Background: an optimization exercise with open tools, aiming at small area. Do not read the settings as production practice.
The RTL was checked by simulation tests, not by an equivalence proof against the original design.
Some runs may be left out. An edit can pass the tests and still lose a function that they never use.

File: flow/design.v
module top (
    input clk,                   
    input mode,                  
    input song,                  
    input plus,                  
    input minus,                 
    input rst,                   
    input set,                   
    input refer,                 
    input player1,               
    input player2,               
    output reg [8:0] rope,       
    output reg [1:0] sel,        
    output reg [1:0] ledr,       
    output reg [1:0] ledg,       
    output reg [1:0] ledb,       
    output reg [3:0] ledop,      
    output reg [7:0] segdata1,   
    output reg [7:0] segdata0,   
    output reg [7:0] seg,        
    output reg [7:0] sel8,       
    output reg ledplayer1,       
    output reg ledplayer2,       
    output reg buzzer,           
    output reg round_indicator_1, 
    output reg round_indicator_2 
);
wire playsong;                   
wire song_pulse;                 
wire mode_pulse;                 
wire plus_pulse;                 
wire minus_pulse;                
wire set_pulse;                  
wire refer_pulse;                
wire player1_pulse;              
wire player2_pulse;              
wire [1:0] led_slowgreen;        
wire [3:0] led_midyellow;        
wire [1:0] led_fastred;          
wire [8:0] led_rope_afk1;        
wire [1:0] led_win_afk1;         
wire [1:0] led_test_afk1;        
wire [8:0] led_rope_afk2;        
wire [1:0] led_win_afk2;         
wire [1:0] led_test_afk2;        
reg gameoverflag;                    
reg win1;                        
reg win2;                        
reg draw;                        
reg winflag_1;                   
reg winflag_2;                   
reg buzzerflag;                  
reg [1:0] modereg;               
reg [3:0] cycle;                 
reg [2:0] scan;                  
reg [3:0] score1;                
reg [3:0] score2;                
reg [3:0] win;                   
reg [3:0] now_round_reg1;        
reg [3:0] now_round_reg0;        
reg [7:0] secreg;                
reg [3:0] secreg1;               
reg [3:0] secreg0;               
reg [7:0] sec;                   
reg [3:0] sec1;                  
reg [3:0] sec0;                  
reg [4:0] now_round;             
reg [1:0] cntdownsec;            
reg [1:0] buzzer_gameover_1;     
reg [3:0] buzzer_gameover_8;     
reg [3:0] next_state;            
reg [3:0] current_state;         
reg [63:0] dispseg;              
reg [23:0] flick_cnt_1Hz;        
reg [23:0] flick_cnt_2Hz;        
reg [22:0] flick_cnt_4Hz_1;      
reg [22:0] flick_cnt_4Hz_2;      
reg [22:0] flick_cnt_4_33Hz;     
reg [23:0] buzzer_cnt_1Hz;       
reg [22:0] buzzer_cnt_4Hz;       
reg [25:0] buzzer_cnt_0_5Hz;     
reg [23:0] countdown_1Hz;        
reg [23:0] win_cnt_2Hz;          
parameter init              = 4'd0;
parameter time_set          = 4'd1;
parameter round_set         = 4'd2;
parameter finish_setting    = 4'd3;
parameter counting_down     = 4'd4;
parameter gaming            = 4'd5;
parameter check             = 4'd6;
parameter gameover          = 4'd7;
debounce mode_debounce (                               
    .clk (clk),
    .rst (rst),
    .key (mode),
    .key_pulse (mode_pulse)
);
debounce song_debounce (                               
    .clk (clk),
    .rst (rst),
    .key (song),
    .key_pulse (song_pulse)
);
debounce sec_plus_debounce (                               
    .clk (clk),
    .rst (rst),
    .key (plus),
    .key_pulse (plus_pulse)
);
debounce sec_minus_debounce (                               
    .clk (clk),
    .rst (rst),
    .key (minus),
    .key_pulse (minus_pulse)
);
debounce set_debounce (                               
    .clk (clk),
    .rst (rst),
    .key (set),
    .key_pulse (set_pulse)
);
debounce refer_debounce (                               
    .clk (clk),
    .rst (rst),
    .key (refer),
    .key_pulse (refer_pulse)
);
debounce player1_debounce (                               
    .clk (clk),
    .rst (rst),
    .key (player1),
    .key_pulse (player1_pulse)
);
debounce player2_debounce (                               
    .clk (clk),
    .rst (rst),
    .key (player2),
    .key_pulse (player2_pulse)
);
breath_led_slow greenslow (
    .clk(clk),
    .rst(rst),
    .ledslow1(led_slowgreen[0]),
    .ledslow2(led_slowgreen[1])
);
breath_led_mid yellowmid (
    .clk(clk),
    .rst(rst),
    .ledmid11(led_midyellow[0]),
    .ledmid12(led_midyellow[1]),
    .ledmid21(led_midyellow[2]),
    .ledmid22(led_midyellow[3])
);
breath_led_fast redfast (
    .clk(clk),
    .rst(rst),
    .ledfast1(led_fastred[0]),
    .ledfast2(led_fastred[1])
);
breath_led_afk1 afk1(
    .clk(clk),
    .rst(rst),
    .ledafkrope(led_rope_afk1),
    .ledafk1(led_win_afk1[0]),
    .ledafk2(led_win_afk1[1]),
    .ledafk3(led_test_afk1[0]),
    .ledafk4(led_test_afk1[1])
);
breath_led_afk2 afk2(
    .clk(clk),
    .rst(rst),
    .ledafkrope(led_rope_afk2),
    .ledafk1(led_win_afk2[0]),
    .ledafk2(led_win_afk2[1]),
    .ledafk3(led_test_afk2[0]),
    .ledafk4(led_test_afk2[1])
);
playsongs bgm(
    .clk(clk),
    .rst(gameoverflag),
    .song(song_pulse),
    .buzzer(playsong)
);
always @(posedge clk or negedge rst)
begin
    if(!rst)
    begin
        ledop[1] <= 0;
        current_state <= init;
    end
    else
    begin
        current_state <= next_state;
        ledop[1] <= 1;
    end
end
always @(posedge clk)
begin
    case(current_state)
    init:   next_state <= time_set;
    time_set:
    begin
        if(set_pulse)
        next_state <= round_set;
    end
    round_set:
    begin
        if(set_pulse)
        next_state <= finish_setting;
    end
    finish_setting:
    begin
        if(refer_pulse)
        next_state <= counting_down;
    end
    counting_down:
    begin
        if(cntdownsec == 0)
        next_state <= gaming;
    end
    gaming:
    begin
        if(secreg > 0)
        begin
            if(rope[0] || rope[8])
            next_state <= check;
        end
        else
        next_state<= check;
    end
    check:
    begin
        if((score1 == win)|| (score2 == win))
        next_state <= gameover;
        else
        begin
            if(refer_pulse)
            next_state <= counting_down;
        end
    end
    gameover:
    begin
        next_state <= gameover;
    end
    endcase
end
always @(posedge clk)
begin
    case(current_state)
    init:
    begin
        score1  <= 0;
        score2  <= 0;
        win1    <= 0;
        win2    <= 0;
        now_round<=1;
        draw    <= 0;
    end
    gaming:
    begin
        if      (rope[0])   begin win1 <= 1; win2 <= 0; end
        else if (rope[8])   begin win1 <= 0; win2 <= 1; end
        else if ((rope[0]||rope[1]||rope[2]||rope[3])&&(secreg == 0)) begin win1 <= 1; win2 <= 0; end
        else if ((rope[5]||rope[6]||rope[7]||rope[8])&&(secreg == 0)) begin win1 <= 0; win2 <= 1; end
        else if (rope[4]&&(secreg == 0)) begin draw <= 1; end
    end
    check:
    begin
        if      (win1)  begin score1 <= score1 + 1; now_round <= now_round + 1; win1 <= 0; end
        else if (win2)  begin score2 <= score2 + 1; now_round <= now_round + 1; win2 <= 0; end
        else if (draw)  begin now_round <= now_round + 1; draw <= 0; end
    end
    default:
    begin
        win1 <= 0;
        win2 <= 0;
    end
    endcase
end
always @(posedge clk)
begin
    case(current_state)
    init:
    begin
        ledr    <= 2'b00;
        ledg    <= 2'b11;
        ledb    <= 2'b11;
    end
    time_set:
    begin
    if(set_pulse)  
    begin
        ledr[1] <= 1;
        ledg[1] <= 0;
    end
    end
    round_set:
    begin
    if(set_pulse)  
    begin
        ledr[0] <= 1;
        ledg[0] <= 0;
    end  
    end
    finish_setting:
    begin
        if(refer_pulse)
        begin
            ledr <= 2'b11;
            ledg <= 2'b11;
            ledb <= 2'b11;
            flick_cnt_4Hz_1 <= 0;
        end
    end
    counting_down:
    begin
        if(flick_cnt_4Hz_1 >= 3_000)
        begin
            ledr <= ~ledr;
            ledg <= ~ledg;
            ledb <= ~ledb;
            flick_cnt_4Hz_1 <= 0;
        end
        else flick_cnt_4Hz_1 <= flick_cnt_4Hz_1 + 1;
        if(cntdownsec == 0)
        begin
            ledr <= 2'b11;
            ledg <= 2'b11;
            ledb <= 2'b11;
        end
    end
    gaming:
    begin
        if(rope[4])
        begin
            ledg[0] <= led_slowgreen[0];
            ledg[1] <= led_slowgreen[1];
            ledr[1] <= 1;
            ledr[0] <= 1;
        end
        else if(rope[2]||rope[3]||rope[5]||rope[6])
        begin
            ledg[0] <= led_midyellow[0];
            ledr[0] <= led_midyellow[1];
            ledg[1] <= led_midyellow[2];
            ledr[1] <= led_midyellow[3];
        end
        else if(rope[0]||rope[1]||rope[7]||rope[8])
        begin
            ledg[0] <= 1;
            ledg[1] <= 1;
            ledr[0] <= led_fastred[0];
            ledr[1] <= led_fastred[1];
        end
    end
    default:
    begin
        ledr    <= 2'b11;
        ledg    <= 2'b11;
        ledb    <= 2'b11;
        flick_cnt_4Hz_1 <= 0;
    end
    endcase
end
always @(posedge clk)
begin
    case(current_state)
    init:
    begin
        sec     <= 5;
        win     <= 1;
    end
    time_set:
    begin
        if(plus_pulse)  
        begin
            if (sec >= 95)
            sec <= 5;
            else
            sec <= sec + 5;
        end
        if(minus_pulse)  
        begin
            if (sec <= 5)
            sec <= 95;
            else
            sec <= sec - 5;
        end
    end
    round_set:
    begin
        if(plus_pulse)  
        begin
            if(win == 9) win <= 1;
            else win <= win + 1;
        end
        if(minus_pulse)  
        begin
            if(win == 1) win <= 9;
            else win <= win - 1;
        end
    end
    default: begin win <= win; end
    endcase
end
always @(posedge clk)
begin
    case(current_state)
    init:
    begin
        ledop[3] <= 1;
        ledop[2] <= 1;
        ledop[0] <= 1;
    end
    time_set:
    begin
        if(set) ledop[0] <= 1;
        else    ledop[0] <= 0;
        if(plus)ledop[2] <= 1;
        else    ledop[2] <= 0;
        if(minus)ledop[3] <= 1;
        else    ledop[3] <= 0;
    end
    round_set:
    begin
        if(set) ledop[0] <= 1;
        else    ledop[0] <= 0;
        if(plus)ledop[2] <= 1;
        else    ledop[2] <= 0;
        if(minus)ledop[3] <= 1;
        else    ledop[3] <= 0;
    end
    default:
    begin
        ledop[3] <= 1;
        ledop[2] <= 1;
        ledop[0] <= 1;
    end
    endcase
end
always @(posedge clk)
begin
    case(current_state)
    counting_down:
    begin
        if(flick_cnt_1Hz >= 12_000)
        begin
            cntdownsec <= cntdownsec - 1;
            flick_cnt_1Hz <= 0;
        end
        else flick_cnt_1Hz <= flick_cnt_1Hz + 1;
    end
    default:
    begin
        flick_cnt_1Hz <= 0;
        cntdownsec <= 3;
    end
    endcase
end
always @(posedge clk)
begin
    case(current_state)
    init: countdown_1Hz <= 0;
    counting_down:
    begin
        secreg <= sec;
    end
    gaming:
    begin
        if(countdown_1Hz >= 12_000)
        begin
            countdown_1Hz <= 0;
            secreg <= secreg - 1;
        end
        else countdown_1Hz <= countdown_1Hz + 1;
    end
    check:
    begin
        if(rope[0]||rope[8])    secreg <= secreg;
        if(secreg == 0)         secreg <= secreg;
    end
    endcase
end
always @(posedge clk)
begin
    if(current_state == init)
    begin
        sec1    <= 0;
        sec0    <= 0;
        secreg1 <= 0;
        secreg0 <= 0;
        now_round_reg1 <= 0;
        now_round_reg0 <= 0;
    end
    sec0 <= sec % 10;
    sec1 <= sec / 10;
    secreg0 <= secreg % 10;
    secreg1 <= secreg / 10;
    now_round_reg0 <= now_round % 10;
    now_round_reg1 <= now_round / 10;
end
always @(posedge clk)
begin
    case(current_state)
    init:
    begin
        sel <= 2'b11;
        flick_cnt_2Hz <= 0;
    end
    time_set:
    begin
        if(flick_cnt_2Hz>=6_000)
        begin
            sel <= ~sel;
            flick_cnt_2Hz <= 0;
        end
        else flick_cnt_2Hz <= flick_cnt_2Hz + 1;
    end
    round_set:
    begin
    sel[0] <= 1;
    if(flick_cnt_2Hz>=6_000)
        begin
            sel[1] <= ~sel[1];
            flick_cnt_2Hz <= 0;
        end
    else flick_cnt_2Hz <= flick_cnt_2Hz + 1;
    end
    finish_setting: sel <= 2'b00;
    counting_down: sel <= 2'b10;
    gaming: sel <= 2'b00;
    endcase
end
always @(posedge clk)
begin
    case(current_state)
    init: dispseg <= 64'h0;
    time_set:
    begin
    case(sec0)
        0: segdata0 <= 8'h3f;
        5: segdata0 <= 8'h6d;
    endcase
    case(sec1)
        0: segdata1 <= 8'h3f;
        1: segdata1 <= 8'h06;
        2: segdata1 <= 8'h5b;
        3: segdata1 <= 8'h4f;
        4: segdata1 <= 8'h66;
        5: segdata1 <= 8'h6d;
        6: segdata1 <= 8'h7d;
        7: segdata1 <= 8'h07;
        8: segdata1 <= 8'h7f;
        9: segdata1 <= 8'h6f;
    endcase
    end
    round_set:
    begin
    case(win)
        1: segdata1 <= 8'h06;
        2: segdata1 <= 8'h5b;
        3: segdata1 <= 8'h4f;
        4: segdata1 <= 8'h66;
        5: segdata1 <= 8'h6d;
        6: segdata1 <= 8'h7d;
        7: segdata1 <= 8'h07;
        8: segdata1 <= 8'h7f;
        9: segdata1 <= 8'h6f;
    endcase
    end
    finish_setting:
    begin
    case(sec0)
        0: segdata0 <= 8'h3f;
        5: segdata0 <= 8'h6d;
    endcase
    case(sec1)
        0: segdata1 <= 8'h3f;
        1: segdata1 <= 8'h06;
        2: segdata1 <= 8'h5b;
        3: segdata1 <= 8'h4f;
        4: segdata1 <= 8'h66;
        5: segdata1 <= 8'h6d;
        6: segdata1 <= 8'h7d;
        7: segdata1 <= 8'h07;
        8: segdata1 <= 8'h7f;
        9: segdata1 <= 8'h6f;
    endcase
    case(win)
    1:
    begin
        dispseg[63:56] <= 8'h06;     
        dispseg[55:48] <= 8'h40;     
        dispseg[47:40] <= 8'h3f;     
        dispseg[39:32] <= 8'h3f;     
        dispseg[31:24] <= 8'h3f;     
        dispseg[23:16] <= 8'h40;     
        dispseg[15:8]  <= 8'h40;     
        dispseg[7:0]   <= 8'h3f;     
    end
    2:
    begin
        dispseg[63:56] <= 8'h5b;     
        dispseg[55:48] <= 8'h40;     
        dispseg[47:40] <= 8'h3f;     
        dispseg[39:32] <= 8'h3f;     
        dispseg[31:24] <= 8'h3f;     
        dispseg[23:16] <= 8'h40;     
        dispseg[15:8]  <= 8'h40;     
        dispseg[7:0]   <= 8'h3f;     
    end
    3:
    begin
        dispseg[63:56] <= 8'h4f;     
        dispseg[55:48] <= 8'h40;     
        dispseg[47:40] <= 8'h3f;     
        dispseg[39:32] <= 8'h3f;     
        dispseg[31:24] <= 8'h3f;     
        dispseg[23:16] <= 8'h40;     
        dispseg[15:8]  <= 8'h40;     
        dispseg[7:0]   <= 8'h3f;     
    end
    4:
    begin
        dispseg[63:56] <= 8'h66;     
        dispseg[55:48] <= 8'h40;     
        dispseg[47:40] <= 8'h3f;     
        dispseg[39:32] <= 8'h3f;     
        dispseg[31:24] <= 8'h3f;     
        dispseg[23:16] <= 8'h40;     
        dispseg[15:8]  <= 8'h40;     
        dispseg[7:0]   <= 8'h3f;     
    end
    5:
    begin
        dispseg[63:56] <= 8'h6d;     
        dispseg[55:48] <= 8'h40;     
        dispseg[47:40] <= 8'h3f;     
        dispseg[39:32] <= 8'h3f;     
        dispseg[31:24] <= 8'h3f;     
        dispseg[23:16] <= 8'h40;     
        dispseg[15:8]  <= 8'h40;     
        dispseg[7:0]   <= 8'h3f;     
    end
    6:
    begin
        dispseg[63:56] <= 8'h7d;     
        dispseg[55:48] <= 8'h40;     
        dispseg[47:40] <= 8'h3f;     
        dispseg[39:32] <= 8'h3f;     
        dispseg[31:24] <= 8'h3f;     
        dispseg[23:16] <= 8'h40;     
        dispseg[15:8]  <= 8'h40;     
        dispseg[7:0]   <= 8'h3f;     
    end
    7:
    begin
        dispseg[63:56] <= 8'h07;     
        dispseg[55:48] <= 8'h40;     
        dispseg[47:40] <= 8'h3f;     
        dispseg[39:32] <= 8'h3f;     
        dispseg[31:24] <= 8'h3f;     
        dispseg[23:16] <= 8'h40;     
        dispseg[15:8]  <= 8'h40;     
        dispseg[7:0]   <= 8'h3f;     
    end
    8:
    begin
        dispseg[63:56] <= 8'h7f;     
        dispseg[55:48] <= 8'h40;     
        dispseg[47:40] <= 8'h3f;     
        dispseg[39:32] <= 8'h3f;     
        dispseg[31:24] <= 8'h3f;     
        dispseg[23:16] <= 8'h40;     
        dispseg[15:8]  <= 8'h40;     
        dispseg[7:0]   <= 8'h3f;     
    end
    9:
    begin
        dispseg[63:56] <= 8'h6f;     
        dispseg[55:48] <= 8'h40;     
        dispseg[47:40] <= 8'h3f;     
        dispseg[39:32] <= 8'h3f;     
        dispseg[31:24] <= 8'h3f;     
        dispseg[23:16] <= 8'h40;     
        dispseg[15:8]  <= 8'h40;     
        dispseg[7:0]   <= 8'h3f;     
    end
    endcase
    end
    counting_down:
    begin
    case(now_round_reg1)
        0: dispseg[47:40] <=8'h3f;
        1: dispseg[47:40] <=8'h06;
        2: dispseg[47:40] <=8'h5b;
        3: dispseg[47:40] <=8'h4f;
        4: dispseg[47:40] <=8'h66;
        5: dispseg[47:40] <=8'h6d;
        6: dispseg[47:40] <=8'h7d;
        7: dispseg[47:40] <=8'h07;
        8: dispseg[47:40] <=8'h7f;
        9: dispseg[47:40] <=8'h6f;
    endcase
    case(now_round_reg0)
        0: dispseg[39:32] <=8'h3f;
        1: dispseg[39:32] <=8'h06;
        2: dispseg[39:32] <=8'h5b;
        3: dispseg[39:32] <=8'h4f;
        4: dispseg[39:32] <=8'h66;
        5: dispseg[39:32] <=8'h6d;
        6: dispseg[39:32] <=8'h7d;
        7: dispseg[39:32] <=8'h07;
        8: dispseg[39:32] <=8'h7f;
        9: dispseg[39:32] <=8'h6f;
    endcase
    case(cntdownsec)   
        3: segdata0 <= 8'h4f;
        2: segdata0 <= 8'h5b;
        1: segdata0 <= 8'h06;
        0: segdata0 <= 8'h3f;
    endcase
    end
    gaming:
    begin
    case(secreg0)
        0: segdata0 <= 8'h3f;
        1: segdata0 <= 8'h06;
        2: segdata0 <= 8'h5b;
        3: segdata0 <= 8'h4f;
        4: segdata0 <= 8'h66;
        5: segdata0 <= 8'h6d;
        6: segdata0 <= 8'h7d;
        7: segdata0 <= 8'h07;
        8: segdata0 <= 8'h7f;
        9: segdata0 <= 8'h6f;
    endcase
    case(secreg1)
        0: segdata1 <= 8'h3f;
        1: segdata1 <= 8'h06;
        2: segdata1 <= 8'h5b;
        3: segdata1 <= 8'h4f;
        4: segdata1 <= 8'h66;
        5: segdata1 <= 8'h6d;
        6: segdata1 <= 8'h7d;
        7: segdata1 <= 8'h07;
        8: segdata1 <= 8'h7f;
        9: segdata1 <= 8'h6f;
    endcase
    end
    check:
    begin
    case(score1)
        0: dispseg[31:24] <= 8'h3f;
        1: dispseg[31:24] <= 8'h06;
        2: dispseg[31:24] <= 8'h5b;
        3: dispseg[31:24] <= 8'h4f;
        4: dispseg[31:24] <= 8'h66;
        5: dispseg[31:24] <= 8'h6d;
        6: dispseg[31:24] <= 8'h7d;
        7: dispseg[31:24] <= 8'h07;
        8: dispseg[31:24] <= 8'h7f;
        9: dispseg[31:24] <= 8'h6f;
    endcase
    case(score2)
        0: dispseg[7 : 0] <= 8'h3f;
        1: dispseg[7 : 0] <= 8'h06;
        2: dispseg[7 : 0] <= 8'h5b;
        3: dispseg[7 : 0] <= 8'h4f;
        4: dispseg[7 : 0] <= 8'h66;
        5: dispseg[7 : 0] <= 8'h6d;
        6: dispseg[7 : 0] <= 8'h7d;
        7: dispseg[7 : 0] <= 8'h07;
        8: dispseg[7 : 0] <= 8'h7f;
        9: dispseg[7 : 0] <= 8'h6f;
    endcase
    end
    gameover:
    begin
    if(score1 == win)
    begin
        dispseg[63:56] <= 8'h7d;
        dispseg[55:48] <= 8'h7d;
        dispseg[47:40] <= 8'h7d;
        dispseg[39:32] <= 8'h7d;
        dispseg[31:24] <= 8'h38;
        dispseg[23:16] <= 8'h3f;
        dispseg[15:8]  <= 8'h6d;
        dispseg[7:0]   <= 8'h79;
    end
    if(score2 == win)
    begin
        dispseg[63:56] <= 8'h38;
        dispseg[55:48] <= 8'h3f;
        dispseg[47:40] <= 8'h6d;
        dispseg[39:32] <= 8'h79;
        dispseg[31:24] <= 8'h7d;
        dispseg[23:16] <= 8'h7d;
        dispseg[15:8]  <= 8'h7d;
        dispseg[7:0]   <= 8'h7d;
    end
    end
    endcase
end
always @(posedge clk)
begin
    if(current_state >= finish_setting)
    begin
        scan <= scan + 1;
        case(scan)
        3'd0: begin sel8 <= 8'b1111_1110; seg <= dispseg[7:0]; end
        3'd1: begin sel8 <= 8'b1111_1101; seg <= dispseg[15:8]; end
        3'd2: begin sel8 <= 8'b1111_1011; seg <= dispseg[23:16]; end
        3'd3: begin sel8 <= 8'b1111_0111; seg <= dispseg[31:24]; end
        3'd4: begin sel8 <= 8'b1110_1111; seg <= dispseg[39:32]; end
        3'd5: begin sel8 <= 8'b1101_1111; seg <= dispseg[47:40]; end
        3'd6: begin sel8 <= 8'b1011_1111; seg <= dispseg[55:48]; end
        3'd7: begin sel8 <= 8'b0111_1111; seg <= dispseg[63:56]; end
        endcase
    end
    else sel8 <= 8'b1111_1111;
    if(current_state == init)
    begin
        scan <= 0;
        seg  <= 8'h00;
    end
end
always @(posedge clk)
begin
    case(current_state)
    init:
    begin
        flick_cnt_4_33Hz <= 0;
        cycle <= 1;
        winflag_2 <= 0;
        flick_cnt_4Hz_2 <= 0;
        rope <= 9'b0000_0_0000;
    end
    time_set:
    begin
        if      (modereg == 2'b00) rope <= led_rope_afk1;
        else if (modereg == 2'b01)
        begin
            rope[8:5] <= led_rope_afk2[8:5];
            rope[3:0] <= led_rope_afk2[3:0];
            rope[4] <= led_rope_afk2[4];
        end
        else if (modereg == 2'b10) rope <= 9'b1111_1_1111;
        else if (modereg == 2'b11) rope <= 9'b0000_0_0000;
    end
    round_set:
    begin
        if      (modereg == 2'b00) rope <= led_rope_afk1;
        else if (modereg == 2'b01)
        begin
            rope[8:5] <= led_rope_afk2[8:5];
            rope[3:0] <= led_rope_afk2[3:0];
            rope[4] <= led_rope_afk2[4];
        end
        else if (modereg == 2'b10) rope <= 9'b1111_1_1111;
        else if (modereg == 2'b11) rope <= 9'b0000_0_0000;
    end
    finish_setting: rope <= 9'b0000_0_0000;
    counting_down:
    begin
        if (flick_cnt_4_33Hz >= 2_769)
        begin
            cycle <= cycle + 1;
            flick_cnt_4_33Hz <= 0;
        end
        else flick_cnt_4_33Hz <= flick_cnt_4_33Hz + 1;
        case(cycle)
            1: rope <= 9'b1000_0_0001;
            2: rope <= 9'b0100_0_0010;
            3: rope <= 9'b0010_0_0100;
            4: rope <= 9'b0001_0_1000;
            5: rope <= 9'b0000_1_0000;
            6: rope <= 9'b0001_0_1000;
            7: rope <= 9'b0010_0_0100;
            8: rope <= 9'b0100_0_0010;
            9: rope <= 9'b1000_0_0001;
            10:rope <= 9'b0100_0_0010;
            11:rope <= 9'b0010_0_0100;
            12:rope <= 9'b0001_0_1000;
            13:rope <= 9'b0000_1_0000;
        endcase
    end
    gaming:
    begin
        if(player1_pulse) rope <= {rope[7:0],rope[8]};
        if(player2_pulse) rope <= {rope[0],rope[8:1]};
    end
    check:
    begin
        if((score1==win || score2==win )) winflag_2 <= 1;
        rope <= rope;
        flick_cnt_4_33Hz <= 0;
        cycle <= 1;
    end
    gameover:
    begin
        if((score1==win || score2==win ) && (winflag_2 == 1))
        begin
            rope <= 9'b0101_0_1010;
            winflag_2 <= 0;
        end
        if(flick_cnt_4Hz_2 >= 3_000)
        begin
            rope <= ~rope;
            flick_cnt_4Hz_2 <= 0;
        end
        else flick_cnt_4Hz_2 <= flick_cnt_4Hz_2 + 1;
    end
    default:
    begin
        flick_cnt_4_33Hz <= 0;
        cycle <= 1;
    end
    endcase
end
always @(posedge clk)
begin
    case(current_state)
    time_set:
    begin
        if(set_pulse||plus_pulse||minus_pulse||buzzerflag)
        begin
            if(buzzer_cnt_4Hz <= 1_500)
            begin
                buzzerflag <= 1;
                buzzer <= 1;
                buzzer_cnt_4Hz <= buzzer_cnt_4Hz + 1;
            end
            else
            begin
                buzzerflag <= 0;
                buzzer <= 0;
                buzzer_cnt_4Hz <= 0;
            end
        end
    end
    round_set:
    begin
        if(plus_pulse||minus_pulse||buzzerflag)
        begin
            if(buzzer_cnt_4Hz <= 1_500)
            begin
                buzzerflag <= 1;
                buzzer <= 1;
                buzzer_cnt_4Hz <= buzzer_cnt_4Hz + 1;
            end
            else
            begin
                buzzerflag <= 0;
                buzzer <= 0;
                buzzer_cnt_4Hz <= 0;
            end
        end
        if(set_pulse) buzzerflag <= 1;
    end
    finish_setting:
    begin
        if(buzzer_cnt_4Hz <= 1_500 && buzzerflag == 1)
        begin
            buzzerflag <= 1;
            buzzer <= 1;
            buzzer_cnt_4Hz <= buzzer_cnt_4Hz + 1;
        end
        else
        begin
            buzzerflag <= 0;
            buzzer <= 0;
            buzzer_cnt_4Hz <= 0;
        end
    end
    counting_down:
    begin
        if(buzzer_cnt_1Hz >= 6_000)
        begin
            buzzer <= ~buzzer;
            buzzer_cnt_1Hz <= 0;
        end
        else buzzer_cnt_1Hz <= buzzer_cnt_1Hz + 1;
    end
    check:
    begin
        if((score1==win || score2==win )) winflag_1 <= 1;
        if(buzzer_cnt_4Hz >= 1_500 && buzzer_gameover_8 < 8)
        begin
            buzzer <= ~buzzer;
            buzzer_cnt_4Hz <= 0;
            buzzer_gameover_8 <= buzzer_gameover_8 + 1;
        end
        else buzzer_cnt_4Hz <= buzzer_cnt_4Hz + 1;
    end
    gameover:
    begin
        if((score1==win || score2==win ) && (winflag_1 == 1))
        begin
            buzzer <= ~buzzer;
            winflag_1 <= 0;
        end
        if(buzzer_cnt_0_5Hz >= 24_000 && buzzer_gameover_1 < 1)
        begin
            buzzer <= ~buzzer;
            buzzer_cnt_0_5Hz <= 0;
            gameoverflag <= 1;
            buzzer_gameover_1 <= buzzer_gameover_1 + 1;
        end
        else buzzer_cnt_0_5Hz <= buzzer_cnt_0_5Hz + 1;
        if(buzzer_gameover_1 == 1)  buzzer <= playsong;
    end
    default:
    begin
        buzzer <= 0;
        buzzer_gameover_8 <= 0;
        buzzer_gameover_1 <= 0;
        buzzer_cnt_4Hz <= 0;
        buzzer_cnt_0_5Hz <= 0;
        winflag_1 <= 0;
        buzzerflag <= 0;
        gameoverflag <= 0;
    end 
    endcase
    if(current_state == init) buzzer_cnt_1Hz <= 0;
end
always @(posedge clk) 
begin
    case(current_state)
    time_set:
    begin
        if(modereg == 2'b00)
        begin
            ledplayer1 <= led_win_afk1[0];  
            ledplayer2 <= led_win_afk1[1];
        end
        else if(modereg == 2'b01)
        begin
            ledplayer1 <= led_win_afk2[0];  
            ledplayer2 <= led_win_afk2[1];
        end
        else if(modereg == 2'b10)
        begin
            ledplayer1 <= 1;  
            ledplayer2 <= 1;
        end
        else if(modereg == 2'b11)
        begin
            ledplayer1 <= 0;  
            ledplayer2 <= 0;
        end
    end
    round_set:
    begin
        if(modereg == 2'b00)
        begin
            ledplayer1 <= led_win_afk1[0];  
            ledplayer2 <= led_win_afk1[1];
        end
        else if(modereg == 2'b01)
        begin
            ledplayer1 <= led_win_afk2[0];  
            ledplayer2 <= led_win_afk2[1];
        end
        else if(modereg == 2'b10)
        begin
            ledplayer1 <= 1;  
            ledplayer2 <= 1;
        end
        else if(modereg == 2'b11)
        begin
            ledplayer1 <= 0;  
            ledplayer2 <= 0;
        end
    end
    check:
    begin
        if(win_cnt_2Hz >= 3_000)
        begin
            win_cnt_2Hz <= 0;
            if(rope[0]||rope[1]||rope[2]||rope[3])
            ledplayer1 <= ~ledplayer1;
            if(rope[5]||rope[6]||rope[7]||rope[8])
            ledplayer2 <= ~ledplayer2;
        end
        else win_cnt_2Hz <= win_cnt_2Hz + 1;
    end
    gameover:
    begin
        if(win_cnt_2Hz >= 3_000)
        begin
            win_cnt_2Hz <= 0;
            if(score1 == win)
            ledplayer1 <= ~ledplayer1;
            if(score2 == win)
            ledplayer2 <= ~ledplayer2;
        end
        else win_cnt_2Hz <= win_cnt_2Hz + 1;
    end
    default:
    begin
        ledplayer1 <= 0;
        ledplayer2 <= 0;
        win_cnt_2Hz <= 0;
    end
    endcase
end
always @(posedge clk)
begin
    case(current_state)
    time_set:
    begin
        if(modereg == 2'b00)
        begin
            round_indicator_1 <= led_test_afk1[0];
            round_indicator_2 <= led_test_afk1[1];
        end
        else if(modereg == 2'b01)
        begin
            round_indicator_1 <= led_test_afk2[0];
            round_indicator_2 <= led_test_afk2[1];
        end
        else if(modereg == 2'b10)
        begin
            round_indicator_1 <= 1;
            round_indicator_2 <= 1;
        end
        else if(modereg == 2'b11)
        begin
            round_indicator_1 <= 0;
            round_indicator_2 <= 0;
        end
    end
    round_set:
    begin
        if(modereg == 2'b00)
        begin
            round_indicator_1 <= led_test_afk1[0];
            round_indicator_2 <= led_test_afk1[1];
        end
        else if(modereg == 2'b01)
        begin
            round_indicator_1 <= led_test_afk2[0];
            round_indicator_2 <= led_test_afk2[1];
        end
        else if(modereg == 2'b10)
        begin
            round_indicator_1 <= 1;
            round_indicator_2 <= 1;
        end
        else if(modereg == 2'b11)
        begin
            round_indicator_1 <= 0;
            round_indicator_2 <= 0;
        end
    end
    default:
    begin
        round_indicator_1 <= 0;
        round_indicator_2 <= 0;
    end
    endcase
end
always @(posedge clk or negedge rst)
begin
    if(!rst) modereg <= 2'b00;
    else if(mode_pulse) modereg <= modereg + 1;
end
endmodule
module debounce (clk,rst,key,key_pulse);
parameter       N  =  1;                       
input             clk;
input             rst;
input 	[N-1:0]   key;                         
output  [N-1:0]   key_pulse;                   
reg     [N-1:0]   key_rst_pre;                 
reg     [N-1:0]   key_rst;                     
wire    [N-1:0]   key_edge;                    
always @(posedge clk or negedge rst)
begin
    if (!rst) begin
        key_rst <= {N{1'b1}};                 
        key_rst_pre <= {N{1'b1}};
    end
    else begin
        key_rst <= key;                      
        key_rst_pre <= key_rst;              
    end    
end
assign key_edge = key_rst_pre & (~key_rst); 
reg	[7:0]	  cnt;                        
always @(posedge clk or negedge rst)
begin
    if(!rst)
        cnt <= 8'h0;
    else if(key_edge)
        cnt <= 8'h0;
    else
        cnt <= cnt + 1'h1;
end  
reg     [N-1:0]   key_sec_pre;                 
reg     [N-1:0]   key_sec;                    
always @(posedge clk or negedge rst)
begin
    if (!rst) 
        key_sec <= {N{1'b1}};                
    else if (cnt==8'hff)
        key_sec <= key;  
end
always @(posedge clk or negedge rst)
begin
    if (!rst)
        key_sec_pre <= {N{1'b1}};
    else                   
        key_sec_pre <= key_sec;             
end      
assign key_pulse = key_sec_pre & (~key_sec);     
endmodule
module breath_led_slow(clk,rst,ledslow1,ledslow2);
input clk;             	 
input rst;             	 
output reg ledslow1;     
output reg ledslow2;
reg [24:0] cnt1;       	 
reg [24:0] cnt2;       	 
reg flag;              	 
parameter   CNT_NUM = 40;	 
always@(posedge clk or negedge rst) begin 
	if(!rst) begin
		cnt1<=13'd0;
		end 
	else begin
		if(cnt1>=CNT_NUM-1) 
			cnt1<=1'b0;
		else 
			cnt1<=cnt1+1'b1; 
		end
	end
always@(posedge clk or negedge rst) begin 
	if(!rst) begin
		cnt2<=13'd0;
		flag<=1'b0;
	end 
	else begin
		if(cnt1==CNT_NUM-1) begin	 
			if(!flag) begin       	 
				if(cnt2>=CNT_NUM-1)	 
					flag<=1'b1;
				else
					cnt2<=cnt2+1'b1;
			end 
			else begin           	 
				if(cnt2<=0)          
					flag<=1'b0;
				else 
					cnt2<=cnt2-1'b1;
			end
		end
	else cnt2<=cnt2;   	 
	ledslow1 <= (cnt1<cnt2)?1'b0:1'b1;
	ledslow2 <= (cnt2<cnt1)?1'b0:1'b1;
	end
end
endmodule
module breath_led_mid(clk,rst,ledmid11,ledmid12,ledmid21,ledmid22);
input clk;             	 
input rst;             	 
output reg ledmid11;     
output reg ledmid12;
output reg ledmid21;
output reg ledmid22;
reg [24:0] cnt1;       	 
reg [24:0] cnt2;       	 
reg flag;              	 
parameter   CNT_NUM = 24;	 
always@(posedge clk or negedge rst) begin 
	if(!rst) begin
		cnt1<=13'd0;
		end 
	else begin
		if(cnt1>=CNT_NUM-1) 
			cnt1<=1'b0;
		else 
			cnt1<=cnt1+1'b1; 
		end
	end
always@(posedge clk or negedge rst) begin 
	if(!rst) begin
		cnt2<=13'd0;
		flag<=1'b0;
	end 
	else begin
		if(cnt1==CNT_NUM-1) begin	 
			if(!flag) begin       	 
				if(cnt2>=CNT_NUM-1)	 
					flag<=1'b1;
				else
					cnt2<=cnt2+1'b1;
			end 
			else begin           	 
				if(cnt2<=0)          
					flag<=1'b0;
				else 
					cnt2<=cnt2-1'b1;
			end
		end
	else cnt2<=cnt2;   	 
	ledmid11 <= (cnt1<cnt2)?1'b0:1'b1;
	ledmid12 <= ledmid11;
	ledmid21 <= (cnt2<cnt1)?1'b0:1'b1;
	ledmid22 <= ledmid21;
	end
end
endmodule
module breath_led_fast(clk,rst,ledfast1,ledfast2);
input clk;             	 
input rst;             	 
output reg ledfast1;     
output reg ledfast2;
reg [24:0] cnt1;       	 
reg [24:0] cnt2;       	 
reg flag;              	 
parameter   CNT_NUM = 15;	 
always@(posedge clk or negedge rst) begin 
	if(!rst) begin
		cnt1<=13'd0;
		end 
	else begin
		if(cnt1>=CNT_NUM-1) 
			cnt1<=1'b0;
		else 
			cnt1<=cnt1+1'b1; 
		end
	end
always@(posedge clk or negedge rst) begin 
	if(!rst) begin
		cnt2<=13'd0;
		flag<=1'b0;
	end 
	else begin
		if(cnt1==CNT_NUM-1) begin	 
			if(!flag) begin       	 
				if(cnt2>=CNT_NUM-1)	 
					flag<=1'b1;
				else
					cnt2<=cnt2+1'b1;
			end 
			else begin           	 
				if(cnt2<=0)          
					flag<=1'b0;
				else 
					cnt2<=cnt2-1'b1;
			end
		end
	else cnt2<=cnt2;   	 
	ledfast1 <= (cnt1<cnt2)?1'b0:1'b1;
	ledfast2 <= (cnt2<cnt1)?1'b0:1'b1;
	end
end
endmodule
module breath_led_afk1(clk,rst,ledafkrope,ledafk1,ledafk2,ledafk3,ledafk4);
input clk;             	 
input rst;             	 
output reg [8:0] ledafkrope;     
output reg ledafk1;
output reg ledafk2;
output reg ledafk3;
output reg ledafk4;
reg [24:0] cnt1;       	 
reg [24:0] cnt2;       	 
reg flag;              	 
parameter   CNT_NUM = 40;	 
always@(posedge clk or negedge rst) begin 
	if(!rst) begin
		cnt1<=13'd0;
		end 
	else begin
		if(cnt1>=CNT_NUM-1) 
			cnt1<=1'b0;
		else 
			cnt1<=cnt1+1'b1; 
		end
	end
always@(posedge clk or negedge rst) begin 
	if(!rst) begin
		cnt2<=13'd0;
		flag<=1'b0;
	end 
	else begin
		if(cnt1==CNT_NUM-1) begin	 
			if(!flag) begin       	 
				if(cnt2>=CNT_NUM-1)	 
					flag<=1'b1;
				else
					cnt2<=cnt2+1'b1;
			end 
			else begin           	 
				if(cnt2<=0)          
					flag<=1'b0;
				else 
					cnt2<=cnt2-1'b1;
			end
		end
	else cnt2<=cnt2;   	 
	ledafkrope[8] <= (cnt1<cnt2)?1'b0:1'b1;
	ledafkrope[7] <= (cnt1<cnt2)?1'b0:1'b1;
	ledafkrope[6] <= (cnt1<cnt2)?1'b0:1'b1;
	ledafkrope[5] <= (cnt1<cnt2)?1'b0:1'b1;
	ledafkrope[4] <= (cnt1<cnt2)?1'b0:1'b1;
	ledafkrope[3] <= (cnt1<cnt2)?1'b0:1'b1;
	ledafkrope[2] <= (cnt1<cnt2)?1'b0:1'b1;
	ledafkrope[1] <= (cnt1<cnt2)?1'b0:1'b1;
	ledafkrope[0] <= (cnt1<cnt2)?1'b0:1'b1;
	ledafk1 <= (cnt1<cnt2)?1'b0:1'b1;
	ledafk2 <= (cnt1<cnt2)?1'b0:1'b1;
	ledafk3 <= (cnt1<cnt2)?1'b0:1'b1;
	ledafk4 <= (cnt1<cnt2)?1'b0:1'b1;
	end
end
endmodule
module breath_led_afk2(clk,rst,ledafkrope,ledafk1,ledafk2,ledafk3,ledafk4);
input clk;             	 
input rst;             	 
output reg [8:0] ledafkrope;     
output reg ledafk1;
output reg ledafk2;
output reg ledafk3;
output reg ledafk4;
reg [24:0] cnt1;       	 
reg [24:0] cnt2;       	 
reg flag;              	 
parameter   CNT_NUM = 40;	 
always@(posedge clk or negedge rst) begin 
	if(!rst) begin
		cnt1<=13'd0;
		end 
	else begin
		if(cnt1>=CNT_NUM-1) 
			cnt1<=1'b0;
		else 
			cnt1<=cnt1+1'b1; 
		end
	end
always@(posedge clk or negedge rst) begin 
	if(!rst) begin
		cnt2<=13'd0;
		flag<=1'b0;
	end 
	else begin
		if(cnt1==CNT_NUM-1) begin	 
			if(!flag) begin       	 
				if(cnt2>=CNT_NUM-1)	 
					flag<=1'b1;
				else
					cnt2<=cnt2+1'b1;
			end 
			else begin           	 
				if(cnt2<=0)          
					flag<=1'b0;
				else 
					cnt2<=cnt2-1'b1;
			end
		end
	else cnt2<=cnt2;   	 
	ledafkrope[8] <= (cnt1<cnt2)?1'b0:1'b1;
	ledafkrope[7] <= (cnt1<cnt2)?1'b0:1'b1;
	ledafkrope[6] <= (cnt1<cnt2)?1'b0:1'b1;
	ledafkrope[5] <= (cnt1<cnt2)?1'b0:1'b1;
	ledafkrope[4] <= (cnt1>cnt2)?1'b0:1'b1;
	ledafkrope[3] <= (cnt1<cnt2)?1'b0:1'b1;
	ledafkrope[2] <= (cnt1<cnt2)?1'b0:1'b1;
	ledafkrope[1] <= (cnt1<cnt2)?1'b0:1'b1;
	ledafkrope[0] <= (cnt1<cnt2)?1'b0:1'b1;
	ledafk1 <= (cnt1>cnt2)?1'b0:1'b1;
	ledafk2 <= (cnt1>cnt2)?1'b0:1'b1;
	ledafk3 <= (cnt1>cnt2)?1'b0:1'b1;
	ledafk4 <= (cnt1>cnt2)?1'b0:1'b1;
	end
end
endmodule
module playsongs(
    input clk,
    input rst,
    input song,
    output reg buzzer
);
parameter   N_sil= 440,  
            N_do = 458,  
            N_re = 408,  
            N_mi = 364,  
            N_fa = 343,  
            N_so = 306,  
            N_la = 272,  
            N_si = 243,  
            stoptime= 11,
            dotime  = 13,
            retime  = 14,
            mitime  = 16,
            fatime  = 17,
            sotime  = 19,
            latime  = 22,
            sitime  = 24;
reg [16:0]	cnt0;	     
reg [10:0]	cnt1;	     
reg	[6 :0]	cnt2;	     
reg	[16:0]	pre_set;	 
wire[16:0]	pre_div;	 
reg	[10:0]	cishu;	     
wire[10:0]	cishu_div;	 
reg [1: 0]  flag;	     
reg	[6 :0]	YINFU;	     
always @(posedge clk or negedge rst)
begin
    if(!rst)        flag <= 2'b00;
    else if(song)   flag <= flag + 1;
end
always @(posedge clk or negedge rst)
begin
    if(!rst)                YINFU <= 66;
    else if(flag == 2'b00)  YINFU <= 66;
    else if(flag == 2'b01)  YINFU <= 48;
    else if(flag == 2'b10)  YINFU <= 36;
    else                    YINFU <= 1;
end
always @(posedge clk or negedge rst)
begin
    if(!rst)                    cnt0 <= 0;
    else if(flag == 2'b11)      cnt0 <= 0;
    else if(song)               cnt0 <= 0;
    else
    begin
        if(cnt0 == pre_set - 1) cnt0 <= 0;
        else                    cnt0 <= cnt0 + 1;
    end
end
always @(posedge clk or negedge rst)
begin
    if(!rst)                    cnt1 <= 0;
    else if(flag == 2'b11)      cnt1 <= 0;
    else if(song)               cnt1 <= 0;
    else
    begin
        if(cnt0 == pre_set - 1)
        begin
            if(cnt1 == cishu)   cnt1 <= 0;
            else                cnt1 <= cnt1 + 1;
        end
    end
end
always @(posedge clk or negedge rst)
begin
    if(!rst)                        cnt2 <= 0;
    else if(flag == 2'b11)          cnt2 <= 0;
    else if(song)                   cnt2 <= 0;
    else
    begin
        if(cnt1 == cishu && cnt0 == pre_set - 1)
        begin
            if(cnt2 == YINFU - 1)   cnt2 <= 0;
            else                    cnt2 <= cnt2 + 1;
        end
    end
end
always @(*)
begin
    case(pre_set)
        N_sil:cishu<= stoptime;
        N_do:cishu <= dotime;
        N_re:cishu <= retime;
        N_mi:cishu <= mitime;
        N_fa:cishu <= fatime;
        N_so:cishu <= sotime;
        N_la:cishu <= latime;
        N_si:cishu <= sitime;
        default:cishu <= stoptime;
    endcase
end
always @(*)
begin
    if(flag == 2'b00)
    begin
        case(cnt2)	 
            0 : pre_set <= N_mi;
            1 : pre_set <= N_mi;
            2 : pre_set <= N_fa;
            3 : pre_set <= N_so;
            4 : pre_set <= N_so;
            5 : pre_set <= N_fa;
            6 : pre_set <= N_mi;
            7 : pre_set <= N_re;
            8 : pre_set <= N_do;
            9 : pre_set <= N_do;
            10: pre_set <= N_re;
            11: pre_set <= N_mi;            
            12: pre_set <= N_mi;
            13: pre_set <= N_re;
            14: pre_set <= N_re;
            15: pre_set <= N_sil;
            16: pre_set <= N_mi;
            17: pre_set <= N_mi;
            18: pre_set <= N_fa;
            19: pre_set <= N_so;
            20: pre_set <= N_so;
            21: pre_set <= N_fa;
            22: pre_set <= N_mi;
            23: pre_set <= N_re;
            24: pre_set <= N_do;
            25: pre_set <= N_do;
            26: pre_set <= N_re;
            27: pre_set <= N_mi;
            28: pre_set <= N_re;
            29: pre_set <= N_do;
            30: pre_set <= N_do;
            31: pre_set <= N_sil;
            32: pre_set <= N_re;
            33: pre_set <= N_re;
            34: pre_set <= N_mi;
            35: pre_set <= N_do;
            36: pre_set <= N_re;
            37: pre_set <= N_mi;
            38: pre_set <= N_fa;
            39: pre_set <= N_mi;
            40: pre_set <= N_do;
            41: pre_set <= N_re;
            42: pre_set <= N_mi;
            43: pre_set <= N_fa;
            44: pre_set <= N_mi;
            45: pre_set <= N_re;
            46: pre_set <= N_do;
            47: pre_set <= N_re;
            48: pre_set <= N_so;
            49: pre_set <= N_sil;
            50: pre_set <= N_mi;
            51: pre_set <= N_mi;
            52: pre_set <= N_fa;
            53: pre_set <= N_so;
            54: pre_set <= N_so;
            55: pre_set <= N_fa;
            56: pre_set <= N_mi;
            57: pre_set <= N_re;
            58: pre_set <= N_do;
            59: pre_set <= N_do;
            60: pre_set <= N_re;
            61: pre_set <= N_mi;
            62: pre_set <= N_re;
            63: pre_set <= N_do;
            64: pre_set <= N_do;
            65: pre_set <= N_sil;
            default: pre_set <= N_sil;
        endcase
    end
    else if (flag == 2'b01)
    begin
        case(cnt2)	 
            0 : pre_set <= N_do;
            1 : pre_set <= N_do;
            2 : pre_set <= N_so;
            3 : pre_set <= N_so;
            4 : pre_set <= N_la;
            5 : pre_set <= N_la;
            6 : pre_set <= N_so;
            7 : pre_set <= N_sil;
            8 : pre_set <= N_fa;
            9 : pre_set <= N_fa;
            10: pre_set <= N_mi;
            11: pre_set <= N_mi;
            12: pre_set <= N_re;
            13: pre_set <= N_re;
            14: pre_set <= N_do;
            15: pre_set <= N_sil;
            16: pre_set <= N_so;
            17: pre_set <= N_so;
            18: pre_set <= N_fa;
            19: pre_set <= N_fa;
            20: pre_set <= N_mi;
            21: pre_set <= N_mi;
            22: pre_set <= N_re;
            23: pre_set <= N_sil;
            24: pre_set <= N_so;
            25: pre_set <= N_so;
            26: pre_set <= N_fa;
            27: pre_set <= N_fa;
            28: pre_set <= N_mi;
            29: pre_set <= N_mi;
            30: pre_set <= N_re;
            31: pre_set <= N_sil;
            32: pre_set <= N_do;
            33: pre_set <= N_do;
            34: pre_set <= N_so;
            35: pre_set <= N_so;
            36: pre_set <= N_la;
            37: pre_set <= N_la;
            38: pre_set <= N_so;
            39: pre_set <= N_sil;
            40: pre_set <= N_fa;
            41: pre_set <= N_fa;
            42: pre_set <= N_mi;
            43: pre_set <= N_mi;
            44: pre_set <= N_re;
            45: pre_set <= N_re;
            46: pre_set <= N_do;
            47: pre_set <= N_sil;
            default: pre_set <= N_sil;
        endcase
    end
    else if (flag == 2'b10)
    begin
        case(cnt2)	 
            0 : pre_set <= N_do;
            1 : pre_set <= N_re;
            2 : pre_set <= N_mi;
            3 : pre_set <= N_do;
            4 : pre_set <= N_do;
            5 : pre_set <= N_re;
            6 : pre_set <= N_mi;
            7 : pre_set <= N_do;
            8 : pre_set <= N_mi;
            9 : pre_set <= N_fa;
            10: pre_set <= N_so;
            11: pre_set <= N_sil;
            12: pre_set <= N_mi;
            13: pre_set <= N_fa;
            14: pre_set <= N_so;
            15: pre_set <= N_sil;
            16: pre_set <= N_so;
            17: pre_set <= N_la;
            18: pre_set <= N_so;
            19: pre_set <= N_fa;
            20: pre_set <= N_mi;
            21: pre_set <= N_do;
            22: pre_set <= N_so;
            23: pre_set <= N_la;
            24: pre_set <= N_so;
            25: pre_set <= N_fa;
            26: pre_set <= N_mi;
            27: pre_set <= N_do;
            28: pre_set <= N_re;
            29: pre_set <= N_so;
            30: pre_set <= N_do;
            31: pre_set <= N_sil;
            32: pre_set <= N_re;
            33: pre_set <= N_so;
            34: pre_set <= N_do;
            35: pre_set <= N_sil;
            default: pre_set <= N_sil;
        endcase
    end
    else    pre_set <= N_sil;
end
assign pre_div = pre_set / 2;
assign cishu_div = cishu * 4 / 5;
always @(posedge clk or negedge rst)
begin
    if(!rst)                    buzzer <= 0;
    else if(pre_set != N_sil)
    begin
        if(cnt1 < cishu_div)
        begin
            if(cnt0 < pre_div)  buzzer <= 0;
            else                buzzer <= 1;
        end
        else                    buzzer <= 0;
    end
    else                        buzzer <= 0;
end
endmodule
File: flow/config.mk
export PLATFORM = sky130hd
export DESIGN_NAME = top
export DESIGN_NICKNAME = top
export VERILOG_FILES = /design/flow/design.v
export SDC_FILE = /design/flow/constraint.sdc
export NUM_CORES = 4
export LEC_CHECK = 0
export CAP_MARGIN = 20
export CORE_MARGIN = 2
export CORE_UTILIZATION = 40
export PLACE_DENSITY = 0.6
export SLEW_MARGIN = 20
File: flow/constraint.sdc
create_clock -name core_clock -period 10.0 [get_ports {clk}]
set_input_delay 2.0000 -clock core_clock [delete_from_list [all_inputs] [get_ports {clk}]]
set_output_delay 2.0000 -clock core_clock [all_outputs]
set_load 0.01 [all_outputs]
File: flow/run.sh
#!/bin/bash
# synth_recipe.tcl (not shown) runs the flow's synth.tcl, then flattens the netlist and writes it again
# the make line also repeats each setting of config.mk as NAME=value (left out here)
make -C /OpenROAD-flow-scripts/flow DESIGN_CONFIG=/design/flow/config.mk WORK_HOME=/design/flow/orfs CLKGATE_MAP_FILE= SYNTH_SCRIPT=/design/flow/synth_recipe.tcl finish
run_1/final_routing.png
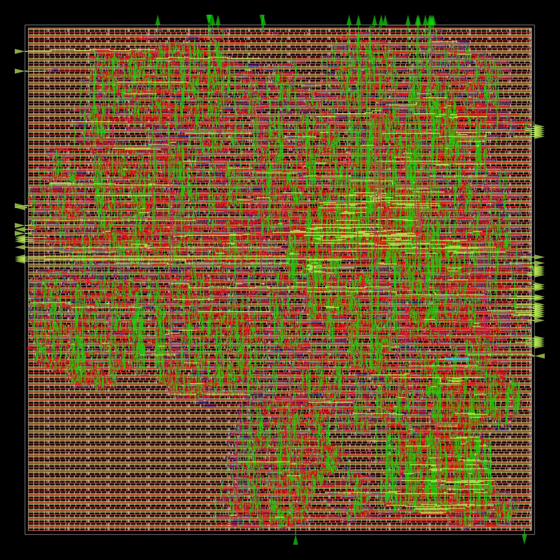
Global Route Usage Sum: 18.0%
DR WL met3: 5.78 mm
final wirelength: 110 mm
wire per inst: 16.1 um

run_1/pdn.png
Pins as bars on the die edge.
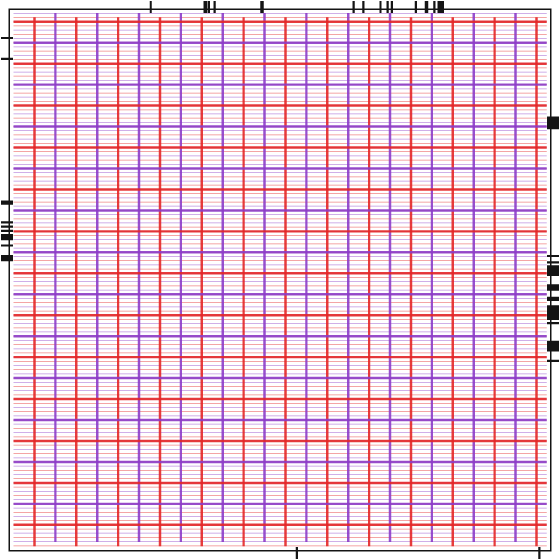
Key: purple = VDD; red = VSS
25 straps on met5. 128 met1 rails follow the rows. 25 straps on met4. 68 signal pins sit on the boundary. The core has 127 rows.
core footprint: 119,000 um2

==> flow_metrics.env, run 1 <==
export IMPL_status="finished clean"
export IMPL_final_common_cell="nor2_1"
export IMPL_syn_area_um2=48000
export IMPL_finalNetCount=5535
export IMPL_grt_pass1_vias=34800
export IMPL_dp_cells=6671
export IMPL_worstSetupPathType="register to register"
export IMPL_yosys_most_used_dff="dfrtp_1"
export IMPL_clkSinkCount=824
export IMPL_hold_viol_final=0
export IMPL_synthCells=4954
export IMPL_max_freq_ghz=0.119
export IMPL_reg2reg_to="bgm.buzzer"
export IMPL_cts_resized_gates=0
export IMPL_cp_num_buf_inv=3
export IMPL_clkTransAtPathRegs_ns=0.06
export IMPL_cp_common_cell="ha_1"
export IMPL_synth_seq_area_share_pct=45.5
export IMPL_slowest_stage="dfrtp_1"
export IMPL_hold_start="player2_debounce.key_sec"
export IMPL_pre_cts_ws_ns=1.73
export IMPL_drt_iter0_markers=2459
export IMPL_dpl_cell_area_um2=50900
export IMPL_cts_buffer_depth=3
export IMPL_ys_types=102
export IMPL_dpl_hpwl_mm=78.5
export IMPL_cts_hold_buf=0
export IMPL_mostFrequentLayoutCells="532 x nor2_1, 368 x dfrtp_1, 366 x ha_1"
export IMPL_gp_congestion=0.900
export IMPL_path_delay_family="compound AO/OA/AOI/OAI gates"
export IMPL_grt_max_degree=91
export IMPL_yosys_top_cells_count="534 x nor2_1, 368 x dfrtp_1, 366 x ha_1, 343 x nand2_1, 331 x o21ai_0"
export IMPL_multi_input_area_um2=25100
export IMPL_path_max_fanout=25
export IMPL_start_kind="register"
export IMPL_via_per_inst=5.28
export IMPL_die_w_um=350
export IMPL_hold_depth=0
export IMPL_grt_pass1_wl_mm=182
export IMPL_cts_tree="yes"
export IMPL_n_fill_cell=11400
export IMPL_crit_required_ns=10.60
export IMPL_period_share_pct=84.0
export IMPL_skew_ns=0.0348
export IMPL_post_cts_buffers=0
export IMPL_async_flop_share_pct=48.7
export IMPL_initial_core_util_pct=40.2
export IMPL_route_detailed_drc=0
export IMPL_slew_headroom_pct=28.9
export IMPL_yosys_top_cells_area="edfxtp_1 21%, dfrtp_1 19%, ha_1 9.5%"
export IMPL_synth_top_area_cell="edfxtp_1"
export IMPL_period_needed_ns=8.40
export IMPL_r2r_worst_path_cells=30
export IMPL_crit_arrival_ns=9.00
export IMPL_dieArea_um2=123000
export IMPL_io_buffers=64
export IMPL_yosys_area_top_type_share_pct=20.5
export IMPL_max_slew_worst_pin_slew_ns=1.04
export IMPL_vias=36100
export IMPL_fin_area_um2=54100
export IMPL_die_y_um=350
export IMPL_worstHoldPathType="register to register"
export IMPL_area_growth_pct=12.8
export IMPL_ctsHtreeMaxLevel=3
export IMPL_cap_violations=0
export IMPL_worst_setup_path_end_kind="register"
export IMPL_grt_ovfl_total=0
export IMPL_drt_antenna_violating_nets=0
export IMPL_rsz0062_at_grt="no"
export IMPL_setup_viol=0
export IMPL_cts_root_buf="clkbuf_16"
export IMPL_synth_edf_count=328
export IMPL_drtPass1Iterations=6
export IMPL_yosysMostFrequentCell="nor2_1"
export IMPL_timing_rr_start="bgm.cnt2[1]"
export IMPL_setup_ws_ns=1.60
export IMPL_seqCellArea_um2=21800
export IMPL_slowest_delay_ns=0.97
export IMPL_yosys_warnings=8
export IMPL_synth_seq_cells=824
export IMPL_clock_latency_ns=0.69
export IMPL_min_to="player2_debounce.key_sec_pre"
export IMPL_ff2ff_setup_slack_ns=1.60
export IMPL_final_cells=6847
export IMPL_tns_ns=0
export IMPL_numCtsBuffers=93
export IMPL_num_rows=127
export IMPL_drive_above_1_share_pct=6.11
export IMPL_maxSlewViolCount=0
export IMPL_syn_area_per_cell_um2=9.68
export IMPL_grt_antenna_before_repair=1
export IMPL_num_io_pins=68
run_1/zoom.png
Window x 63 to 113, y 63 to 113 um. Cells in grey, sequential cells in the stronger grey; small squares are vias.
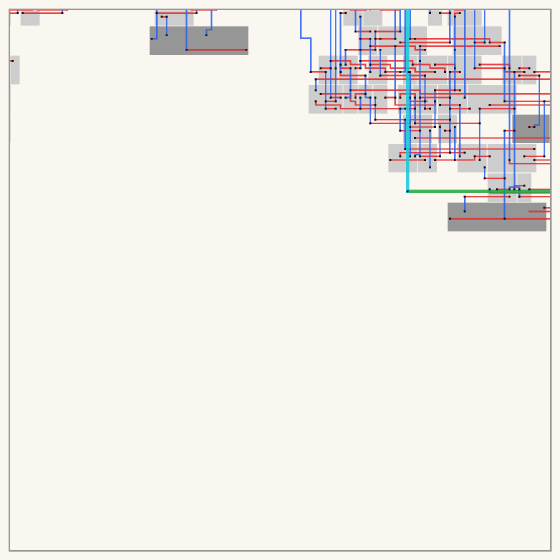
Key: cyan = met4; blue = met2; green = met3; red = met1
Sequential cells in the window: 2. Most frequent: o21ai_0 (5), nor2_1 (4), ha_1 (4). Netlist names of flops here include greenslow.cnt2 (1), redfast.cnt2 (1). 35 logic cells have their middle in the window.

[run 1: final cells by class]
type,instances,area share [%]
Inverter,283,1.96
Antenna cell,1,0.00462
Clock buffer,135,5.14
Sequential cell,824,40.3
Multi-Input combinational cell,3846,46.3
Timing Repair Buffer,106,1.78
Clock inverter,40,0.770
Tap cell,1612,3.73
[run 1: sequential cells by signal (all words and copies together) (netlist names), 25 cells and up]
register	flops
redfast.cnt1	25
yellowmid.cnt1	25
afk1.cnt1	25
redfast.cnt2	25
dispseg	40
greenslow.cnt1	25
afk1.cnt2	25
yellowmid.cnt2	25
afk2.cnt1	25
greenslow.cnt2	25
buzzer_cnt_0_5Hz	26
afk2.cnt2	25
[run 1: routing by layer]
metal | vias up | part of all wire [%] | global-route usage, % | wire length, um
li1 | 18100 | - | - | -
met1 | 17200 | 48 | 25.4 | 53000
met2 | 641 | 45 | 28.3 | 49000
met3 | 170 | 5.3 | 3.26 | 5780
met4 | 2 | 2.1 | 4.98 | 2290
met5 | - | 0.012 | 0 | 13
[run 1: worst max path at each step]
stage	startpoint	endpoint	slack, ns	depth (start not counted)
2_1_floorplan	bgm.cnt2[0]	bgm.buzzer	2.89	34
3_3_place_gp	bgm.cnt2[1]	bgm.buzzer	1.78	30
3_5_place_dp	bgm.cnt2[1]	bgm.buzzer	1.73	30
4_1_cts	bgm.cnt2[1]	bgm.buzzer	1.67	30
5_1_grt	bgm.cnt2[1]	bgm.buzzer	0.94	30
6_report	bgm.cnt2[1]	bgm.buzzer	1.60	30
[run 1: cells by family (layout without fill, tap and decap cells)]
group,count (synthesis),in the layout,share of synthesized area [%]
buf+inv,459,564,3.78
xor+xnor,355,355,6.48
mux,66,66,1.50
fa+ha+maj,375,375,9.84
other cells,2,178,0.0157
simple gates,1768,1768,18.1
flops,824,824,45.5
compound gates,1105,1105,14.8
[run 1: through the flow]
step	util [%]	hold slack, ns
final	45.3	0.363
after global routing	45.3	0.371
after CTS	45.3	0.365
after global placement	42.6	0.356
after detailed placement	42.6	0.356
after floorplan	-	0.354
## Run 2: files that changed since run 1, shown whole
==> flow/design.v <==
module top (
    input clk,
    input mode,
    input song,
    input plus,
    input minus,
    input rst,
    input set,
    input refer,
    input player1,
    input player2,
    output reg [8:0] rope,
    output reg [1:0] sel,
    output reg [1:0] ledr,
    output reg [1:0] ledg,
    output [1:0] ledb,
    output [3:0] ledop,
    output [7:0] segdata1,
    output [7:0] segdata0,
    output [7:0] seg,
    output [7:0] sel8,
    output reg ledplayer1,
    output reg ledplayer2,
    output reg buzzer,
    output reg round_indicator_1,
    output reg round_indicator_2
);
localparam SYM_DASH = 4'd10, SYM_L = 4'd11, SYM_E = 4'd12, SYM_BLANK = 4'd13;
wire playsong;
wire song_pulse, mode_pulse, plus_pulse, minus_pulse, set_pulse, refer_pulse;
wire player1_pulse, player2_pulse;
wire set_q, plus_q, minus_q;    
wire b40_lt, b40_gt;         
wire mid_lt, mid_gt;         
wire fast_lt, fast_gt;       
reg  mid_lt_d, mid_gt_d;
parameter init              = 3'd0;
parameter time_set          = 3'd1;
parameter round_set         = 3'd2;
parameter finish_setting    = 3'd3;
parameter counting_down     = 3'd4;
parameter gaming            = 3'd5;
parameter check             = 3'd6;
parameter gameover          = 3'd7;
reg [2:0] current_state;
reg [2:0] next_state;
reg gameoverflag;            
reg win1, win2, draw;
reg winflag_1, winflag_2, buzzerflag;
reg [1:0] modereg;
reg [3:0] cycle;
reg [2:0] scan;
reg [3:0] score1, score2;
reg [3:0] win;
reg [1:0] nr1;              
reg [3:0] nr0;              
reg [4:0] seck;              
reg [4:0] seck_d;            
reg [3:0] sr1, sr0;          
reg [3:0] sr1_d, sr0_d;      
reg [1:0] cntdownsec;
reg [3:0] buzzer_gameover_8;
reg       ledb_r;
reg       insetting_d;       
reg       act_d;             
reg [3:0] sd0, sd1;          
reg [3:0] segsym;            
reg [1:0] dmode;             
reg [1:0] d_r1;
reg [3:0] d_r0, d_s1, d_s2;
reg [14:0] p1;
reg [12:0] p2;
reg [11:0] p3;
reg [12:0] buzzer_cnt_1Hz;
reg [13:0] countdown_1Hz;
wire [14:0] p1_next = {p1[13:0], ~(p1[14] ^ p1[13])};
wire [12:0] p2_next = {p2[11:0], ~(p2[12] ^ p2[3] ^ p2[2] ^ p2[0])};
wire [11:0] p3_next = {p3[10:0], ~(p3[11] ^ p3[5] ^ p3[3] ^ p3[0])};
wire [12:0] b1_next = {buzzer_cnt_1Hz[11:0], ~(buzzer_cnt_1Hz[12] ^ buzzer_cnt_1Hz[3] ^ buzzer_cnt_1Hz[2] ^ buzzer_cnt_1Hz[0])};
wire [13:0] cd_next = {countdown_1Hz[12:0], ~(countdown_1Hz[13] ^ countdown_1Hz[4] ^ countdown_1Hz[2] ^ countdown_1Hz[0])};
wire p1_1500  = (p1 == 15'h300e);
wire p1_1501  = (p1 == 15'h601c);
wire p1_12000 = (p1 == 15'h594c);
wire p1_24000 = (p1 == 15'h187a);
wire p2_3000  = (p2 == 13'h1cd0);
wire p2_6000  = (p2 == 13'h0457);
wire p3_2769  = (p3 == 12'h50d);
wire p3_3000  = (p3 == 12'hd32);
wire b1_6000  = (buzzer_cnt_1Hz == 13'h0457);
wire cd_12000 = (countdown_1Hz == 14'h3115);
debounce mode_debounce    (.clk(clk), .rst(rst), .key(mode),    .key_pulse(mode_pulse));
debounce song_debounce    (.clk(clk), .rst(rst), .key(song),    .key_pulse(song_pulse));
debounce sec_plus_debounce(.clk(clk), .rst(rst), .key(plus),    .key_pulse(plus_pulse), .key_q(plus_q));
debounce sec_minus_debounce(.clk(clk), .rst(rst), .key(minus),  .key_pulse(minus_pulse), .key_q(minus_q));
debounce set_debounce     (.clk(clk), .rst(rst), .key(set),     .key_pulse(set_pulse), .key_q(set_q));
debounce refer_debounce   (.clk(clk), .rst(rst), .key(refer),   .key_pulse(refer_pulse));
debounce player1_debounce (.clk(clk), .rst(rst), .key(player1), .key_pulse(player1_pulse));
debounce player2_debounce (.clk(clk), .rst(rst), .key(player2), .key_pulse(player2_pulse));
breath_gen #(.N(40), .W(6)) b40  (.clk(clk), .rst(rst), .lt(b40_lt),  .gt(b40_gt));
breath_gen #(.N(24), .W(5)) bmid (.clk(clk), .rst(rst), .lt(mid_lt),  .gt(mid_gt));
breath_gen #(.N(15), .W(4)) bfast(.clk(clk), .rst(rst), .lt(fast_lt), .gt(fast_gt));
always @(posedge clk) begin
    mid_lt_d <= mid_lt;
    mid_gt_d <= mid_gt;
end
playsongs bgm(.clk(clk), .rst(gameoverflag), .song(song_pulse), .buzzer(playsong));
wire st_init  = (current_state == init);
wire st_ts    = (current_state == time_set);
wire st_rs    = (current_state == round_set);
wire st_fin   = (current_state == finish_setting);
wire st_cd    = (current_state == counting_down);
wire st_game  = (current_state == gaming);
wire st_check = (current_state == check);
wire st_over  = (current_state == gameover);
wire secreg_zero = (sr1 == 4'd0) && (sr0 == 4'd0);
wire p1won = (score1 == win);
wire p2won = (score2 == win);
wire rope_left  = rope[0] | rope[1] | rope[2] | rope[3];
wire rope_right = rope[5] | rope[6] | rope[7] | rope[8];
always @(posedge clk or negedge rst)
begin
    if (!rst) current_state <= init;
    else      current_state <= next_state;
end
always @(posedge clk)
begin
    case (current_state)
    init:           next_state <= time_set;
    time_set:       if (set_pulse) next_state <= round_set;
    round_set:      if (set_pulse) next_state <= finish_setting;
    finish_setting: if (refer_pulse) next_state <= counting_down;
    counting_down:  if (cntdownsec == 0) next_state <= gaming;
    gaming: begin
        if (!secreg_zero) begin
            if (rope[0] || rope[8]) next_state <= check;
        end
        else next_state <= check;
    end
    check: begin
        if (p1won || p2won) next_state <= gameover;
        else if (refer_pulse) next_state <= counting_down;
    end
    default:        next_state <= gameover;
    endcase
end
always @(posedge clk)
begin
    case (current_state)
    init: begin
        score1 <= 0; score2 <= 0; win1 <= 0; win2 <= 0; nr1 <= 2'd0; nr0 <= 4'd1; draw <= 0;
    end
    gaming: begin
        if      (rope[0]) begin win1 <= 1; win2 <= 0; end
        else if (rope[8]) begin win1 <= 0; win2 <= 1; end
        else if (rope_left && secreg_zero)  begin win1 <= 1; win2 <= 0; end
        else if (rope_right && secreg_zero) begin win1 <= 0; win2 <= 1; end
        else if (rope[4] && secreg_zero) draw <= 1;
    end
    check: begin
        if      (win1) begin score1 <= score1 + 1'b1; win1 <= 0; end
        else if (win2) begin score2 <= score2 + 1'b1; win2 <= 0; end
        else if (draw) draw <= 0;
        if (win1 || win2 || draw) begin
            if (nr1 == 2'd3 && nr0 == 4'd1) begin nr1 <= 2'd0; nr0 <= 4'd0; end
            else if (nr0 == 4'd9) begin nr1 <= nr1 + 1'b1; nr0 <= 4'd0; end
            else nr0 <= nr0 + 1'b1;
        end
    end
    default: begin win1 <= 0; win2 <= 0; end
    endcase
end
always @(posedge clk)
begin
    case (current_state)
    init: begin
        ledr <= 2'b00; ledg <= 2'b11; ledb_r <= 1'b1;
    end
    time_set:  if (set_pulse) begin ledr[1] <= 1; ledg[1] <= 0; end
    round_set: if (set_pulse) begin ledr[0] <= 1; ledg[0] <= 0; end
    finish_setting: if (refer_pulse) begin
        ledr <= 2'b11; ledg <= 2'b11; ledb_r <= 1'b1;
    end
    counting_down: begin
        if (p2_3000) begin
            ledr <= ~ledr; ledg <= ~ledg; ledb_r <= ~ledb_r;
        end
        if (cntdownsec == 0) begin
            ledr <= 2'b11; ledg <= 2'b11; ledb_r <= 1'b1;
        end
    end
    gaming: begin
        if (rope[4]) begin
            ledg[0] <= b40_lt; ledg[1] <= b40_gt; ledr <= 2'b11;
        end
        else if (rope[2] || rope[3] || rope[5] || rope[6]) begin
            ledg[0] <= mid_lt; ledr[0] <= mid_lt_d; ledg[1] <= mid_gt; ledr[1] <= mid_gt_d;
        end
        else if (rope[0] || rope[1] || rope[7] || rope[8]) begin
            ledg <= 2'b11; ledr[0] <= fast_lt; ledr[1] <= fast_gt;
        end
    end
    default: begin
        ledr <= 2'b11; ledg <= 2'b11; ledb_r <= 1'b1;
    end
    endcase
end
assign ledb = {2{ledb_r}};
always @(posedge clk)
begin
    case (current_state)
    init: begin seck <= 5'd1; win <= 4'd1; end
    time_set: begin
        if (minus_pulse) seck <= (seck == 5'd1)  ? 5'd19 : seck - 1'b1;
        else if (plus_pulse) seck <= (seck == 5'd19) ? 5'd1 : seck + 1'b1;
    end
    round_set: begin
        if (minus_pulse) win <= (win == 4'd1) ? 4'd9 : win - 1'b1;
        else if (plus_pulse) win <= (win == 4'd9) ? 4'd1 : win + 1'b1;
    end
    default: ;
    endcase
end
always @(posedge clk) insetting_d <= st_ts | st_rs;
assign ledop[0] = ~insetting_d | set_q;
assign ledop[1] = 1'b1;
assign ledop[2] = ~insetting_d | plus_q;
assign ledop[3] = ~insetting_d | minus_q;
always @(posedge clk)
begin
    if (st_cd) begin
        if (p1_12000) cntdownsec <= cntdownsec - 1'b1;
    end
    else cntdownsec <= 2'd3;
end
always @(posedge clk)
begin
    case (current_state)
    init: countdown_1Hz <= 14'd0;
    counting_down: begin
        sr1 <= {1'b0, seck[4:1]};
        sr0 <= seck[0] ? 4'd5 : 4'd0;
    end
    gaming: begin
        if (cd_12000) begin
            countdown_1Hz <= 14'd0;
            if (sr0 == 4'd0) begin sr0 <= 4'd9; sr1 <= sr1 - 1'b1; end
            else sr0 <= sr0 - 1'b1;
        end
        else countdown_1Hz <= cd_next;
    end
    default: ;
    endcase
end
always @(posedge clk)
begin
    seck_d <= seck;
    sr1_d  <= sr1;
    sr0_d  <= sr0;
end
always @(posedge clk)
begin
    case (current_state)
    init: sel <= 2'b11;
    time_set: if (p2_6000) sel <= ~sel;
    round_set: begin
        sel[0] <= 1'b1;
        if (p2_6000) sel[1] <= ~sel[1];
    end
    finish_setting: sel <= 2'b00;
    counting_down:  sel <= 2'b10;
    gaming:         sel <= 2'b00;
    default: ;
    endcase
end
always @(posedge clk)
begin
    case (current_state)
    init: dmode <= 2'd0;
    time_set: begin
        sd0 <= seck_d[0] ? 4'd5 : 4'd0;
        sd1 <= seck_d[4:1];
    end
    round_set: sd1 <= win;
    finish_setting: begin
        sd0 <= seck_d[0] ? 4'd5 : 4'd0;
        sd1 <= seck_d[4:1];
        dmode <= 2'd1;
        d_r1 <= 2'd0; d_r0 <= 4'd0; d_s1 <= 4'd0; d_s2 <= 4'd0;
    end
    counting_down: begin
        d_r1 <= nr1;
        d_r0 <= nr0;
        sd0 <= {2'b00, cntdownsec};
    end
    gaming: begin
        sd0 <= sr0_d;
        sd1 <= sr1_d;
    end
    check: begin
        d_s1 <= score1;
        d_s2 <= score2;
    end
    default: begin
        if (p2won)      dmode <= 2'd3;
        else if (p1won) dmode <= 2'd2;
    end
    endcase
end
assign segdata0[7] = 1'b0;
seg7 seg7_sd0 (.d(sd0), .s(segdata0[6:0]));
assign segdata1[7] = 1'b0;
seg7 seg7_sd1 (.d(sd1), .s(segdata1[6:0]));
reg [3:0] scan_sym;
always @(*) begin
    case (dmode)
    2'd1: case (scan)
        3'd0: scan_sym = d_s2;
        3'd1: scan_sym = SYM_DASH;
        3'd2: scan_sym = SYM_DASH;
        3'd3: scan_sym = d_s1;
        3'd4: scan_sym = d_r0;
        3'd5: scan_sym = {2'b00, d_r1};
        3'd6: scan_sym = SYM_DASH;
        default: scan_sym = win;
        endcase
    2'd2: case (scan)
        3'd0: scan_sym = SYM_E;
        3'd1: scan_sym = 4'd5;
        3'd2: scan_sym = 4'd0;
        3'd3: scan_sym = SYM_L;
        default: scan_sym = 4'd6;
        endcase
    2'd3: case (scan)
        3'd4: scan_sym = SYM_E;
        3'd5: scan_sym = 4'd5;
        3'd6: scan_sym = 4'd0;
        3'd7: scan_sym = SYM_L;
        default: scan_sym = 4'd6;
        endcase
    default: scan_sym = SYM_BLANK;
    endcase
end
always @(posedge clk)
begin
    act_d <= (current_state >= finish_setting);
    if (st_init) begin
        scan <= 3'd0;
        segsym <= SYM_BLANK;
    end
    else if (current_state >= finish_setting) begin
        scan <= scan + 1'b1;
        segsym <= scan_sym;
    end
end
assign seg[7] = 1'b0;
seg7 seg7_seg (.d(segsym), .s(seg[6:0]));
assign sel8 = act_d ? ~(8'd1 << (scan - 1'b1)) : 8'hff;
always @(posedge clk)
begin
    case (current_state)
    init: begin
        cycle <= 4'd1;
        winflag_2 <= 0;
        rope <= 9'b0;
    end
    time_set, round_set: begin
        case (modereg)
        2'b00: rope <= {9{b40_lt}};
        2'b01: rope <= {{4{b40_lt}}, b40_gt, {4{b40_lt}}};
        2'b10: rope <= 9'b1111_1_1111;
        default: rope <= 9'b0;
        endcase
    end
    finish_setting: rope <= 9'b0;
    counting_down: begin
        if (p3_2769) cycle <= cycle + 1'b1;
        case (cycle)
            4'd1:  rope <= 9'b1000_0_0001;
            4'd2:  rope <= 9'b0100_0_0010;
            4'd3:  rope <= 9'b0010_0_0100;
            4'd4:  rope <= 9'b0001_0_1000;
            4'd5:  rope <= 9'b0000_1_0000;
            4'd6:  rope <= 9'b0001_0_1000;
            4'd7:  rope <= 9'b0010_0_0100;
            4'd8:  rope <= 9'b0100_0_0010;
            4'd9:  rope <= 9'b1000_0_0001;
            4'd10: rope <= 9'b0100_0_0010;
            4'd11: rope <= 9'b0010_0_0100;
            4'd12: rope <= 9'b0001_0_1000;
            4'd13: rope <= 9'b0000_1_0000;
            default: ;
        endcase
    end
    gaming: begin
        if (player2_pulse)      rope <= {rope[0], rope[8:1]};
        else if (player1_pulse) rope <= {rope[7:0], rope[8]};
    end
    check: begin
        if (p1won || p2won) winflag_2 <= 1'b1;
        cycle <= 4'd1;
    end
    default: begin
        if (p2_3000) rope <= ~rope;
        else if ((p1won || p2won) && winflag_2) rope <= 9'b0101_0_1010;
        if ((p1won || p2won) && winflag_2) winflag_2 <= 1'b0;
    end
    endcase
end
wire beep_go = ~p1_1501;     
always @(posedge clk)
begin
    case (current_state)
    time_set: begin
        if (set_pulse || plus_pulse || minus_pulse || buzzerflag) begin
            buzzerflag <= beep_go; buzzer <= beep_go;
        end
    end
    round_set: begin
        if (plus_pulse || minus_pulse || buzzerflag) begin
            buzzerflag <= beep_go; buzzer <= beep_go;
        end
        if (set_pulse) buzzerflag <= 1'b1;
    end
    finish_setting: begin
        buzzerflag <= beep_go & buzzerflag;
        buzzer     <= beep_go & buzzerflag;
    end
    counting_down: if (b1_6000) buzzer <= ~buzzer;
    check: begin
        if (p1won || p2won) winflag_1 <= 1'b1;
        if (p1_1500 && buzzer_gameover_8 < 4'd8) begin
            buzzer <= ~buzzer;
            buzzer_gameover_8 <= buzzer_gameover_8 + 1'b1;
        end
    end
    gameover: begin
        if ((p1won || p2won) && winflag_1) begin
            buzzer <= ~buzzer;
            winflag_1 <= 1'b0;
        end
        if (p1_24000 && !gameoverflag) begin
            buzzer <= ~buzzer;
            gameoverflag <= 1'b1;
        end
        if (gameoverflag) buzzer <= playsong;
    end
    default: begin
        buzzer <= 1'b0;
        buzzer_gameover_8 <= 0;
        winflag_1 <= 1'b0;
        buzzerflag <= 1'b0;
        gameoverflag <= 1'b0;
    end
    endcase
end
always @(posedge clk)
begin
    if (st_init) buzzer_cnt_1Hz <= 13'd0;
    else if (st_cd) buzzer_cnt_1Hz <= b1_6000 ? 13'd0 : b1_next;
end
wire ns_over = (next_state == gameover);
always @(posedge clk)
begin
    case (current_state)
    time_set: begin
        if (set_pulse || plus_pulse || minus_pulse || buzzerflag)
            p1 <= beep_go ? p1_next : 15'd0;
    end
    round_set: begin
        if (plus_pulse || minus_pulse || buzzerflag)
            p1 <= beep_go ? p1_next : 15'd0;
    end
    finish_setting:
        p1 <= (beep_go && buzzerflag && next_state != counting_down) ? p1_next : 15'd0;
    counting_down:
        p1 <= (p1_12000 || ns_over) ? 15'd0 : p1_next;
    check:
        p1 <= (next_state != check || (p1_1500 && buzzer_gameover_8 < 4'd8)) ? 15'd0 : p1_next;
    gameover:
        p1 <= (p1_24000 && !gameoverflag) ? 15'd0 : p1_next;
    default: p1 <= 15'd0;
    endcase
end
always @(posedge clk)
begin
    case (current_state)
    time_set, round_set: p2 <= p2_6000 ? 13'd0 : p2_next;
    counting_down:       p2 <= (p2_3000 || ns_over) ? 13'd0 : p2_next;
    gameover:            p2 <= p2_3000 ? 13'd0 : p2_next;
    default:             p2 <= 13'd0;
    endcase
end
always @(posedge clk)
begin
    case (current_state)
    counting_down: p3 <= (p3_2769 || ns_over) ? 12'd0 : p3_next;
    check:         p3 <= (p3_3000 || next_state == counting_down) ? 12'd0 : p3_next;
    gameover:      p3 <= p3_3000 ? 12'd0 : p3_next;
    default:       p3 <= 12'd0;
    endcase
end
always @(posedge clk)
begin
    case (current_state)
    time_set, round_set: begin
        case (modereg)
        2'b00: begin ledplayer1 <= b40_lt; ledplayer2 <= b40_lt; end
        2'b01: begin ledplayer1 <= b40_gt; ledplayer2 <= b40_gt; end
        2'b10: begin ledplayer1 <= 1'b1;   ledplayer2 <= 1'b1;   end
        default: begin ledplayer1 <= 1'b0; ledplayer2 <= 1'b0;   end
        endcase
    end
    check: begin
        if (p3_3000) begin
            if (rope_left)  ledplayer1 <= ~ledplayer1;
            if (rope_right) ledplayer2 <= ~ledplayer2;
        end
    end
    gameover: begin
        if (p3_3000) begin
            if (p1won) ledplayer1 <= ~ledplayer1;
            if (p2won) ledplayer2 <= ~ledplayer2;
        end
    end
    default: begin
        ledplayer1 <= 1'b0;
        ledplayer2 <= 1'b0;
    end
    endcase
end
always @(posedge clk)
begin
    case (current_state)
    time_set, round_set: begin
        case (modereg)
        2'b00: begin round_indicator_1 <= b40_lt; round_indicator_2 <= b40_lt; end
        2'b01: begin round_indicator_1 <= b40_gt; round_indicator_2 <= b40_gt; end
        2'b10: begin round_indicator_1 <= 1'b1;   round_indicator_2 <= 1'b1;   end
        default: begin round_indicator_1 <= 1'b0; round_indicator_2 <= 1'b0;   end
        endcase
    end
    default: begin
        round_indicator_1 <= 1'b0;
        round_indicator_2 <= 1'b0;
    end
    endcase
end
always @(posedge clk or negedge rst)
begin
    if (!rst) modereg <= 2'b00;
    else if (mode_pulse) modereg <= modereg + 1'b1;
end
endmodule
module seg7 (
    input      [3:0] d,
    output reg [6:0] s
);
always @(*) begin
    case (d)
        4'd0:  s = 7'h3f;
        4'd1:  s = 7'h06;
        4'd2:  s = 7'h5b;
        4'd3:  s = 7'h4f;
        4'd4:  s = 7'h66;
        4'd5:  s = 7'h6d;
        4'd6:  s = 7'h7d;
        4'd7:  s = 7'h07;
        4'd8:  s = 7'h7f;
        4'd9:  s = 7'h6f;
        4'd10: s = 7'h40;
        4'd11: s = 7'h38;
        4'd12: s = 7'h79;
        default: s = 7'h00;
    endcase
end
endmodule
module debounce (clk,rst,key,key_pulse,key_q);
input  clk;
input  rst;
input  key;
output key_pulse;
output key_q;
reg       key_rst_pre_n;
reg       key_rst_n;
reg [7:0] cnt;
reg       key_sec_n;
reg       key_sec_pre_n;
wire key_edge = ~key_rst_pre_n & key_rst_n;
always @(posedge clk or negedge rst)
begin
    if (!rst) begin
        key_rst_n     <= 1'b0;
        key_rst_pre_n <= 1'b0;
        cnt           <= 8'h0;
        key_sec_n     <= 1'b0;
        key_sec_pre_n <= 1'b0;
    end
    else begin
        key_rst_n     <= ~key;
        key_rst_pre_n <= key_rst_n;
        if (key_edge) cnt <= 8'h0;
        else          cnt <= cnt + 1'b1;
        if (cnt == 8'hff) key_sec_n <= ~key;
        key_sec_pre_n <= key_sec_n;
    end
end
assign key_pulse = ~key_sec_pre_n & key_sec_n;
assign key_q = ~key_rst_n;
endmodule
module breath_gen #(parameter N = 40, parameter W = 6) (
    input  clk,
    input  rst,
    output reg lt,
    output reg gt
);
reg [W-1:0] cnt1;
reg [W-1:0] cnt2;
reg         flag;
always @(posedge clk or negedge rst) begin
    if (!rst) begin
        cnt1 <= 0;
        cnt2 <= 0;
        flag <= 1'b0;
    end
    else begin
        if (cnt1 == N-1) cnt1 <= 0;
        else             cnt1 <= cnt1 + 1'b1;
        if (cnt1 == N-1) begin
            if (!flag) begin
                if (cnt2 == N-1) flag <= 1'b1;
                else             cnt2 <= cnt2 + 1'b1;
            end
            else begin
                if (cnt2 == 0) flag <= 1'b0;
                else           cnt2 <= cnt2 - 1'b1;
            end
        end
    end
end
always @(posedge clk) begin
    lt <= !(cnt1 < cnt2);
    gt <= !(cnt2 < cnt1);
end
endmodule
module playsongs(
    input clk,
    input rst,
    input song,
    output reg buzzer
);
reg [8:0] cnt0;      
reg [4:0] cnt1;      
reg [6:0] cnt2;      
reg [1:0] flag;      
reg [2:0] note;      
reg [8:0] per_m1;    
reg [7:0] half;      
reg [4:0] cishu;
reg [4:0] cishu_div;
reg [6:0] last;      
always @(*) begin
    case (flag)
        2'd0: case (cnt2)
            7'd0: note = 3'd3;
            7'd1: note = 3'd3;
            7'd2: note = 3'd4;
            7'd3: note = 3'd5;
            7'd4: note = 3'd5;
            7'd5: note = 3'd4;
            7'd6: note = 3'd3;
            7'd7: note = 3'd2;
            7'd8: note = 3'd1;
            7'd9: note = 3'd1;
            7'd10: note = 3'd2;
            7'd11: note = 3'd3;
            7'd12: note = 3'd3;
            7'd13: note = 3'd2;
            7'd14: note = 3'd2;
            7'd16: note = 3'd3;
            7'd17: note = 3'd3;
            7'd18: note = 3'd4;
            7'd19: note = 3'd5;
            7'd20: note = 3'd5;
            7'd21: note = 3'd4;
            7'd22: note = 3'd3;
            7'd23: note = 3'd2;
            7'd24: note = 3'd1;
            7'd25: note = 3'd1;
            7'd26: note = 3'd2;
            7'd27: note = 3'd3;
            7'd28: note = 3'd2;
            7'd29: note = 3'd1;
            7'd30: note = 3'd1;
            7'd32: note = 3'd2;
            7'd33: note = 3'd2;
            7'd34: note = 3'd3;
            7'd35: note = 3'd1;
            7'd36: note = 3'd2;
            7'd37: note = 3'd3;
            7'd38: note = 3'd4;
            7'd39: note = 3'd3;
            7'd40: note = 3'd1;
            7'd41: note = 3'd2;
            7'd42: note = 3'd3;
            7'd43: note = 3'd4;
            7'd44: note = 3'd3;
            7'd45: note = 3'd2;
            7'd46: note = 3'd1;
            7'd47: note = 3'd2;
            7'd48: note = 3'd5;
            7'd50: note = 3'd3;
            7'd51: note = 3'd3;
            7'd52: note = 3'd4;
            7'd53: note = 3'd5;
            7'd54: note = 3'd5;
            7'd55: note = 3'd4;
            7'd56: note = 3'd3;
            7'd57: note = 3'd2;
            7'd58: note = 3'd1;
            7'd59: note = 3'd1;
            7'd60: note = 3'd2;
            7'd61: note = 3'd3;
            7'd62: note = 3'd2;
            7'd63: note = 3'd1;
            7'd64: note = 3'd1;
            default: note = 3'd0;
        endcase
        2'd1: case (cnt2)
            7'd0: note = 3'd1;
            7'd1: note = 3'd1;
            7'd2: note = 3'd5;
            7'd3: note = 3'd5;
            7'd4: note = 3'd6;
            7'd5: note = 3'd6;
            7'd6: note = 3'd5;
            7'd8: note = 3'd4;
            7'd9: note = 3'd4;
            7'd10: note = 3'd3;
            7'd11: note = 3'd3;
            7'd12: note = 3'd2;
            7'd13: note = 3'd2;
            7'd14: note = 3'd1;
            7'd16: note = 3'd5;
            7'd17: note = 3'd5;
            7'd18: note = 3'd4;
            7'd19: note = 3'd4;
            7'd20: note = 3'd3;
            7'd21: note = 3'd3;
            7'd22: note = 3'd2;
            7'd24: note = 3'd5;
            7'd25: note = 3'd5;
            7'd26: note = 3'd4;
            7'd27: note = 3'd4;
            7'd28: note = 3'd3;
            7'd29: note = 3'd3;
            7'd30: note = 3'd2;
            7'd32: note = 3'd1;
            7'd33: note = 3'd1;
            7'd34: note = 3'd5;
            7'd35: note = 3'd5;
            7'd36: note = 3'd6;
            7'd37: note = 3'd6;
            7'd38: note = 3'd5;
            7'd40: note = 3'd4;
            7'd41: note = 3'd4;
            7'd42: note = 3'd3;
            7'd43: note = 3'd3;
            7'd44: note = 3'd2;
            7'd45: note = 3'd2;
            7'd46: note = 3'd1;
            default: note = 3'd0;
        endcase
        2'd2: case (cnt2)
            7'd0: note = 3'd1;
            7'd1: note = 3'd2;
            7'd2: note = 3'd3;
            7'd3: note = 3'd1;
            7'd4: note = 3'd1;
            7'd5: note = 3'd2;
            7'd6: note = 3'd3;
            7'd7: note = 3'd1;
            7'd8: note = 3'd3;
            7'd9: note = 3'd4;
            7'd10: note = 3'd5;
            7'd12: note = 3'd3;
            7'd13: note = 3'd4;
            7'd14: note = 3'd5;
            7'd16: note = 3'd5;
            7'd17: note = 3'd6;
            7'd18: note = 3'd5;
            7'd19: note = 3'd4;
            7'd20: note = 3'd3;
            7'd21: note = 3'd1;
            7'd22: note = 3'd5;
            7'd23: note = 3'd6;
            7'd24: note = 3'd5;
            7'd25: note = 3'd4;
            7'd26: note = 3'd3;
            7'd27: note = 3'd1;
            7'd28: note = 3'd2;
            7'd29: note = 3'd5;
            7'd30: note = 3'd1;
            7'd32: note = 3'd2;
            7'd33: note = 3'd5;
            7'd34: note = 3'd1;
            default: note = 3'd0;
        endcase        default: note = 3'd0;
    endcase
end
always @(*) begin
    case (note)
        3'd0: begin per_m1 = 9'd439; half = 8'd220; cishu = 5'd11; cishu_div = 5'd8;  end
        3'd1: begin per_m1 = 9'd457; half = 8'd229; cishu = 5'd13; cishu_div = 5'd10; end
        3'd2: begin per_m1 = 9'd407; half = 8'd204; cishu = 5'd14; cishu_div = 5'd11; end
        3'd3: begin per_m1 = 9'd363; half = 8'd182; cishu = 5'd16; cishu_div = 5'd12; end
        3'd4: begin per_m1 = 9'd342; half = 8'd171; cishu = 5'd17; cishu_div = 5'd13; end
        3'd5: begin per_m1 = 9'd305; half = 8'd153; cishu = 5'd19; cishu_div = 5'd15; end
        3'd6: begin per_m1 = 9'd271; half = 8'd136; cishu = 5'd22; cishu_div = 5'd17; end
        default: begin per_m1 = 9'd242; half = 8'd121; cishu = 5'd24; cishu_div = 5'd19; end
    endcase
    case (flag)
        2'd0: last = 7'd65;
        2'd1: last = 7'd47;
        2'd2: last = 7'd35;
        default: last = 7'd0;
    endcase
end
wire end0 = (cnt0 == per_m1);
wire end1 = (cnt1 == cishu);
always @(posedge clk or negedge rst)
begin
    if (!rst) begin
        flag   <= 2'b00;
        cnt0   <= 0;
        cnt1   <= 0;
        cnt2   <= 0;
        buzzer <= 1'b0;
    end
    else begin
        if (song) flag <= flag + 1'b1;
        if (flag == 2'b11 || song) begin
            cnt0 <= 0;
            cnt1 <= 0;
            cnt2 <= 0;
        end
        else begin
            if (end0) cnt0 <= 0;
            else      cnt0 <= cnt0 + 1'b1;
            if (end0) begin
                if (end1) cnt1 <= 0;
                else      cnt1 <= cnt1 + 1'b1;
            end
            if (end0 && end1) begin
                if (cnt2 == last) cnt2 <= 0;
                else              cnt2 <= cnt2 + 1'b1;
            end
        end
        buzzer <= (note != 3'd0) && (cnt1 < cishu_div) && !(cnt0 < half);
    end
end
endmodule
==> flow/config.mk <==
export PLATFORM = sky130hd
export DESIGN_NAME = top
export DESIGN_NICKNAME = top
export VERILOG_FILES = /design/flow/design.v
export SDC_FILE = /design/flow/constraint.sdc
export NUM_CORES = 4
export LEC_CHECK = 0
export CAP_MARGIN = 20
export CORE_MARGIN = 2
export CORE_UTILIZATION = 40
export CTS_BUF_LIST = sky130_fd_sc_hd__clkbuf_4
export PLACE_DENSITY = 0.6
export SLEW_MARGIN = 20
==> run 2 against run 1 <==
Sequential cell count down 453. Wire length down 59%. Via count down 58%. Clock skew up 0.010 ns. Maximum frequency up 82%. Register-to-register slack better by 3.8 ns. Global-route usage up 0.13 points. Design area down 59%. First-iteration DRC count down 65%.
==> flow_metrics.env, run 2 <==
export IMPL_status="finished clean"
export IMPL_n_fill_cell=4752
export IMPL_worstHoldPathType="register to async pin"
export IMPL_yosys_most_used_dff="dfrtp_1"
export IMPL_start_kind="register"
export IMPL_dieArea_um2=51200
export IMPL_mostFrequentLayoutCells="196 x nor2_1, 166 x clkbuf_4, 158 x dfrtp_1"
export IMPL_synthCells=1997
export IMPL_numCtsBuffers=101
export IMPL_fin_util_pct=45.7
export IMPL_area_growth_pct=12.9
export IMPL_clkTransAtPathRegs_ns=0.08
export IMPL_seqCellArea_um2=9420
export IMPL_largest_register_ffs=15
export IMPL_cts_buffer_depth=3
export IMPL_skew_ns=0.0453
export IMPL_cts_hold_buf=0
export IMPL_yosys_warnings=7
export IMPL_period_share_pct=46.1
export IMPL_multi_input_area_um2=9540
export IMPL_path_max_fanout=16
export IMPL_cts_resized_gates=0
export IMPL_synth_edf_count=120
export IMPL_hold_viol_final=0
export IMPL_top_regs="p1: 15 flops, countdown_1Hz: 14 flops"
export IMPL_ff2ff_setup_slack_ns=5.39
export IMPL_regMostFlops="p1"
export IMPL_io_buffers=63
export IMPL_grt_pass1_wl_mm=75.5
export IMPL_timing_rr_start="bgm.cnt2[1]"
export IMPL_syn_area_um2=19800
export IMPL_yosys_top_cells_count="196 x nor2_1, 158 x dfrtp_1, 147 x nand2_1, 120 x edfxtp_1, 119 x ha_1"
export IMPL_maxSlewViolCount=0
export IMPL_synth_seq_area_share_pct=47.7
export IMPL_slew_headroom_pct=30.4
export IMPL_drt_antenna_violating_nets=0
export IMPL_rsz0062_at_grt="no"
export IMPL_crit_arrival_ns=5.33
export IMPL_route_detailed_drc=0
export IMPL_drive_above_1_share_pct=11.2
export IMPL_yosys_top_cells_area="dfrtp_1 20%, edfxtp_1 18%, dfxtp_1 9.4%"
export IMPL_crit_required_ns=10.72
export IMPL_grt_ovfl_total=0
export IMPL_setup_viol=0
export IMPL_cts_tree="yes"
export IMPL_synth_seq_cells=371
export IMPL_r2r_worst_path_cells=12
export IMPL_grt_antenna_before_repair=2
export IMPL_final_common_cell="nor2_1"
export IMPL_synth_top_area_cell="dfrtp_1"
export IMPL_syn_area_per_cell_um2=9.89
export IMPL_grt_pass1_vias=15000
export IMPL_cap_violations=0
export IMPL_finalNetCount=2218
export IMPL_grt_max_degree=79
export IMPL_clock_latency_ns=0.83
export IMPL_gp_congestion=0.892
export IMPL_dpl_hpwl_mm=31.1
export IMPL_yosys_area_top_type_share_pct=20.0
export IMPL_reg2reg_to="bgm.cnt2[4]"
export IMPL_drtPass1Iterations=7
export IMPL_max_slew_worst_pin_slew_ns=1.04
export IMPL_clkSinkCount=371
export IMPL_drt_iter0_markers=856
export IMPL_vias=15000
export IMPL_worstSetupPathType="register to register"
export IMPL_via_per_inst=5.28
export IMPL_cts_root_buf="clkbuf_4"
export IMPL_post_cts_buffers=0
export IMPL_drt_wl_total_mm=44.9
export IMPL_period_needed_ns=4.61
export IMPL_num_io_pins=68
export IMPL_tns_ns=0
export IMPL_ctsHtreeMaxLevel=3
export IMPL_worst_setup_path_end_kind="register"
export IMPL_num_rows=81
export IMPL_initial_core_util_pct=40.4
export IMPL_ys_types=107
export IMPL_yosysMostFrequentCell="nor2_1"
export IMPL_async_flop_share_pct=42.6
export IMPL_max_freq_ghz=0.217
-- run 2: final cells by class --
class | instances | area share (%)
Sequential cell | 371 | 42.2
Multi-Input combinational cell | 1438 | 42.8
Clock inverter | 25 | 0.701
Clock buffer | 166 | 5.59
Tap cell | 664 | 3.72
Antenna cell | 5 | 0.0561
Timing Repair Buffer | 78 | 3.34
Inverter | 96 | 1.62
-- run 2: cell families after synthesis --
logic type / synth area share, %
compound gates: 13.6
xor+xnor: 5.01
fa+ha+maj: 7.84
buf+inv: 4.10
flops: 47.7
mux: 1.94
other cells: 0.0380
simple gates: 19.7
-- run 2: stage by stage --
stage	setup slack [ns]	hold slack (ns)	instances	cell area, um2
floorplan	6.33	0.331	1999	19800
global placement	5.55	0.262	2647	20900
detailed placement	5.43	0.280	2647	20900
CTS	5.30	0.274	2838	22300
global route	4.88	0.311	2843	22300
finish	5.39	0.278	2843	22300
-- run 2: per-layer routing --
layer / wire length, um / track usage (%)
met2: 21700 / 30.4
met3: 2050 / 3.51
met4: 1260 / 7.43
met5: 0 / 0
met1: 20000 / 22.9
-- run 2: worst max-delay path, stage by stage, from the launching register on --
cell and delay [ns]:
dfrtp_1 0.65, inv_1 0.29, ha_1 0.54, nor2b_1 0.12, o41ai_1 0.42, o221ai_2 0.19, nand4_2 0.24, nand3_2 0.33
or4_1 0.49, o211a_2 0.17, nor4_4 0.51, nand3_4 0.21, o41ai_2 0.31
-- run 2: worst max path at each step --
stage	start	endpoint	slack, ns	depth (start not counted)
floorplan	bgm.cnt2[1]	bgm.cnt1[0]	6.33	14
global placement	bgm.cnt2[1]	bgm.cnt2[4]	5.55	12
detailed placement	bgm.cnt2[1]	bgm.cnt2[6]	5.43	12
CTS	scan[0]	sel8[3]	5.30	5
global route	bgm.cnt2[1]	bgm.buzzer	4.88	20
finish	bgm.cnt2[1]	bgm.cnt2[4]	5.39	12
run_2/pdn.png
Pins as bars on the die edge.
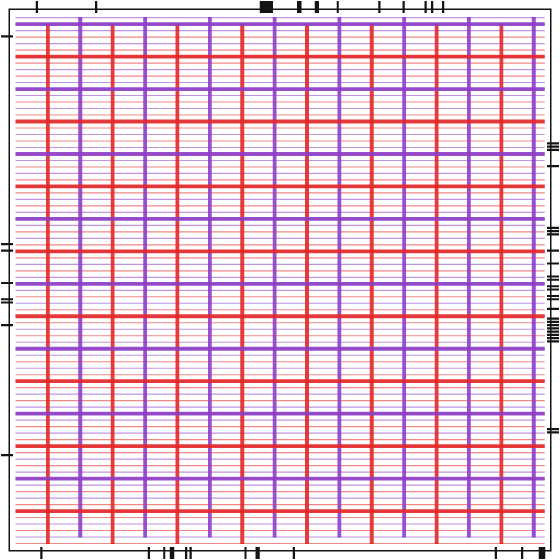
Key: red = VSS; purple = VDD
82 met1 rails follow the rows. 16 straps on met4.
width of the die: 226 um
core footprint: 48,800 um2
Die H: 226 um

run_2/final_routing.png
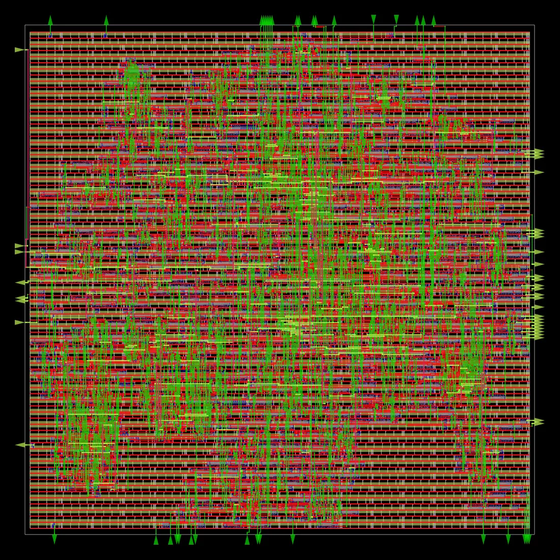
wire per inst: 15.8 um
DR WL met3: 2.05 mm
M1 wire length: 20.0 mm

run_2/final_congestion.png
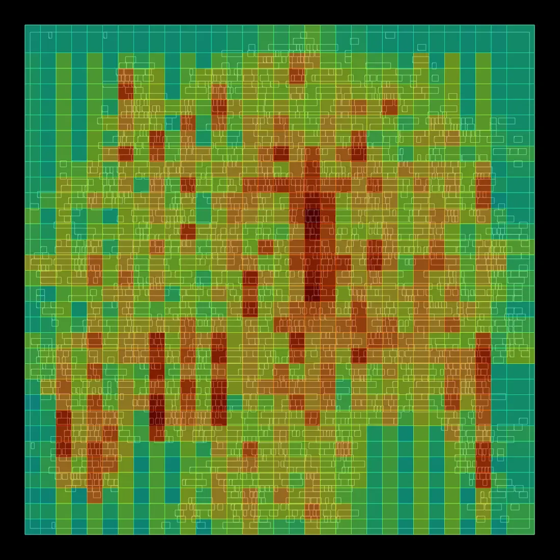
Global Route Usage Sum: 18.1%
M3 GR Usage: 3.51%

--- run 3 (diff from run 2) ---
--- a/flow/config.mk
+++ b/flow/config.mk
@@ -10,3 +10,2 @@
 export CORE_UTILIZATION = 40
-export CTS_BUF_LIST = sky130_fd_sc_hd__clkbuf_4
 export PLACE_DENSITY = 0.6
==> run 3 against run 2 <==
Critical path type unchanged. Die area unchanged. Clock-buffer cell count is 98 lower. Final cell count shrank 4.1%. Design area shrank 0.14%. Maximum frequency barely moved. Utilization decreased by 0.064 points. Worst hold slack better by 0.013 ns. Clock skew fell by 0.019 ns. Largest cell class unchanged. Global-route usage decreased by 0.26 points.
==> flow_metrics.env, run 3 <==
export IMPL_n_fill_cell=4671
export IMPL_num_io_pins=68
export IMPL_dieArea_um2=51200
export IMPL_synthCells=1997
export IMPL_pre_cts_ws_ns=5.43
export IMPL_die_w_um=226
export IMPL_area_growth_pct=12.8
export IMPL_path_max_fanout=16
export IMPL_clkSinkCount=371
export IMPL_drive_above_1_share_pct=6.60
export IMPL_yosys_area_top_type_share_pct=20.0
export IMPL_final_common_cell="nor2_1"
export IMPL_synthMuxAreaShare_pct=1.94
export IMPL_setup_ws_ns=5.39
export IMPL_grt_antenna_before_repair=0
export IMPL_cts_hold_buf=0
export IMPL_cts_root_buf="clkbuf_16"
export IMPL_yosys_warnings=7
export IMPL_synth_simple_area_share_pct=19.7
export IMPL_numCtsBuffers=43
export IMPL_fin_area_um2=22300
export IMPL_tns_ns=0
export IMPL_syn_area_um2=19800
export IMPL_mostFrequentLayoutCells="196 x nor2_1, 158 x dfrtp_1, 147 x nand2_1"
export IMPL_cts_resized_gates=0
export IMPL_top_regs="p1: 15 flops, countdown_1Hz: 14 flops"
export IMPL_grt_pass1_wl_mm=74.4
export IMPL_maxSlewViolCount=0
export IMPL_route_detailed_drc=0
export IMPL_synth_edf_count=120
export IMPL_grt_ovfl_total=0
export IMPL_worst_setup_path_end_kind="register"
export IMPL_start_kind="register"
export IMPL_io_buffers=63
export IMPL_post_cts_buffers=0
export IMPL_cap_violations=0
export IMPL_syn_area_per_cell_um2=9.89
export IMPL_clock_latency_ns=0.57
export IMPL_ys_types=107
export IMPL_drtPass1Iterations=5
export IMPL_vias=14600
export IMPL_status="finished clean"
export IMPL_slew_headroom_pct=29.2
export IMPL_yosysMostFrequentCell="nor2_1"
export IMPL_worstHoldPathType="register to async pin"
export IMPL_synthAdderAreaFrac_pct=7.84
export IMPL_dpl_hpwl_mm=31.1
export IMPL_num_antenna_cells=0
export IMPL_rsz0062_at_grt="no"
export IMPL_synth_top_area_cell="dfrtp_1"
export IMPL_largest_register_ffs=15
export IMPL_synth_xor_area_share_pct=5.01
export IMPL_ctsHtreeMaxLevel=2
export IMPL_synth_top_family_by_area="simple AND/OR/NAND/NOR gates"
export IMPL_cts_buffer_depth=3
export IMPL_fp_coreArea_um2=48800
export IMPL_clkTransAtPathRegs_ns=0.06
export IMPL_fin_util_pct=45.6
export IMPL_crit_arrival_ns=5.06
export IMPL_yosys_most_used_dff="dfrtp_1"
export IMPL_drt_antenna_violating_nets=0
export IMPL_die_y_um=226
export IMPL_gp_congestion=0.892
export IMPL_synth_seq_cells=371
export IMPL_hold_viol_final=0
export IMPL_max_freq_ghz=0.217
export IMPL_grt_max_degree=79
export IMPL_cts_tree="yes"
export IMPL_grt_use_total_pct=17.9
export IMPL_finalNetCount=2160
export IMPL_grt_pass1_vias=14400
export IMPL_max_slew_worst_pin_slew_ns=1.06
export IMPL_period_share_pct=46.1
export IMPL_period_needed_ns=4.61
export IMPL_skew_ns=0.0262
export IMPL_regMostFlops="p1"
export IMPL_setup_viol=0
export IMPL_dpl_cell_area_um2=20900
export IMPL_synth_seq_area_share_pct=47.7
export IMPL_yosys_top_cells_count="196 x nor2_1, 158 x dfrtp_1, 147 x nand2_1, 120 x edfxtp_1, 119 x ha_1"
export IMPL_synth_compound_area_share_pct=13.6
export IMPL_drt_iter0_markers=887
export IMPL_async_flop_share_pct=42.6
export IMPL_via_per_inst=5.35
export IMPL_initial_core_util_pct=40.4
export IMPL_crit_required_ns=10.46
export IMPL_yosys_top_cells_area="dfrtp_1 20%, edfxtp_1 18%, dfxtp_1 9.4%"
export IMPL_worstSetupPathType="register to register"
## run 3: cell type report
cell class / count / area (um2) / area share [%]
Clock buffer: 68 / 1320 / 5.91
Clock inverter: 11 / 67.6 / 0.303
Inverter: 96 / 360 / 1.62
Multi-Input combinational cell: 1438 / 9540 / 42.8
Sequential cell: 371 / 9420 / 42.3
Tap cell: 664 / 831 / 3.73
Timing Repair Buffer: 78 / 744 / 3.34
## run 3: final timing paths
path                                    from                     end  slack, ns  depth (start not counted)
worst max-delay path             bgm.cnt2[1]             bgm.cnt2[6]       5.39                         12
worst min-delay path            gameoverflag             bgm.cnt0[8]       0.29                          1
worst max register to register   bgm.cnt2[1]             bgm.cnt2[6]       5.39                         12
worst min register to register  gameoverflag             bgm.cnt0[8]       0.29                          1
max in group asynchronous                rst  set_debounce.key_rst_n       7.33                          2
min in group core_clock              bmid.lt                mid_lt_d       0.36                          0
## run 3: cell families after synthesis
family                     after synthesis
muxes                                   35
DFF                                    371
adders and majority gates              122
and+or+nand+nor                        759
AOI/OAI and AO/OA                      405
buffers and inverters                  190
xor gates and xnor gates               113
other                                    2
## run 3: through the flow
step,std cells,hold slack (ns)
2_1_floorplan,1999,0.331
3_3_place_gp,2647,0.262
3_5_place_dp,2647,0.280
4_1_cts,2726,0.300
5_1_grt,2726,0.316
6_report,2726,0.290
## run 3: critical path: stages (launching register included)
cell and delay (ns):
dfrtp_1 0.65, inv_1 0.29, ha_1 0.54, nor2b_1 0.12, o41ai_1 0.42, o221ai_2 0.19
nand4_2 0.24, nand3_2 0.33, or4_1 0.49, o211a_2 0.17, nor4_4 0.51, nand3_4 0.21
o41ai_2 0.32
## run 3: routing by layer
metal | GRT usage [%] | part of all wire, % | vias to the layer above
met5 | 0 | 0 | -
met4 | 6.15 | 2.9 | 0
met3 | 2.97 | 4.6 | 86
met2 | 30.1 | 48 | 335
met1 | 23.2 | 45 | 6998
li1 | - | - | 7158
run_3/cell_classes.png
The bar under the picture is 50 um long. Fill, decap, tap and diode cells in grey.
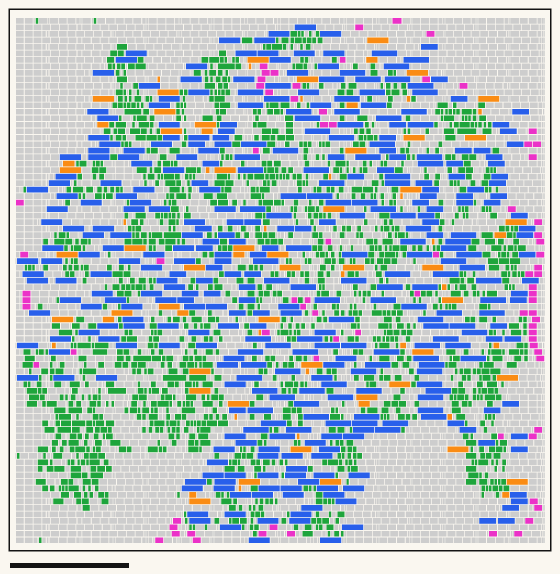
Key: blue = flops [cells 371, share of their area 44%]; green = all other logic [cells 1,534, share of their area 46%]; orange = clock drivers and dummy loads [cells 79, share of their area 6.5%]; magenta = other buffers and delay cells [cells 78, share of their area 3.5%]
row count: 81
sequential portion of the cell area: 42.3%

run_3/clock_map.png
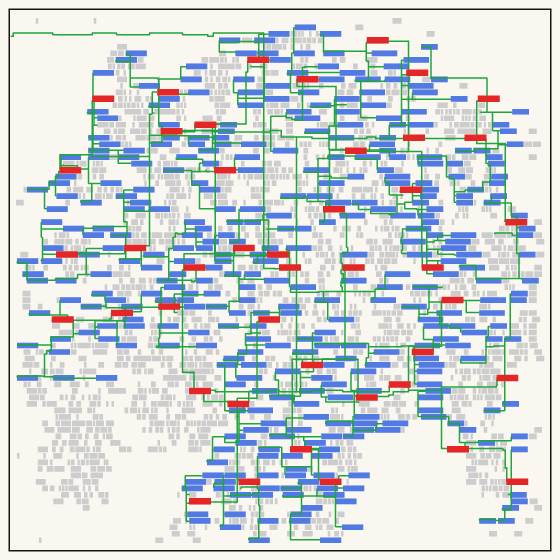
Key: green = clock wires [length 5,270 um]; blue = flip-flops [count 371]; red = cells driving clock nets [count 43]
Position of the flops: widely spread. There are 44 routed clock nets.

run_3/final_routing.png
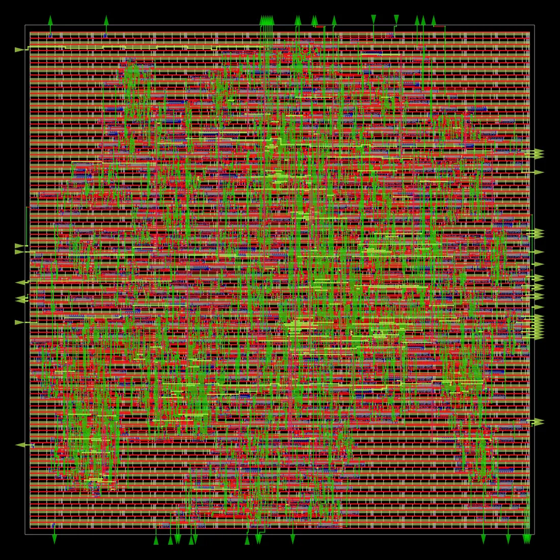
DR top layer: met4
wire per inst: 16.2 um
metal2 WL: 21.1 mm
final wirelength: 44.2 mm

--- run 4 (diff from run 3) ---
--- a/flow/design.v
+++ b/flow/design.v
@@ -69,3 +69,4 @@
 reg [1:0] d_r1;
-reg [3:0] d_r0, d_s1, d_s2;
+reg [3:0] d_r0;
+reg       lag1, lag2;        
 reg [14:0] p1;
@@ -287,3 +288,3 @@
         dmode <= 2'd1;
-        d_r1 <= 2'd0; d_r0 <= 4'd0; d_s1 <= 4'd0; d_s2 <= 4'd0;
+        d_r1 <= 2'd0; d_r0 <= 4'd0;
     end
@@ -298,6 +299,3 @@
     end
-    check: begin
-        d_s1 <= score1;
-        d_s2 <= score2;
-    end
+    check: ;
     default: begin
@@ -312,2 +310,8 @@
 seg7 seg7_sd1 (.d(sd1), .s(segdata1[6:0]));
+always @(posedge clk) begin
+    lag1 <= st_check & win1;
+    lag2 <= st_check & win2 & ~win1;
+end
+wire [3:0] d_s1 = lag1 ? score1 - 1'b1 : score1;
+wire [3:0] d_s2 = lag2 ? score2 - 1'b1 : score2;
 reg [3:0] scan_sym;
@@ -650,3 +654,4 @@
 );
-reg [8:0] cnt0;      
+reg [7:0] hcnt;      
+reg       ph;        
 reg [4:0] cnt1;      
@@ -655,4 +660,4 @@
 reg [2:0] note;      
-reg [8:0] per_m1;    
-reg [7:0] half;      
+reg [7:0] hlast;     
+reg [7:0] hlast2;    
 reg [4:0] cishu;
@@ -811,10 +816,10 @@
     case (note)
-        3'd0: begin per_m1 = 9'd439; half = 8'd220; cishu = 5'd11; cishu_div = 5'd8;  end
-        3'd1: begin per_m1 = 9'd457; half = 8'd229; cishu = 5'd13; cishu_div = 5'd10; end
-        3'd2: begin per_m1 = 9'd407; half = 8'd204; cishu = 5'd14; cishu_div = 5'd11; end
-        3'd3: begin per_m1 = 9'd363; half = 8'd182; cishu = 5'd16; cishu_div = 5'd12; end
-        3'd4: begin per_m1 = 9'd342; half = 8'd171; cishu = 5'd17; cishu_div = 5'd13; end
-        3'd5: begin per_m1 = 9'd305; half = 8'd153; cishu = 5'd19; cishu_div = 5'd15; end
-        3'd6: begin per_m1 = 9'd271; half = 8'd136; cishu = 5'd22; cishu_div = 5'd17; end
-        default: begin per_m1 = 9'd242; half = 8'd121; cishu = 5'd24; cishu_div = 5'd19; end
+        3'd0: begin hlast = 8'd219; hlast2 = 8'd219; cishu = 5'd11; cishu_div = 5'd8; end
+        3'd1: begin hlast = 8'd228; hlast2 = 8'd228; cishu = 5'd13; cishu_div = 5'd10; end
+        3'd2: begin hlast = 8'd203; hlast2 = 8'd203; cishu = 5'd14; cishu_div = 5'd11; end
+        3'd3: begin hlast = 8'd181; hlast2 = 8'd181; cishu = 5'd16; cishu_div = 5'd12; end
+        3'd4: begin hlast = 8'd170; hlast2 = 8'd171; cishu = 5'd17; cishu_div = 5'd13; end
+        3'd5: begin hlast = 8'd152; hlast2 = 8'd152; cishu = 5'd19; cishu_div = 5'd15; end
+        3'd6: begin hlast = 8'd135; hlast2 = 8'd135; cishu = 5'd22; cishu_div = 5'd17; end
+        default: begin hlast = 8'd120; hlast2 = 8'd121; cishu = 5'd24; cishu_div = 5'd19; end
     endcase
@@ -827,3 +832,4 @@
 end
-wire end0 = (cnt0 == per_m1);
+wire hend = (hcnt == (ph ? hlast2 : hlast));    
+wire end0 = ph & hend;                           
 wire end1 = (cnt1 == cishu);
@@ -833,3 +839,4 @@
         flag   <= 2'b00;
-        cnt0   <= 0;
+        hcnt   <= 0;
+        ph     <= 1'b0;
         cnt1   <= 0;
@@ -841,3 +848,4 @@
         if (flag == 2'b11 || song) begin
-            cnt0 <= 0;
+            hcnt <= 0;
+            ph   <= 1'b0;
             cnt1 <= 0;
@@ -846,4 +854,5 @@
         else begin
-            if (end0) cnt0 <= 0;
-            else      cnt0 <= cnt0 + 1'b1;
+            if (hend) hcnt <= 0;
+            else              hcnt <= hcnt + 1'b1;
+            if (hend) ph <= ~ph;
             if (end0) begin
@@ -857,3 +866,3 @@
         end
-        buzzer <= (note != 3'd0) && (cnt1 < cishu_div) && !(cnt0 < half);
+        buzzer <= (note != 3'd0) && (cnt1 < cishu_div) && ph;
     end
--- a/flow/config.mk
+++ b/flow/config.mk
@@ -10,2 +10,4 @@
 export CORE_UTILIZATION = 40
+export CTS_CLUSTER_DIAMETER = 100
+export CTS_CLUSTER_SIZE = 30
 export PLACE_DENSITY = 0.6
==> run 4 against run 3 <==
Highest routed layer unchanged. Synthesized area shrank 2.9%. Die area down 2.9%. Synthesized cell count fell by 1.7%. First-iteration DRC count up 44%. Critical path depth grew 2.
==> flow_metrics.env, run 4 <==
export IMPL_route_detailed_drc=0
export IMPL_max_freq_ghz=0.202
export IMPL_slowest_stage="dfrtp_1"
export IMPL_dpl_hpwl_mm=30.5
export IMPL_regMostFlops="p1"
export IMPL_start_kind="register"
export IMPL_syn_area_per_cell_um2=9.76
export IMPL_gp_congestion=0.842
export IMPL_die_y_um=223
export IMPL_synth_top_area_cell="dfrtp_1"
export IMPL_wl_per_cell_um=16.2
export IMPL_startpoint="bgm.cnt2[1]"
export IMPL_crit_end="bgm.cnt2[4]"
export IMPL_cap_violations=0
export IMPL_grt_pass1_vias=13700
export IMPL_crit_required_ns=10.47
export IMPL_synth_edf_count=112
export IMPL_cts_buffer_depth=3
export IMPL_drive_above_1_share_pct=3.83
export IMPL_yosys_area_top_type_share_pct=20.6
export IMPL_worstSetupPathType="register to register"
export IMPL_yosys_top_cells_area="dfrtp_1 21%, edfxtp_1 18%, dfxtp_1 9.9%"
export IMPL_cts_tree="yes"
export IMPL_vias=14300
export IMPL_grt_max_degree=83
export IMPL_synth_seq_area_share_pct=48.1
export IMPL_area_growth_pct=8.53
export IMPL_cp_common_cell="a21oi_1"
export IMPL_grt_ovfl_total=0
export IMPL_clkSinkCount=365
export IMPL_worst_setup_path_end_kind="register"
export IMPL_initial_core_util_pct=40.3
export IMPL_crit_arrival_ns=5.42
export IMPL_skew_ns=0.0311
export IMPL_io_buffers=63
export IMPL_grt_antenna_before_repair=0
export IMPL_max_slew_worst_pin_slew_ns=1.14
export IMPL_drt_antenna_violating_nets=0
export IMPL_rsz0062_at_grt="no"
export IMPL_drtPass1Iterations=5
export IMPL_timing_rr_start="bgm.cnt2[1]"
export IMPL_via_per_inst=5.49
export IMPL_top_regs="p1: 15 flops, countdown_1Hz: 14 flops"
export IMPL_yosys_warnings=7
export IMPL_die_w_um=223
export IMPL_crit_chain="inv_1 > ha_1 > nor2b_1 > o21ai_0 > a22oi_1 > o311ai_1 > a21oi_1 > buf_4 > nand2b_1 > or4b_4 > a311oi_4 > nand4_2 > or4_1 > a21oi_1"
export IMPL_ff2ff_setup_slack_ns=5.04
export IMPL_r2r_worst_path_cells=14
export IMPL_cts_root_buf="clkbuf_16"
export IMPL_maxSlewViolCount=0
export IMPL_mostFrequentLayoutCells="182 x nor2_1, 158 x nand2_1, 158 x dfrtp_1"
export IMPL_status="finished clean"
export IMPL_crit_cells=14
export IMPL_cts_resized_gates=0
export IMPL_period_needed_ns=4.96
export IMPL_num_io_pins=68
export IMPL_period_share_pct=49.6
export IMPL_clock_latency_ns=0.54
export IMPL_slowest_delay_ns=0.65
export IMPL_synthCells=1964
export IMPL_finalNetCount=2101
export IMPL_yosys_most_used_dff="dfrtp_1"
export IMPL_tns_ns=0
export IMPL_async_flop_share_pct=43.3
export IMPL_ctsHtreeMaxLevel=1
export IMPL_cp_num_buf_inv=2
export IMPL_synth_seq_cells=365
-- run 4: changes by cell type in the layout (fill, tap and decap cells not counted), moves of 7 or more --
cell	delta
clkbuf_16	-28
nor2_1	-14
nand2_1	+11
xnor2_1	+11
nor3_1	-10
and3_1	+9
clkbuf_8	-9
edfxtp_1	-8
o22ai_1	+7
-- run 4: kinds of logic (layout without fill, tap and decap cells) --
logic type / Yosys count / count (layout) / share of synthesized area, %
simple gates: 754 / 754 / 20.1
other cells: 2 / 4 / 0.0392
fa+ha+maj: 118 / 118 / 7.80
buf+inv: 187 / 205 / 4.09
flops: 365 / 365 / 48.1
compound gates: 391 / 391 / 12.9
mux: 26 / 26 / 1.48
xor+xnor: 121 / 121 / 5.53
-- run 4: cell type report --
cell class	count	area, um2	area share (%)
inverters	99	372	1.79
clock inverters	5	65.1	0.313
repair buffers	77	737	3.54
well taps	615	769	3.70
clock buffers	24	462	2.22
multi-input cells	1414	9190	44.2
flip-flops and latches	365	9220	44.3
-- run 4: through the flow --
step                util (%)  area [um2]  hold WS (ns)  setup slack, ns  instances
floorplan                  -       19200         0.331             6.17       1966
global placement        42.6       20300         0.273             5.22       2569
detailed placement      42.7       20300         0.284             5.11       2570
CTS                     43.8       20800         0.298             5.06       2599
global route            43.8       20800         0.323             4.65       2599
finish                  43.8       20800         0.285             5.04       2599
-- run 4: per-layer routing --
| metal | up-vias | share of wire (%) | GRT usage (%) |
|---|---|---|---|
| met1 | 6943 | 47 | 23.7 |
| met3 | 57 | 5.4 | 2.71 |
| met5 | - | 0 | 0 |
| met4 | 0 | 2.3 | 4.44 |
| li1 | 6921 | - | - |
| met2 | 356 | 46 | 27.6 |
run_4/clock_map.png
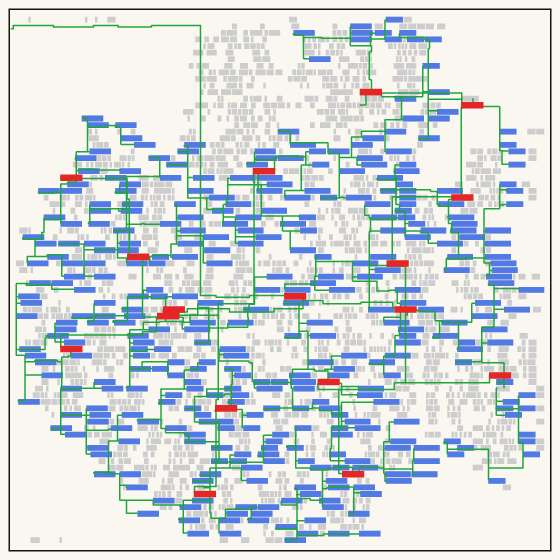
Key: green = clock wires [length 4,310 um]; blue = flip-flops [count 365]; red = cells driving clock nets [count 17]
There are 18 routed clock nets.

run_4/cell_classes.png
The bar under the picture is 50 um long. Fill, decap, tap and diode cells in grey.
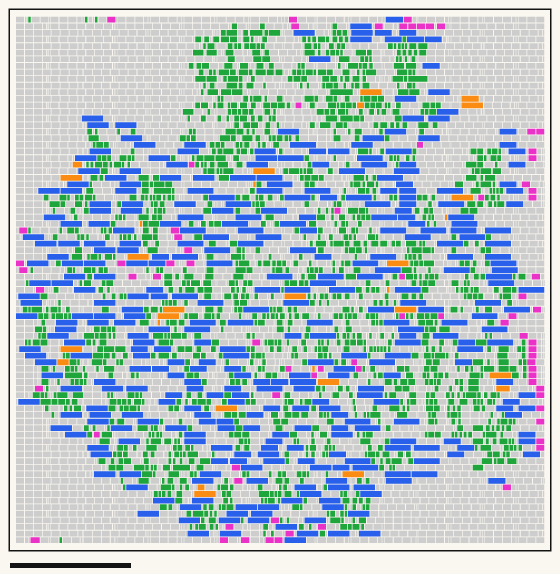
Key: blue = flops [cells 365, share of their area 46%]; magenta = other buffers and delay cells [cells 77, share of their area 3.7%]; green = all other logic [cells 1,513, share of their area 48%]; orange = clock drivers and dummy loads [cells 29, share of their area 2.6%]
row count: 80
Core Util, Final: 43.8%
core footprint: 47,500 um2
sequential portion of the cell area: 44.3%
design area: 20,800 um2

run_4/zoom.png
Window x 31 to 81, y 31 to 81 um. Cells in grey, sequential cells in the stronger grey; small squares are vias.
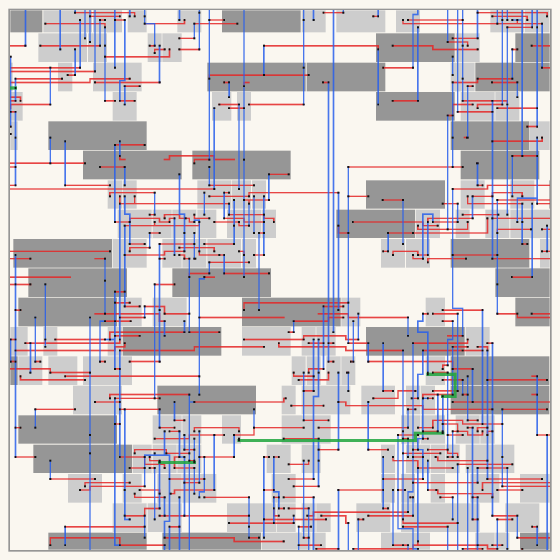
Key: green = met3; red = met1; blue = met2
145 logic cells have their middle in the window. Most frequent: dfrtp_1 (18), ha_1 (14), nor2_1 (13). Sequential cells in the window: 29. Netlist names of flops here include p2 (9), player2_debounce.cnt (8), b40.cnt1 (5).

--- run 5 (diff from run 4) ---
--- a/flow/config.mk
+++ b/flow/config.mk
@@ -10,3 +10,3 @@
 export CORE_UTILIZATION = 40
-export CTS_CLUSTER_DIAMETER = 100
+export CTS_CLUSTER_DIAMETER = 70
 export CTS_CLUSTER_SIZE = 30
==> run 5 against run 4 <==
Final cell count increased by 0.81%. Global-route usage increased by 0.18 points. Wire length increased by 0.70%. First-iteration DRC count decreased by 2.7%. Worst hold slack got worse by 0.024 ns. Sequential cell count unchanged. Largest cell class unchanged. Synthesized area unchanged. Non-clock buffer count unchanged. Sequential share of layout area decreased by 1.0 points. Utilization increased by 1.0 points.
==> flow_metrics.env, run 5 <==
export IMPL_synth_top_area_cell="dfrtp_1"
export IMPL_dieArea_um2=49700
export IMPL_yosys_warnings=7
export IMPL_timing_rr_start="bgm.cnt2[1]"
export IMPL_final_common_cell="nor2_1"
export IMPL_cts_root_buf="clkbuf_16"
export IMPL_max_slew_worst_pin_slew_ns=1.14
export IMPL_synthCells=1964
export IMPL_rsz0062_at_grt="no"
export IMPL_period_share_pct=49.3
export IMPL_grt_ovfl_total=0
export IMPL_syn_area_um2=19200
export IMPL_vias=14300
export IMPL_grt_pass1_wl_mm=70.9
export IMPL_crit_end="bgm.cnt2[4]"
export IMPL_io_buffers=63
export IMPL_final_cells=2620
export IMPL_grt_use_total_pct=17.2
export IMPL_hold_viol_final=0
export IMPL_regMostFlops="p1"
export IMPL_crit_required_ns=10.53
export IMPL_ctsHtreeMaxLevel=1
export IMPL_die_w_um=223
export IMPL_drt_wl_total_mm=42.5
export IMPL_largest_register_ffs=15
export IMPL_grt_max_degree=83
export IMPL_area_growth_pct=11.1
export IMPL_status="finished clean"
export IMPL_cp_common_cell="a21oi_1"
export IMPL_die_y_um=223
export IMPL_async_flop_share_pct=43.3
export IMPL_drt_iter0_markers=1241
export IMPL_yosys_top_cells_area="dfrtp_1 21%, edfxtp_1 18%, dfxtp_1 9.9%"
export IMPL_worstSetupPathType="register to register"
export IMPL_yosys_most_used_dff="dfrtp_1"
export IMPL_worstHoldPathType="register to async pin"
export IMPL_num_rows=80
export IMPL_finalNetCount=2111
export IMPL_mostFrequentLayoutCells="182 x nor2_1, 158 x nand2_1, 158 x dfrtp_1"
export IMPL_dpl_hpwl_mm=30.5
export IMPL_synth_seq_cells=365
export IMPL_drive_above_1_share_pct=5.14
export IMPL_top_regs="p1: 15 flops, countdown_1Hz: 14 flops"
export IMPL_setup_viol=0
export IMPL_reg2reg_to="bgm.cnt2[4]"
export IMPL_synth_seq_area_share_pct=48.1
export IMPL_ff2ff_setup_slack_ns=5.07
export IMPL_clkSinkCount=365
export IMPL_fp_coreArea_um2=47500
export IMPL_slowest_delay_ns=0.64
export IMPL_start_kind="register"
export IMPL_gp_congestion=0.842
export IMPL_worst_setup_path_end_kind="register"
export IMPL_slowest_stage="dfrtp_1"
export IMPL_fin_util_pct=44.8
export IMPL_cts_tree="yes"
export IMPL_cts_hold_buf=0
export IMPL_post_cts_buffers=0
export IMPL_initial_core_util_pct=40.3
export IMPL_cts_resized_gates=0
export IMPL_cap_violations=0
export IMPL_num_antenna_cells=0
export IMPL_grt_antenna_before_repair=0
export IMPL_via_per_inst=5.45
export IMPL_max_freq_ghz=0.203
export IMPL_numCtsBuffers=27
export IMPL_yosys_top_cells_count="182 x nor2_1, 158 x dfrtp_1, 158 x nand2_1, 114 x ha_1, 112 x edfxtp_1"
export IMPL_maxSlewViolCount=0
export IMPL_dp_cells=2570
export IMPL_n_fill_cell=4496
export IMPL_crit_chain="inv_1 > ha_1 > nor2b_1 > o21ai_0 > a22oi_1 > o311ai_1 > a21oi_1 > buf_4 > nand2b_1 > or4b_4 > a311oi_4 > nand4_2 > or4_1 > a21oi_1"
export IMPL_grt_pass1_vias=13900
export IMPL_yosys_area_top_type_share_pct=20.6
export IMPL_startpoint="bgm.cnt2[1]"
export IMPL_drt_antenna_violating_nets=0
export IMPL_seqCellArea_um2=9220
export IMPL_tns_ns=0
export IMPL_slew_headroom_pct=23.4
export IMPL_r2r_worst_path_cells=14
export IMPL_crit_arrival_ns=5.46
export IMPL_hold_ws_ns=0.261
export IMPL_clkTransAtPathRegs_ns=0.11
export IMPL_route_detailed_drc=0
export IMPL_path_max_fanout=21
export IMPL_cts_buffer_depth=3
export IMPL_ys_types=90
export IMPL_syn_area_per_cell_um2=9.76
export IMPL_multi_input_area_um2=9190
export IMPL_drtPass1Iterations=8
export IMPL_period_needed_ns=4.93
export IMPL_yosysMostFrequentCell="nor2_1"
export IMPL_synth_edf_count=112
export IMPL_num_io_pins=68
-- run 5: cell count changes in the layout (fill, tap and decap cells not counted), moves of 4 or more --
cell / delta
inv_16: +4
inv_12: +7
clkbuf_16: +10
clkbuf_1: -6
-- run 5: area by class of cell --
type	count	share of cell area (%)
Tap cell	615	3.61
Clock buffer	27	3.17
Sequential cell	365	43.3
Inverter	99	1.74
Multi-Input combinational cell	1414	43.1
Timing Repair Buffer	77	3.46
Clock inverter	23	1.61
-- run 5: worst min-delay path by stage --
stage | endpoint | start | slack, ns
floorplan | mid_gt_d | bmid.gt | 0.33
global placement | bgm.hcnt[5] | gameoverflag | 0.27
detailed placement | bgm.hcnt[5] | gameoverflag | 0.28
CTS | bgm.flag[0] | gameoverflag | 0.28
global route | bgm.flag[0] | gameoverflag | 0.30
finish | bgm.flag[0] | gameoverflag | 0.26
-- run 5: worst max-delay path: cells and delay by family (launching register included) --
family	cells	cell delay, ns
AOI/OAI and AO/OA	6	1.40
adders and majority gates	1	0.50
buffers and inverters	2	0.49
DFF	1	0.64
and+or+nand+nor	5	1.82
-- run 5: logic make-up after synthesis --
group / after synthesis / synth area share [%]
AND/OR/NAND/NOR: 754 / 20.1
buffers and inverters: 187 / 4.09
AO/OA/AOI/OAI: 391 / 12.9
flip-flops: 365 / 48.1
XOR/XNOR: 121 / 5.53
multiplexers: 26 / 1.48
adder cells (fa/ha/maj): 118 / 7.80
other: 2 / 0.0392
-- run 5: per-stage QoR --
step / cell area (um2) / setup slack [ns]
floorplan: 19200 / 6.17
global placement: 20300 / 5.22
detailed placement: 20300 / 5.11
CTS: 21300 / 5.08
global route: 21300 / 4.67
finish: 21300 / 5.07
-- run 5: per-layer routing --
layer  up-vias  share of wire (%)  track usage (%)
met2       339                 45             27.6
li1       6965                  -                -
met4         0                2.7             5.54
met5         -                  0                0
met1      6907                 47             23.6
met3        72                5.5             2.98
run_5/cell_classes.png
The bar under the picture is 50 um long. Fill, decap, tap and diode cells in grey.
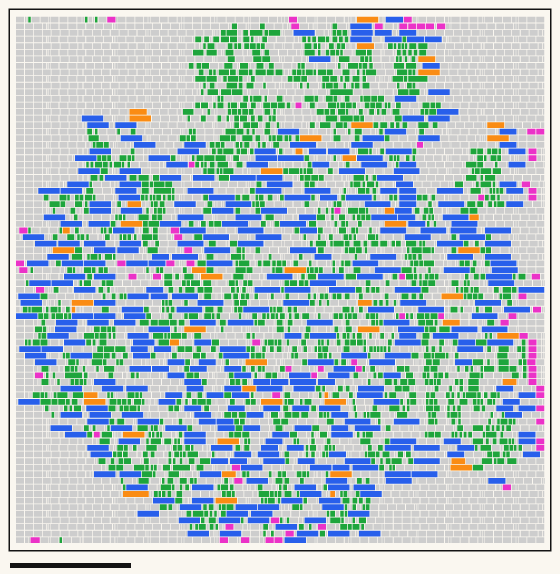
Key: magenta = other buffers and delay cells [cells 77, share of their area 3.6%]; green = all other logic [cells 1,513, share of their area 47%]; blue = flops [cells 365, share of their area 45%]; orange = clock drivers and dummy loads [cells 50, share of their area 5.0%]

run_5/clock_map.png
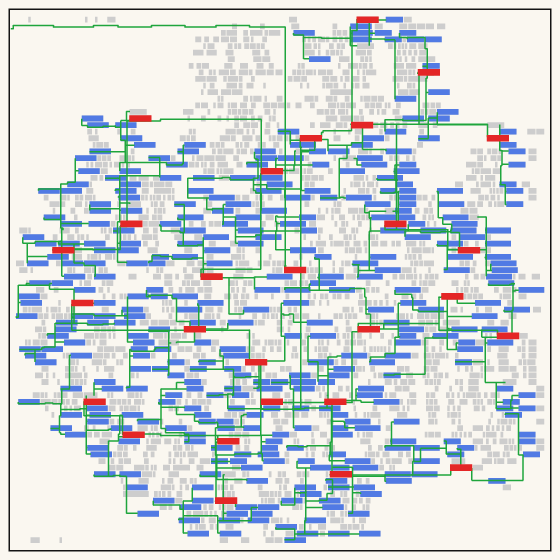
Key: blue = flip-flops [count 365]; green = clock wires [length 4,660 um]; red = cells driving clock nets [count 27]
There are 28 routed clock nets.
Skew-Pair Late Insertion Delay: 0.61 ns
Final Skew: 0.0290 ns

run_5/final_congestion.png
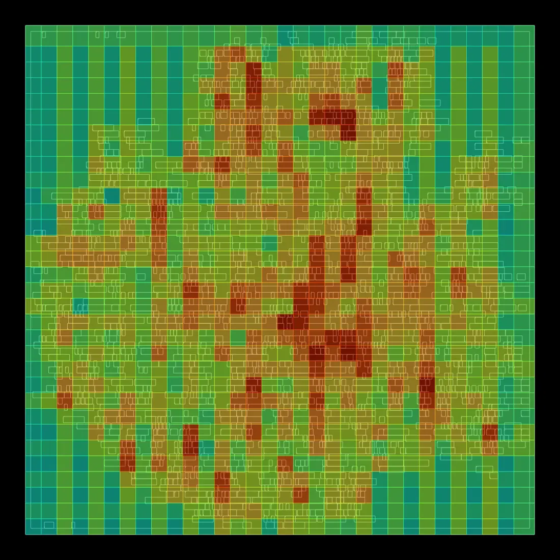
M3 GR Usage: 2.98%
grt peak-use layer: met2
met1 Use GR: 23.6%
wire per inst: 16.2 um

--- run 6 (diff from run 5) ---
--- a/flow/config.mk
+++ b/flow/config.mk
@@ -10,4 +10,2 @@
 export CORE_UTILIZATION = 40
-export CTS_CLUSTER_DIAMETER = 70
-export CTS_CLUSTER_SIZE = 30
 export PLACE_DENSITY = 0.6
==> run 6 against run 5 <==
Still clean on timing, DRC and antenna. Global-route usage up 0.36 points. Worst hold slack better by 0.017 ns. First-iteration DRC count up 1.8%. Utilization up 0.63 points. Critical path depth unchanged. Largest cell class unchanged.
==> flow_metrics.env, run 6 <==
export IMPL_worstSetupPathType="register to register"
export IMPL_hold_viol_final=0
export IMPL_drt_wl_total_mm=42.9
export IMPL_worst_setup_path_end_kind="register"
export IMPL_ys_types=90
export IMPL_clkTransAtPathRegs_ns=0.06
export IMPL_syn_area_um2=19200
export IMPL_io_buffers=63
export IMPL_syn_area_per_cell_um2=9.76
export IMPL_synth_edf_count=112
export IMPL_yosys_area_top_type_share_pct=20.6
export IMPL_hold_ws_ns=0.278
export IMPL_drive_above_1_share_pct=5.51
export IMPL_dp_cells=2570
export IMPL_clkSinkCount=365
export IMPL_final_common_cell="nor2_1"
export IMPL_largest_register_ffs=15
export IMPL_yosys_warnings=7
export IMPL_dieArea_um2=49700
export IMPL_yosys_top_cells_count="182 x nor2_1, 158 x dfrtp_1, 158 x nand2_1, 114 x ha_1, 112 x edfxtp_1"
export IMPL_yosysMostFrequentCell="nor2_1"
export IMPL_crit_required_ns=10.47
export IMPL_worstHoldPathType="register to async pin"
export IMPL_yosys_top_cells_area="dfrtp_1 21%, edfxtp_1 18%, dfxtp_1 9.9%"
export IMPL_ff2ff_setup_slack_ns=5.08
export IMPL_drt_iter0_markers=1263
export IMPL_final_cells=2646
export IMPL_ctsHtreeMaxLevel=2
export IMPL_cts_buffer_depth=3
export IMPL_post_cts_buffers=0
export IMPL_crit_end="bgm.cnt2[3]"
export IMPL_timing_rr_start="bgm.cnt2[1]"
export IMPL_grt_pass1_vias=14000
export IMPL_setup_viol=0
export IMPL_synth_seq_cells=365
export IMPL_die_w_um=223
export IMPL_drt_antenna_violating_nets=0
export IMPL_num_antenna_cells=0
export IMPL_synthAdderAreaFrac_pct=7.80
export IMPL_synth_xor_area_share_pct=5.53
export IMPL_cts_root_buf="clkbuf_16"
export IMPL_grt_max_degree=83
export IMPL_grt_antenna_before_repair=0
export IMPL_maxSlewViolCount=0
export IMPL_top_regs="p1: 15 flops, countdown_1Hz: 14 flops"
export IMPL_period_needed_ns=4.92
export IMPL_synthCells=1964
export IMPL_crit_arrival_ns=5.39
export IMPL_dpl_hpwl_mm=30.5
export IMPL_async_flop_share_pct=43.3
export IMPL_num_io_pins=68
export IMPL_startpoint="bgm.cnt2[1]"
export IMPL_synth_seq_area_share_pct=48.1
export IMPL_rsz0062_at_grt="no"
export IMPL_area_growth_pct=12.7
export IMPL_grt_pass1_wl_mm=71.8
export IMPL_initial_core_util_pct=40.3
export IMPL_max_freq_ghz=0.203
export IMPL_via_per_inst=5.42
export IMPL_grt_ovfl_total=0
export IMPL_finalNetCount=2125
export IMPL_regMostFlops="p1"
export IMPL_max_slew_worst_pin_slew_ns=1.13
export IMPL_start_kind="register"
export IMPL_status="finished clean"
export IMPL_clock_latency_ns=0.56
export IMPL_synthMuxAreaShare_pct=1.48
export IMPL_r2r_worst_path_cells=14
export IMPL_synth_top_area_cell="dfrtp_1"
export IMPL_skew_ns=0.0179
export IMPL_cap_violations=0
export IMPL_tns_ns=0
export IMPL_synth_compound_area_share_pct=12.9
export IMPL_route_detailed_drc=0
export IMPL_cts_hold_buf=0
export IMPL_cts_tree="yes"
export IMPL_drtPass1Iterations=5
export IMPL_period_share_pct=49.2
export IMPL_reg2reg_to="bgm.cnt2[3]"
export IMPL_num_rows=80
export IMPL_yosys_most_used_dff="dfrtp_1"
export IMPL_synth_top_family_by_area="simple AND/OR/NAND/NOR gates"
export IMPL_gp_congestion=0.842
export IMPL_numCtsBuffers=41
export IMPL_cts_resized_gates=0
export IMPL_slew_headroom_pct=23.3
export IMPL_synth_simple_area_share_pct=20.1
export IMPL_mostFrequentLayoutCells="182 x nor2_1, 158 x nand2_1, 158 x dfrtp_1"
export IMPL_fp_coreArea_um2=47500
export IMPL_die_y_um=223
export IMPL_path_max_fanout=21
==> run 6: cell counts after synthesis <==
No cell type changed its count.
==> run 6: how the worst min path moves through the flow <==
stage	cells after the start	slack (ns)	to
after global routing	1	0.32	bgm.buzzer
after CTS	1	0.29	bgm.buzzer
after floorplan	0	0.33	mid_gt_d
after global placement	1	0.27	bgm.hcnt[5]
after detailed placement	1	0.28	bgm.hcnt[5]
final	1	0.28	bgm.hcnt[5]
==> run 6: through the flow <==
step	area, um2	setup WS (ns)
finish	21600	5.08
floorplan	19200	6.17
global placement	20300	5.22
detailed placement	20300	5.11
global route	21600	4.67
CTS	21600	5.08
==> run 6: worst max-delay path, cell delays in order (launching register included) <==
cell and delay (ns):
dfrtp_1 0.63, inv_1 0.27, ha_1 0.51, nor2b_1 0.11
o21ai_0 0.17, a22oi_1 0.12, o311ai_1 0.43, a21oi_1 0.12
buf_4 0.22, nand2b_1 0.19, or4b_4 0.55, a311oi_4 0.40
nand4_2 0.37, or4_1 0.60, a21oi_1 0.15
==> run 6: logic make-up after synthesis <==
group	after synthesis
simple gates	754
compound gates	391
flops	365
buf+inv	187
xor+xnor	121
fa+ha+maj	118
mux	26
other cells	2
==> run 6: area by class of cell <==
class / count / area (um2)
fillers: 4481 / 25900
multi-input cells: 1414 / 9190
repair buffers: 77 / 737
clock buffers: 65 / 1230
flip-flops and latches: 365 / 9220
inverters: 99 / 372
clock inverters: 11 / 88.8
well taps: 615 / 769
==> run 6: layer usage <==
| metal | vias up | wire length [um] | GRT usage [%] |
|---|---|---|---|
| li1 | 7005 | - | - |
| met1 | 6929 | 19700 | 23.5 |
| met2 | 339 | 19300 | 27.9 |
| met3 | 72 | 2690 | 4.19 |
| met4 | 0 | 1200 | 5.95 |
| met5 | - | 0 | 0 |
run_6/clock_map.png
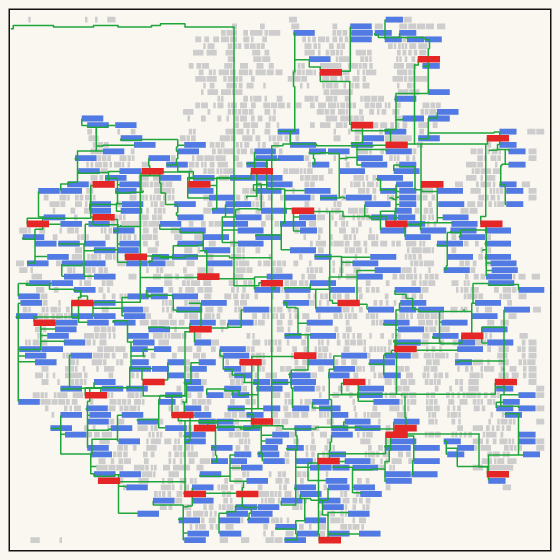
Key: green = clock wires [length 4,920 um]; red = cells driving clock nets [count 41]; blue = flip-flops [count 365]
There are 42 routed clock nets.

run_6/final_congestion.png
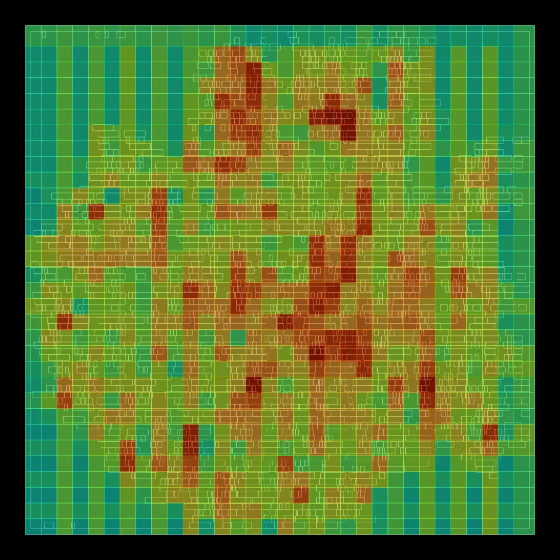
M3 GR Usage: 4.19%
wire per inst: 16.2 um
Global Route Usage Sum: 17.5%
GRT met2 Usage: 27.9%
Core Util, Final: 45.4%

run_6/final_routing.png
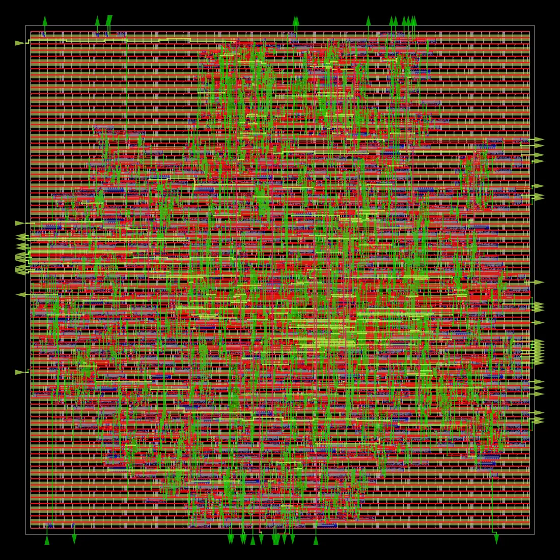
M1 wire length: 19.7 mm
metal2 WL: 19.3 mm
via count: 14,300

--- run 7 (diff from run 6) ---
--- a/flow/config.mk
+++ b/flow/config.mk
@@ -10,2 +10,4 @@
 export CORE_UTILIZATION = 40
+export CTS_CLUSTER_DIAMETER = 100
+export CTS_CLUSTER_SIZE = 25
 export PLACE_DENSITY = 0.6
==> run 7 against run 6 <==
Non-clock buffer count unchanged. Critical path type unchanged. Critical endpoint is now bgm.cnt2[4]. Via count shrank 0.38%. Global-route usage fell by 0.52 points. First-iteration DRC count decreased by 4.8%. Final cell count down 1.6%. Clock skew grew 0.010 ns. Critical path depth unchanged. Worst hold slack got worse by 0.014 ns. Utilization decreased by 1.6 points. Sequential cell count stayed put.
==> flow_metrics.env, run 7 <==
export IMPL_num_antenna_cells=0
export IMPL_syn_area_per_cell_um2=9.76
export IMPL_crit_arrival_ns=5.43
export IMPL_r2r_worst_path_cells=14
export IMPL_vias=14300
export IMPL_grt_pass1_wl_mm=70.4
export IMPL_max_freq_ghz=0.202
export IMPL_tns_ns=0
export IMPL_start_kind="register"
export IMPL_grt_ovfl_total=0
export IMPL_mostFrequentLayoutCells="182 x nor2_1, 158 x nand2_1, 158 x dfrtp_1"
export IMPL_final_common_cell="nor2_1"
export IMPL_cts_tree="yes"
export IMPL_yosys_warnings=7
export IMPL_grt_antenna_before_repair=0
export IMPL_hold_viol_final=0
export IMPL_via_per_inst=5.49
export IMPL_dpl_hpwl_mm=30.5
export IMPL_io_buffers=63
export IMPL_ff2ff_setup_slack_ns=5.05
export IMPL_dp_cells=2570
export IMPL_max_slew_worst_pin_slew_ns=1.14
export IMPL_yosys_most_used_dff="dfrtp_1"
export IMPL_drt_antenna_violating_nets=0
export IMPL_yosys_top_cells_count="182 x nor2_1, 158 x dfrtp_1, 158 x nand2_1, 114 x ha_1, 112 x edfxtp_1"
export IMPL_synth_seq_cells=365
export IMPL_async_flop_share_pct=43.3
export IMPL_route_detailed_drc=0
export IMPL_drive_above_1_share_pct=4.02
export IMPL_synthCells=1964
export IMPL_num_io_pins=68
export IMPL_ctsHtreeMaxLevel=1
export IMPL_dieArea_um2=49700
export IMPL_yosysMostFrequentCell="nor2_1"
export IMPL_fin_area_um2=20900
export IMPL_n_fill_cell=4528
export IMPL_drtPass1Iterations=5
export IMPL_yosys_top_cells_area="dfrtp_1 21%, edfxtp_1 18%, dfxtp_1 9.9%"
export IMPL_cts_hold_buf=0
export IMPL_clkTransAtPathRegs_ns=0.10
export IMPL_slew_headroom_pct=22.7
export IMPL_top_regs="p1: 15 flops, countdown_1Hz: 14 flops"
export IMPL_synth_seq_area_share_pct=48.1
export IMPL_worstSetupPathType="register to register"
export IMPL_cap_violations=0
export IMPL_period_share_pct=49.5
export IMPL_setup_ws_ns=5.05
export IMPL_crit_required_ns=10.48
export IMPL_worst_setup_path_end_kind="register"
export IMPL_finalNetCount=2103
export IMPL_path_max_fanout=21
export IMPL_cts_resized_gates=0
export IMPL_grt_pass1_vias=13700
export IMPL_post_cts_buffers=0
export IMPL_yosys_area_top_type_share_pct=20.6
export IMPL_cts_root_buf="clkbuf_16"
export IMPL_period_needed_ns=4.95
export IMPL_syn_area_um2=19200
export IMPL_maxSlewViolCount=0
export IMPL_pre_cts_ws_ns=5.11
export IMPL_synth_top_area_cell="dfrtp_1"
export IMPL_clock_latency_ns=0.56
export IMPL_final_cells=2604
export IMPL_worstHoldPathType="register to async pin"
export IMPL_initial_core_util_pct=40.3
export IMPL_setup_viol=0
export IMPL_skew_ns=0.0282
export IMPL_drt_wl_total_mm=42.2
export IMPL_rsz0062_at_grt="no"
export IMPL_status="finished clean"
export IMPL_clkSinkCount=365
export IMPL_ys_types=90
export IMPL_fp_coreArea_um2=47500
export IMPL_num_rows=80
export IMPL_grt_max_degree=83
export IMPL_hold_ws_ns=0.263
export IMPL_gp_congestion=0.842
export IMPL_largest_register_ffs=15
[run 7: changes by cell type in the layout (fill, tap and decap cells not counted), sizes merged]
cell and delta:
bufinv -1, clkbuf -38, clkinv -4, clkinvlp -1, inv +2
[run 7: final cells by class]
cell class / count / area, um2 / area share, %
sequential: 365 / 9220 / 44.2
inverter: 99 / 372 / 1.78
clock inverter: 7 / 52.6 / 0.252
multi-input combinational: 1414 / 9190 / 44.1
tap: 615 / 769 / 3.69
clock buffer: 27 / 515 / 2.47
timing repair buffer: 77 / 737 / 3.53
[run 7: metal layers]
metal | part of all wire [%] | track usage [%] | vias to the layer above
li1 | - | - | 6936
met1 | 47 | 23.6 | 6944
met2 | 46 | 27.6 | 348
met3 | 5.2 | 2.86 | 63
met4 | 2.5 | 4.57 | 0
met5 | 0 | 0 | -
[run 7: logic make-up (layout without fill, tap and decap cells)]
group           count (synthesis)  after routing  synth area share, %
buf+inv                       187            210                 4.09
compound gates                391            391                 12.9
flops                         365            365                 48.1
mux                            26             26                 1.48
simple gates                  754            754                 20.1
xor+xnor                      121            121                 5.53
fa+ha+maj                     118            118                 7.80
other cells                     2              4               0.0392
[run 7: final timing paths]
path / from / endpoint
max: bgm.cnt2[1] / bgm.cnt2[4]
min: gameoverflag / bgm.cnt2[3]
max reg2reg: bgm.cnt2[1] / bgm.cnt2[4]
min reg2reg: gameoverflag / bgm.cnt2[3]
max in group asynchronous: rst / song_debounce.cnt[0]
min in group core_clock: bmid.gt / mid_gt_d
[run 7: worst max-delay path: stages (launching register included)]
cell      delay, ns
dfrtp_1        0.65
inv_1          0.27
ha_1           0.50
nor2b_1        0.11
o21ai_0        0.17
a22oi_1        0.12
o311ai_1       0.43
a21oi_1        0.12
buf_4          0.22
nand2b_1       0.19
or4b_4         0.55
a311oi_4       0.40
nand4_2        0.37
or4_1          0.59
a21oi_1        0.16
run_7/pdn.png
Pins as bars on the die edge.
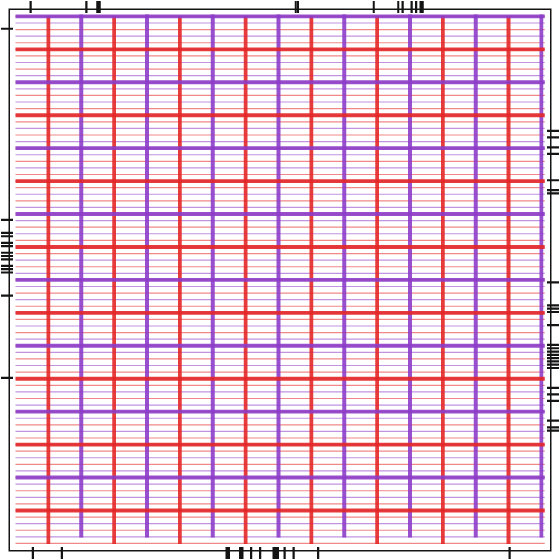
Key: red = VSS; purple = VDD
16 straps on met5. 16 straps on met4. 68 signal pins sit on the boundary.
Die H: 223 um
width of the die: 223 um

run_7/final_congestion.png
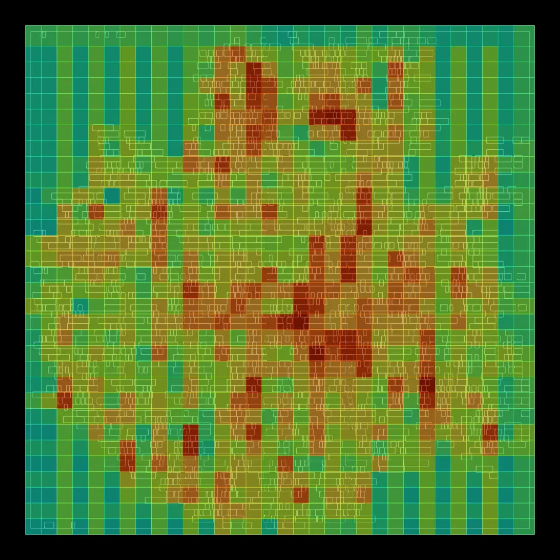
wire per inst: 16.2 um
Core Util, Final: 43.9%
GRT met2 Usage: 27.6%
Global Route Usage Sum: 17.0%
M3 GR Usage: 2.86%

run_7/cell_classes.png
The bar under the picture is 50 um long. Fill, decap, tap and diode cells in grey.
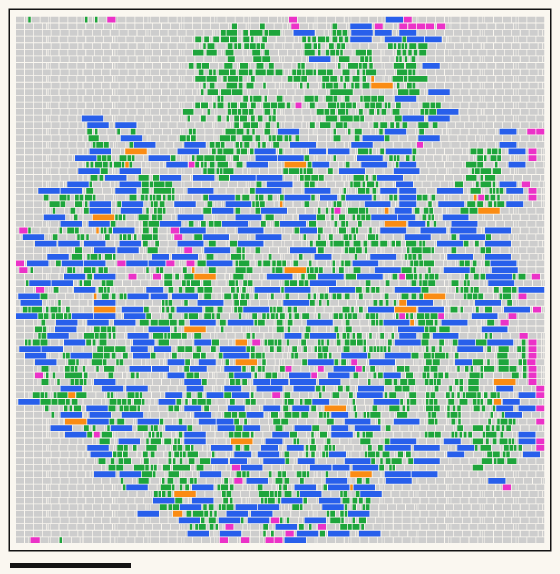
Key: magenta = other buffers and delay cells [cells 77, share of their area 3.7%]; green = all other logic [cells 1,513, share of their area 48%]; blue = flops [cells 365, share of their area 46%]; orange = clock drivers and dummy loads [cells 34, share of their area 2.8%]

--- run 8 (diff from run 7) ---
--- a/flow/design.v
+++ b/flow/design.v
@@ -307,5 +307,5 @@
 assign segdata0[7] = 1'b0;
-seg7 seg7_sd0 (.d(sd0), .s(segdata0[6:0]));
+seg7d seg7_sd0 (.d(sd0), .s(segdata0[6:0]));
 assign segdata1[7] = 1'b0;
-seg7 seg7_sd1 (.d(sd1), .s(segdata1[6:0]));
+seg7d seg7_sd1 (.d(sd1), .s(segdata1[6:0]));
 always @(posedge clk) begin
@@ -576,3 +576,24 @@
         4'd12: s = 7'h79;
-        default: s = 7'h00;
+        4'd13: s = 7'h00;
+        default: s = 7'bx;
+    endcase
+end
+endmodule
+module seg7d (
+    input      [3:0] d,
+    output reg [6:0] s
+);
+always @(*) begin
+    case (d)
+        4'd0:  s = 7'h3f;
+        4'd1:  s = 7'h06;
+        4'd2:  s = 7'h5b;
+        4'd3:  s = 7'h4f;
+        4'd4:  s = 7'h66;
+        4'd5:  s = 7'h6d;
+        4'd6:  s = 7'h7d;
+        4'd7:  s = 7'h07;
+        4'd8:  s = 7'h7f;
+        4'd9:  s = 7'h6f;
+        default: s = 7'bx;
     endcase
@@ -643,5 +664,7 @@
 end
+wire eq = (cnt1 == cnt2);
+wire ge = eq | ((cnt1 != 0) & lt);
 always @(posedge clk) begin
-    lt <= !(cnt1 < cnt2);
-    gt <= !(cnt2 < cnt1);
+    lt <= ge;
+    gt <= ~ge | eq;
 end
@@ -816,10 +839,10 @@
     case (note)
-        3'd0: begin hlast = 8'd219; hlast2 = 8'd219; cishu = 5'd11; cishu_div = 5'd8; end
-        3'd1: begin hlast = 8'd228; hlast2 = 8'd228; cishu = 5'd13; cishu_div = 5'd10; end
-        3'd2: begin hlast = 8'd203; hlast2 = 8'd203; cishu = 5'd14; cishu_div = 5'd11; end
-        3'd3: begin hlast = 8'd181; hlast2 = 8'd181; cishu = 5'd16; cishu_div = 5'd12; end
-        3'd4: begin hlast = 8'd170; hlast2 = 8'd171; cishu = 5'd17; cishu_div = 5'd13; end
-        3'd5: begin hlast = 8'd152; hlast2 = 8'd152; cishu = 5'd19; cishu_div = 5'd15; end
-        3'd6: begin hlast = 8'd135; hlast2 = 8'd135; cishu = 5'd22; cishu_div = 5'd17; end
-        default: begin hlast = 8'd120; hlast2 = 8'd121; cishu = 5'd24; cishu_div = 5'd19; end
+        3'd0: begin hlast = 8'hcf; hlast2 = 8'hcf; cishu = 5'd11; cishu_div = 5'd8; end
+        3'd1: begin hlast = 8'h15; hlast2 = 8'h15; cishu = 5'd13; cishu_div = 5'd10; end
+        3'd2: begin hlast = 8'h59; hlast2 = 8'h59; cishu = 5'd14; cishu_div = 5'd11; end
+        3'd3: begin hlast = 8'h11; hlast2 = 8'h11; cishu = 5'd16; cishu_div = 5'd12; end
+        3'd4: begin hlast = 8'hb5; hlast2 = 8'h6a; cishu = 5'd17; cishu_div = 5'd13; end
+        3'd5: begin hlast = 8'h3a; hlast2 = 8'h3a; cishu = 5'd19; cishu_div = 5'd15; end
+        3'd6: begin hlast = 8'h9c; hlast2 = 8'h9c; cishu = 5'd22; cishu_div = 5'd17; end
+        default: begin hlast = 8'h17; hlast2 = 8'h2e; cishu = 5'd24; cishu_div = 5'd19; end
     endcase
@@ -855,3 +878,3 @@
             if (hend) hcnt <= 0;
-            else              hcnt <= hcnt + 1'b1;
+            else              hcnt <= {hcnt[6:0], ~(hcnt[7] ^ hcnt[5] ^ hcnt[4] ^ hcnt[3])};
             if (hend) ph <= ~ph;
--- a/flow/config.mk
+++ b/flow/config.mk
@@ -7,8 +7,10 @@
 export LEC_CHECK = 0
+export ABC_AREA = 1
+export ABC_CLOCK_PERIOD_IN_PS = 1000000
 export CAP_MARGIN = 20
 export CORE_MARGIN = 2
-export CORE_UTILIZATION = 40
+export CORE_UTILIZATION = 60
 export CTS_CLUSTER_DIAMETER = 100
 export CTS_CLUSTER_SIZE = 25
-export PLACE_DENSITY = 0.6
+export PLACE_DENSITY = 0.75
 export SLEW_MARGIN = 20
==> run 8 against run 7 <==
Synthesized area decreased by 1.8%. Utilization increased by 22 points. Maximum frequency rose by 9.1%. Worst hold slack better by 0.024 ns. Critical endpoint is now sel8[5]. Highest routed layer unchanged.
==> flow_metrics.env, run 8 <==
export IMPL_grt_max_degree=75
export IMPL_grt_ovfl_total=0
export IMPL_slew_headroom_pct=31.8
export IMPL_synthCells=2216
export IMPL_cts_root_buf="clkbuf_16"
export IMPL_num_io_pins=68
export IMPL_top_regs="p1: 15 flops, countdown_1Hz: 14 flops"
export IMPL_initial_core_util_pct=61.2
export IMPL_numCtsBuffers=18
export IMPL_dp_cells=2644
export IMPL_async_flop_share_pct=43.3
export IMPL_n_fill_cell=2549
export IMPL_yosys_top_cells_area="dfrtp_1 21%, edfxtp_1 18%, dfxtp_1 10%"
export IMPL_synth_seq_cells=365
export IMPL_crit_arrival_ns=2.54
export IMPL_via_per_inst=5.53
export IMPL_die_y_um=181
export IMPL_period_needed_ns=4.54
export IMPL_max_slew_worst_pin_slew_ns=1.02
export IMPL_io_buffers=63
export IMPL_fin_util_pct=66.2
export IMPL_final_cells=2676
export IMPL_path_max_fanout=8
export IMPL_post_cts_buffers=0
export IMPL_route_detailed_drc=0
export IMPL_regMostFlops="p1"
export IMPL_clkTransAtPathRegs_ns=0.11
export IMPL_vias=14800
export IMPL_drive_above_1_share_pct=3.82
export IMPL_crit_required_ns=8.00
export IMPL_worstSetupPathType="register to primary output"
export IMPL_largest_register_ffs=15
export IMPL_area_growth_pct=8.07
export IMPL_drt_antenna_violating_nets=0
export IMPL_syn_area_um2=18800
export IMPL_setup_ws_ns=5.46
export IMPL_max_freq_ghz=0.220
export IMPL_synth_top_area_cell="dfrtp_1"
export IMPL_num_antenna_cells=0
export IMPL_grt_pass1_vias=14100
export IMPL_drt_wl_total_mm=39.2
export IMPL_synth_seq_area_share_pct=49.0
export IMPL_yosys_top_cells_count="341 x nand2_1, 329 x inv_1, 285 x nor2_1, 158 x dfrtp_1, 151 x nand3_1"
export IMPL_dpl_hpwl_mm=29.0
export IMPL_drtPass1Iterations=5
export IMPL_cts_resized_gates=0
export IMPL_status="finished clean"
export IMPL_cts_buffer_depth=3
export IMPL_yosys_area_top_type_share_pct=21.0
export IMPL_start_kind="register"
export IMPL_cts_tree="yes"
export IMPL_finalNetCount=2378
export IMPL_grt_pass1_wl_mm=66.3
export IMPL_setup_viol=0
export IMPL_final_common_cell="nand2_1"
export IMPL_wl_per_cell_um=14.6
export IMPL_rsz0062_at_grt="no"
export IMPL_worstHoldPathType="register to async pin"
export IMPL_dieArea_um2=32800
export IMPL_period_share_pct=45.4
export IMPL_pre_cts_ws_ns=6.01
export IMPL_hold_viol_final=0
export IMPL_ctsHtreeMaxLevel=1
export IMPL_grt_antenna_before_repair=0
export IMPL_gp_congestion=0.912
export IMPL_mostFrequentLayoutCells="341 x nand2_1, 329 x inv_1, 284 x nor2_1"
export IMPL_synth_edf_count=112
export IMPL_syn_area_per_cell_um2=8.50
export IMPL_yosysMostFrequentCell="nand2_1"
export IMPL_drt_iter0_markers=1008
export IMPL_cap_violations=0
export IMPL_yosys_warnings=8
export IMPL_maxSlewViolCount=0
export IMPL_tns_ns=0
export IMPL_r2r_worst_path_cells=21
export IMPL_cts_hold_buf=0
export IMPL_clkSinkCount=365
export IMPL_worst_setup_path_end_kind="primary output"
export IMPL_ys_types=66
export IMPL_yosys_most_used_dff="dfrtp_1"
export IMPL_die_w_um=181
## run 8: path summary, 6_finish.rpt
path	from	to	slack, ns
worst max register to register	bgm.cnt2[1]	bgm.hcnt[3]	6.35
worst max-delay path	scan[0]	sel8[5]	5.46
min in group core_clock	bmid.gt	mid_gt_d	0.37
max in group asynchronous	rst	sec_plus_debounce.cnt[4]	7.29
worst min register to register	gameoverflag	bgm.hcnt[0]	0.29
worst min-delay path	gameoverflag	bgm.hcnt[0]	0.29
## run 8: per-stage QoR
stage               hold slack [ns]  instance area [um2]
global placement              0.259                19800
floorplan                     0.331                18800
CTS                           0.283                20300
global route                  0.330                20300
detailed placement            0.270                19800
finish                        0.287                20300
## run 8: logic make-up (layout without fill, tap and decap cells)
family / count (synthesis) / after routing / synth area share (%)
buf+inv: 385 / 447 / 8.07
fa+ha+maj: 100 / 100 / 6.76
xor+xnor: 63 / 63 / 2.93
other cells: 2 / 4 / 0.0399
flops: 365 / 365 / 49.0
compound gates: 331 / 331 / 10.1
simple gates: 970 / 970 / 23.1
## run 8: cell type report
type / count / area, um2 / share of cell area [%]
repair buffers: 71 / 692 / 3.40
multi-input cells: 1468 / 8110 / 39.9
well taps: 396 / 495 / 2.43
clock buffers: 31 / 531 / 2.61
flip-flops and latches: 365 / 9220 / 45.3
clock inverters: 1 / 8.76 / 0.0430
inverters: 344 / 1290 / 6.36
## run 8: routing by layer
layer,track usage [%],wire (um),vias to the layer above
met3,2.10,1780,77
met1,32.5,17700,6908
met4,8.33,1250,0
met5,0,0,-
li1,-,-,7405
met2,40.9,18500,401
## run 8: critical path, cell delays in order, from the launching register on
cell,delay [ns]
dfxtp_1,0.49
inv_1,0.17
ha_1,0.23
or2_2,0.27
nand2_1,0.14
inv_1,0.10
nand3_1,0.08
clkdlybuf4s50_1,0.54
run_8/final_congestion.png
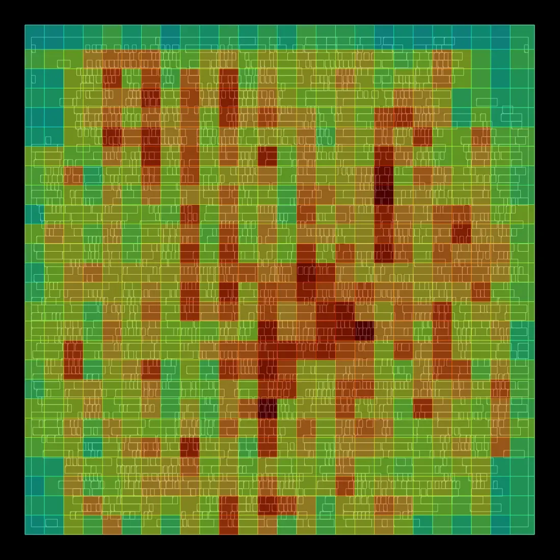
met1 Use GR: 32.5%
GRT met2 Usage: 40.9%
Global Route Usage Sum: 24.0%

run_8/cell_classes.png
The bar under the picture is 50 um long. Fill, decap, tap and diode cells in grey.
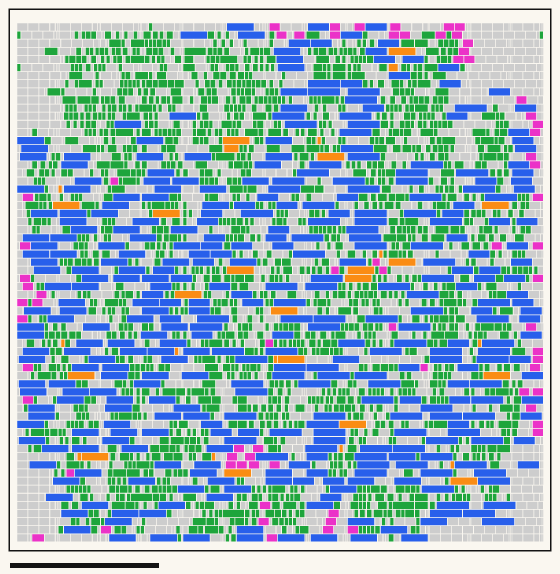
Key: orange = clock drivers and dummy loads [cells 32, share of their area 2.7%]; blue = flops [cells 365, share of their area 46%]; magenta = other buffers and delay cells [cells 71, share of their area 3.5%]; green = all other logic [cells 1,812, share of their area 47%]
core footprint: 30,700 um2
row count: 64

run_8/clock_map.png
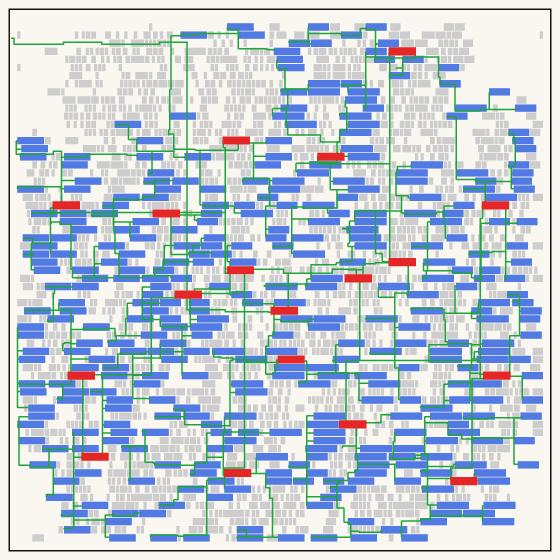
Key: blue = flip-flops [count 365]; red = cells driving clock nets [count 18]; green = clock wires [length 3,950 um]
Position of the flops: widely spread.
Final Skew: 0.0223 ns
Skew-Pair Late Insertion Delay: 0.53 ns

--- run 9 (diff from run 8) ---
--- a/flow/config.mk
+++ b/flow/config.mk
@@ -11,6 +11,6 @@
 export CORE_MARGIN = 2
-export CORE_UTILIZATION = 60
+export CORE_UTILIZATION = 40
 export CTS_CLUSTER_DIAMETER = 100
 export CTS_CLUSTER_SIZE = 25
-export PLACE_DENSITY = 0.75
+export PLACE_DENSITY = 0.6
 export SLEW_MARGIN = 20
==> run 9 against run 8 <==
Still clean on timing, DRC and antenna. Die area increased by 49%. Wire length up 3.3%. First-iteration DRC count increased by 4.3%. Final cell count increased by 8.0%. Clock-buffer cell count down 3. Synthesized area unchanged. Clock skew increased by 0.0031 ns. Critical endpoint is now sel8[4]. Highest routed layer unchanged.
==> flow_metrics.env, run 9 <==
export IMPL_status="finished clean"
export IMPL_synth_edf_count=112
export IMPL_synth_seq_area_share_pct=49.0
export IMPL_largest_register_ffs=15
export IMPL_n_fill_cell=4511
export IMPL_dpl_hpwl_mm=29.9
export IMPL_num_io_pins=68
export IMPL_max_freq_ghz=0.223
export IMPL_grt_pass1_vias=14000
export IMPL_yosysMostFrequentCell="nand2_1"
export IMPL_mostFrequentLayoutCells="341 x nand2_1, 329 x inv_1, 284 x nor2_1"
export IMPL_worst_setup_path_end_kind="primary output"
export IMPL_die_w_um=221
export IMPL_syn_area_per_cell_um2=8.50
export IMPL_synth_seq_cells=365
export IMPL_io_buffers=63
export IMPL_cts_buffer_depth=3
export IMPL_grt_ovfl_total=0
export IMPL_numCtsBuffers=19
export IMPL_die_y_um=221
export IMPL_vias=14600
export IMPL_async_flop_share_pct=43.3
export IMPL_r2r_worst_path_cells=21
export IMPL_synth_top_area_cell="dfrtp_1"
export IMPL_wl_per_cell_um=14.0
export IMPL_initial_core_util_pct=40.4
export IMPL_finalNetCount=2381
export IMPL_slowest_delay_ns=0.54
export IMPL_period_needed_ns=4.49
export IMPL_start_kind="register"
export IMPL_final_common_cell="nand2_1"
export IMPL_drive_above_1_share_pct=3.99
export IMPL_regMostFlops="p1"
export IMPL_crit_chain="inv_1 > ha_1 > or2_2 > nand2_1 > inv_1 > nand3_1 > clkdlybuf4s50_1"
export IMPL_crit_required_ns=8.00
export IMPL_path_max_fanout=8
export IMPL_cts_resized_gates=0
export IMPL_cts_root_buf="clkbuf_16"
export IMPL_yosys_area_top_type_share_pct=21.0
export IMPL_yosys_most_used_dff="dfrtp_1"
export IMPL_grt_pass1_wl_mm=68.3
export IMPL_period_share_pct=44.9
export IMPL_grt_max_degree=74
export IMPL_grt_antenna_before_repair=0
export IMPL_cts_tree="yes"
export IMPL_route_detailed_drc=0
export IMPL_crit_end="sel8[4]"
export IMPL_pre_cts_ws_ns=6.05
export IMPL_grt_use_total_pct=16.5
export IMPL_via_per_inst=5.06
export IMPL_slew_headroom_pct=30.4
export IMPL_final_cells=2889
export IMPL_reg2reg_to="bgm.cnt2[2]"
export IMPL_dp_cells=2857
export IMPL_tns_ns=0
export IMPL_num_antenna_cells=0
export IMPL_syn_area_um2=18800
export IMPL_cp_common_cell="inv_1"
export IMPL_top_regs="p1: 15 flops, countdown_1Hz: 14 flops"
export IMPL_timing_rr_start="bgm.cnt2[1]"
export IMPL_cap_violations=0
export IMPL_dieArea_um2=48800
export IMPL_fp_coreArea_um2=46600
export IMPL_ys_types=66
export IMPL_crit_arrival_ns=2.49
export IMPL_drt_antenna_violating_nets=0
export IMPL_num_rows=79
export IMPL_ff2ff_setup_slack_ns=6.43
export IMPL_hold_viol_final=0
export IMPL_worstSetupPathType="register to primary output"
export IMPL_setup_ws_ns=5.51
export IMPL_clkSinkCount=365
export IMPL_ctsHtreeMaxLevel=1
export IMPL_yosys_top_cells_count="341 x nand2_1, 329 x inv_1, 285 x nor2_1, 158 x dfrtp_1, 151 x nand3_1"
export IMPL_hold_ws_ns=0.343
export IMPL_drt_iter0_markers=1051
export IMPL_startpoint="scan[0]"
export IMPL_drt_wl_total_mm=40.5
export IMPL_gp_congestion=0.891
export IMPL_yosys_top_cells_area="dfrtp_1 21%, edfxtp_1 18%, dfxtp_1 10%"
export IMPL_setup_viol=0
export IMPL_post_cts_buffers=0
export IMPL_rsz0062_at_grt="no"
export IMPL_synthCells=2216
export IMPL_clkTransAtPathRegs_ns=0.11
export IMPL_max_slew_worst_pin_slew_ns=1.04
export IMPL_drtPass1Iterations=5
export IMPL_slowest_stage="clkdlybuf4s50_1"
export IMPL_yosys_warnings=8
export IMPL_area_growth_pct=9.63
export IMPL_maxSlewViolCount=0
export IMPL_cts_hold_buf=0
export IMPL_worstHoldPathType="register to async pin"
-- run 9: cell counts after synthesis --
Identical to the previous run, type by type.
-- run 9: cell families (layout without fill, tap and decap cells) --
kind of cell / count (synthesis) / in the layout / share of synthesized area, %
xor gates and xnor gates: 63 / 63 / 2.93
adders and majority gates: 100 / 100 / 6.76
buffers and inverters: 385 / 449 / 8.07
other: 2 / 4 / 0.0399
and+or+nand+nor: 970 / 970 / 23.1
DFF: 365 / 365 / 49.0
AOI/OAI and AO/OA: 331 / 331 / 10.1
-- run 9: layout make-up --
type,instances,area [um2],area share [%]
inverter,344,1290,6.27
timing repair buffer,73,707,3.42
clock buffer,28,509,2.47
tap,607,759,3.68
sequential,365,9220,44.7
multi-input combinational,1468,8110,39.3
clock inverter,4,46.3,0.224
-- run 9: per-stage QoR --
step                      instance area [um2]  utilization, %
after global routing                    20600            44.3
final                                   20600            44.3
after detailed placement                20100            43.1
after global placement                  20100            43.1
after floorplan                         18800               -
after CTS                               20600            44.3
-- run 9: worst max-delay path: cells and delay by family, from the launching register on --
family | cells | cell delay [ns]
AND/OR/NAND/NOR | 3 | 0.47
buffers and inverters | 3 | 0.79
adder cells (fa/ha/maj) | 1 | 0.23
flip-flops | 1 | 0.47
-- run 9: how the worst min path moves through the flow --
stage | cells past startpoint | end
3_5_place_dp | 1 | bgm.buzzer
4_1_cts | 1 | bgm.buzzer
5_1_grt | 0 | song_debounce.key_rst_pre_n
3_3_place_gp | 1 | bgm.cnt1[2]
2_1_floorplan | 0 | mid_gt_d
6_report | 1 | bgm.buzzer
-- run 9: routing by layer --
metal  global-route usage, %  wire length [um]  vias to the layer above
met2                    28.3             19200                      236
met4                    3.96               963                        0
met5                       0                 0                        -
met3                    2.14              1410                       57
li1                        -                 -                     7417
met1                    22.0             18900                     6908
run_9/cell_classes.png
The bar under the picture is 50 um long. Fill, decap, tap and diode cells in grey.
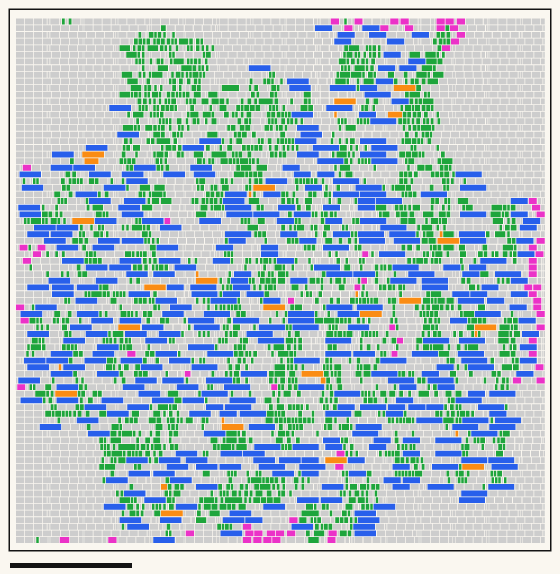
Key: green = all other logic [cells 1,812, share of their area 47%]; orange = clock drivers and dummy loads [cells 32, share of their area 2.8%]; magenta = other buffers and delay cells [cells 73, share of their area 3.6%]; blue = flops [cells 365, share of their area 46%]

run_9/clock_map.png
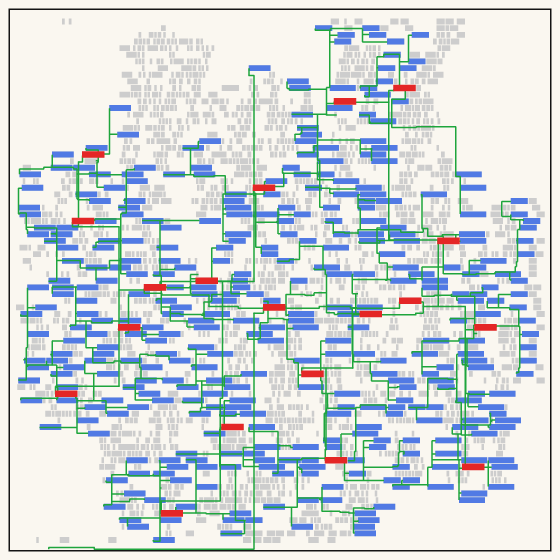
Key: red = cells driving clock nets [count 19]; green = clock wires [length 4,470 um]; blue = flip-flops [count 365]
There are 20 routed clock nets.
Skew-Pair Late Insertion Delay: 0.54 ns
Final Skew: 0.0253 ns

run_9/pdn.png
Pins as bars on the die edge.
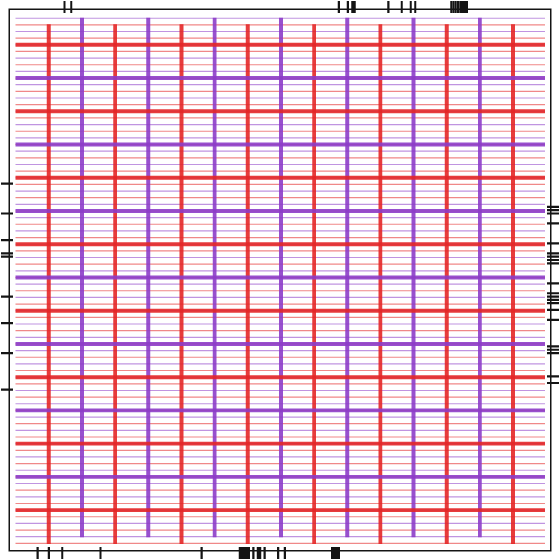
Key: red = VSS; purple = VDD
80 met1 rails follow the rows. 68 signal pins sit on the boundary. 15 straps on met5. The core has 79 rows. 15 straps on met4.

--- run 10 (diff from run 9) ---
--- a/flow/design.v
+++ b/flow/design.v
@@ -99,5 +99,5 @@
 debounce player2_debounce (.clk(clk), .rst(rst), .key(player2), .key_pulse(player2_pulse));
-breath_gen #(.N(40), .W(6)) b40  (.clk(clk), .rst(rst), .lt(b40_lt),  .gt(b40_gt));
-breath_gen #(.N(24), .W(5)) bmid (.clk(clk), .rst(rst), .lt(mid_lt),  .gt(mid_gt));
-breath_gen #(.N(15), .W(4)) bfast(.clk(clk), .rst(rst), .lt(fast_lt), .gt(fast_gt));
+breath_gen #(.N(40), .W(6), .T2(5), .LAST(6'h2d)) b40  (.clk(clk), .rst(rst), .lt(b40_lt),  .gt(b40_gt));
+breath_gen #(.N(24), .W(5), .T2(3), .LAST(5'h1a)) bmid (.clk(clk), .rst(rst), .lt(mid_lt),  .gt(mid_gt));
+breath_gen #(.N(15), .W(4), .T2(3), .LAST(4'h8)) bfast(.clk(clk), .rst(rst), .lt(fast_lt), .gt(fast_gt));
 always @(posedge clk) begin
@@ -634,3 +634,3 @@
 endmodule
-module breath_gen #(parameter N = 40, parameter W = 6) (
+module breath_gen #(parameter N = 40, parameter W = 6, parameter T2 = 5, parameter [W-1:0] LAST = 6'h2d) (
     input  clk,
@@ -643,2 +643,6 @@
 reg         flag;
+wire [W-1:0] c1_up   = {cnt1[W-2:0], ~(cnt1[W-1] ^ cnt1[T2-1])};
+wire [W-1:0] c2_up   = {cnt2[W-2:0], ~(cnt2[W-1] ^ cnt2[T2-1])};
+wire [W-1:0] c2_down = {~(cnt2[0] ^ cnt2[T2]), cnt2[W-1:1]};
+wire c1_last = (cnt1 == LAST);
 always @(posedge clk or negedge rst) begin
@@ -650,8 +654,7 @@
     else begin
-        if (cnt1 == N-1) cnt1 <= 0;
-        else             cnt1 <= cnt1 + 1'b1;
-        if (cnt1 == N-1) begin
+        cnt1 <= c1_last ? {W{1'b0}} : c1_up;
+        if (c1_last) begin
             if (!flag) begin
-                if (cnt2 == N-1) flag <= 1'b1;
-                else             cnt2 <= cnt2 + 1'b1;
+                if (cnt2 == LAST) flag <= 1'b1;
+                else              cnt2 <= c2_up;
             end
@@ -659,3 +662,3 @@
                 if (cnt2 == 0) flag <= 1'b0;
-                else           cnt2 <= cnt2 - 1'b1;
+                else           cnt2 <= c2_down;
             end
==> run 10 against run 9 <==
Critical path depth did not move. Largest cell class unchanged. Critical path type unchanged. Still clean on timing, DRC and antenna. Highest routed layer unchanged. Via count fell by 0.44%. Worst hold slack lost 0.029 ns. Synthesized area is 0.60% lower.
==> flow_metrics.env, run 10 <==
export IMPL_path_max_fanout=7
export IMPL_grt_pass1_wl_mm=68.1
export IMPL_timing_rr_start="bgm.cnt2[1]"
export IMPL_clkSinkCount=365
export IMPL_max_slew_worst_pin_slew_ns=0.997
export IMPL_yosys_top_cells_area="dfrtp_1 21%, edfxtp_1 18%, dfxtp_1 10%"
export IMPL_vias=14600
export IMPL_grt_pass1_vias=13800
export IMPL_cts_buffer_depth=3
export IMPL_yosys_most_used_dff="dfrtp_1"
export IMPL_dpl_cell_area_um2=19900
export IMPL_die_y_um=220
export IMPL_cts_root_buf="clkbuf_16"
export IMPL_syn_area_um2=18700
export IMPL_num_rows=79
export IMPL_grt_antenna_before_repair=0
export IMPL_period_share_pct=45.2
export IMPL_ctsHtreeMaxLevel=1
export IMPL_yosys_area_top_type_share_pct=21.1
export IMPL_drt_iter0_markers=1218
export IMPL_rsz0062_at_grt="no"
export IMPL_worst_setup_path_end_kind="primary output"
export IMPL_cts_resized_gates=0
export IMPL_dieArea_um2=48500
export IMPL_r2r_worst_path_cells=22
export IMPL_crit_arrival_ns=2.52
export IMPL_async_flop_share_pct=43.3
export IMPL_yosys_warnings=8
export IMPL_synth_simple_area_share_pct=24.1
export IMPL_worstHoldPathType="register to async pin"
export IMPL_crit_required_ns=8.00
export IMPL_hold_viol_final=0
export IMPL_io_buffers=63
export IMPL_synthCells=2235
export IMPL_n_fill_cell=4523
export IMPL_numCtsBuffers=18
export IMPL_num_antenna_cells=0
export IMPL_ff2ff_setup_slack_ns=6.41
export IMPL_clkTransAtPathRegs_ns=0.10
export IMPL_worstSetupPathType="register to primary output"
export IMPL_area_growth_pct=9.27
export IMPL_regMostFlops="p1"
export IMPL_period_needed_ns=4.52
export IMPL_largest_register_ffs=15
export IMPL_top_regs="p1: 15 flops, countdown_1Hz: 14 flops"
export IMPL_synth_xor_area_share_pct=2.57
export IMPL_grt_ovfl_total=0
export IMPL_final_common_cell="nand2_1"
export IMPL_fp_coreArea_um2=46400
export IMPL_synth_compound_area_share_pct=9.43
export IMPL_cap_violations=0
export IMPL_synthAdderAreaFrac_pct=6.15
export IMPL_wl_per_cell_um=14.1
export IMPL_yosys_top_cells_count="396 x nand2_1, 332 x inv_1, 283 x nor2_1, 158 x dfrtp_1, 138 x nand3_1"
export IMPL_drt_wl_total_mm=41.0
export IMPL_grt_max_degree=81
export IMPL_via_per_inst=5.02
export IMPL_setup_viol=0
export IMPL_max_freq_ghz=0.221
export IMPL_drtPass1Iterations=5
export IMPL_num_io_pins=68
export IMPL_initial_core_util_pct=40.4
export IMPL_post_cts_buffers=0
export IMPL_synthMuxAreaShare_pct=0
export IMPL_dpl_hpwl_mm=30.1
export IMPL_cts_hold_buf=0
export IMPL_reg2reg_to="bgm.cnt1[1]"
export IMPL_syn_area_per_cell_um2=8.37
export IMPL_synth_edf_count=112
export IMPL_route_detailed_drc=0
export IMPL_grt_use_total_pct=16.9
export IMPL_ys_types=60
export IMPL_synth_seq_area_share_pct=49.3
export IMPL_die_w_um=220
export IMPL_tns_ns=0
export IMPL_start_kind="register"
export IMPL_cts_tree="yes"
export IMPL_maxSlewViolCount=0
export IMPL_clock_latency_ns=0.54
export IMPL_startpoint="scan[0]"
export IMPL_yosysMostFrequentCell="nand2_1"
export IMPL_fin_area_um2=20500
export IMPL_synth_seq_cells=365
export IMPL_crit_end="sel8[4]"
export IMPL_slew_headroom_pct=33.3
export IMPL_synth_top_family_by_area="simple AND/OR/NAND/NOR gates"
export IMPL_gp_congestion=0.869
export IMPL_drt_antenna_violating_nets=0
export IMPL_synth_top_area_cell="dfrtp_1"
export IMPL_drive_above_1_share_pct=3.62
export IMPL_mostFrequentLayoutCells="396 x nand2_1, 332 x inv_1, 283 x nor2_1"
export IMPL_status="finished clean"
export IMPL_finalNetCount=2381
run 10: cell count changes in the layout (fill, tap and decap cells not counted), sizes merged, moves of 6 or more:
cell	delta
a21oi	-10
and3	+6
nand2	+56
nand3	-14
o211ai	+8
o21ai	-9
o31ai	+6
xor2	-12
run 10: cell families (layout without fill, tap and decap cells):
group                    count (synthesis)  after routing
buffers and inverters                  397            451
AO/OA/AOI/OAI                          308            308
adder cells (fa/ha/maj)                 92             92
other                                    2              4
flip-flops                             365            365
XOR/XNOR                                55             55
AND/OR/NAND/NOR                       1016           1016
run 10: how the worst min path moves through the flow:
| stage | from | to | slack [ns] | depth (start not counted) |
|---|---|---|---|---|
| after floorplan | bmid.gt | mid_gt_d | 0.33 | 0 |
| after global placement | gameoverflag | bgm.cnt1[0] | 0.33 | 1 |
| after detailed placement | gameoverflag | bgm.cnt1[0] | 0.33 | 1 |
| after CTS | gameoverflag | bgm.cnt1[0] | 0.33 | 1 |
| after global routing | gameoverflag | bgm.cnt2[3] | 0.36 | 1 |
| final | gameoverflag | bgm.cnt1[4] | 0.31 | 1 |
run 10: layout make-up:
class | count | area, um2 | area share, %
clock inverters | 1 | 8.76 | 0.0428
multi-input cells | 1475 | 7920 | 38.7
clock buffers | 31 | 531 | 2.59
repair buffers | 73 | 711 | 3.48
inverters | 346 | 1300 | 6.38
flip-flops and latches | 365 | 9220 | 45.1
well taps | 607 | 759 | 3.71
run 10: per-stage QoR:
step	setup WS, ns	util (%)	hold WS, ns	instances
detailed placement	6.04	42.9	0.327	2866
floorplan	6.70	-	0.331	2237
global route	5.30	44.1	0.364	2898
finish	5.48	44.1	0.315	2898
global placement	6.13	42.9	0.328	2866
CTS	5.44	44.1	0.333	2898
run 10: critical path, cell delays in order (launching register included):
cell             delay [ns]
dfxtp_1                0.47
inv_1                  0.17
ha_1                   0.24
or2_2                  0.27
nand2_1                0.12
inv_1                  0.10
nand3_1                0.08
clkdlybuf4s50_1        0.53
run 10: metal layers:
| layer | GRT usage, % | wire length (um) | part of all wire, % |
|---|---|---|---|
| met5 | 0 | 0 | 0 |
| met4 | 3.45 | 675 | 1.6 |
| met3 | 2.09 | 1830 | 4.5 |
| met2 | 28.2 | 19000 | 46 |
| met1 | 23.6 | 19500 | 47 |
run_10/cell_classes.png
The bar under the picture is 50 um long. Fill, decap, tap and diode cells in grey.
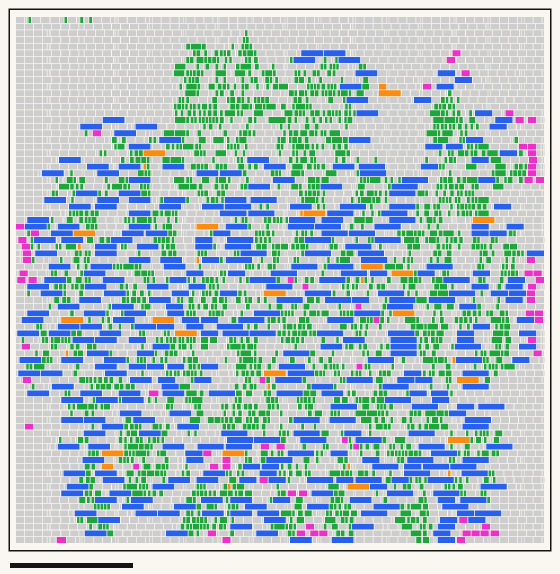
Key: green = all other logic [cells 1,821, share of their area 47%]; orange = clock drivers and dummy loads [cells 32, share of their area 2.7%]; magenta = other buffers and delay cells [cells 73, share of their area 3.6%]; blue = flops [cells 365, share of their area 47%]

run_10/clock_map.png
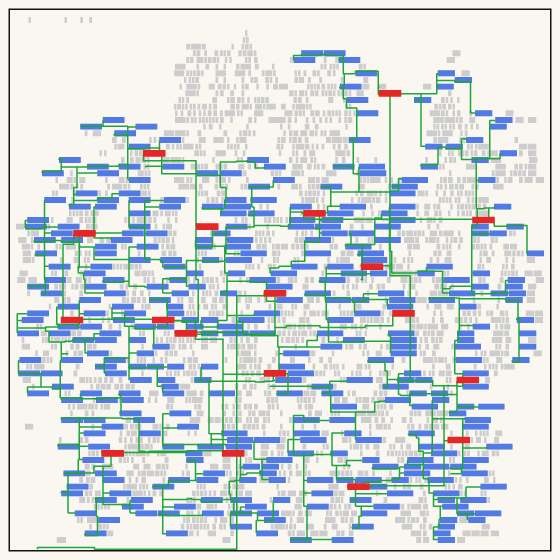
Key: green = clock wires [length 4,390 um]; blue = flip-flops [count 365]; red = cells driving clock nets [count 18]
There are 19 routed clock nets.
Final Skew: 0.0230 ns

run_10/final_congestion.png
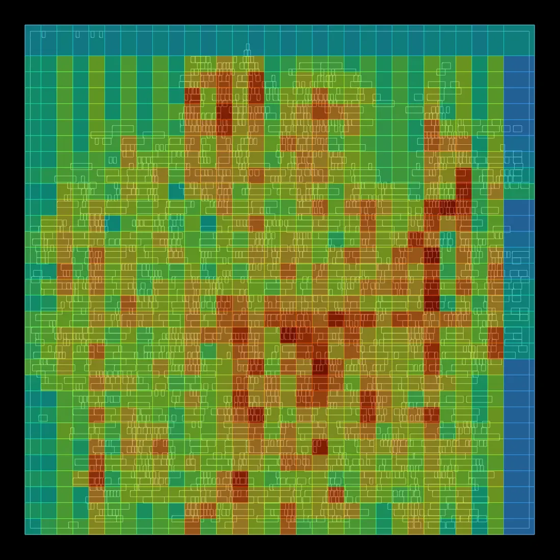
met1 Use GR: 23.6%
M3 GR Usage: 2.09%
GRT met2 Usage: 28.2%

--- run 11 (diff from run 10) ---
==> flow/flow/run.sh (new file) <==
#!/bin/bash
# The standard layout (standard.sh, unchanged synthesis) with two CTS
# and placement options: the port buffers are sky130_fd_sc_hd__buf_1 cells,
# and clock tree synthesis inserts no dummy loads. Each tool's output is kept
# in a log file here.
set -euo pipefail
export BUFFER_PORTS_ARGS="-buffer_cell sky130_fd_sc_hd__buf_1"
export CTS_ARGS="-sink_clustering_enable -repair_clock_nets -sink_clustering_size 25 -sink_clustering_max_diameter 100 -dont_use_dummy_load"
bash ./standard.sh > standard.log 2>&1
==> flow/standard.sh (new file) <==
#!/bin/bash
# synth_recipe.tcl (not shown) runs the flow's synth.tcl, then flattens the netlist and writes it again
# the make line also repeats each setting of config.mk as NAME=value (left out here)
make -C /OpenROAD-flow-scripts/flow DESIGN_CONFIG=/design/flow/config.mk WORK_HOME=/design/flow/orfs CLKGATE_MAP_FILE= SYNTH_SCRIPT=/design/flow/synth_recipe.tcl "${@:-finish}"
removed: flow/run.sh
==> run 11 against run 10 <==
Final cell count decreased by 0.45%. Critical endpoint is now sel8[5]. Sequential cell count unchanged. Still clean. Critical path depth unchanged. First-iteration DRC count fell by 5.0%. Synthesized area is the same.
==> flow_metrics.env, run 11 <==
export IMPL_start_kind="register"
export IMPL_skew_ns=0.0646
export IMPL_grt_max_degree=72
export IMPL_drt_wl_total_mm=40.8
export IMPL_drtPass1Iterations=5
export IMPL_slowest_stage="dfxtp_1"
export IMPL_reg2reg_to="ledplayer1"
export IMPL_synth_seq_cells=365
export IMPL_status="finished clean"
export IMPL_grt_use_met2_pct=28.9
export IMPL_mostFrequentLayoutCells="396 x nand2_1, 332 x inv_1, 283 x nor2_1"
export IMPL_path_delay_family="simple AND/OR/NAND/NOR gates"
export IMPL_top_regs="p1: 15 flops, countdown_1Hz: 14 flops"
export IMPL_slew_headroom_pct=36.4
export IMPL_period_share_pct=41.3
export IMPL_tns_ns=0
export IMPL_syn_area_um2=18700
export IMPL_cts_tree="yes"
export IMPL_setup_ws_ns=5.87
export IMPL_final_cells=2885
export IMPL_cp_common_cell="inv_1"
export IMPL_hold_viol_final=0
export IMPL_dpl_hpwl_mm=30.3
export IMPL_num_io_pins=68
export IMPL_hold_ws_ns=0.327
export IMPL_grt_pass1_vias=14100
export IMPL_max_slew_worst_pin_slew_ns=0.948
export IMPL_clkSinkCount=365
export IMPL_async_flop_share_pct=43.3
export IMPL_dieArea_um2=48500
export IMPL_drive_above_1_share_pct=3.56
export IMPL_r2r_worst_path_cells=10
export IMPL_grt_ovfl_total=0
export IMPL_initial_core_util_pct=40.4
export IMPL_ys_types=60
export IMPL_cap_violations=0
export IMPL_crit_chain="inv_1 > ha_1 > or2_2 > nand2_1 > inv_1 > nand3_1 > buf_1"
export IMPL_yosys_warnings=8
export IMPL_yosysMostFrequentCell="nand2_1"
export IMPL_synth_top_area_cell="dfrtp_1"
export IMPL_max_freq_ghz=0.242
export IMPL_final_common_cell="nand2_1"
export IMPL_via_per_inst=5.09
export IMPL_area_growth_pct=6.82
export IMPL_worst_setup_path_end_kind="primary output"
export IMPL_syn_area_per_cell_um2=8.37
export IMPL_ctsHtreeMaxLevel=1
export IMPL_route_detailed_drc=0
export IMPL_grt_util_met1_pct=23.0
export IMPL_cts_hold_buf=0
export IMPL_drt_antenna_violating_nets=0
export IMPL_busiest_layer="met2"
export IMPL_period_needed_ns=4.13
export IMPL_crit_required_ns=8.00
export IMPL_numCtsBuffers=19
export IMPL_startpoint="scan[0]"
export IMPL_setup_viol=0
export IMPL_pre_cts_ws_ns=6.27
export IMPL_yosys_top_cells_count="396 x nand2_1, 332 x inv_1, 283 x nor2_1, 158 x dfrtp_1, 138 x nand3_1"
export IMPL_clock_latency_ns=0.55
export IMPL_largest_register_ffs=15
export IMPL_post_cts_buffers=0
export IMPL_grt_pass1_wl_mm=68.6
export IMPL_yosys_most_used_dff="dfrtp_1"
export IMPL_finalNetCount=2382
export IMPL_path_max_fanout=7
export IMPL_num_antenna_cells=0
export IMPL_synth_edf_count=112
export IMPL_cts_resized_gates=0
export IMPL_yosys_top_cells_area="dfrtp_1 21%, edfxtp_1 18%, dfxtp_1 10%"
export IMPL_rsz0062_at_grt="no"
export IMPL_synthCells=2235
export IMPL_crit_arrival_ns=2.13
export IMPL_gp_congestion=0.905
export IMPL_grt_util_met3_pct=2.20
export IMPL_synth_seq_area_share_pct=49.3
export IMPL_cts_buffer_depth=3
export IMPL_ff2ff_setup_slack_ns=6.52
export IMPL_timing_rr_start="current_state[0]"
export IMPL_dp_cells=2866
export IMPL_drt_iter0_markers=1157
export IMPL_worstSetupPathType="register to primary output"
export IMPL_slowest_delay_ns=0.48
export IMPL_io_buffers=63
export IMPL_grt_antenna_before_repair=0
export IMPL_yosys_area_top_type_share_pct=21.1
export IMPL_regMostFlops="p1"
export IMPL_cp_num_buf_inv=3
export IMPL_maxSlewViolCount=0
export IMPL_clkTransAtPathRegs_ns=0.10
export IMPL_cts_root_buf="clkbuf_16"
export IMPL_worstHoldPathType="register to async pin"
[run 11: kinds of logic (layout without fill, tap and decap cells)]
family | Yosys count | after routing | share of synthesized area, %
compound gates | 308 | 308 | 9.43
fa+ha+maj | 92 | 92 | 6.15
buf+inv | 397 | 438 | 8.47
flops | 365 | 365 | 49.3
other cells | 2 | 4 | 0.0401
simple gates | 1016 | 1016 | 24.1
xor+xnor | 55 | 55 | 2.57
[run 11: metal layers]
| layer | vias up | wire length [um] |
|---|---|---|
| met5 | - | 0 |
| met4 | 0 | 789 |
| met3 | 51 | 2010 |
| met2 | 335 | 19000 |
| met1 | 6935 | 19000 |
| li1 | 7373 | - |
[run 11: worst max path at each step]
stage,endpoint,depth (start not counted)
after floorplan,sel8[4],6
after global placement,song_debounce.key_rst_n,2
after detailed placement,song_debounce.key_rst_n,2
after CTS,sel8[5],7
after global routing,sel8[6],7
final,sel8[5],7
[run 11: worst register-to-register path, cell delays in order (launching register included)]
cell,delay [ns]
dfrtp_1,0.50
inv_1,0.13
nor2_1,0.37
inv_1,0.12
nor2_1,0.37
inv_1,0.19
nand2_1,0.43
inv_1,0.22
nor3_1,0.73
inv_1,0.14
o21ai_0,0.11
[run 11: cell type report]
| class | instances | area (um2) |
|---|---|---|
| tap | 607 | 759 |
| sequential | 365 | 9220 |
| clock buffer | 19 | 475 |
| timing repair buffer | 73 | 315 |
| inverter | 346 | 1300 |
| fill | 4526 | 26400 |
| multi-input combinational | 1475 | 7920 |
[run 11: per-stage QoR]
step | utilization (%) | instance area, um2
3_3_place_gp | 42.1 | 19500
5_1_grt | 43.1 | 20000
3_5_place_dp | 42.1 | 19500
4_1_cts | 43.1 | 20000
6_report | 43.1 | 20000
2_1_floorplan | - | 18700
run_11/pdn.png
Pins as bars on the die edge.
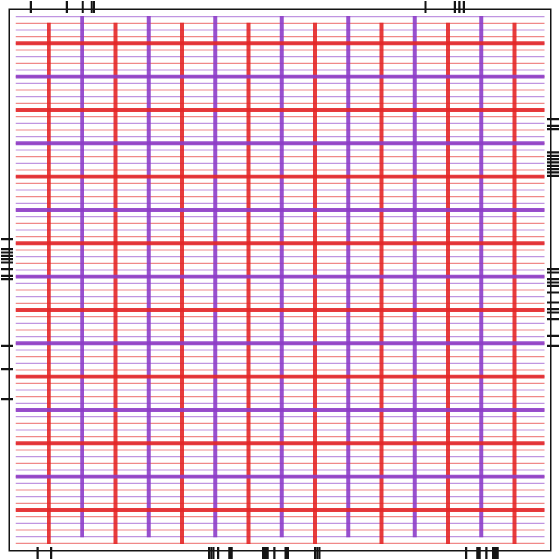
Key: red = VSS; purple = VDD
68 signal pins sit on the boundary. The core has 79 rows. 15 straps on met5. 80 met1 rails follow the rows.
width of the die: 220 um
Die H: 220 um
core footprint: 46,400 um2

run_11/cell_classes.png
The bar under the picture is 50 um long. Fill, decap, tap and diode cells in grey.
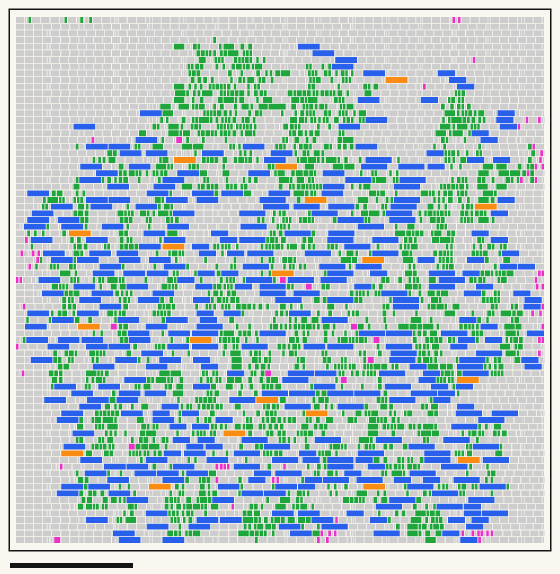
Key: magenta = other buffers and delay cells [cells 73, share of their area 1.6%]; green = all other logic [cells 1,821, share of their area 48%]; orange = cells driving clock nets [cells 19, share of their area 2.5%]; blue = flops [cells 365, share of their area 48%]
row count: 79
design area: 20,000 um2
sequential portion of the cell area: 46.1%

run_11/final_routing.png
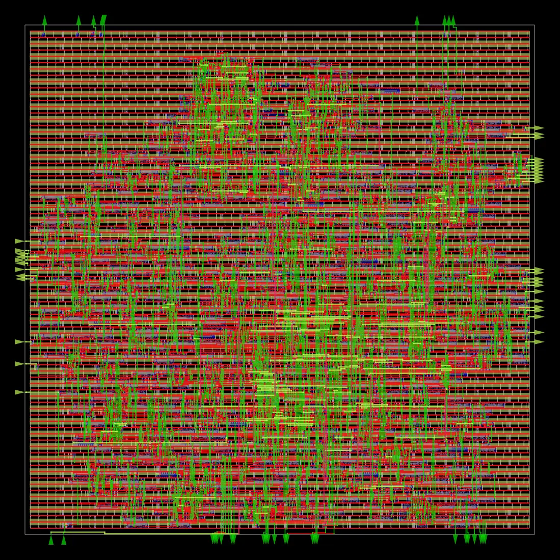
metal2 WL: 19.0 mm
Global Route Usage Sum: 17.1%
via count: 14,700
wire per inst: 14.1 um
DR WL met3: 2.01 mm

--- run 12 (diff from run 11) ---
--- a/flow/design.v
+++ b/flow/design.v
@@ -613,2 +613,4 @@
 wire key_edge = ~key_rst_pre_n & key_rst_n;
+wire [7:0] carry = {&cnt[6:0], &cnt[5:0], &cnt[4:0], &cnt[3:0], &cnt[2:0], &cnt[1:0], cnt[0], 1'b1};
+wire [7:0] cnt_next = (cnt ^ carry) & {8{~key_edge}};
 always @(posedge clk or negedge rst)
@@ -625,5 +627,4 @@
         key_rst_pre_n <= key_rst_n;
-        if (key_edge) cnt <= 8'h0;
-        else          cnt <= cnt + 1'b1;
-        if (cnt == 8'hff) key_sec_n <= ~key;
+        cnt <= cnt_next;
+        if (carry[7] & cnt[7]) key_sec_n <= ~key;
         key_sec_pre_n <= key_sec_n;
==> run 12 against run 11 <==
Register-to-register slack lost 0.66 ns. Critical path depth is 5 higher. Synthesized area down 0.94%. Design area down 0.65%. Global-route usage decreased by 0.11 points. Die area decreased by 0.92%. Utilization increased by 0.45 points. First-iteration DRC count is 3.0% higher.
==> flow_metrics.env, run 12 <==
export IMPL_yosysMostFrequentCell="inv_1"
export IMPL_cts_root_buf="clkbuf_16"
export IMPL_start_kind="register"
export IMPL_yosys_area_top_type_share_pct=21.3
export IMPL_num_rows=78
export IMPL_grt_antenna_before_repair=1
export IMPL_setup_viol=0
export IMPL_dpl_hpwl_mm=30.1
export IMPL_drt_iter0_markers=1192
export IMPL_max_freq_ghz=0.241
export IMPL_ys_types=60
export IMPL_ctsHtreeMaxLevel=1
export IMPL_clkSinkCount=365
export IMPL_clock_latency_ns=0.56
export IMPL_slew_headroom_pct=37.5
export IMPL_worstHoldPathType="register to register"
export IMPL_cts_resized_gates=0
export IMPL_regMostFlops="p1"
export IMPL_drt_antenna_violating_nets=0
export IMPL_yosys_warnings=8
export IMPL_drive_above_1_share_pct=3.41
export IMPL_num_io_pins=68
export IMPL_pre_cts_ws_ns=5.97
export IMPL_cts_buffer_depth=3
export IMPL_yosys_top_cells_area="dfrtp_1 21%, edfxtp_1 18%, dfxtp_1 10%"
export IMPL_crit_required_ns=10.44
export IMPL_syn_area_um2=18500
export IMPL_via_per_inst=4.99
export IMPL_maxSlewViolCount=0
export IMPL_synth_seq_area_share_pct=49.7
export IMPL_die_y_um=219
export IMPL_grt_ovfl_total=0
export IMPL_syn_area_per_cell_um2=8.48
export IMPL_setup_ws_ns=5.86
export IMPL_mostFrequentLayoutCells="349 x inv_1, 347 x nand2_1, 308 x nor2_1"
export IMPL_n_fill_cell=4521
export IMPL_grt_pass1_wl_mm=66.6
export IMPL_worst_setup_path_end_kind="register"
export IMPL_rsz0062_at_grt="no"
export IMPL_grt_max_degree=83
export IMPL_yosys_most_used_dff="dfrtp_1"
export IMPL_drtPass1Iterations=5
export IMPL_final_common_cell="inv_1"
export IMPL_timing_rr_start="current_state[1]"
export IMPL_max_slew_worst_pin_slew_ns=0.935
export IMPL_drt_wl_total_mm=40.3
export IMPL_dieArea_um2=48100
export IMPL_synthCells=2187
export IMPL_synth_edf_count=112
export IMPL_largest_register_ffs=15
export IMPL_tns_ns=0
export IMPL_grt_pass1_vias=13400
export IMPL_fp_coreArea_um2=45600
export IMPL_path_max_fanout=21
export IMPL_area_growth_pct=7.13
export IMPL_numCtsBuffers=19
export IMPL_clkTransAtPathRegs_ns=0.10
export IMPL_num_antenna_cells=0
export IMPL_ff2ff_setup_slack_ns=5.86
export IMPL_cts_tree="yes"
export IMPL_top_regs="p1: 15 flops, countdown_1Hz: 14 flops"
export IMPL_reg2reg_to="seg7_sd0.s[6]"
export IMPL_worstSetupPathType="register to register"
export IMPL_synth_seq_cells=365
export IMPL_period_share_pct=41.4
export IMPL_die_w_um=219
export IMPL_post_cts_buffers=0
export IMPL_status="finished clean"
export IMPL_skew_ns=0.0540
export IMPL_gp_congestion=0.863
export IMPL_cts_hold_buf=0
export IMPL_hold_viol_final=0
export IMPL_crit_end="seg7_sd0.s[6]"
export IMPL_crit_arrival_ns=4.59
export IMPL_async_flop_share_pct=43.3
export IMPL_initial_core_util_pct=40.7
export IMPL_route_detailed_drc=0
export IMPL_io_buffers=63
export IMPL_yosys_top_cells_count="349 x inv_1, 347 x nand2_1, 308 x nor2_1, 158 x dfrtp_1, 155 x nand3_1"
export IMPL_finalNetCount=2357
export IMPL_period_needed_ns=4.14
export IMPL_synth_top_area_cell="dfrtp_1"
run 12: cell types whose count changed after synthesis, moves of 15 or more:
cell,delta
nor3b_1,-18
nor2_1,+25
nand2_1,-49
nor3_1,-30
inv_1,+17
ha_1,+24
o21ai_0,+15
nand3_1,+17
run 12: stage by stage:
stage,area (um2),hold slack [ns],cells
global placement,19400,0.346,2809
CTS,19900,0.365,2828
detailed placement,19400,0.350,2809
global route,19900,0.376,2829
floorplan,18500,0.332,2189
finish,19900,0.362,2829
run 12: routing by layer:
metal	GRT usage [%]	part of all wire (%)	vias up
met5	0	0.027	-
met4	3.96	2.2	2
met3	3.05	5.2	51
met2	27.2	45	290
met1	23.7	48	6626
li1	-	-	7142
run 12: kinds of logic after synthesis:
family | Yosys count | share of synthesized area [%]
AOI/OAI and AO/OA | 303 | 9.43
xor gates and xnor gates | 60 | 2.83
adders and majority gates | 116 | 7.83
buffers and inverters | 416 | 8.71
DFF | 365 | 49.7
other | 2 | 0.0405
and+or+nand+nor | 925 | 21.4
run 12: area by class of cell:
class	instances	area [um2]	area share, %
clock buffers	19	475	2.39
multi-input cells	1408	7730	38.9
well taps	600	751	3.78
flip-flops and latches	365	9220	46.4
inverters	365	1370	6.91
repair buffers	72	312	1.57
run 12: worst min path at each step:
stage / from / to / slack [ns] / depth (start not counted)
after floorplan: bmid.gt / mid_gt_d / 0.33 / 0
after global placement: bmid.gt / mid_gt_d / 0.35 / 0
after detailed placement: bmid.gt / mid_gt_d / 0.35 / 0
after CTS: bmid.gt / mid_gt_d / 0.37 / 0
after global routing: bmid.gt / mid_gt_d / 0.38 / 0
final: bmid.gt / mid_gt_d / 0.36 / 0
run 12: critical path, stage by stage (launching register included):
cell and delay [ns]:
dfrtp_1 0.47, nor2_1 0.57, inv_1 0.20, nor2_1 0.67, inv_1 0.53, buf_4 0.34
nand3_1 0.14, nand3_1 0.09, o21ai_0 0.28, inv_1 0.14, ha_1 0.20, or2_2 0.30
o211ai_1 0.08
run_12/cell_classes.png
The bar under the picture is 50 um long. Fill, decap, tap and diode cells in grey.
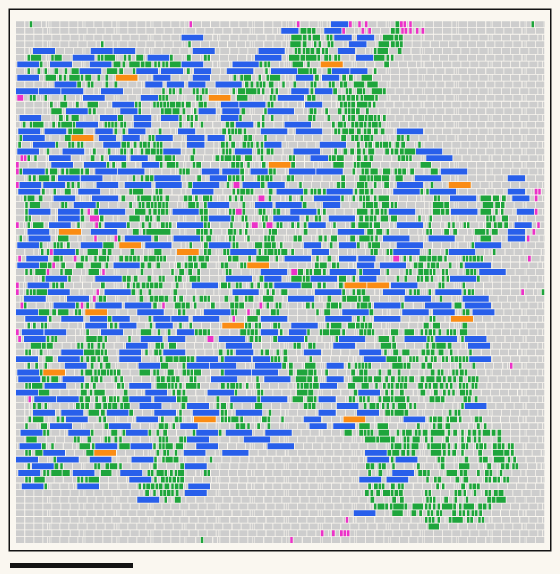
Key: orange = cells driving clock nets [cells 19, share of their area 2.5%]; green = all other logic [cells 1,773, share of their area 48%]; blue = flops [cells 365, share of their area 48%]; magenta = other buffers and delay cells [cells 72, share of their area 1.6%]

run_12/zoom.png
Window x 30 to 80, y 30 to 80 um. Cells in grey, sequential cells in the stronger grey; small squares are vias.
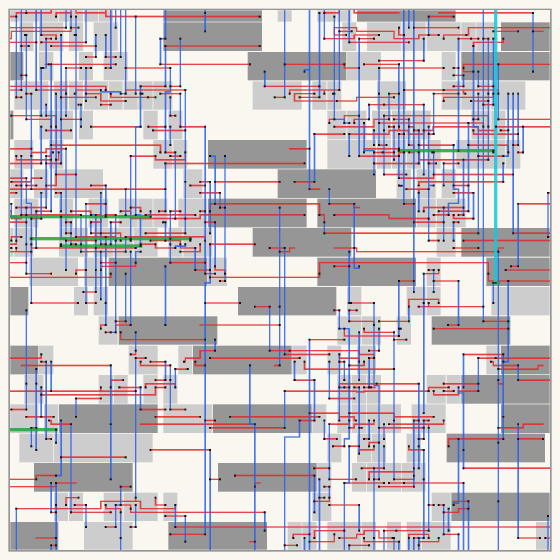
Key: blue = met2; red = met1; cyan = met4; green = met3
Sequential cells in the window: 24. Most frequent: inv_1 (31), dfrtp_1 (22). 166 logic cells have their middle in the window. Netlist names of flops here include bmid.cnt1 (5), song_debounce.cnt (4), b40.cnt2 (3).

run_12/final_congestion.png
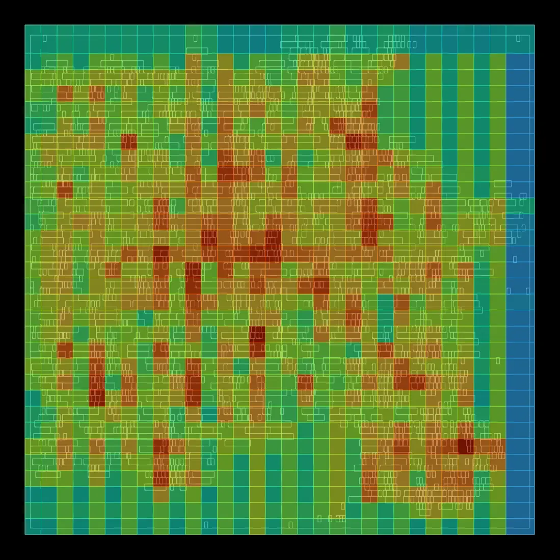
GRT met2 Usage: 27.2%
Global Route Usage Sum: 16.9%
wire per inst: 14.3 um
Core Util, Final: 43.6%
M3 GR Usage: 3.05%

--- run 13 (diff from run 12) ---
--- a/flow/design.v
+++ b/flow/design.v
@@ -558,44 +558,32 @@
 module seg7 (
-    input      [3:0] d,
-    output reg [6:0] s
+    input  [3:0] d,
+    output [6:0] s
 );
-always @(*) begin
-    case (d)
-        4'd0:  s = 7'h3f;
-        4'd1:  s = 7'h06;
-        4'd2:  s = 7'h5b;
-        4'd3:  s = 7'h4f;
-        4'd4:  s = 7'h66;
-        4'd5:  s = 7'h6d;
-        4'd6:  s = 7'h7d;
-        4'd7:  s = 7'h07;
-        4'd8:  s = 7'h7f;
-        4'd9:  s = 7'h6f;
-        4'd10: s = 7'h40;
-        4'd11: s = 7'h38;
-        4'd12: s = 7'h79;
-        4'd13: s = 7'h00;
-        default: s = 7'bx;
-    endcase
-end
+assign s = (d == 4'd0)  ? 7'h3f :
+           (d == 4'd1)  ? 7'h06 :
+           (d == 4'd2)  ? 7'h5b :
+           (d == 4'd3)  ? 7'h4f :
+           (d == 4'd4)  ? 7'h66 :
+           (d == 4'd5)  ? 7'h6d :
+           (d == 4'd6)  ? 7'h7d :
+           (d == 4'd7)  ? 7'h07 :
+           (d == 4'd8)  ? 7'h7f :
+           (d == 4'd9)  ? 7'h6f :
+           (d == 4'd10) ? 7'h40 :
+           (d == 4'd11) ? 7'h38 :
+           (d == 4'd12) ? 7'h79 : 7'h00;
 endmodule
 module seg7d (
-    input      [3:0] d,
-    output reg [6:0] s
+    input  [3:0] d,
+    output [6:0] s
 );
-always @(*) begin
-    case (d)
-        4'd0:  s = 7'h3f;
-        4'd1:  s = 7'h06;
-        4'd2:  s = 7'h5b;
-        4'd3:  s = 7'h4f;
-        4'd4:  s = 7'h66;
-        4'd5:  s = 7'h6d;
-        4'd6:  s = 7'h7d;
-        4'd7:  s = 7'h07;
-        4'd8:  s = 7'h7f;
-        4'd9:  s = 7'h6f;
-        default: s = 7'bx;
-    endcase
-end
+assign s = (d == 4'd0)  ? 7'h3f :
+           (d == 4'd1)  ? 7'h06 :
+           (d == 4'd2)  ? 7'h5b :
+           (d == 4'd3)  ? 7'h4f :
+           (d == 4'd4)  ? 7'h66 :
+           (d == 4'd5)  ? 7'h6d :
+           (d == 4'd6)  ? 7'h7d :
+           (d == 4'd7)  ? 7'h07 :
+           (d == 4'd8)  ? 7'h7f : 7'h6f;
 endmodule
==> run 13 against run 12 <==
Register-to-register slack better by 0.60 ns. Clock skew is 0.032 ns lower. First-iteration DRC count is 35% lower. Critical path depth is 5 lower. Non-clock buffer count is 1 lower. Still clean on timing, DRC and antenna. Synthesized area is 2.9% lower. Die area is 2.8% lower. Worst setup slack better by 0.063 ns. Worst hold slack worse by 0.092 ns. Via count is 2.2% lower.
==> flow_metrics.env, run 13 <==
export IMPL_status="finished clean"
export IMPL_yosys_area_top_type_share_pct=22.0
export IMPL_worstHoldPathType="register to async pin"
export IMPL_synth_seq_area_share_pct=48.9
export IMPL_num_io_pins=68
export IMPL_yosysMostFrequentCell="nand2_1"
export IMPL_dieArea_um2=46700
export IMPL_grt_max_degree=71
export IMPL_final_cells=2767
export IMPL_synth_seq_cells=344
export IMPL_period_needed_ns=4.08
export IMPL_crit_arrival_ns=2.08
export IMPL_setup_viol=0
export IMPL_top_regs="p1: 15 flops, countdown_1Hz: 14 flops"
export IMPL_syn_area_um2=18000
export IMPL_gp_congestion=0.881
export IMPL_dpl_cell_area_um2=18800
export IMPL_async_flop_share_pct=45.9
export IMPL_hold_ws_ns=0.270
export IMPL_rsz0062_at_grt="no"
export IMPL_worstSetupPathType="register to primary output"
export IMPL_wl_per_cell_um=14.1
export IMPL_initial_core_util_pct=40.6
export IMPL_ff2ff_setup_slack_ns=6.46
export IMPL_finalNetCount=2287
export IMPL_slowest_stage="dfxtp_1"
export IMPL_mostFrequentLayoutCells="344 x nand2_1, 337 x inv_1, 307 x nor2_1"
export IMPL_grt_pass1_vias=13300
export IMPL_grt_pass1_wl_mm=65.2
export IMPL_start_kind="register"
export IMPL_ys_types=60
export IMPL_clkTransAtPathRegs_ns=0.10
export IMPL_io_buffers=63
export IMPL_cts_hold_buf=0
export IMPL_pre_cts_ws_ns=6.28
export IMPL_grt_ovfl_total=0
export IMPL_max_slew_worst_pin_slew_ns=1.03
export IMPL_cp_common_cell="inv_1"
export IMPL_period_share_pct=40.8
export IMPL_regMostFlops="p1"
export IMPL_ctsHtreeMaxLevel=1
export IMPL_syn_area_per_cell_um2=8.41
export IMPL_cts_tree="yes"
export IMPL_clock_latency_ns=0.52
export IMPL_setup_ws_ns=5.92
export IMPL_yosys_warnings=6
export IMPL_synth_top_area_cell="dfrtp_1"
export IMPL_timing_rr_start="bgm.cnt2[1]"
export IMPL_fin_area_um2=19200
export IMPL_numCtsBuffers=17
export IMPL_worst_setup_path_end_kind="primary output"
export IMPL_synth_edf_count=112
export IMPL_slowest_delay_ns=0.46
export IMPL_route_detailed_drc=0
export IMPL_dpl_hpwl_mm=28.9
export IMPL_fp_coreArea_um2=44300
export IMPL_yosys_top_cells_area="dfrtp_1 22%, edfxtp_1 19%, dfxtp_1 8.2%"
export IMPL_synthCells=2141
export IMPL_tns_ns=0
export IMPL_skew_ns=0.0220
export IMPL_final_common_cell="nand2_1"
export IMPL_grt_antenna_before_repair=0
export IMPL_largest_register_ffs=15
export IMPL_max_freq_ghz=0.245
export IMPL_grt_use_total_pct=16.6
export IMPL_cts_root_buf="clkbuf_16"
export IMPL_drtPass1Iterations=5
export IMPL_fin_util_pct=43.3
export IMPL_drt_iter0_markers=776
export IMPL_maxSlewViolCount=0
export IMPL_reg2reg_to="bgm.cnt2[5]"
export IMPL_crit_chain="inv_1 > ha_1 > or2_2 > nand2_1 > inv_1 > nand3_1 > buf_1"
export IMPL_dp_cells=2750
export IMPL_yosys_most_used_dff="dfrtp_1"
export IMPL_cap_violations=0
export IMPL_r2r_worst_path_cells=21
export IMPL_hold_viol_final=0
export IMPL_clkSinkCount=344
export IMPL_cts_buffer_depth=3
export IMPL_yosys_top_cells_count="344 x nand2_1, 337 x inv_1, 308 x nor2_1, 158 x dfrtp_1, 150 x nand3_1"
export IMPL_area_growth_pct=6.65
export IMPL_crit_required_ns=8.00
export IMPL_drt_wl_total_mm=38.9
export IMPL_via_per_inst=4.99
export IMPL_num_rows=77
export IMPL_post_cts_buffers=0
export IMPL_cts_resized_gates=0
export IMPL_drt_antenna_violating_nets=0
export IMPL_slew_headroom_pct=31.2
export IMPL_drive_above_1_share_pct=3.63
export IMPL_num_antenna_cells=0
export IMPL_path_max_fanout=7
-- run 13: cell types whose count changed after synthesis, moves of 6 or more --
| cell | delta |
|---|---|
| o21ai_0 | -13 |
| nand4_1 | +6 |
| ha_1 | -16 |
| inv_1 | -12 |
| xor2_1 | +8 |
| dfxtp_1 | -21 |
| nor3_1 | +7 |
| or2_2 | -6 |
-- run 13: cells by family after synthesis --
| logic type | Yosys count | synth area share, % |
|---|---|---|
| other cells | 2 | 0.0417 |
| mux | 1 | 0.0556 |
| compound gates | 283 | 9.07 |
| simple gates | 934 | 22.7 |
| fa+ha+maj | 100 | 6.95 |
| buf+inv | 408 | 8.95 |
| flops | 344 | 48.9 |
| xor+xnor | 69 | 3.36 |
-- run 13: layer usage --
layer	GRT usage (%)	up-vias	wire (um)
met5	0	-	0
met4	4.41	0	850
met3	1.42	43	1410
met2	28.9	257	19100
met1	22.1	6517	17600
li1	-	6983	-
-- run 13: worst max-delay path: cells and delay by family (launching register included) --
family	cells	cell delay, ns
simple gates	3	0.48
flops	1	0.46
fa+ha+maj	1	0.22
buf+inv	3	0.39
-- run 13: worst max path at each step --
| stage | from | end |
|---|---|---|
| after global routing | scan[0] | sel8[6] |
| after CTS | scan[0] | sel8[5] |
| after detailed placement | rst | set_debounce.key_rst_pre_n |
| after floorplan | current_state[2] | rope[0] |
| after global placement | rst | set_debounce.key_rst_pre_n |
| final | scan[0] | sel8[5] |
-- run 13: final cells by class --
| type | count | area, um2 |
|---|---|---|
| Clock buffer | 17 | 425 |
| Fill cell | 4477 | 25100 |
| Inverter | 352 | 1330 |
| Multi-Input combinational cell | 1391 | 7610 |
| Sequential cell | 344 | 8800 |
| Tap cell | 592 | 741 |
| Timing Repair Buffer | 71 | 300 |
run_13/pdn.png
Pins as bars on the die edge.
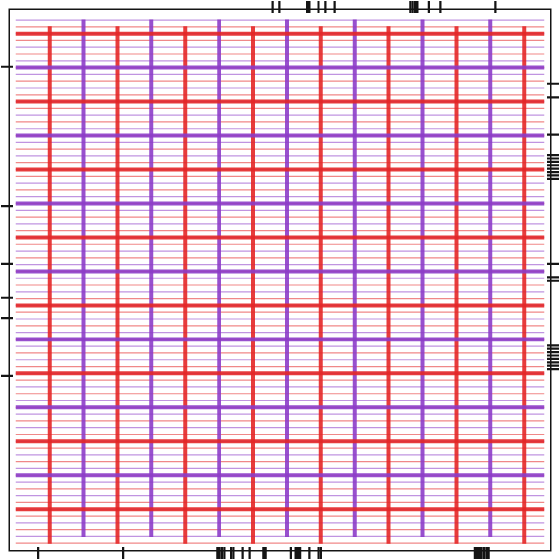
Key: red = VSS; purple = VDD
68 signal pins sit on the boundary. 15 straps on met5. The core has 77 rows. 15 straps on met4. 78 met1 rails follow the rows.
width of the die: 216 um

run_13/final_routing.png
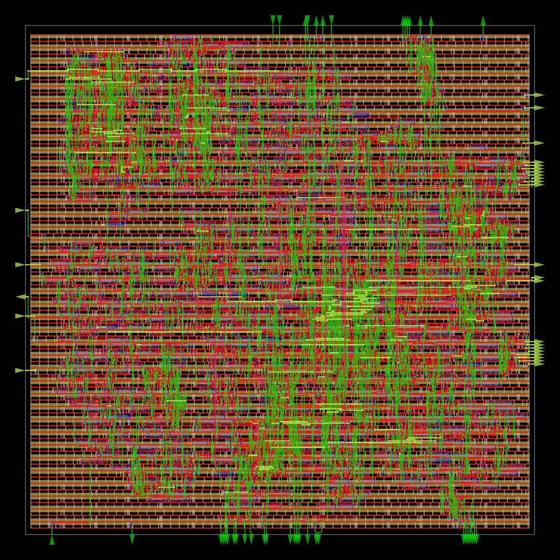
metal2 WL: 19.1 mm
via count: 13,800

run_13/final_congestion.png
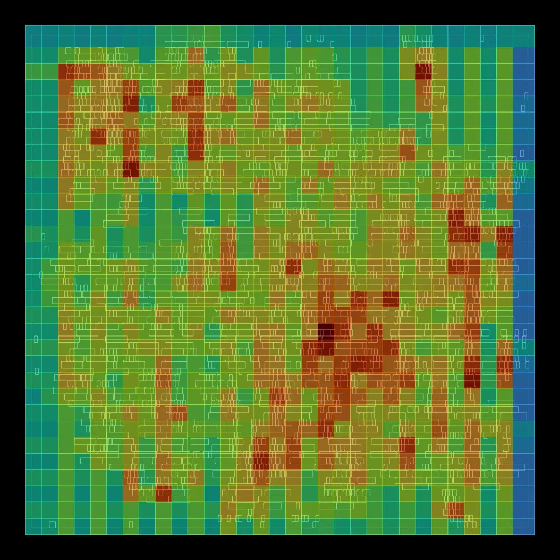
GRT met2 Usage: 28.9%
met1 Use GR: 22.1%
M3 GR Usage: 1.42%

--- run 14 (diff from run 13) ---
--- a/flow/design.v
+++ b/flow/design.v
@@ -468,10 +468,6 @@
     case (current_state)
-    time_set: begin
-        if (set_pulse || plus_pulse || minus_pulse || buzzerflag)
-            p1 <= beep_go ? p1_next : 15'd0;
-    end
-    round_set: begin
-        if (plus_pulse || minus_pulse || buzzerflag)
-            p1 <= beep_go ? p1_next : 15'd0;
-    end
+    time_set:
+        p1 <= ((set_pulse || plus_pulse || minus_pulse || buzzerflag) && beep_go) ? p1_next : 15'd0;
+    round_set:
+        p1 <= ((plus_pulse || minus_pulse || buzzerflag) && beep_go) ? p1_next : 15'd0;
     finish_setting:
==> run 14 against run 13 <==
Synthesized cell count shrank 0.98%. Largest cell class unchanged. Still clean. Register-to-register slack lost 0.07 ns. Synthesized area shrank 2.0%.
==> flow_metrics.env, run 14 <==
export IMPL_yosys_top_cells_count="365 x nand2_1, 331 x inv_1, 300 x nor2_1, 158 x dfrtp_1, 147 x nand3_1"
export IMPL_synthAdderAreaFrac_pct=7.16
export IMPL_route_detailed_drc=0
export IMPL_yosys_area_top_type_share_pct=22.4
export IMPL_syn_area_per_cell_um2=8.33
export IMPL_post_cts_buffers=0
export IMPL_grt_max_degree=78
export IMPL_yosysMostFrequentCell="nand2_1"
export IMPL_area_growth_pct=7.19
export IMPL_pre_cts_ws_ns=6.26
export IMPL_mostFrequentLayoutCells="365 x nand2_1, 331 x inv_1, 299 x nor2_1"
export IMPL_largest_register_ffs=15
export IMPL_start_kind="register"
export IMPL_ctsHtreeMaxLevel=1
export IMPL_grt_ovfl_total=0
export IMPL_fp_coreArea_um2=43400
export IMPL_yosys_warnings=6
export IMPL_gp_congestion=0.909
export IMPL_slowest_delay_ns=0.49
export IMPL_slew_headroom_pct=36.6
export IMPL_crit_required_ns=8.00
export IMPL_crit_chain="inv_1 > ha_1 > or2_2 > nand2_1 > inv_1 > nand3_1 > buf_1"
export IMPL_grt_pass1_vias=13000
export IMPL_max_slew_worst_pin_slew_ns=0.950
export IMPL_cap_violations=0
export IMPL_synth_top_family_by_area="simple AND/OR/NAND/NOR gates"
export IMPL_cp_common_cell="inv_1"
export IMPL_status="finished clean"
export IMPL_finalNetCount=2275
export IMPL_numCtsBuffers=18
export IMPL_path_delay_family="flip-flops"
export IMPL_num_antenna_cells=0
export IMPL_clock_latency_ns=0.51
export IMPL_drt_antenna_violating_nets=0
export IMPL_dieArea_um2=45800
export IMPL_drtPass1Iterations=5
export IMPL_synth_compound_area_share_pct=9.26
export IMPL_vias=13800
export IMPL_cts_resized_gates=0
export IMPL_grt_antenna_before_repair=1
export IMPL_setup_viol=0
export IMPL_yosys_top_cells_area="dfrtp_1 22%, edfxtp_1 17%, dfxtp_1 10%"
export IMPL_clkTransAtPathRegs_ns=0.11
export IMPL_slowest_stage="dfxtp_1"
export IMPL_synth_top_area_cell="dfrtp_1"
export IMPL_drive_above_1_share_pct=2.82
export IMPL_crit_arrival_ns=2.12
export IMPL_worstSetupPathType="register to primary output"
export IMPL_yosys_most_used_dff="dfrtp_1"
export IMPL_worst_setup_path_end_kind="primary output"
export IMPL_period_needed_ns=4.12
export IMPL_regMostFlops="p1"
export IMPL_synth_seq_area_share_pct=49.0
export IMPL_hold_viol_final=0
export IMPL_tns_ns=0
export IMPL_cts_buffer_depth=3
export IMPL_cts_tree="yes"
export IMPL_async_flop_share_pct=45.9
export IMPL_via_per_inst=5.01
export IMPL_top_regs="p1: 15 flops, countdown_1Hz: 14 flops"
export IMPL_cp_num_buf_inv=3
export IMPL_synth_seq_cells=344
export IMPL_setup_ws_ns=5.88
export IMPL_grt_pass1_wl_mm=65.3
export IMPL_worstHoldPathType="register to async pin"
export IMPL_cts_root_buf="clkbuf_16"
export IMPL_max_freq_ghz=0.242
export IMPL_synth_edf_count=97
export IMPL_cts_hold_buf=0
export IMPL_drt_wl_total_mm=38.9
export IMPL_grt_use_total_pct=16.9
export IMPL_syn_area_um2=17700
export IMPL_initial_core_util_pct=40.7
export IMPL_synthCells=2120
export IMPL_num_rows=76
export IMPL_wl_per_cell_um=14.1
export IMPL_num_io_pins=68
## run 14: cell types whose count changed in the layout (fill, tap and decap cells not counted), moves of 4 or more
cell,delta
nand2_1,+21
dfxtp_1,+15
edfxtp_1,-15
nor2_1,-8
a21oi_1,-6
inv_1,-6
nand4_1,-5
o211ai_1,+5
a311oi_1,+4
nand3_2,-4
o21ai_0,-4
xor2_1,-4
## run 14: cell families (layout without fill, tap and decap cells)
family                     Yosys count  in the layout
AOI/OAI and AO/OA                  281            281
other                                2              4
DFF                                344            344
adders and majority gates          101            101
and+or+nand+nor                    927            927
xor gates and xnor gates            68             68
buffers and inverters              397            437
## run 14: path summary, 6_finish.rpt
kind / startpoint / depth (start not counted) / slack (ns) / end
worst max-delay path: scan[0] / 7 / 5.88 / sel8[5]
worst min register to register: gameoverflag / 0 / 0.23 / bgm.hcnt[7]
worst max register to register: bgm.cnt2[2] / 21 / 6.39 / bgm.cnt2[2]
max in group asynchronous: rst / 2 / 6.93 / refer_debounce.cnt[0]
min in group core_clock: bmid.gt / 0 / 0.37 / mid_gt_d
worst min-delay path: gameoverflag / 0 / 0.23 / bgm.hcnt[7]
## run 14: layer usage
metal  track usage (%)  share of wire [%]  vias to the layer above
li1                  -                  -                     6930
met1              23.4                 47                     6496
met2              28.0                 46                      305
met3              2.48                5.0                       38
met4              3.59                1.8                        0
met5                 0                  0                        -
## run 14: worst register-to-register path, cell delays in order (launching register included)
cell	delay (ns)
dfrtp_1	0.77
inv_2	0.29
ha_1	0.38
a21oi_1	0.08
nor2_1	0.11
nand3_1	0.09
nand2_1	0.08
inv_2	0.04
nand2_2	0.08
nand2_2	0.12
inv_2	0.17
nand4_1	0.21
nand2_1	0.13
nand2_1	0.05
nand2_1	0.06
nand3_1	0.07
nor2_1	0.14
nand3_1	0.11
nand2_2	0.25
nand2_4	0.13
nand2_1	0.07
nand2_1	0.06
## run 14: cell type report
class	instances	area, um2
repair buffers	74	330
well taps	585	732
multi-input cells	1381	7460
clock buffers	18	450
flip-flops and latches	344	8650
inverters	345	1300
fillers	4370	24400
## run 14: stage by stage
step	std cells	cell area, um2	util (%)	hold WS [ns]
after detailed placement	2728	18500	42.6	0.358
after floorplan	2122	17700	-	0.330
after CTS	2746	18900	43.6	0.375
after global placement	2728	18500	42.6	0.348
final	2747	18900	43.6	0.233
after global routing	2747	18900	43.6	0.301
run_14/pdn.png
Pins as bars on the die edge.
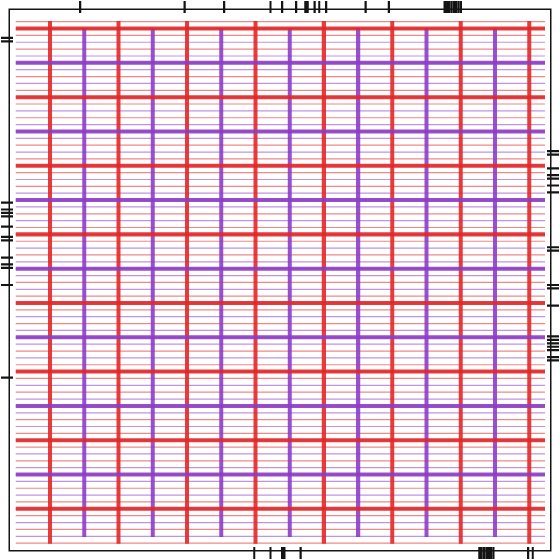
Key: purple = VDD; red = VSS
77 met1 rails follow the rows. 15 straps on met4. 15 straps on met5.
Die H: 214 um
width of the die: 214 um

run_14/final_congestion.png
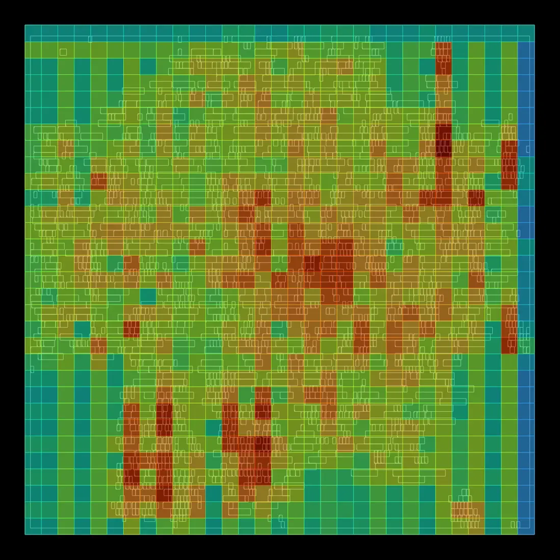
Core Util, Final: 43.6%
M3 GR Usage: 2.48%

run_14/clock_map.png
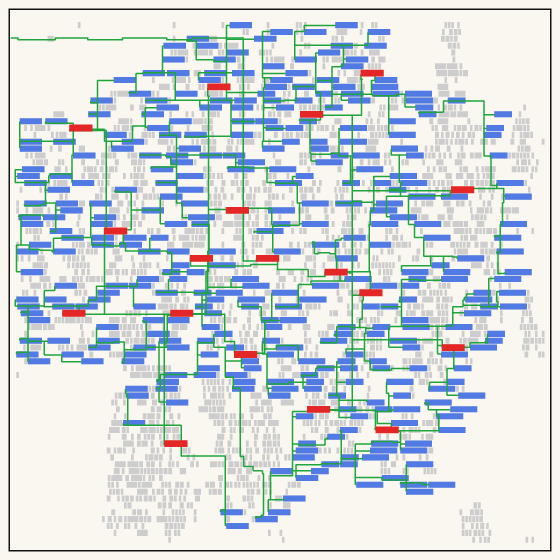
Key: red = cells driving clock nets [count 18]; blue = flip-flops [count 344]; green = clock wires [length 4,020 um]
There are 19 routed clock nets.

--- run 15 (diff from run 14) ---
--- a/flow/design.v
+++ b/flow/design.v
@@ -91,18 +91,2 @@
 wire cd_12000 = (countdown_1Hz == 14'h3115);
-debounce mode_debounce    (.clk(clk), .rst(rst), .key(mode),    .key_pulse(mode_pulse));
-debounce song_debounce    (.clk(clk), .rst(rst), .key(song),    .key_pulse(song_pulse));
-debounce sec_plus_debounce(.clk(clk), .rst(rst), .key(plus),    .key_pulse(plus_pulse), .key_q(plus_q));
-debounce sec_minus_debounce(.clk(clk), .rst(rst), .key(minus),  .key_pulse(minus_pulse), .key_q(minus_q));
-debounce set_debounce     (.clk(clk), .rst(rst), .key(set),     .key_pulse(set_pulse), .key_q(set_q));
-debounce refer_debounce   (.clk(clk), .rst(rst), .key(refer),   .key_pulse(refer_pulse));
-debounce player1_debounce (.clk(clk), .rst(rst), .key(player1), .key_pulse(player1_pulse));
-debounce player2_debounce (.clk(clk), .rst(rst), .key(player2), .key_pulse(player2_pulse));
-breath_gen #(.N(40), .W(6), .T2(5), .LAST(6'h2d)) b40  (.clk(clk), .rst(rst), .lt(b40_lt),  .gt(b40_gt));
-breath_gen #(.N(24), .W(5), .T2(3), .LAST(5'h1a)) bmid (.clk(clk), .rst(rst), .lt(mid_lt),  .gt(mid_gt));
-breath_gen #(.N(15), .W(4), .T2(3), .LAST(4'h8)) bfast(.clk(clk), .rst(rst), .lt(fast_lt), .gt(fast_gt));
-always @(posedge clk) begin
-    mid_lt_d <= mid_lt;
-    mid_gt_d <= mid_gt;
-end
-playsongs bgm(.clk(clk), .rst(gameoverflag), .song(song_pulse), .buzzer(playsong));
 wire st_init  = (current_state == init);
@@ -115,2 +99,18 @@
 wire st_over  = (current_state == gameover);
+debounce mode_debounce (.clk(clk), .init(st_init), .key(mode),    .key_pulse(mode_pulse));
+debounce song_debounce (.clk(clk), .init(st_init), .key(song),    .key_pulse(song_pulse));
+debounce sec_plus_debounce (.clk(clk), .init(st_init), .key(plus),    .key_pulse(plus_pulse), .key_q(plus_q));
+debounce sec_minus_debounce (.clk(clk), .init(st_init), .key(minus),  .key_pulse(minus_pulse), .key_q(minus_q));
+debounce set_debounce (.clk(clk), .init(st_init), .key(set),     .key_pulse(set_pulse), .key_q(set_q));
+debounce refer_debounce (.clk(clk), .init(st_init), .key(refer),   .key_pulse(refer_pulse));
+debounce player1_debounce (.clk(clk), .init(st_init), .key(player1), .key_pulse(player1_pulse));
+debounce player2_debounce (.clk(clk), .init(st_init), .key(player2), .key_pulse(player2_pulse));
+breath_gen #(.N(40), .W(6), .T2(5), .LAST(6'h2d)) b40  (.clk(clk), .init(st_init), .lt(b40_lt),  .gt(b40_gt));
+breath_gen #(.N(24), .W(5), .T2(3), .LAST(5'h1a)) bmid (.clk(clk), .init(st_init), .lt(mid_lt),  .gt(mid_gt));
+breath_gen #(.N(15), .W(4), .T2(3), .LAST(4'h8)) bfast(.clk(clk), .init(st_init), .lt(fast_lt), .gt(fast_gt));
+always @(posedge clk) begin
+    mid_lt_d <= mid_lt;
+    mid_gt_d <= mid_gt;
+end
+playsongs bgm(.clk(clk), .rst(gameoverflag), .song(song_pulse), .buzzer(playsong));
 wire secreg_zero = (sr1 == 4'd0) && (sr0 == 4'd0);
@@ -585,5 +585,5 @@
 endmodule
-module debounce (clk,rst,key,key_pulse,key_q);
+module debounce (clk,init,key,key_pulse,key_q);
 input  clk;
-input  rst;
+input  init;
 input  key;
@@ -599,8 +599,8 @@
 wire [7:0] cnt_next = (cnt ^ carry) & {8{~key_edge}};
-always @(posedge clk or negedge rst)
+always @(posedge clk)
 begin
-    if (!rst) begin
-        key_rst_n     <= 1'b0;
+    key_rst_n <= ~key;
+    if (init) begin
         key_rst_pre_n <= 1'b0;
-        cnt           <= 8'h0;
+        cnt           <= 8'h1;
         key_sec_n     <= 1'b0;
@@ -609,3 +609,2 @@
     else begin
-        key_rst_n     <= ~key;
         key_rst_pre_n <= key_rst_n;
@@ -621,3 +620,3 @@
     input  clk,
-    input  rst,
+    input  init,
     output reg lt,
@@ -632,5 +631,6 @@
 wire c1_last = (cnt1 == LAST);
-always @(posedge clk or negedge rst) begin
-    if (!rst) begin
-        cnt1 <= 0;
+wire [W-1:0] c1_one = {{(W-1){1'b0}}, 1'b1};
+always @(posedge clk) begin
+    if (init) begin
+        cnt1 <= c1_one;
         cnt2 <= 0;
@@ -655,4 +655,4 @@
 always @(posedge clk) begin
-    lt <= ge;
-    gt <= ~ge | eq;
+    lt <= ge | init;
+    gt <= ~ge | eq | init;
 end
--- a/flow/flow/run.sh
+++ b/flow/flow/run.sh
@@ -7,3 +7,3 @@
 export BUFFER_PORTS_ARGS="-buffer_cell sky130_fd_sc_hd__buf_1"
-export CTS_ARGS="-sink_clustering_enable -repair_clock_nets -sink_clustering_size 25 -sink_clustering_max_diameter 100 -dont_use_dummy_load"
+export CTS_ARGS="-sink_clustering_enable -repair_clock_nets -sink_clustering_size 30 -sink_clustering_max_diameter 100 -dont_use_dummy_load"
 bash ./standard.sh > standard.log 2>&1
--- a/flow/config.mk
+++ b/flow/config.mk
@@ -13,3 +13,3 @@
 export CTS_CLUSTER_DIAMETER = 100
-export CTS_CLUSTER_SIZE = 25
+export CTS_CLUSTER_SIZE = 30
 export PLACE_DENSITY = 0.6
==> run 15 against run 14 <==
Final cell count grew 2.1%. Sequential share of layout area shrank 2.5 points. Wire length is 2.3% lower. Non-clock buffer count down 4. Synthesized area fell by 1.4%. Utilization decreased by 0.50 points. Synthesized cell count is 3.3% higher. Die area down 1.4%. Register-to-register slack better by 0.09 ns. Critical path depth stayed put. Largest cell class unchanged.
==> flow_metrics.env, run 15 <==
export IMPL_regMostFlops="p1"
export IMPL_synth_top_area_cell="dfxtp_1"
export IMPL_gp_congestion=0.887
export IMPL_async_flop_share_pct=8.43
export IMPL_yosys_top_cells_count="350 x inv_1, 347 x nand2_1, 310 x nor2_1, 218 x dfxtp_1, 143 x nand3_1"
export IMPL_dpl_hpwl_mm=28.3
export IMPL_yosys_area_top_type_share_pct=25.1
export IMPL_num_io_pins=68
export IMPL_clkSinkCount=344
export IMPL_clock_latency_ns=0.54
export IMPL_final_common_cell="inv_1"
export IMPL_skew_ns=0.0701
export IMPL_dieArea_um2=45200
export IMPL_largest_register_ffs=15
export IMPL_setup_viol=0
export IMPL_yosysMostFrequentCell="inv_1"
export IMPL_crit_arrival_ns=2.09
export IMPL_drive_above_1_share_pct=3.29
export IMPL_worst_setup_path_end_kind="primary output"
export IMPL_rsz0062_at_grt="no"
export IMPL_drtPass1Iterations=6
export IMPL_clkTransAtPathRegs_ns=0.11
export IMPL_grt_pass1_vias=12900
export IMPL_drt_antenna_violating_nets=0
export IMPL_syn_area_um2=17400
export IMPL_drt_iter0_markers=992
export IMPL_max_freq_ghz=0.244
export IMPL_synth_edf_count=97
export IMPL_initial_core_util_pct=40.5
export IMPL_dpl_cell_area_um2=18100
export IMPL_tns_ns=0
export IMPL_setup_ws_ns=5.91
export IMPL_mostFrequentLayoutCells="349 x inv_1, 347 x nand2_1, 308 x nor2_1"
export IMPL_ctsHtreeMaxLevel=1
export IMPL_hold_viol_final=0
export IMPL_area_growth_pct=6.56
export IMPL_ys_types=62
export IMPL_cts_root_buf="clkbuf_16"
export IMPL_io_buffers=63
export IMPL_grt_pass1_wl_mm=62.6
export IMPL_period_share_pct=40.9
export IMPL_path_max_fanout=7
export IMPL_vias=13900
export IMPL_grt_max_degree=56
export IMPL_slew_headroom_pct=37.1
export IMPL_synthCells=2190
export IMPL_cts_tree="yes"
export IMPL_post_cts_buffers=0
export IMPL_drt_wl_total_mm=38.0
export IMPL_yosys_most_used_dff="dfxtp_1"
export IMPL_period_needed_ns=4.09
export IMPL_worstHoldPathType="register to async pin"
export IMPL_num_antenna_cells=0
export IMPL_synth_seq_area_share_pct=46.0
export IMPL_crit_required_ns=8.00
export IMPL_worstSetupPathType="register to primary output"
export IMPL_pre_cts_ws_ns=6.47
export IMPL_grt_antenna_before_repair=0
export IMPL_max_slew_worst_pin_slew_ns=0.934
export IMPL_route_detailed_drc=0
export IMPL_start_kind="register"
export IMPL_cts_hold_buf=0
export IMPL_cts_resized_gates=0
export IMPL_hold_ws_ns=0.328
export IMPL_synth_seq_cells=344
export IMPL_yosys_top_cells_area="dfxtp_1 25%, edfxtp_1 17%, inv_1 7.6%"
export IMPL_wl_per_cell_um=13.5
export IMPL_cap_violations=0
export IMPL_via_per_inst=4.96
export IMPL_syn_area_per_cell_um2=7.95
export IMPL_finalNetCount=2333
export IMPL_die_y_um=213
export IMPL_yosys_warnings=6
export IMPL_numCtsBuffers=16
export IMPL_top_regs="p1: 15 flops, countdown_1Hz: 14 flops"
export IMPL_maxSlewViolCount=0
export IMPL_status="finished clean"
export IMPL_die_w_um=213
export IMPL_grt_ovfl_total=0
export IMPL_cts_buffer_depth=3
==> run 15: worst paths after layout <==
kind                                   from              endpoint  slack, ns  depth (start not counted)
max                                 scan[0]               sel8[4]       5.91                          7
max reg2reg                current_state[2]  buzzer_gameover_8[3]       6.48                          9
min in group core_clock              sr0[2]              sr0_d[2]       0.40                          0
min reg2reg                    gameoverflag           bgm.cnt1[3]       0.33                          1
min                            gameoverflag           bgm.cnt1[3]       0.33                          1
max in group asynchronous               rst            modereg[0]       8.35                          1
==> run 15: metal layers <==
metal / wire length, um / GRT usage [%] / vias to the layer above
met1: 17700 / 22.6 / 6455
met2: 17800 / 28.7 / 300
li1: - / - / 7116
met3: 1790 / 1.83 / 43
met5: 0 / 0 / -
met4: 640 / 4.20 / 0
==> run 15: cells by family (layout without fill, tap and decap cells) <==
| logic type | Yosys count | after routing | share of synthesized area [%] |
|---|---|---|---|
| and+or+nand+nor | 929 | 929 | 23.1 |
| buffers and inverters | 422 | 450 | 9.63 |
| DFF | 344 | 344 | 46.0 |
| AOI/OAI and AO/OA | 327 | 327 | 10.7 |
| adders and majority gates | 101 | 101 | 7.26 |
| xor gates and xnor gates | 65 | 65 | 3.27 |
| other | 2 | 4 | 0.0432 |
==> run 15: worst max-delay path, cell delays in order, from the launching register on <==
cell and delay (ns):
dfxtp_1 0.46, inv_1 0.15, ha_1 0.23, or2_2 0.27, nand2_1 0.13, inv_1 0.10, nand3_1 0.08, buf_1 0.15
==> run 15: cell type report <==
class	instances	area (um2)
multi-input combinational	1426	7740
inverter	364	1370
clock buffer	16	400
sequential	344	8000
tap	585	732
fill	4392	24400
timing repair buffer	70	289
==> run 15: per-stage QoR <==
stage          instances
2_1_floorplan       2192
3_5_place_dp        2789
4_1_cts             2805
5_1_grt             2805
6_report            2805
3_3_place_gp        2789
run_15/cell_classes.png
The bar under the picture is 50 um long. Fill, decap, tap and diode cells in grey.
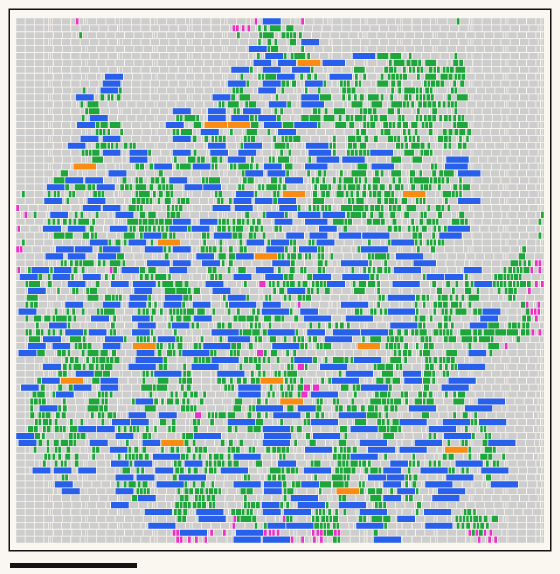
Key: orange = cells driving clock nets [cells 16, share of their area 2.2%]; magenta = other buffers and delay cells [cells 70, share of their area 1.6%]; blue = flops [cells 344, share of their area 45%]; green = all other logic [cells 1,790, share of their area 51%]
core footprint: 43,000 um2
design area: 18,500 um2
sequential portion of the cell area: 43.2%
row count: 76
Core Util, Final: 43.1%

run_15/clock_map.png
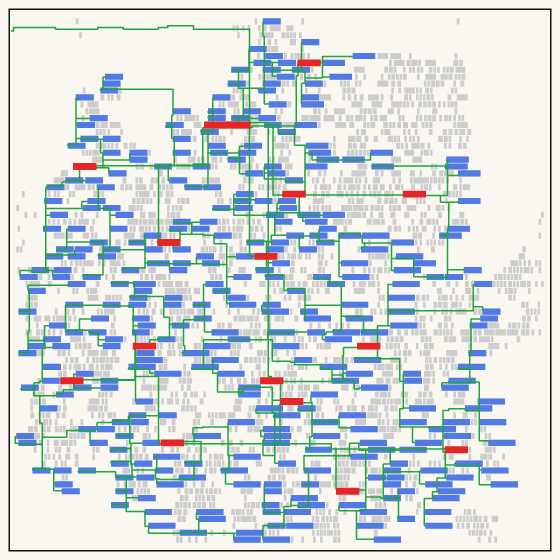
Key: red = cells driving clock nets [count 16]; green = clock wires [length 3,950 um]; blue = flip-flops [count 344]
Position of the flops: widely spread. There are 17 routed clock nets.

run_15/final_congestion.png
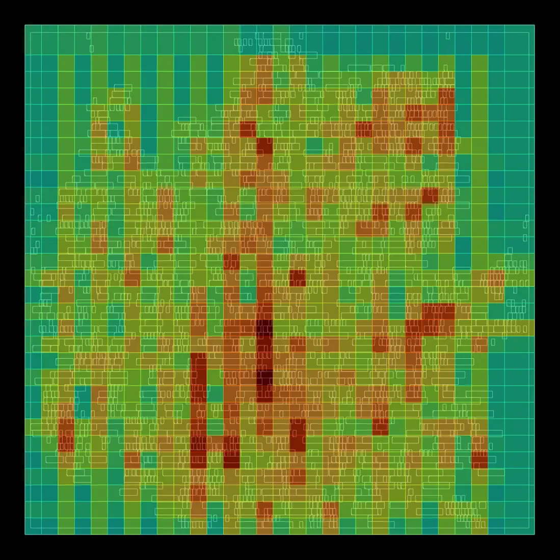
Global Route Usage Sum: 16.8%
met1 Use GR: 22.6%

--- run 16 (diff from run 15) ---
--- a/flow/flow/run.sh
+++ b/flow/flow/run.sh
@@ -7,3 +7,3 @@
 export BUFFER_PORTS_ARGS="-buffer_cell sky130_fd_sc_hd__buf_1"
-export CTS_ARGS="-sink_clustering_enable -repair_clock_nets -sink_clustering_size 30 -sink_clustering_max_diameter 100 -dont_use_dummy_load"
+export CTS_ARGS="-sink_clustering_enable -repair_clock_nets -sink_clustering_size 35 -sink_clustering_max_diameter 90 -dont_use_dummy_load"
 bash ./standard.sh > standard.log 2>&1
--- a/flow/config.mk
+++ b/flow/config.mk
@@ -12,4 +12,4 @@
 export CORE_UTILIZATION = 40
-export CTS_CLUSTER_DIAMETER = 100
-export CTS_CLUSTER_SIZE = 30
+export CTS_CLUSTER_DIAMETER = 90
+export CTS_CLUSTER_SIZE = 35
 export PLACE_DENSITY = 0.6
==> run 16 against run 15 <==
Synthesized area did not move. Clock skew rose by 0.020 ns. Final cell count barely moved. Still clean on timing, DRC and antenna. Utilization rose by 0.058 points. Via count fell by 0.22%. Die area did not move. Sequential share of layout area fell by 0.058 points. Non-clock buffer count did not move. Worst hold slack improved by 0.031 ns. Maximum frequency fell by 0.32%.
==> flow_metrics.env, run 16 <==
export IMPL_status="finished clean"
export IMPL_grt_pass1_vias=12900
export IMPL_synth_seq_area_share_pct=46.0
export IMPL_tns_ns=0
export IMPL_period_needed_ns=4.11
export IMPL_synth_edf_count=97
export IMPL_numCtsBuffers=17
export IMPL_dpl_cell_area_um2=18100
export IMPL_drt_antenna_violating_nets=0
export IMPL_final_cells=2806
export IMPL_ys_types=62
export IMPL_drt_iter0_markers=965
export IMPL_num_rows=76
export IMPL_crit_chain="inv_1 > ha_1 > or2_2 > nand2_1 > inv_1 > nand3_1 > buf_1"
export IMPL_cp_common_cell="inv_1"
export IMPL_mostFrequentLayoutCells="349 x inv_1, 347 x nand2_1, 308 x nor2_1"
export IMPL_cts_resized_gates=0
export IMPL_crit_arrival_ns=2.11
export IMPL_vias=13900
export IMPL_drtPass1Iterations=5
export IMPL_n_fill_cell=4398
export IMPL_via_per_inst=4.95
export IMPL_cts_buffer_depth=3
export IMPL_fp_coreArea_um2=43000
export IMPL_synth_top_area_cell="dfxtp_1"
export IMPL_die_y_um=213
export IMPL_post_cts_buffers=0
export IMPL_grt_antenna_before_repair=0
export IMPL_ff2ff_setup_slack_ns=6.43
export IMPL_regMostFlops="p1"
export IMPL_period_share_pct=41.1
export IMPL_ctsHtreeMaxLevel=1
export IMPL_gp_congestion=0.887
export IMPL_slowest_delay_ns=0.46
export IMPL_cts_hold_buf=0
export IMPL_grt_max_degree=56
export IMPL_rsz0062_at_grt="no"
export IMPL_cts_root_buf="clkbuf_16"
export IMPL_yosys_top_cells_area="dfxtp_1 25%, edfxtp_1 17%, inv_1 7.6%"
export IMPL_wl_per_cell_um=13.6
export IMPL_largest_register_ffs=15
export IMPL_yosys_warnings=6
export IMPL_finalNetCount=2334
export IMPL_initial_core_util_pct=40.5
export IMPL_cap_violations=0
export IMPL_route_detailed_drc=0
export IMPL_worstHoldPathType="register to async pin"
export IMPL_synth_seq_cells=344
export IMPL_skew_ns=0.0897
export IMPL_grt_pass1_wl_mm=62.9
export IMPL_drt_wl_total_mm=38.0
export IMPL_clkTransAtPathRegs_ns=0.11
export IMPL_num_antenna_cells=0
export IMPL_io_buffers=63
export IMPL_setup_viol=0
export IMPL_top_regs="p1: 15 flops, countdown_1Hz: 14 flops"
export IMPL_final_common_cell="inv_1"
export IMPL_maxSlewViolCount=0
export IMPL_dieArea_um2=45200
export IMPL_syn_area_um2=17400
export IMPL_yosys_area_top_type_share_pct=25.1
export IMPL_fin_area_um2=18600
export IMPL_start_kind="register"
export IMPL_grt_ovfl_total=0
export IMPL_num_io_pins=68
export IMPL_synthCells=2190
export IMPL_dp_cells=2789
export IMPL_max_freq_ghz=0.244
export IMPL_hold_viol_final=0
export IMPL_slowest_stage="dfxtp_1"
[run 16: routing by layer]
layer	track usage, %	part of all wire [%]	vias up
met1	22.6	46	6428
met3	1.85	4.7	37
met5	0	0	-
met2	28.8	47	285
met4	4.15	1.7	0
li1	-	-	7133
[run 16: metrics by stage]
stage | setup WS, ns | hold WS (ns)
floorplan | 6.71 | 0.332
global placement | 6.53 | 0.330
detailed placement | 6.47 | 0.329
CTS | 5.88 | 0.373
global route | 5.78 | 0.406
finish | 5.89 | 0.359
[run 16: path summary, 6_finish.rpt]
path,startpoint,endpoint,cells past startpoint
max in group asynchronous,rst,modereg[0],1
setup / recovery,scan[0],sel8[4],7
hold reg to reg,gameoverflag,bgm.cnt1[3],1
min in group core_clock,sr0[1],sr0_d[1],0
hold / removal,gameoverflag,bgm.cnt1[3],1
setup reg to reg,current_state[2],buzzer_gameover_8[3],9
[run 16: area by class of cell]
| class | instances | area (um2) | area share (%) |
|---|---|---|---|
| clock buffer | 17 | 425 | 2.29 |
| timing repair buffer | 70 | 289 | 1.56 |
| sequential | 344 | 8000 | 43.1 |
| multi-input combinational | 1426 | 7740 | 41.7 |
| tap | 585 | 732 | 3.94 |
| inverter | 364 | 1370 | 7.40 |
[run 16: cells by family (layout without fill, tap and decap cells)]
| family | Yosys count | after routing | synth area share (%) |
|---|---|---|---|
| XOR/XNOR | 65 | 65 | 3.27 |
| adder cells (fa/ha/maj) | 101 | 101 | 7.26 |
| AO/OA/AOI/OAI | 327 | 327 | 10.7 |
| buffers and inverters | 422 | 451 | 9.63 |
| AND/OR/NAND/NOR | 929 | 929 | 23.1 |
| flip-flops | 344 | 344 | 46.0 |
| other | 2 | 4 | 0.0432 |
[run 16: critical path: cells and delay by family (launching register included)]
kind                     cells  cell delay, ns
adder cells (fa/ha/maj)      1            0.23
flip-flops                   1            0.46
buffers and inverters        3            0.40
AND/OR/NAND/NOR              3            0.48
run_16/pdn.png
Pins as bars on the die edge.
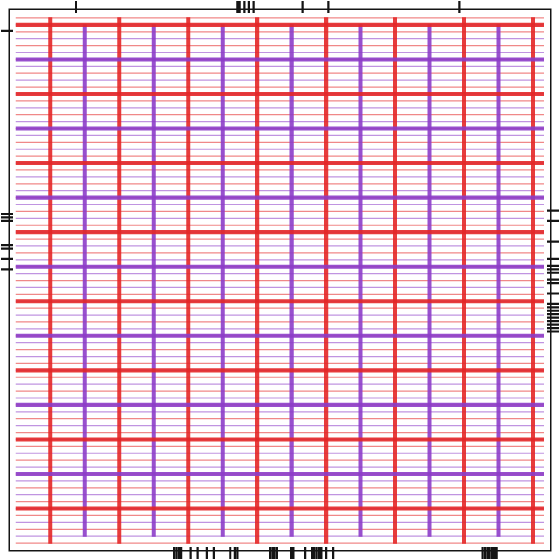
Key: purple = VDD; red = VSS
15 straps on met4. 77 met1 rails follow the rows.

run_16/cell_classes.png
The bar under the picture is 50 um long. Fill, decap, tap and diode cells in grey.
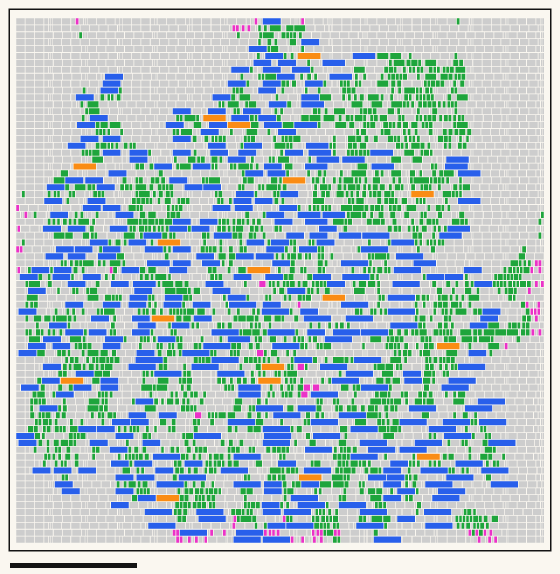
Key: magenta = other buffers and delay cells [cells 70, share of their area 1.6%]; green = all other logic [cells 1,790, share of their area 51%]; blue = flops [cells 344, share of their area 45%]; orange = cells driving clock nets [cells 17, share of their area 2.4%]
Core Util, Final: 43.2%
sequential portion of the cell area: 43.1%

run_16/final_routing.png
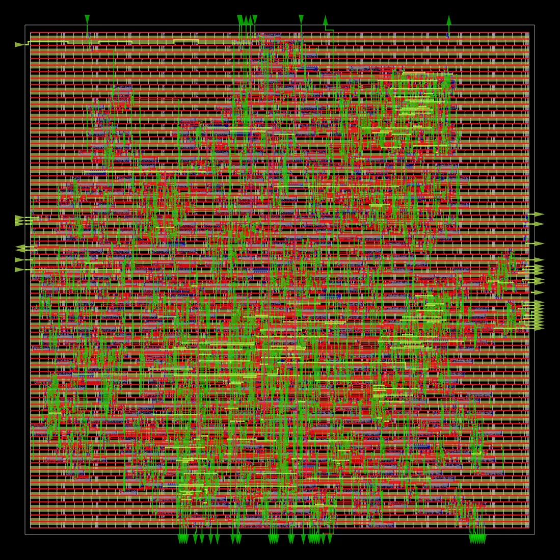
DR WL met3: 1.78 mm
M1 wire length: 17.7 mm
Global Route Usage Sum: 16.8%


==> screenshots <==
Routing congestion.
shot_01.png
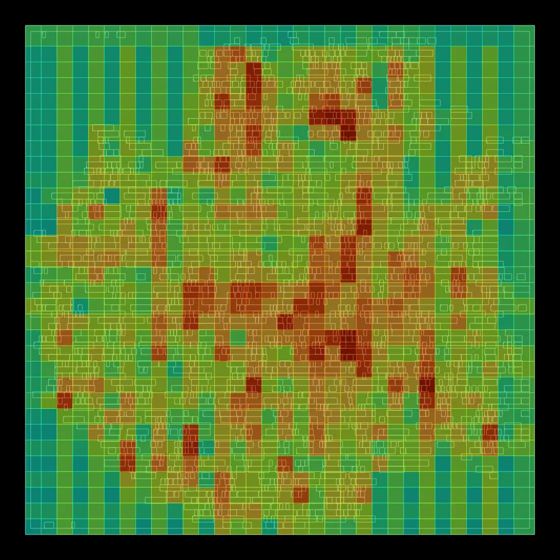
shot_02.png
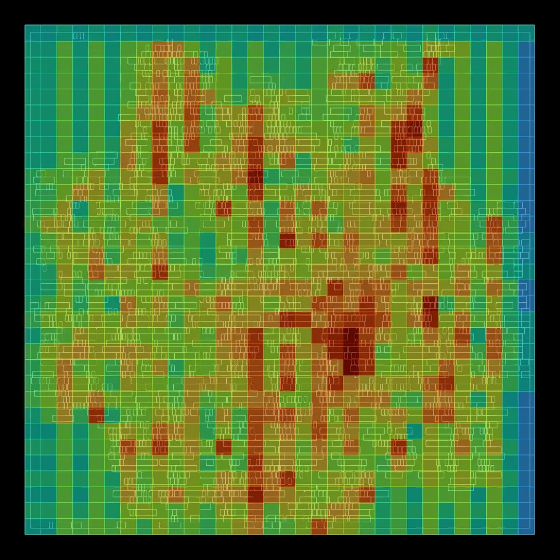
shot_03.png
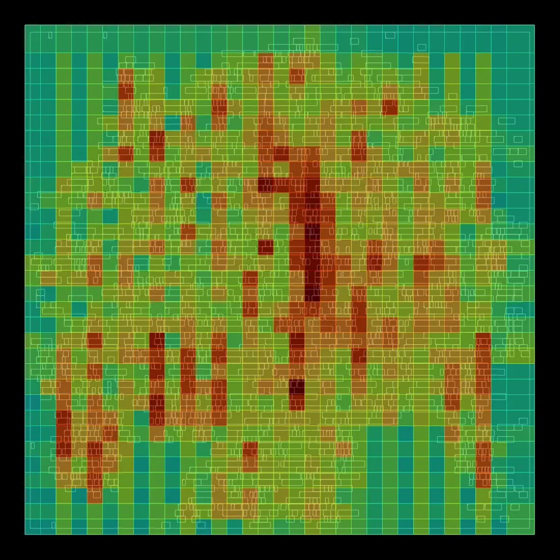
shot_04.png
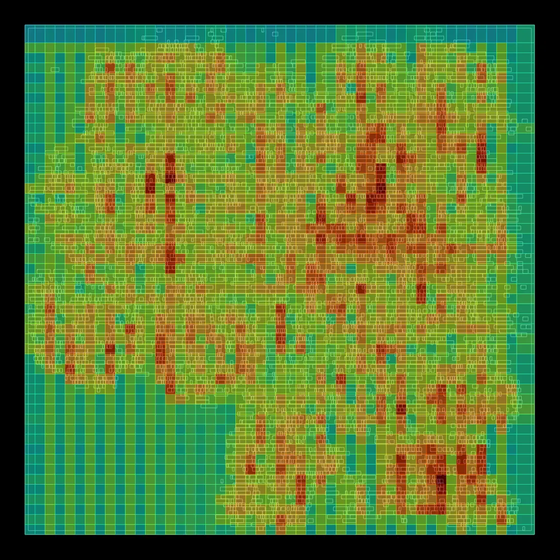
shot_05.png
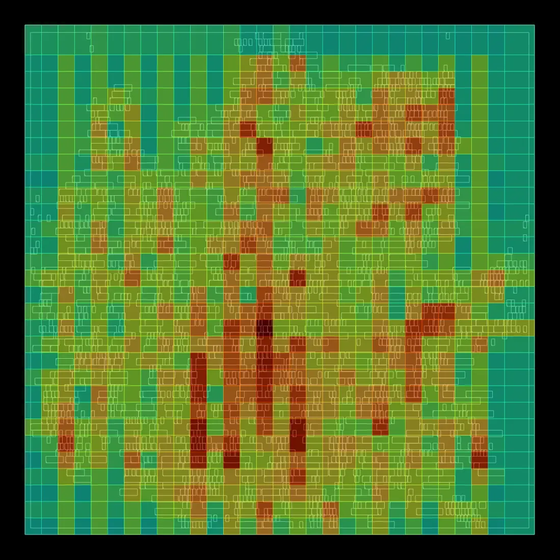
shot_03.png: run 3
shot_02.png: run 9
shot_01.png: run 4
shot_05.png: run 16
shot_04.png: run 1


==> notes/layouts.md <==
Pictures saved along the way, in no particular order.

Cells coloured by class.
panel A
The bar under the picture is 100 um long. Fill, decap, tap and diode cells in grey.
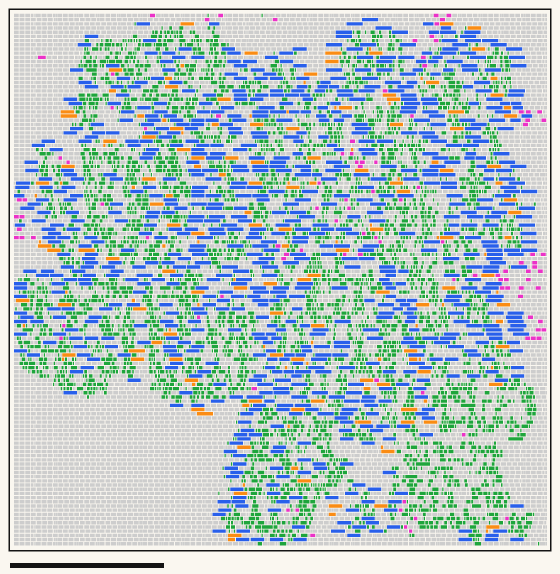
panel B
The bar under the picture is 50 um long. Fill, decap, tap and diode cells in grey.
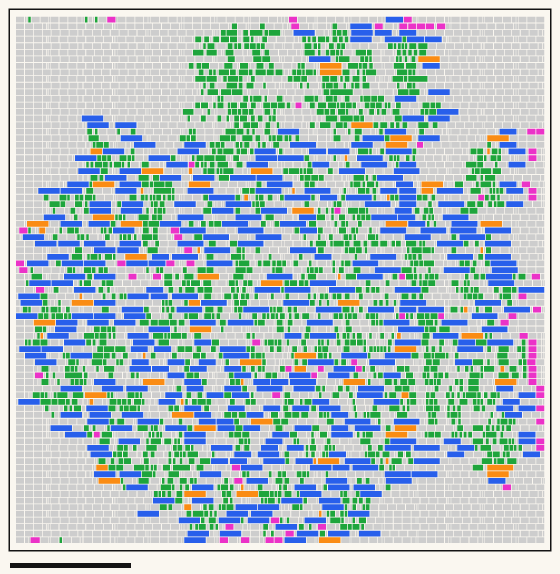
panel C
The bar under the picture is 50 um long. Fill, decap, tap and diode cells in grey.
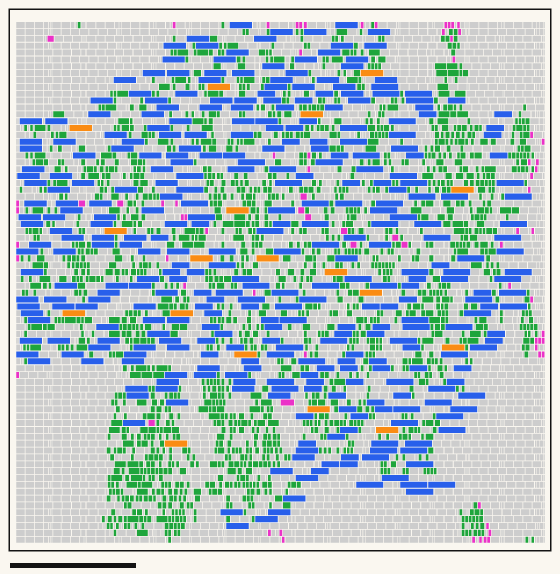
panel D
The bar under the picture is 50 um long. Fill, decap, tap and diode cells in grey.
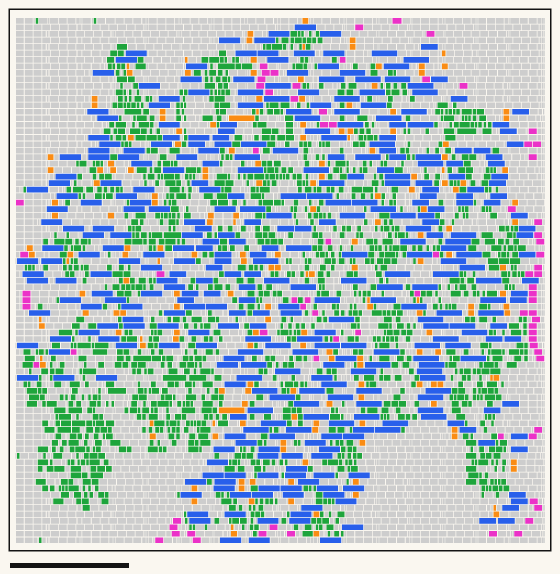
panel E
The bar under the picture is 50 um long. Fill, decap, tap and diode cells in grey.
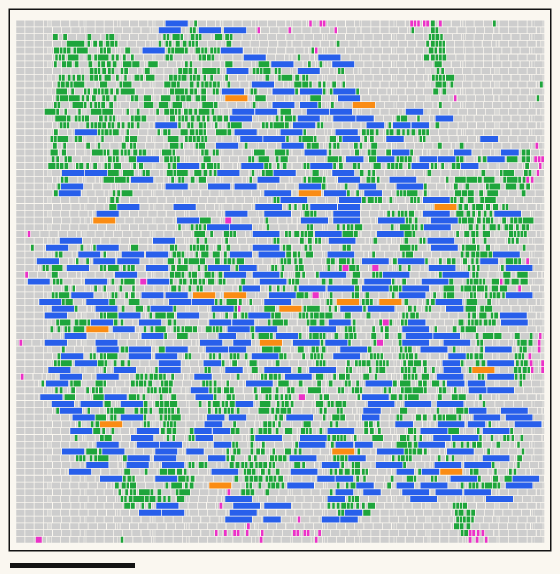
For run 1, see panel A.
For run 2, see panel D.
For run 13, see panel E.
For run 6, see panel B.
For run 14, see panel C.
- most cells: panel A
- largest die: panel A

## what the ideal ports hide
Ports are ideal in the flow. The routed layouts listed here were re-timed in OpenROAD.
Step 1 (the two cells are an assumption about what drives the block):
set clk [get_ports {clk}]
set_driving_cell -lib_cell sky130_fd_sc_hd__clkbuf_16 $clk
set_driving_cell -lib_cell sky130_fd_sc_hd__buf_2 [delete_from_list [all_inputs] $clk]
Step 2 also shifts input and output timing later by t, the mid clock arrival at the registers, as if the neighbouring blocks saw the same clock.
Slacks: ideal / step 1 / step 2; pairs: ideal / step 1.
| run | t (ns) | setup slack, ns | cell pins on the clock port's net |
|---|---|---|---|
| run 1 | 0.742 | 1.598 / 1.598 / 1.598 | 1 |
| run 2 | 0.855 | 5.390 / 5.350 / 5.390 | 1 |
| run 3 | 0.615 | 5.393 / 5.393 / 5.393 | 1 |
| run 4 | 0.583 | 5.043 / 5.043 / 5.043 | 1 |
| run 5 | 0.645 | 5.070 / 5.070 / 5.070 | 1 |
| run 6 | 0.605 | 5.076 / 5.076 / 5.076 | 1 |
| run 7 | 0.597 | 5.053 / 5.053 / 5.053 | 1 |
| run 8 | 0.578 | 5.464 / 5.410 / 5.988 | 1 |
| run 9 | 0.581 | 5.512 / 5.462 / 6.043 | 1 |
| run 10 | 0.581 | 5.485 / 5.432 / 6.012 | 1 |
| run 11 | 0.570 | 5.872 / 5.820 / 6.390 | 1 |
| run 12 | 0.583 | 5.858 / 5.852 / 5.858 | 1 |
| run 13 | 0.563 | 5.921 / 5.865 / 6.428 | 1 |
| run 14 | 0.548 | 5.876 / 5.825 / 6.373 | 1 |
| run 15 | 0.557 | 5.907 / 5.857 / 6.414 | 1 |
| run 16 | 0.560 | 5.894 / 5.843 / 6.404 | 1 |
After both steps every run listed still meets setup and hold.
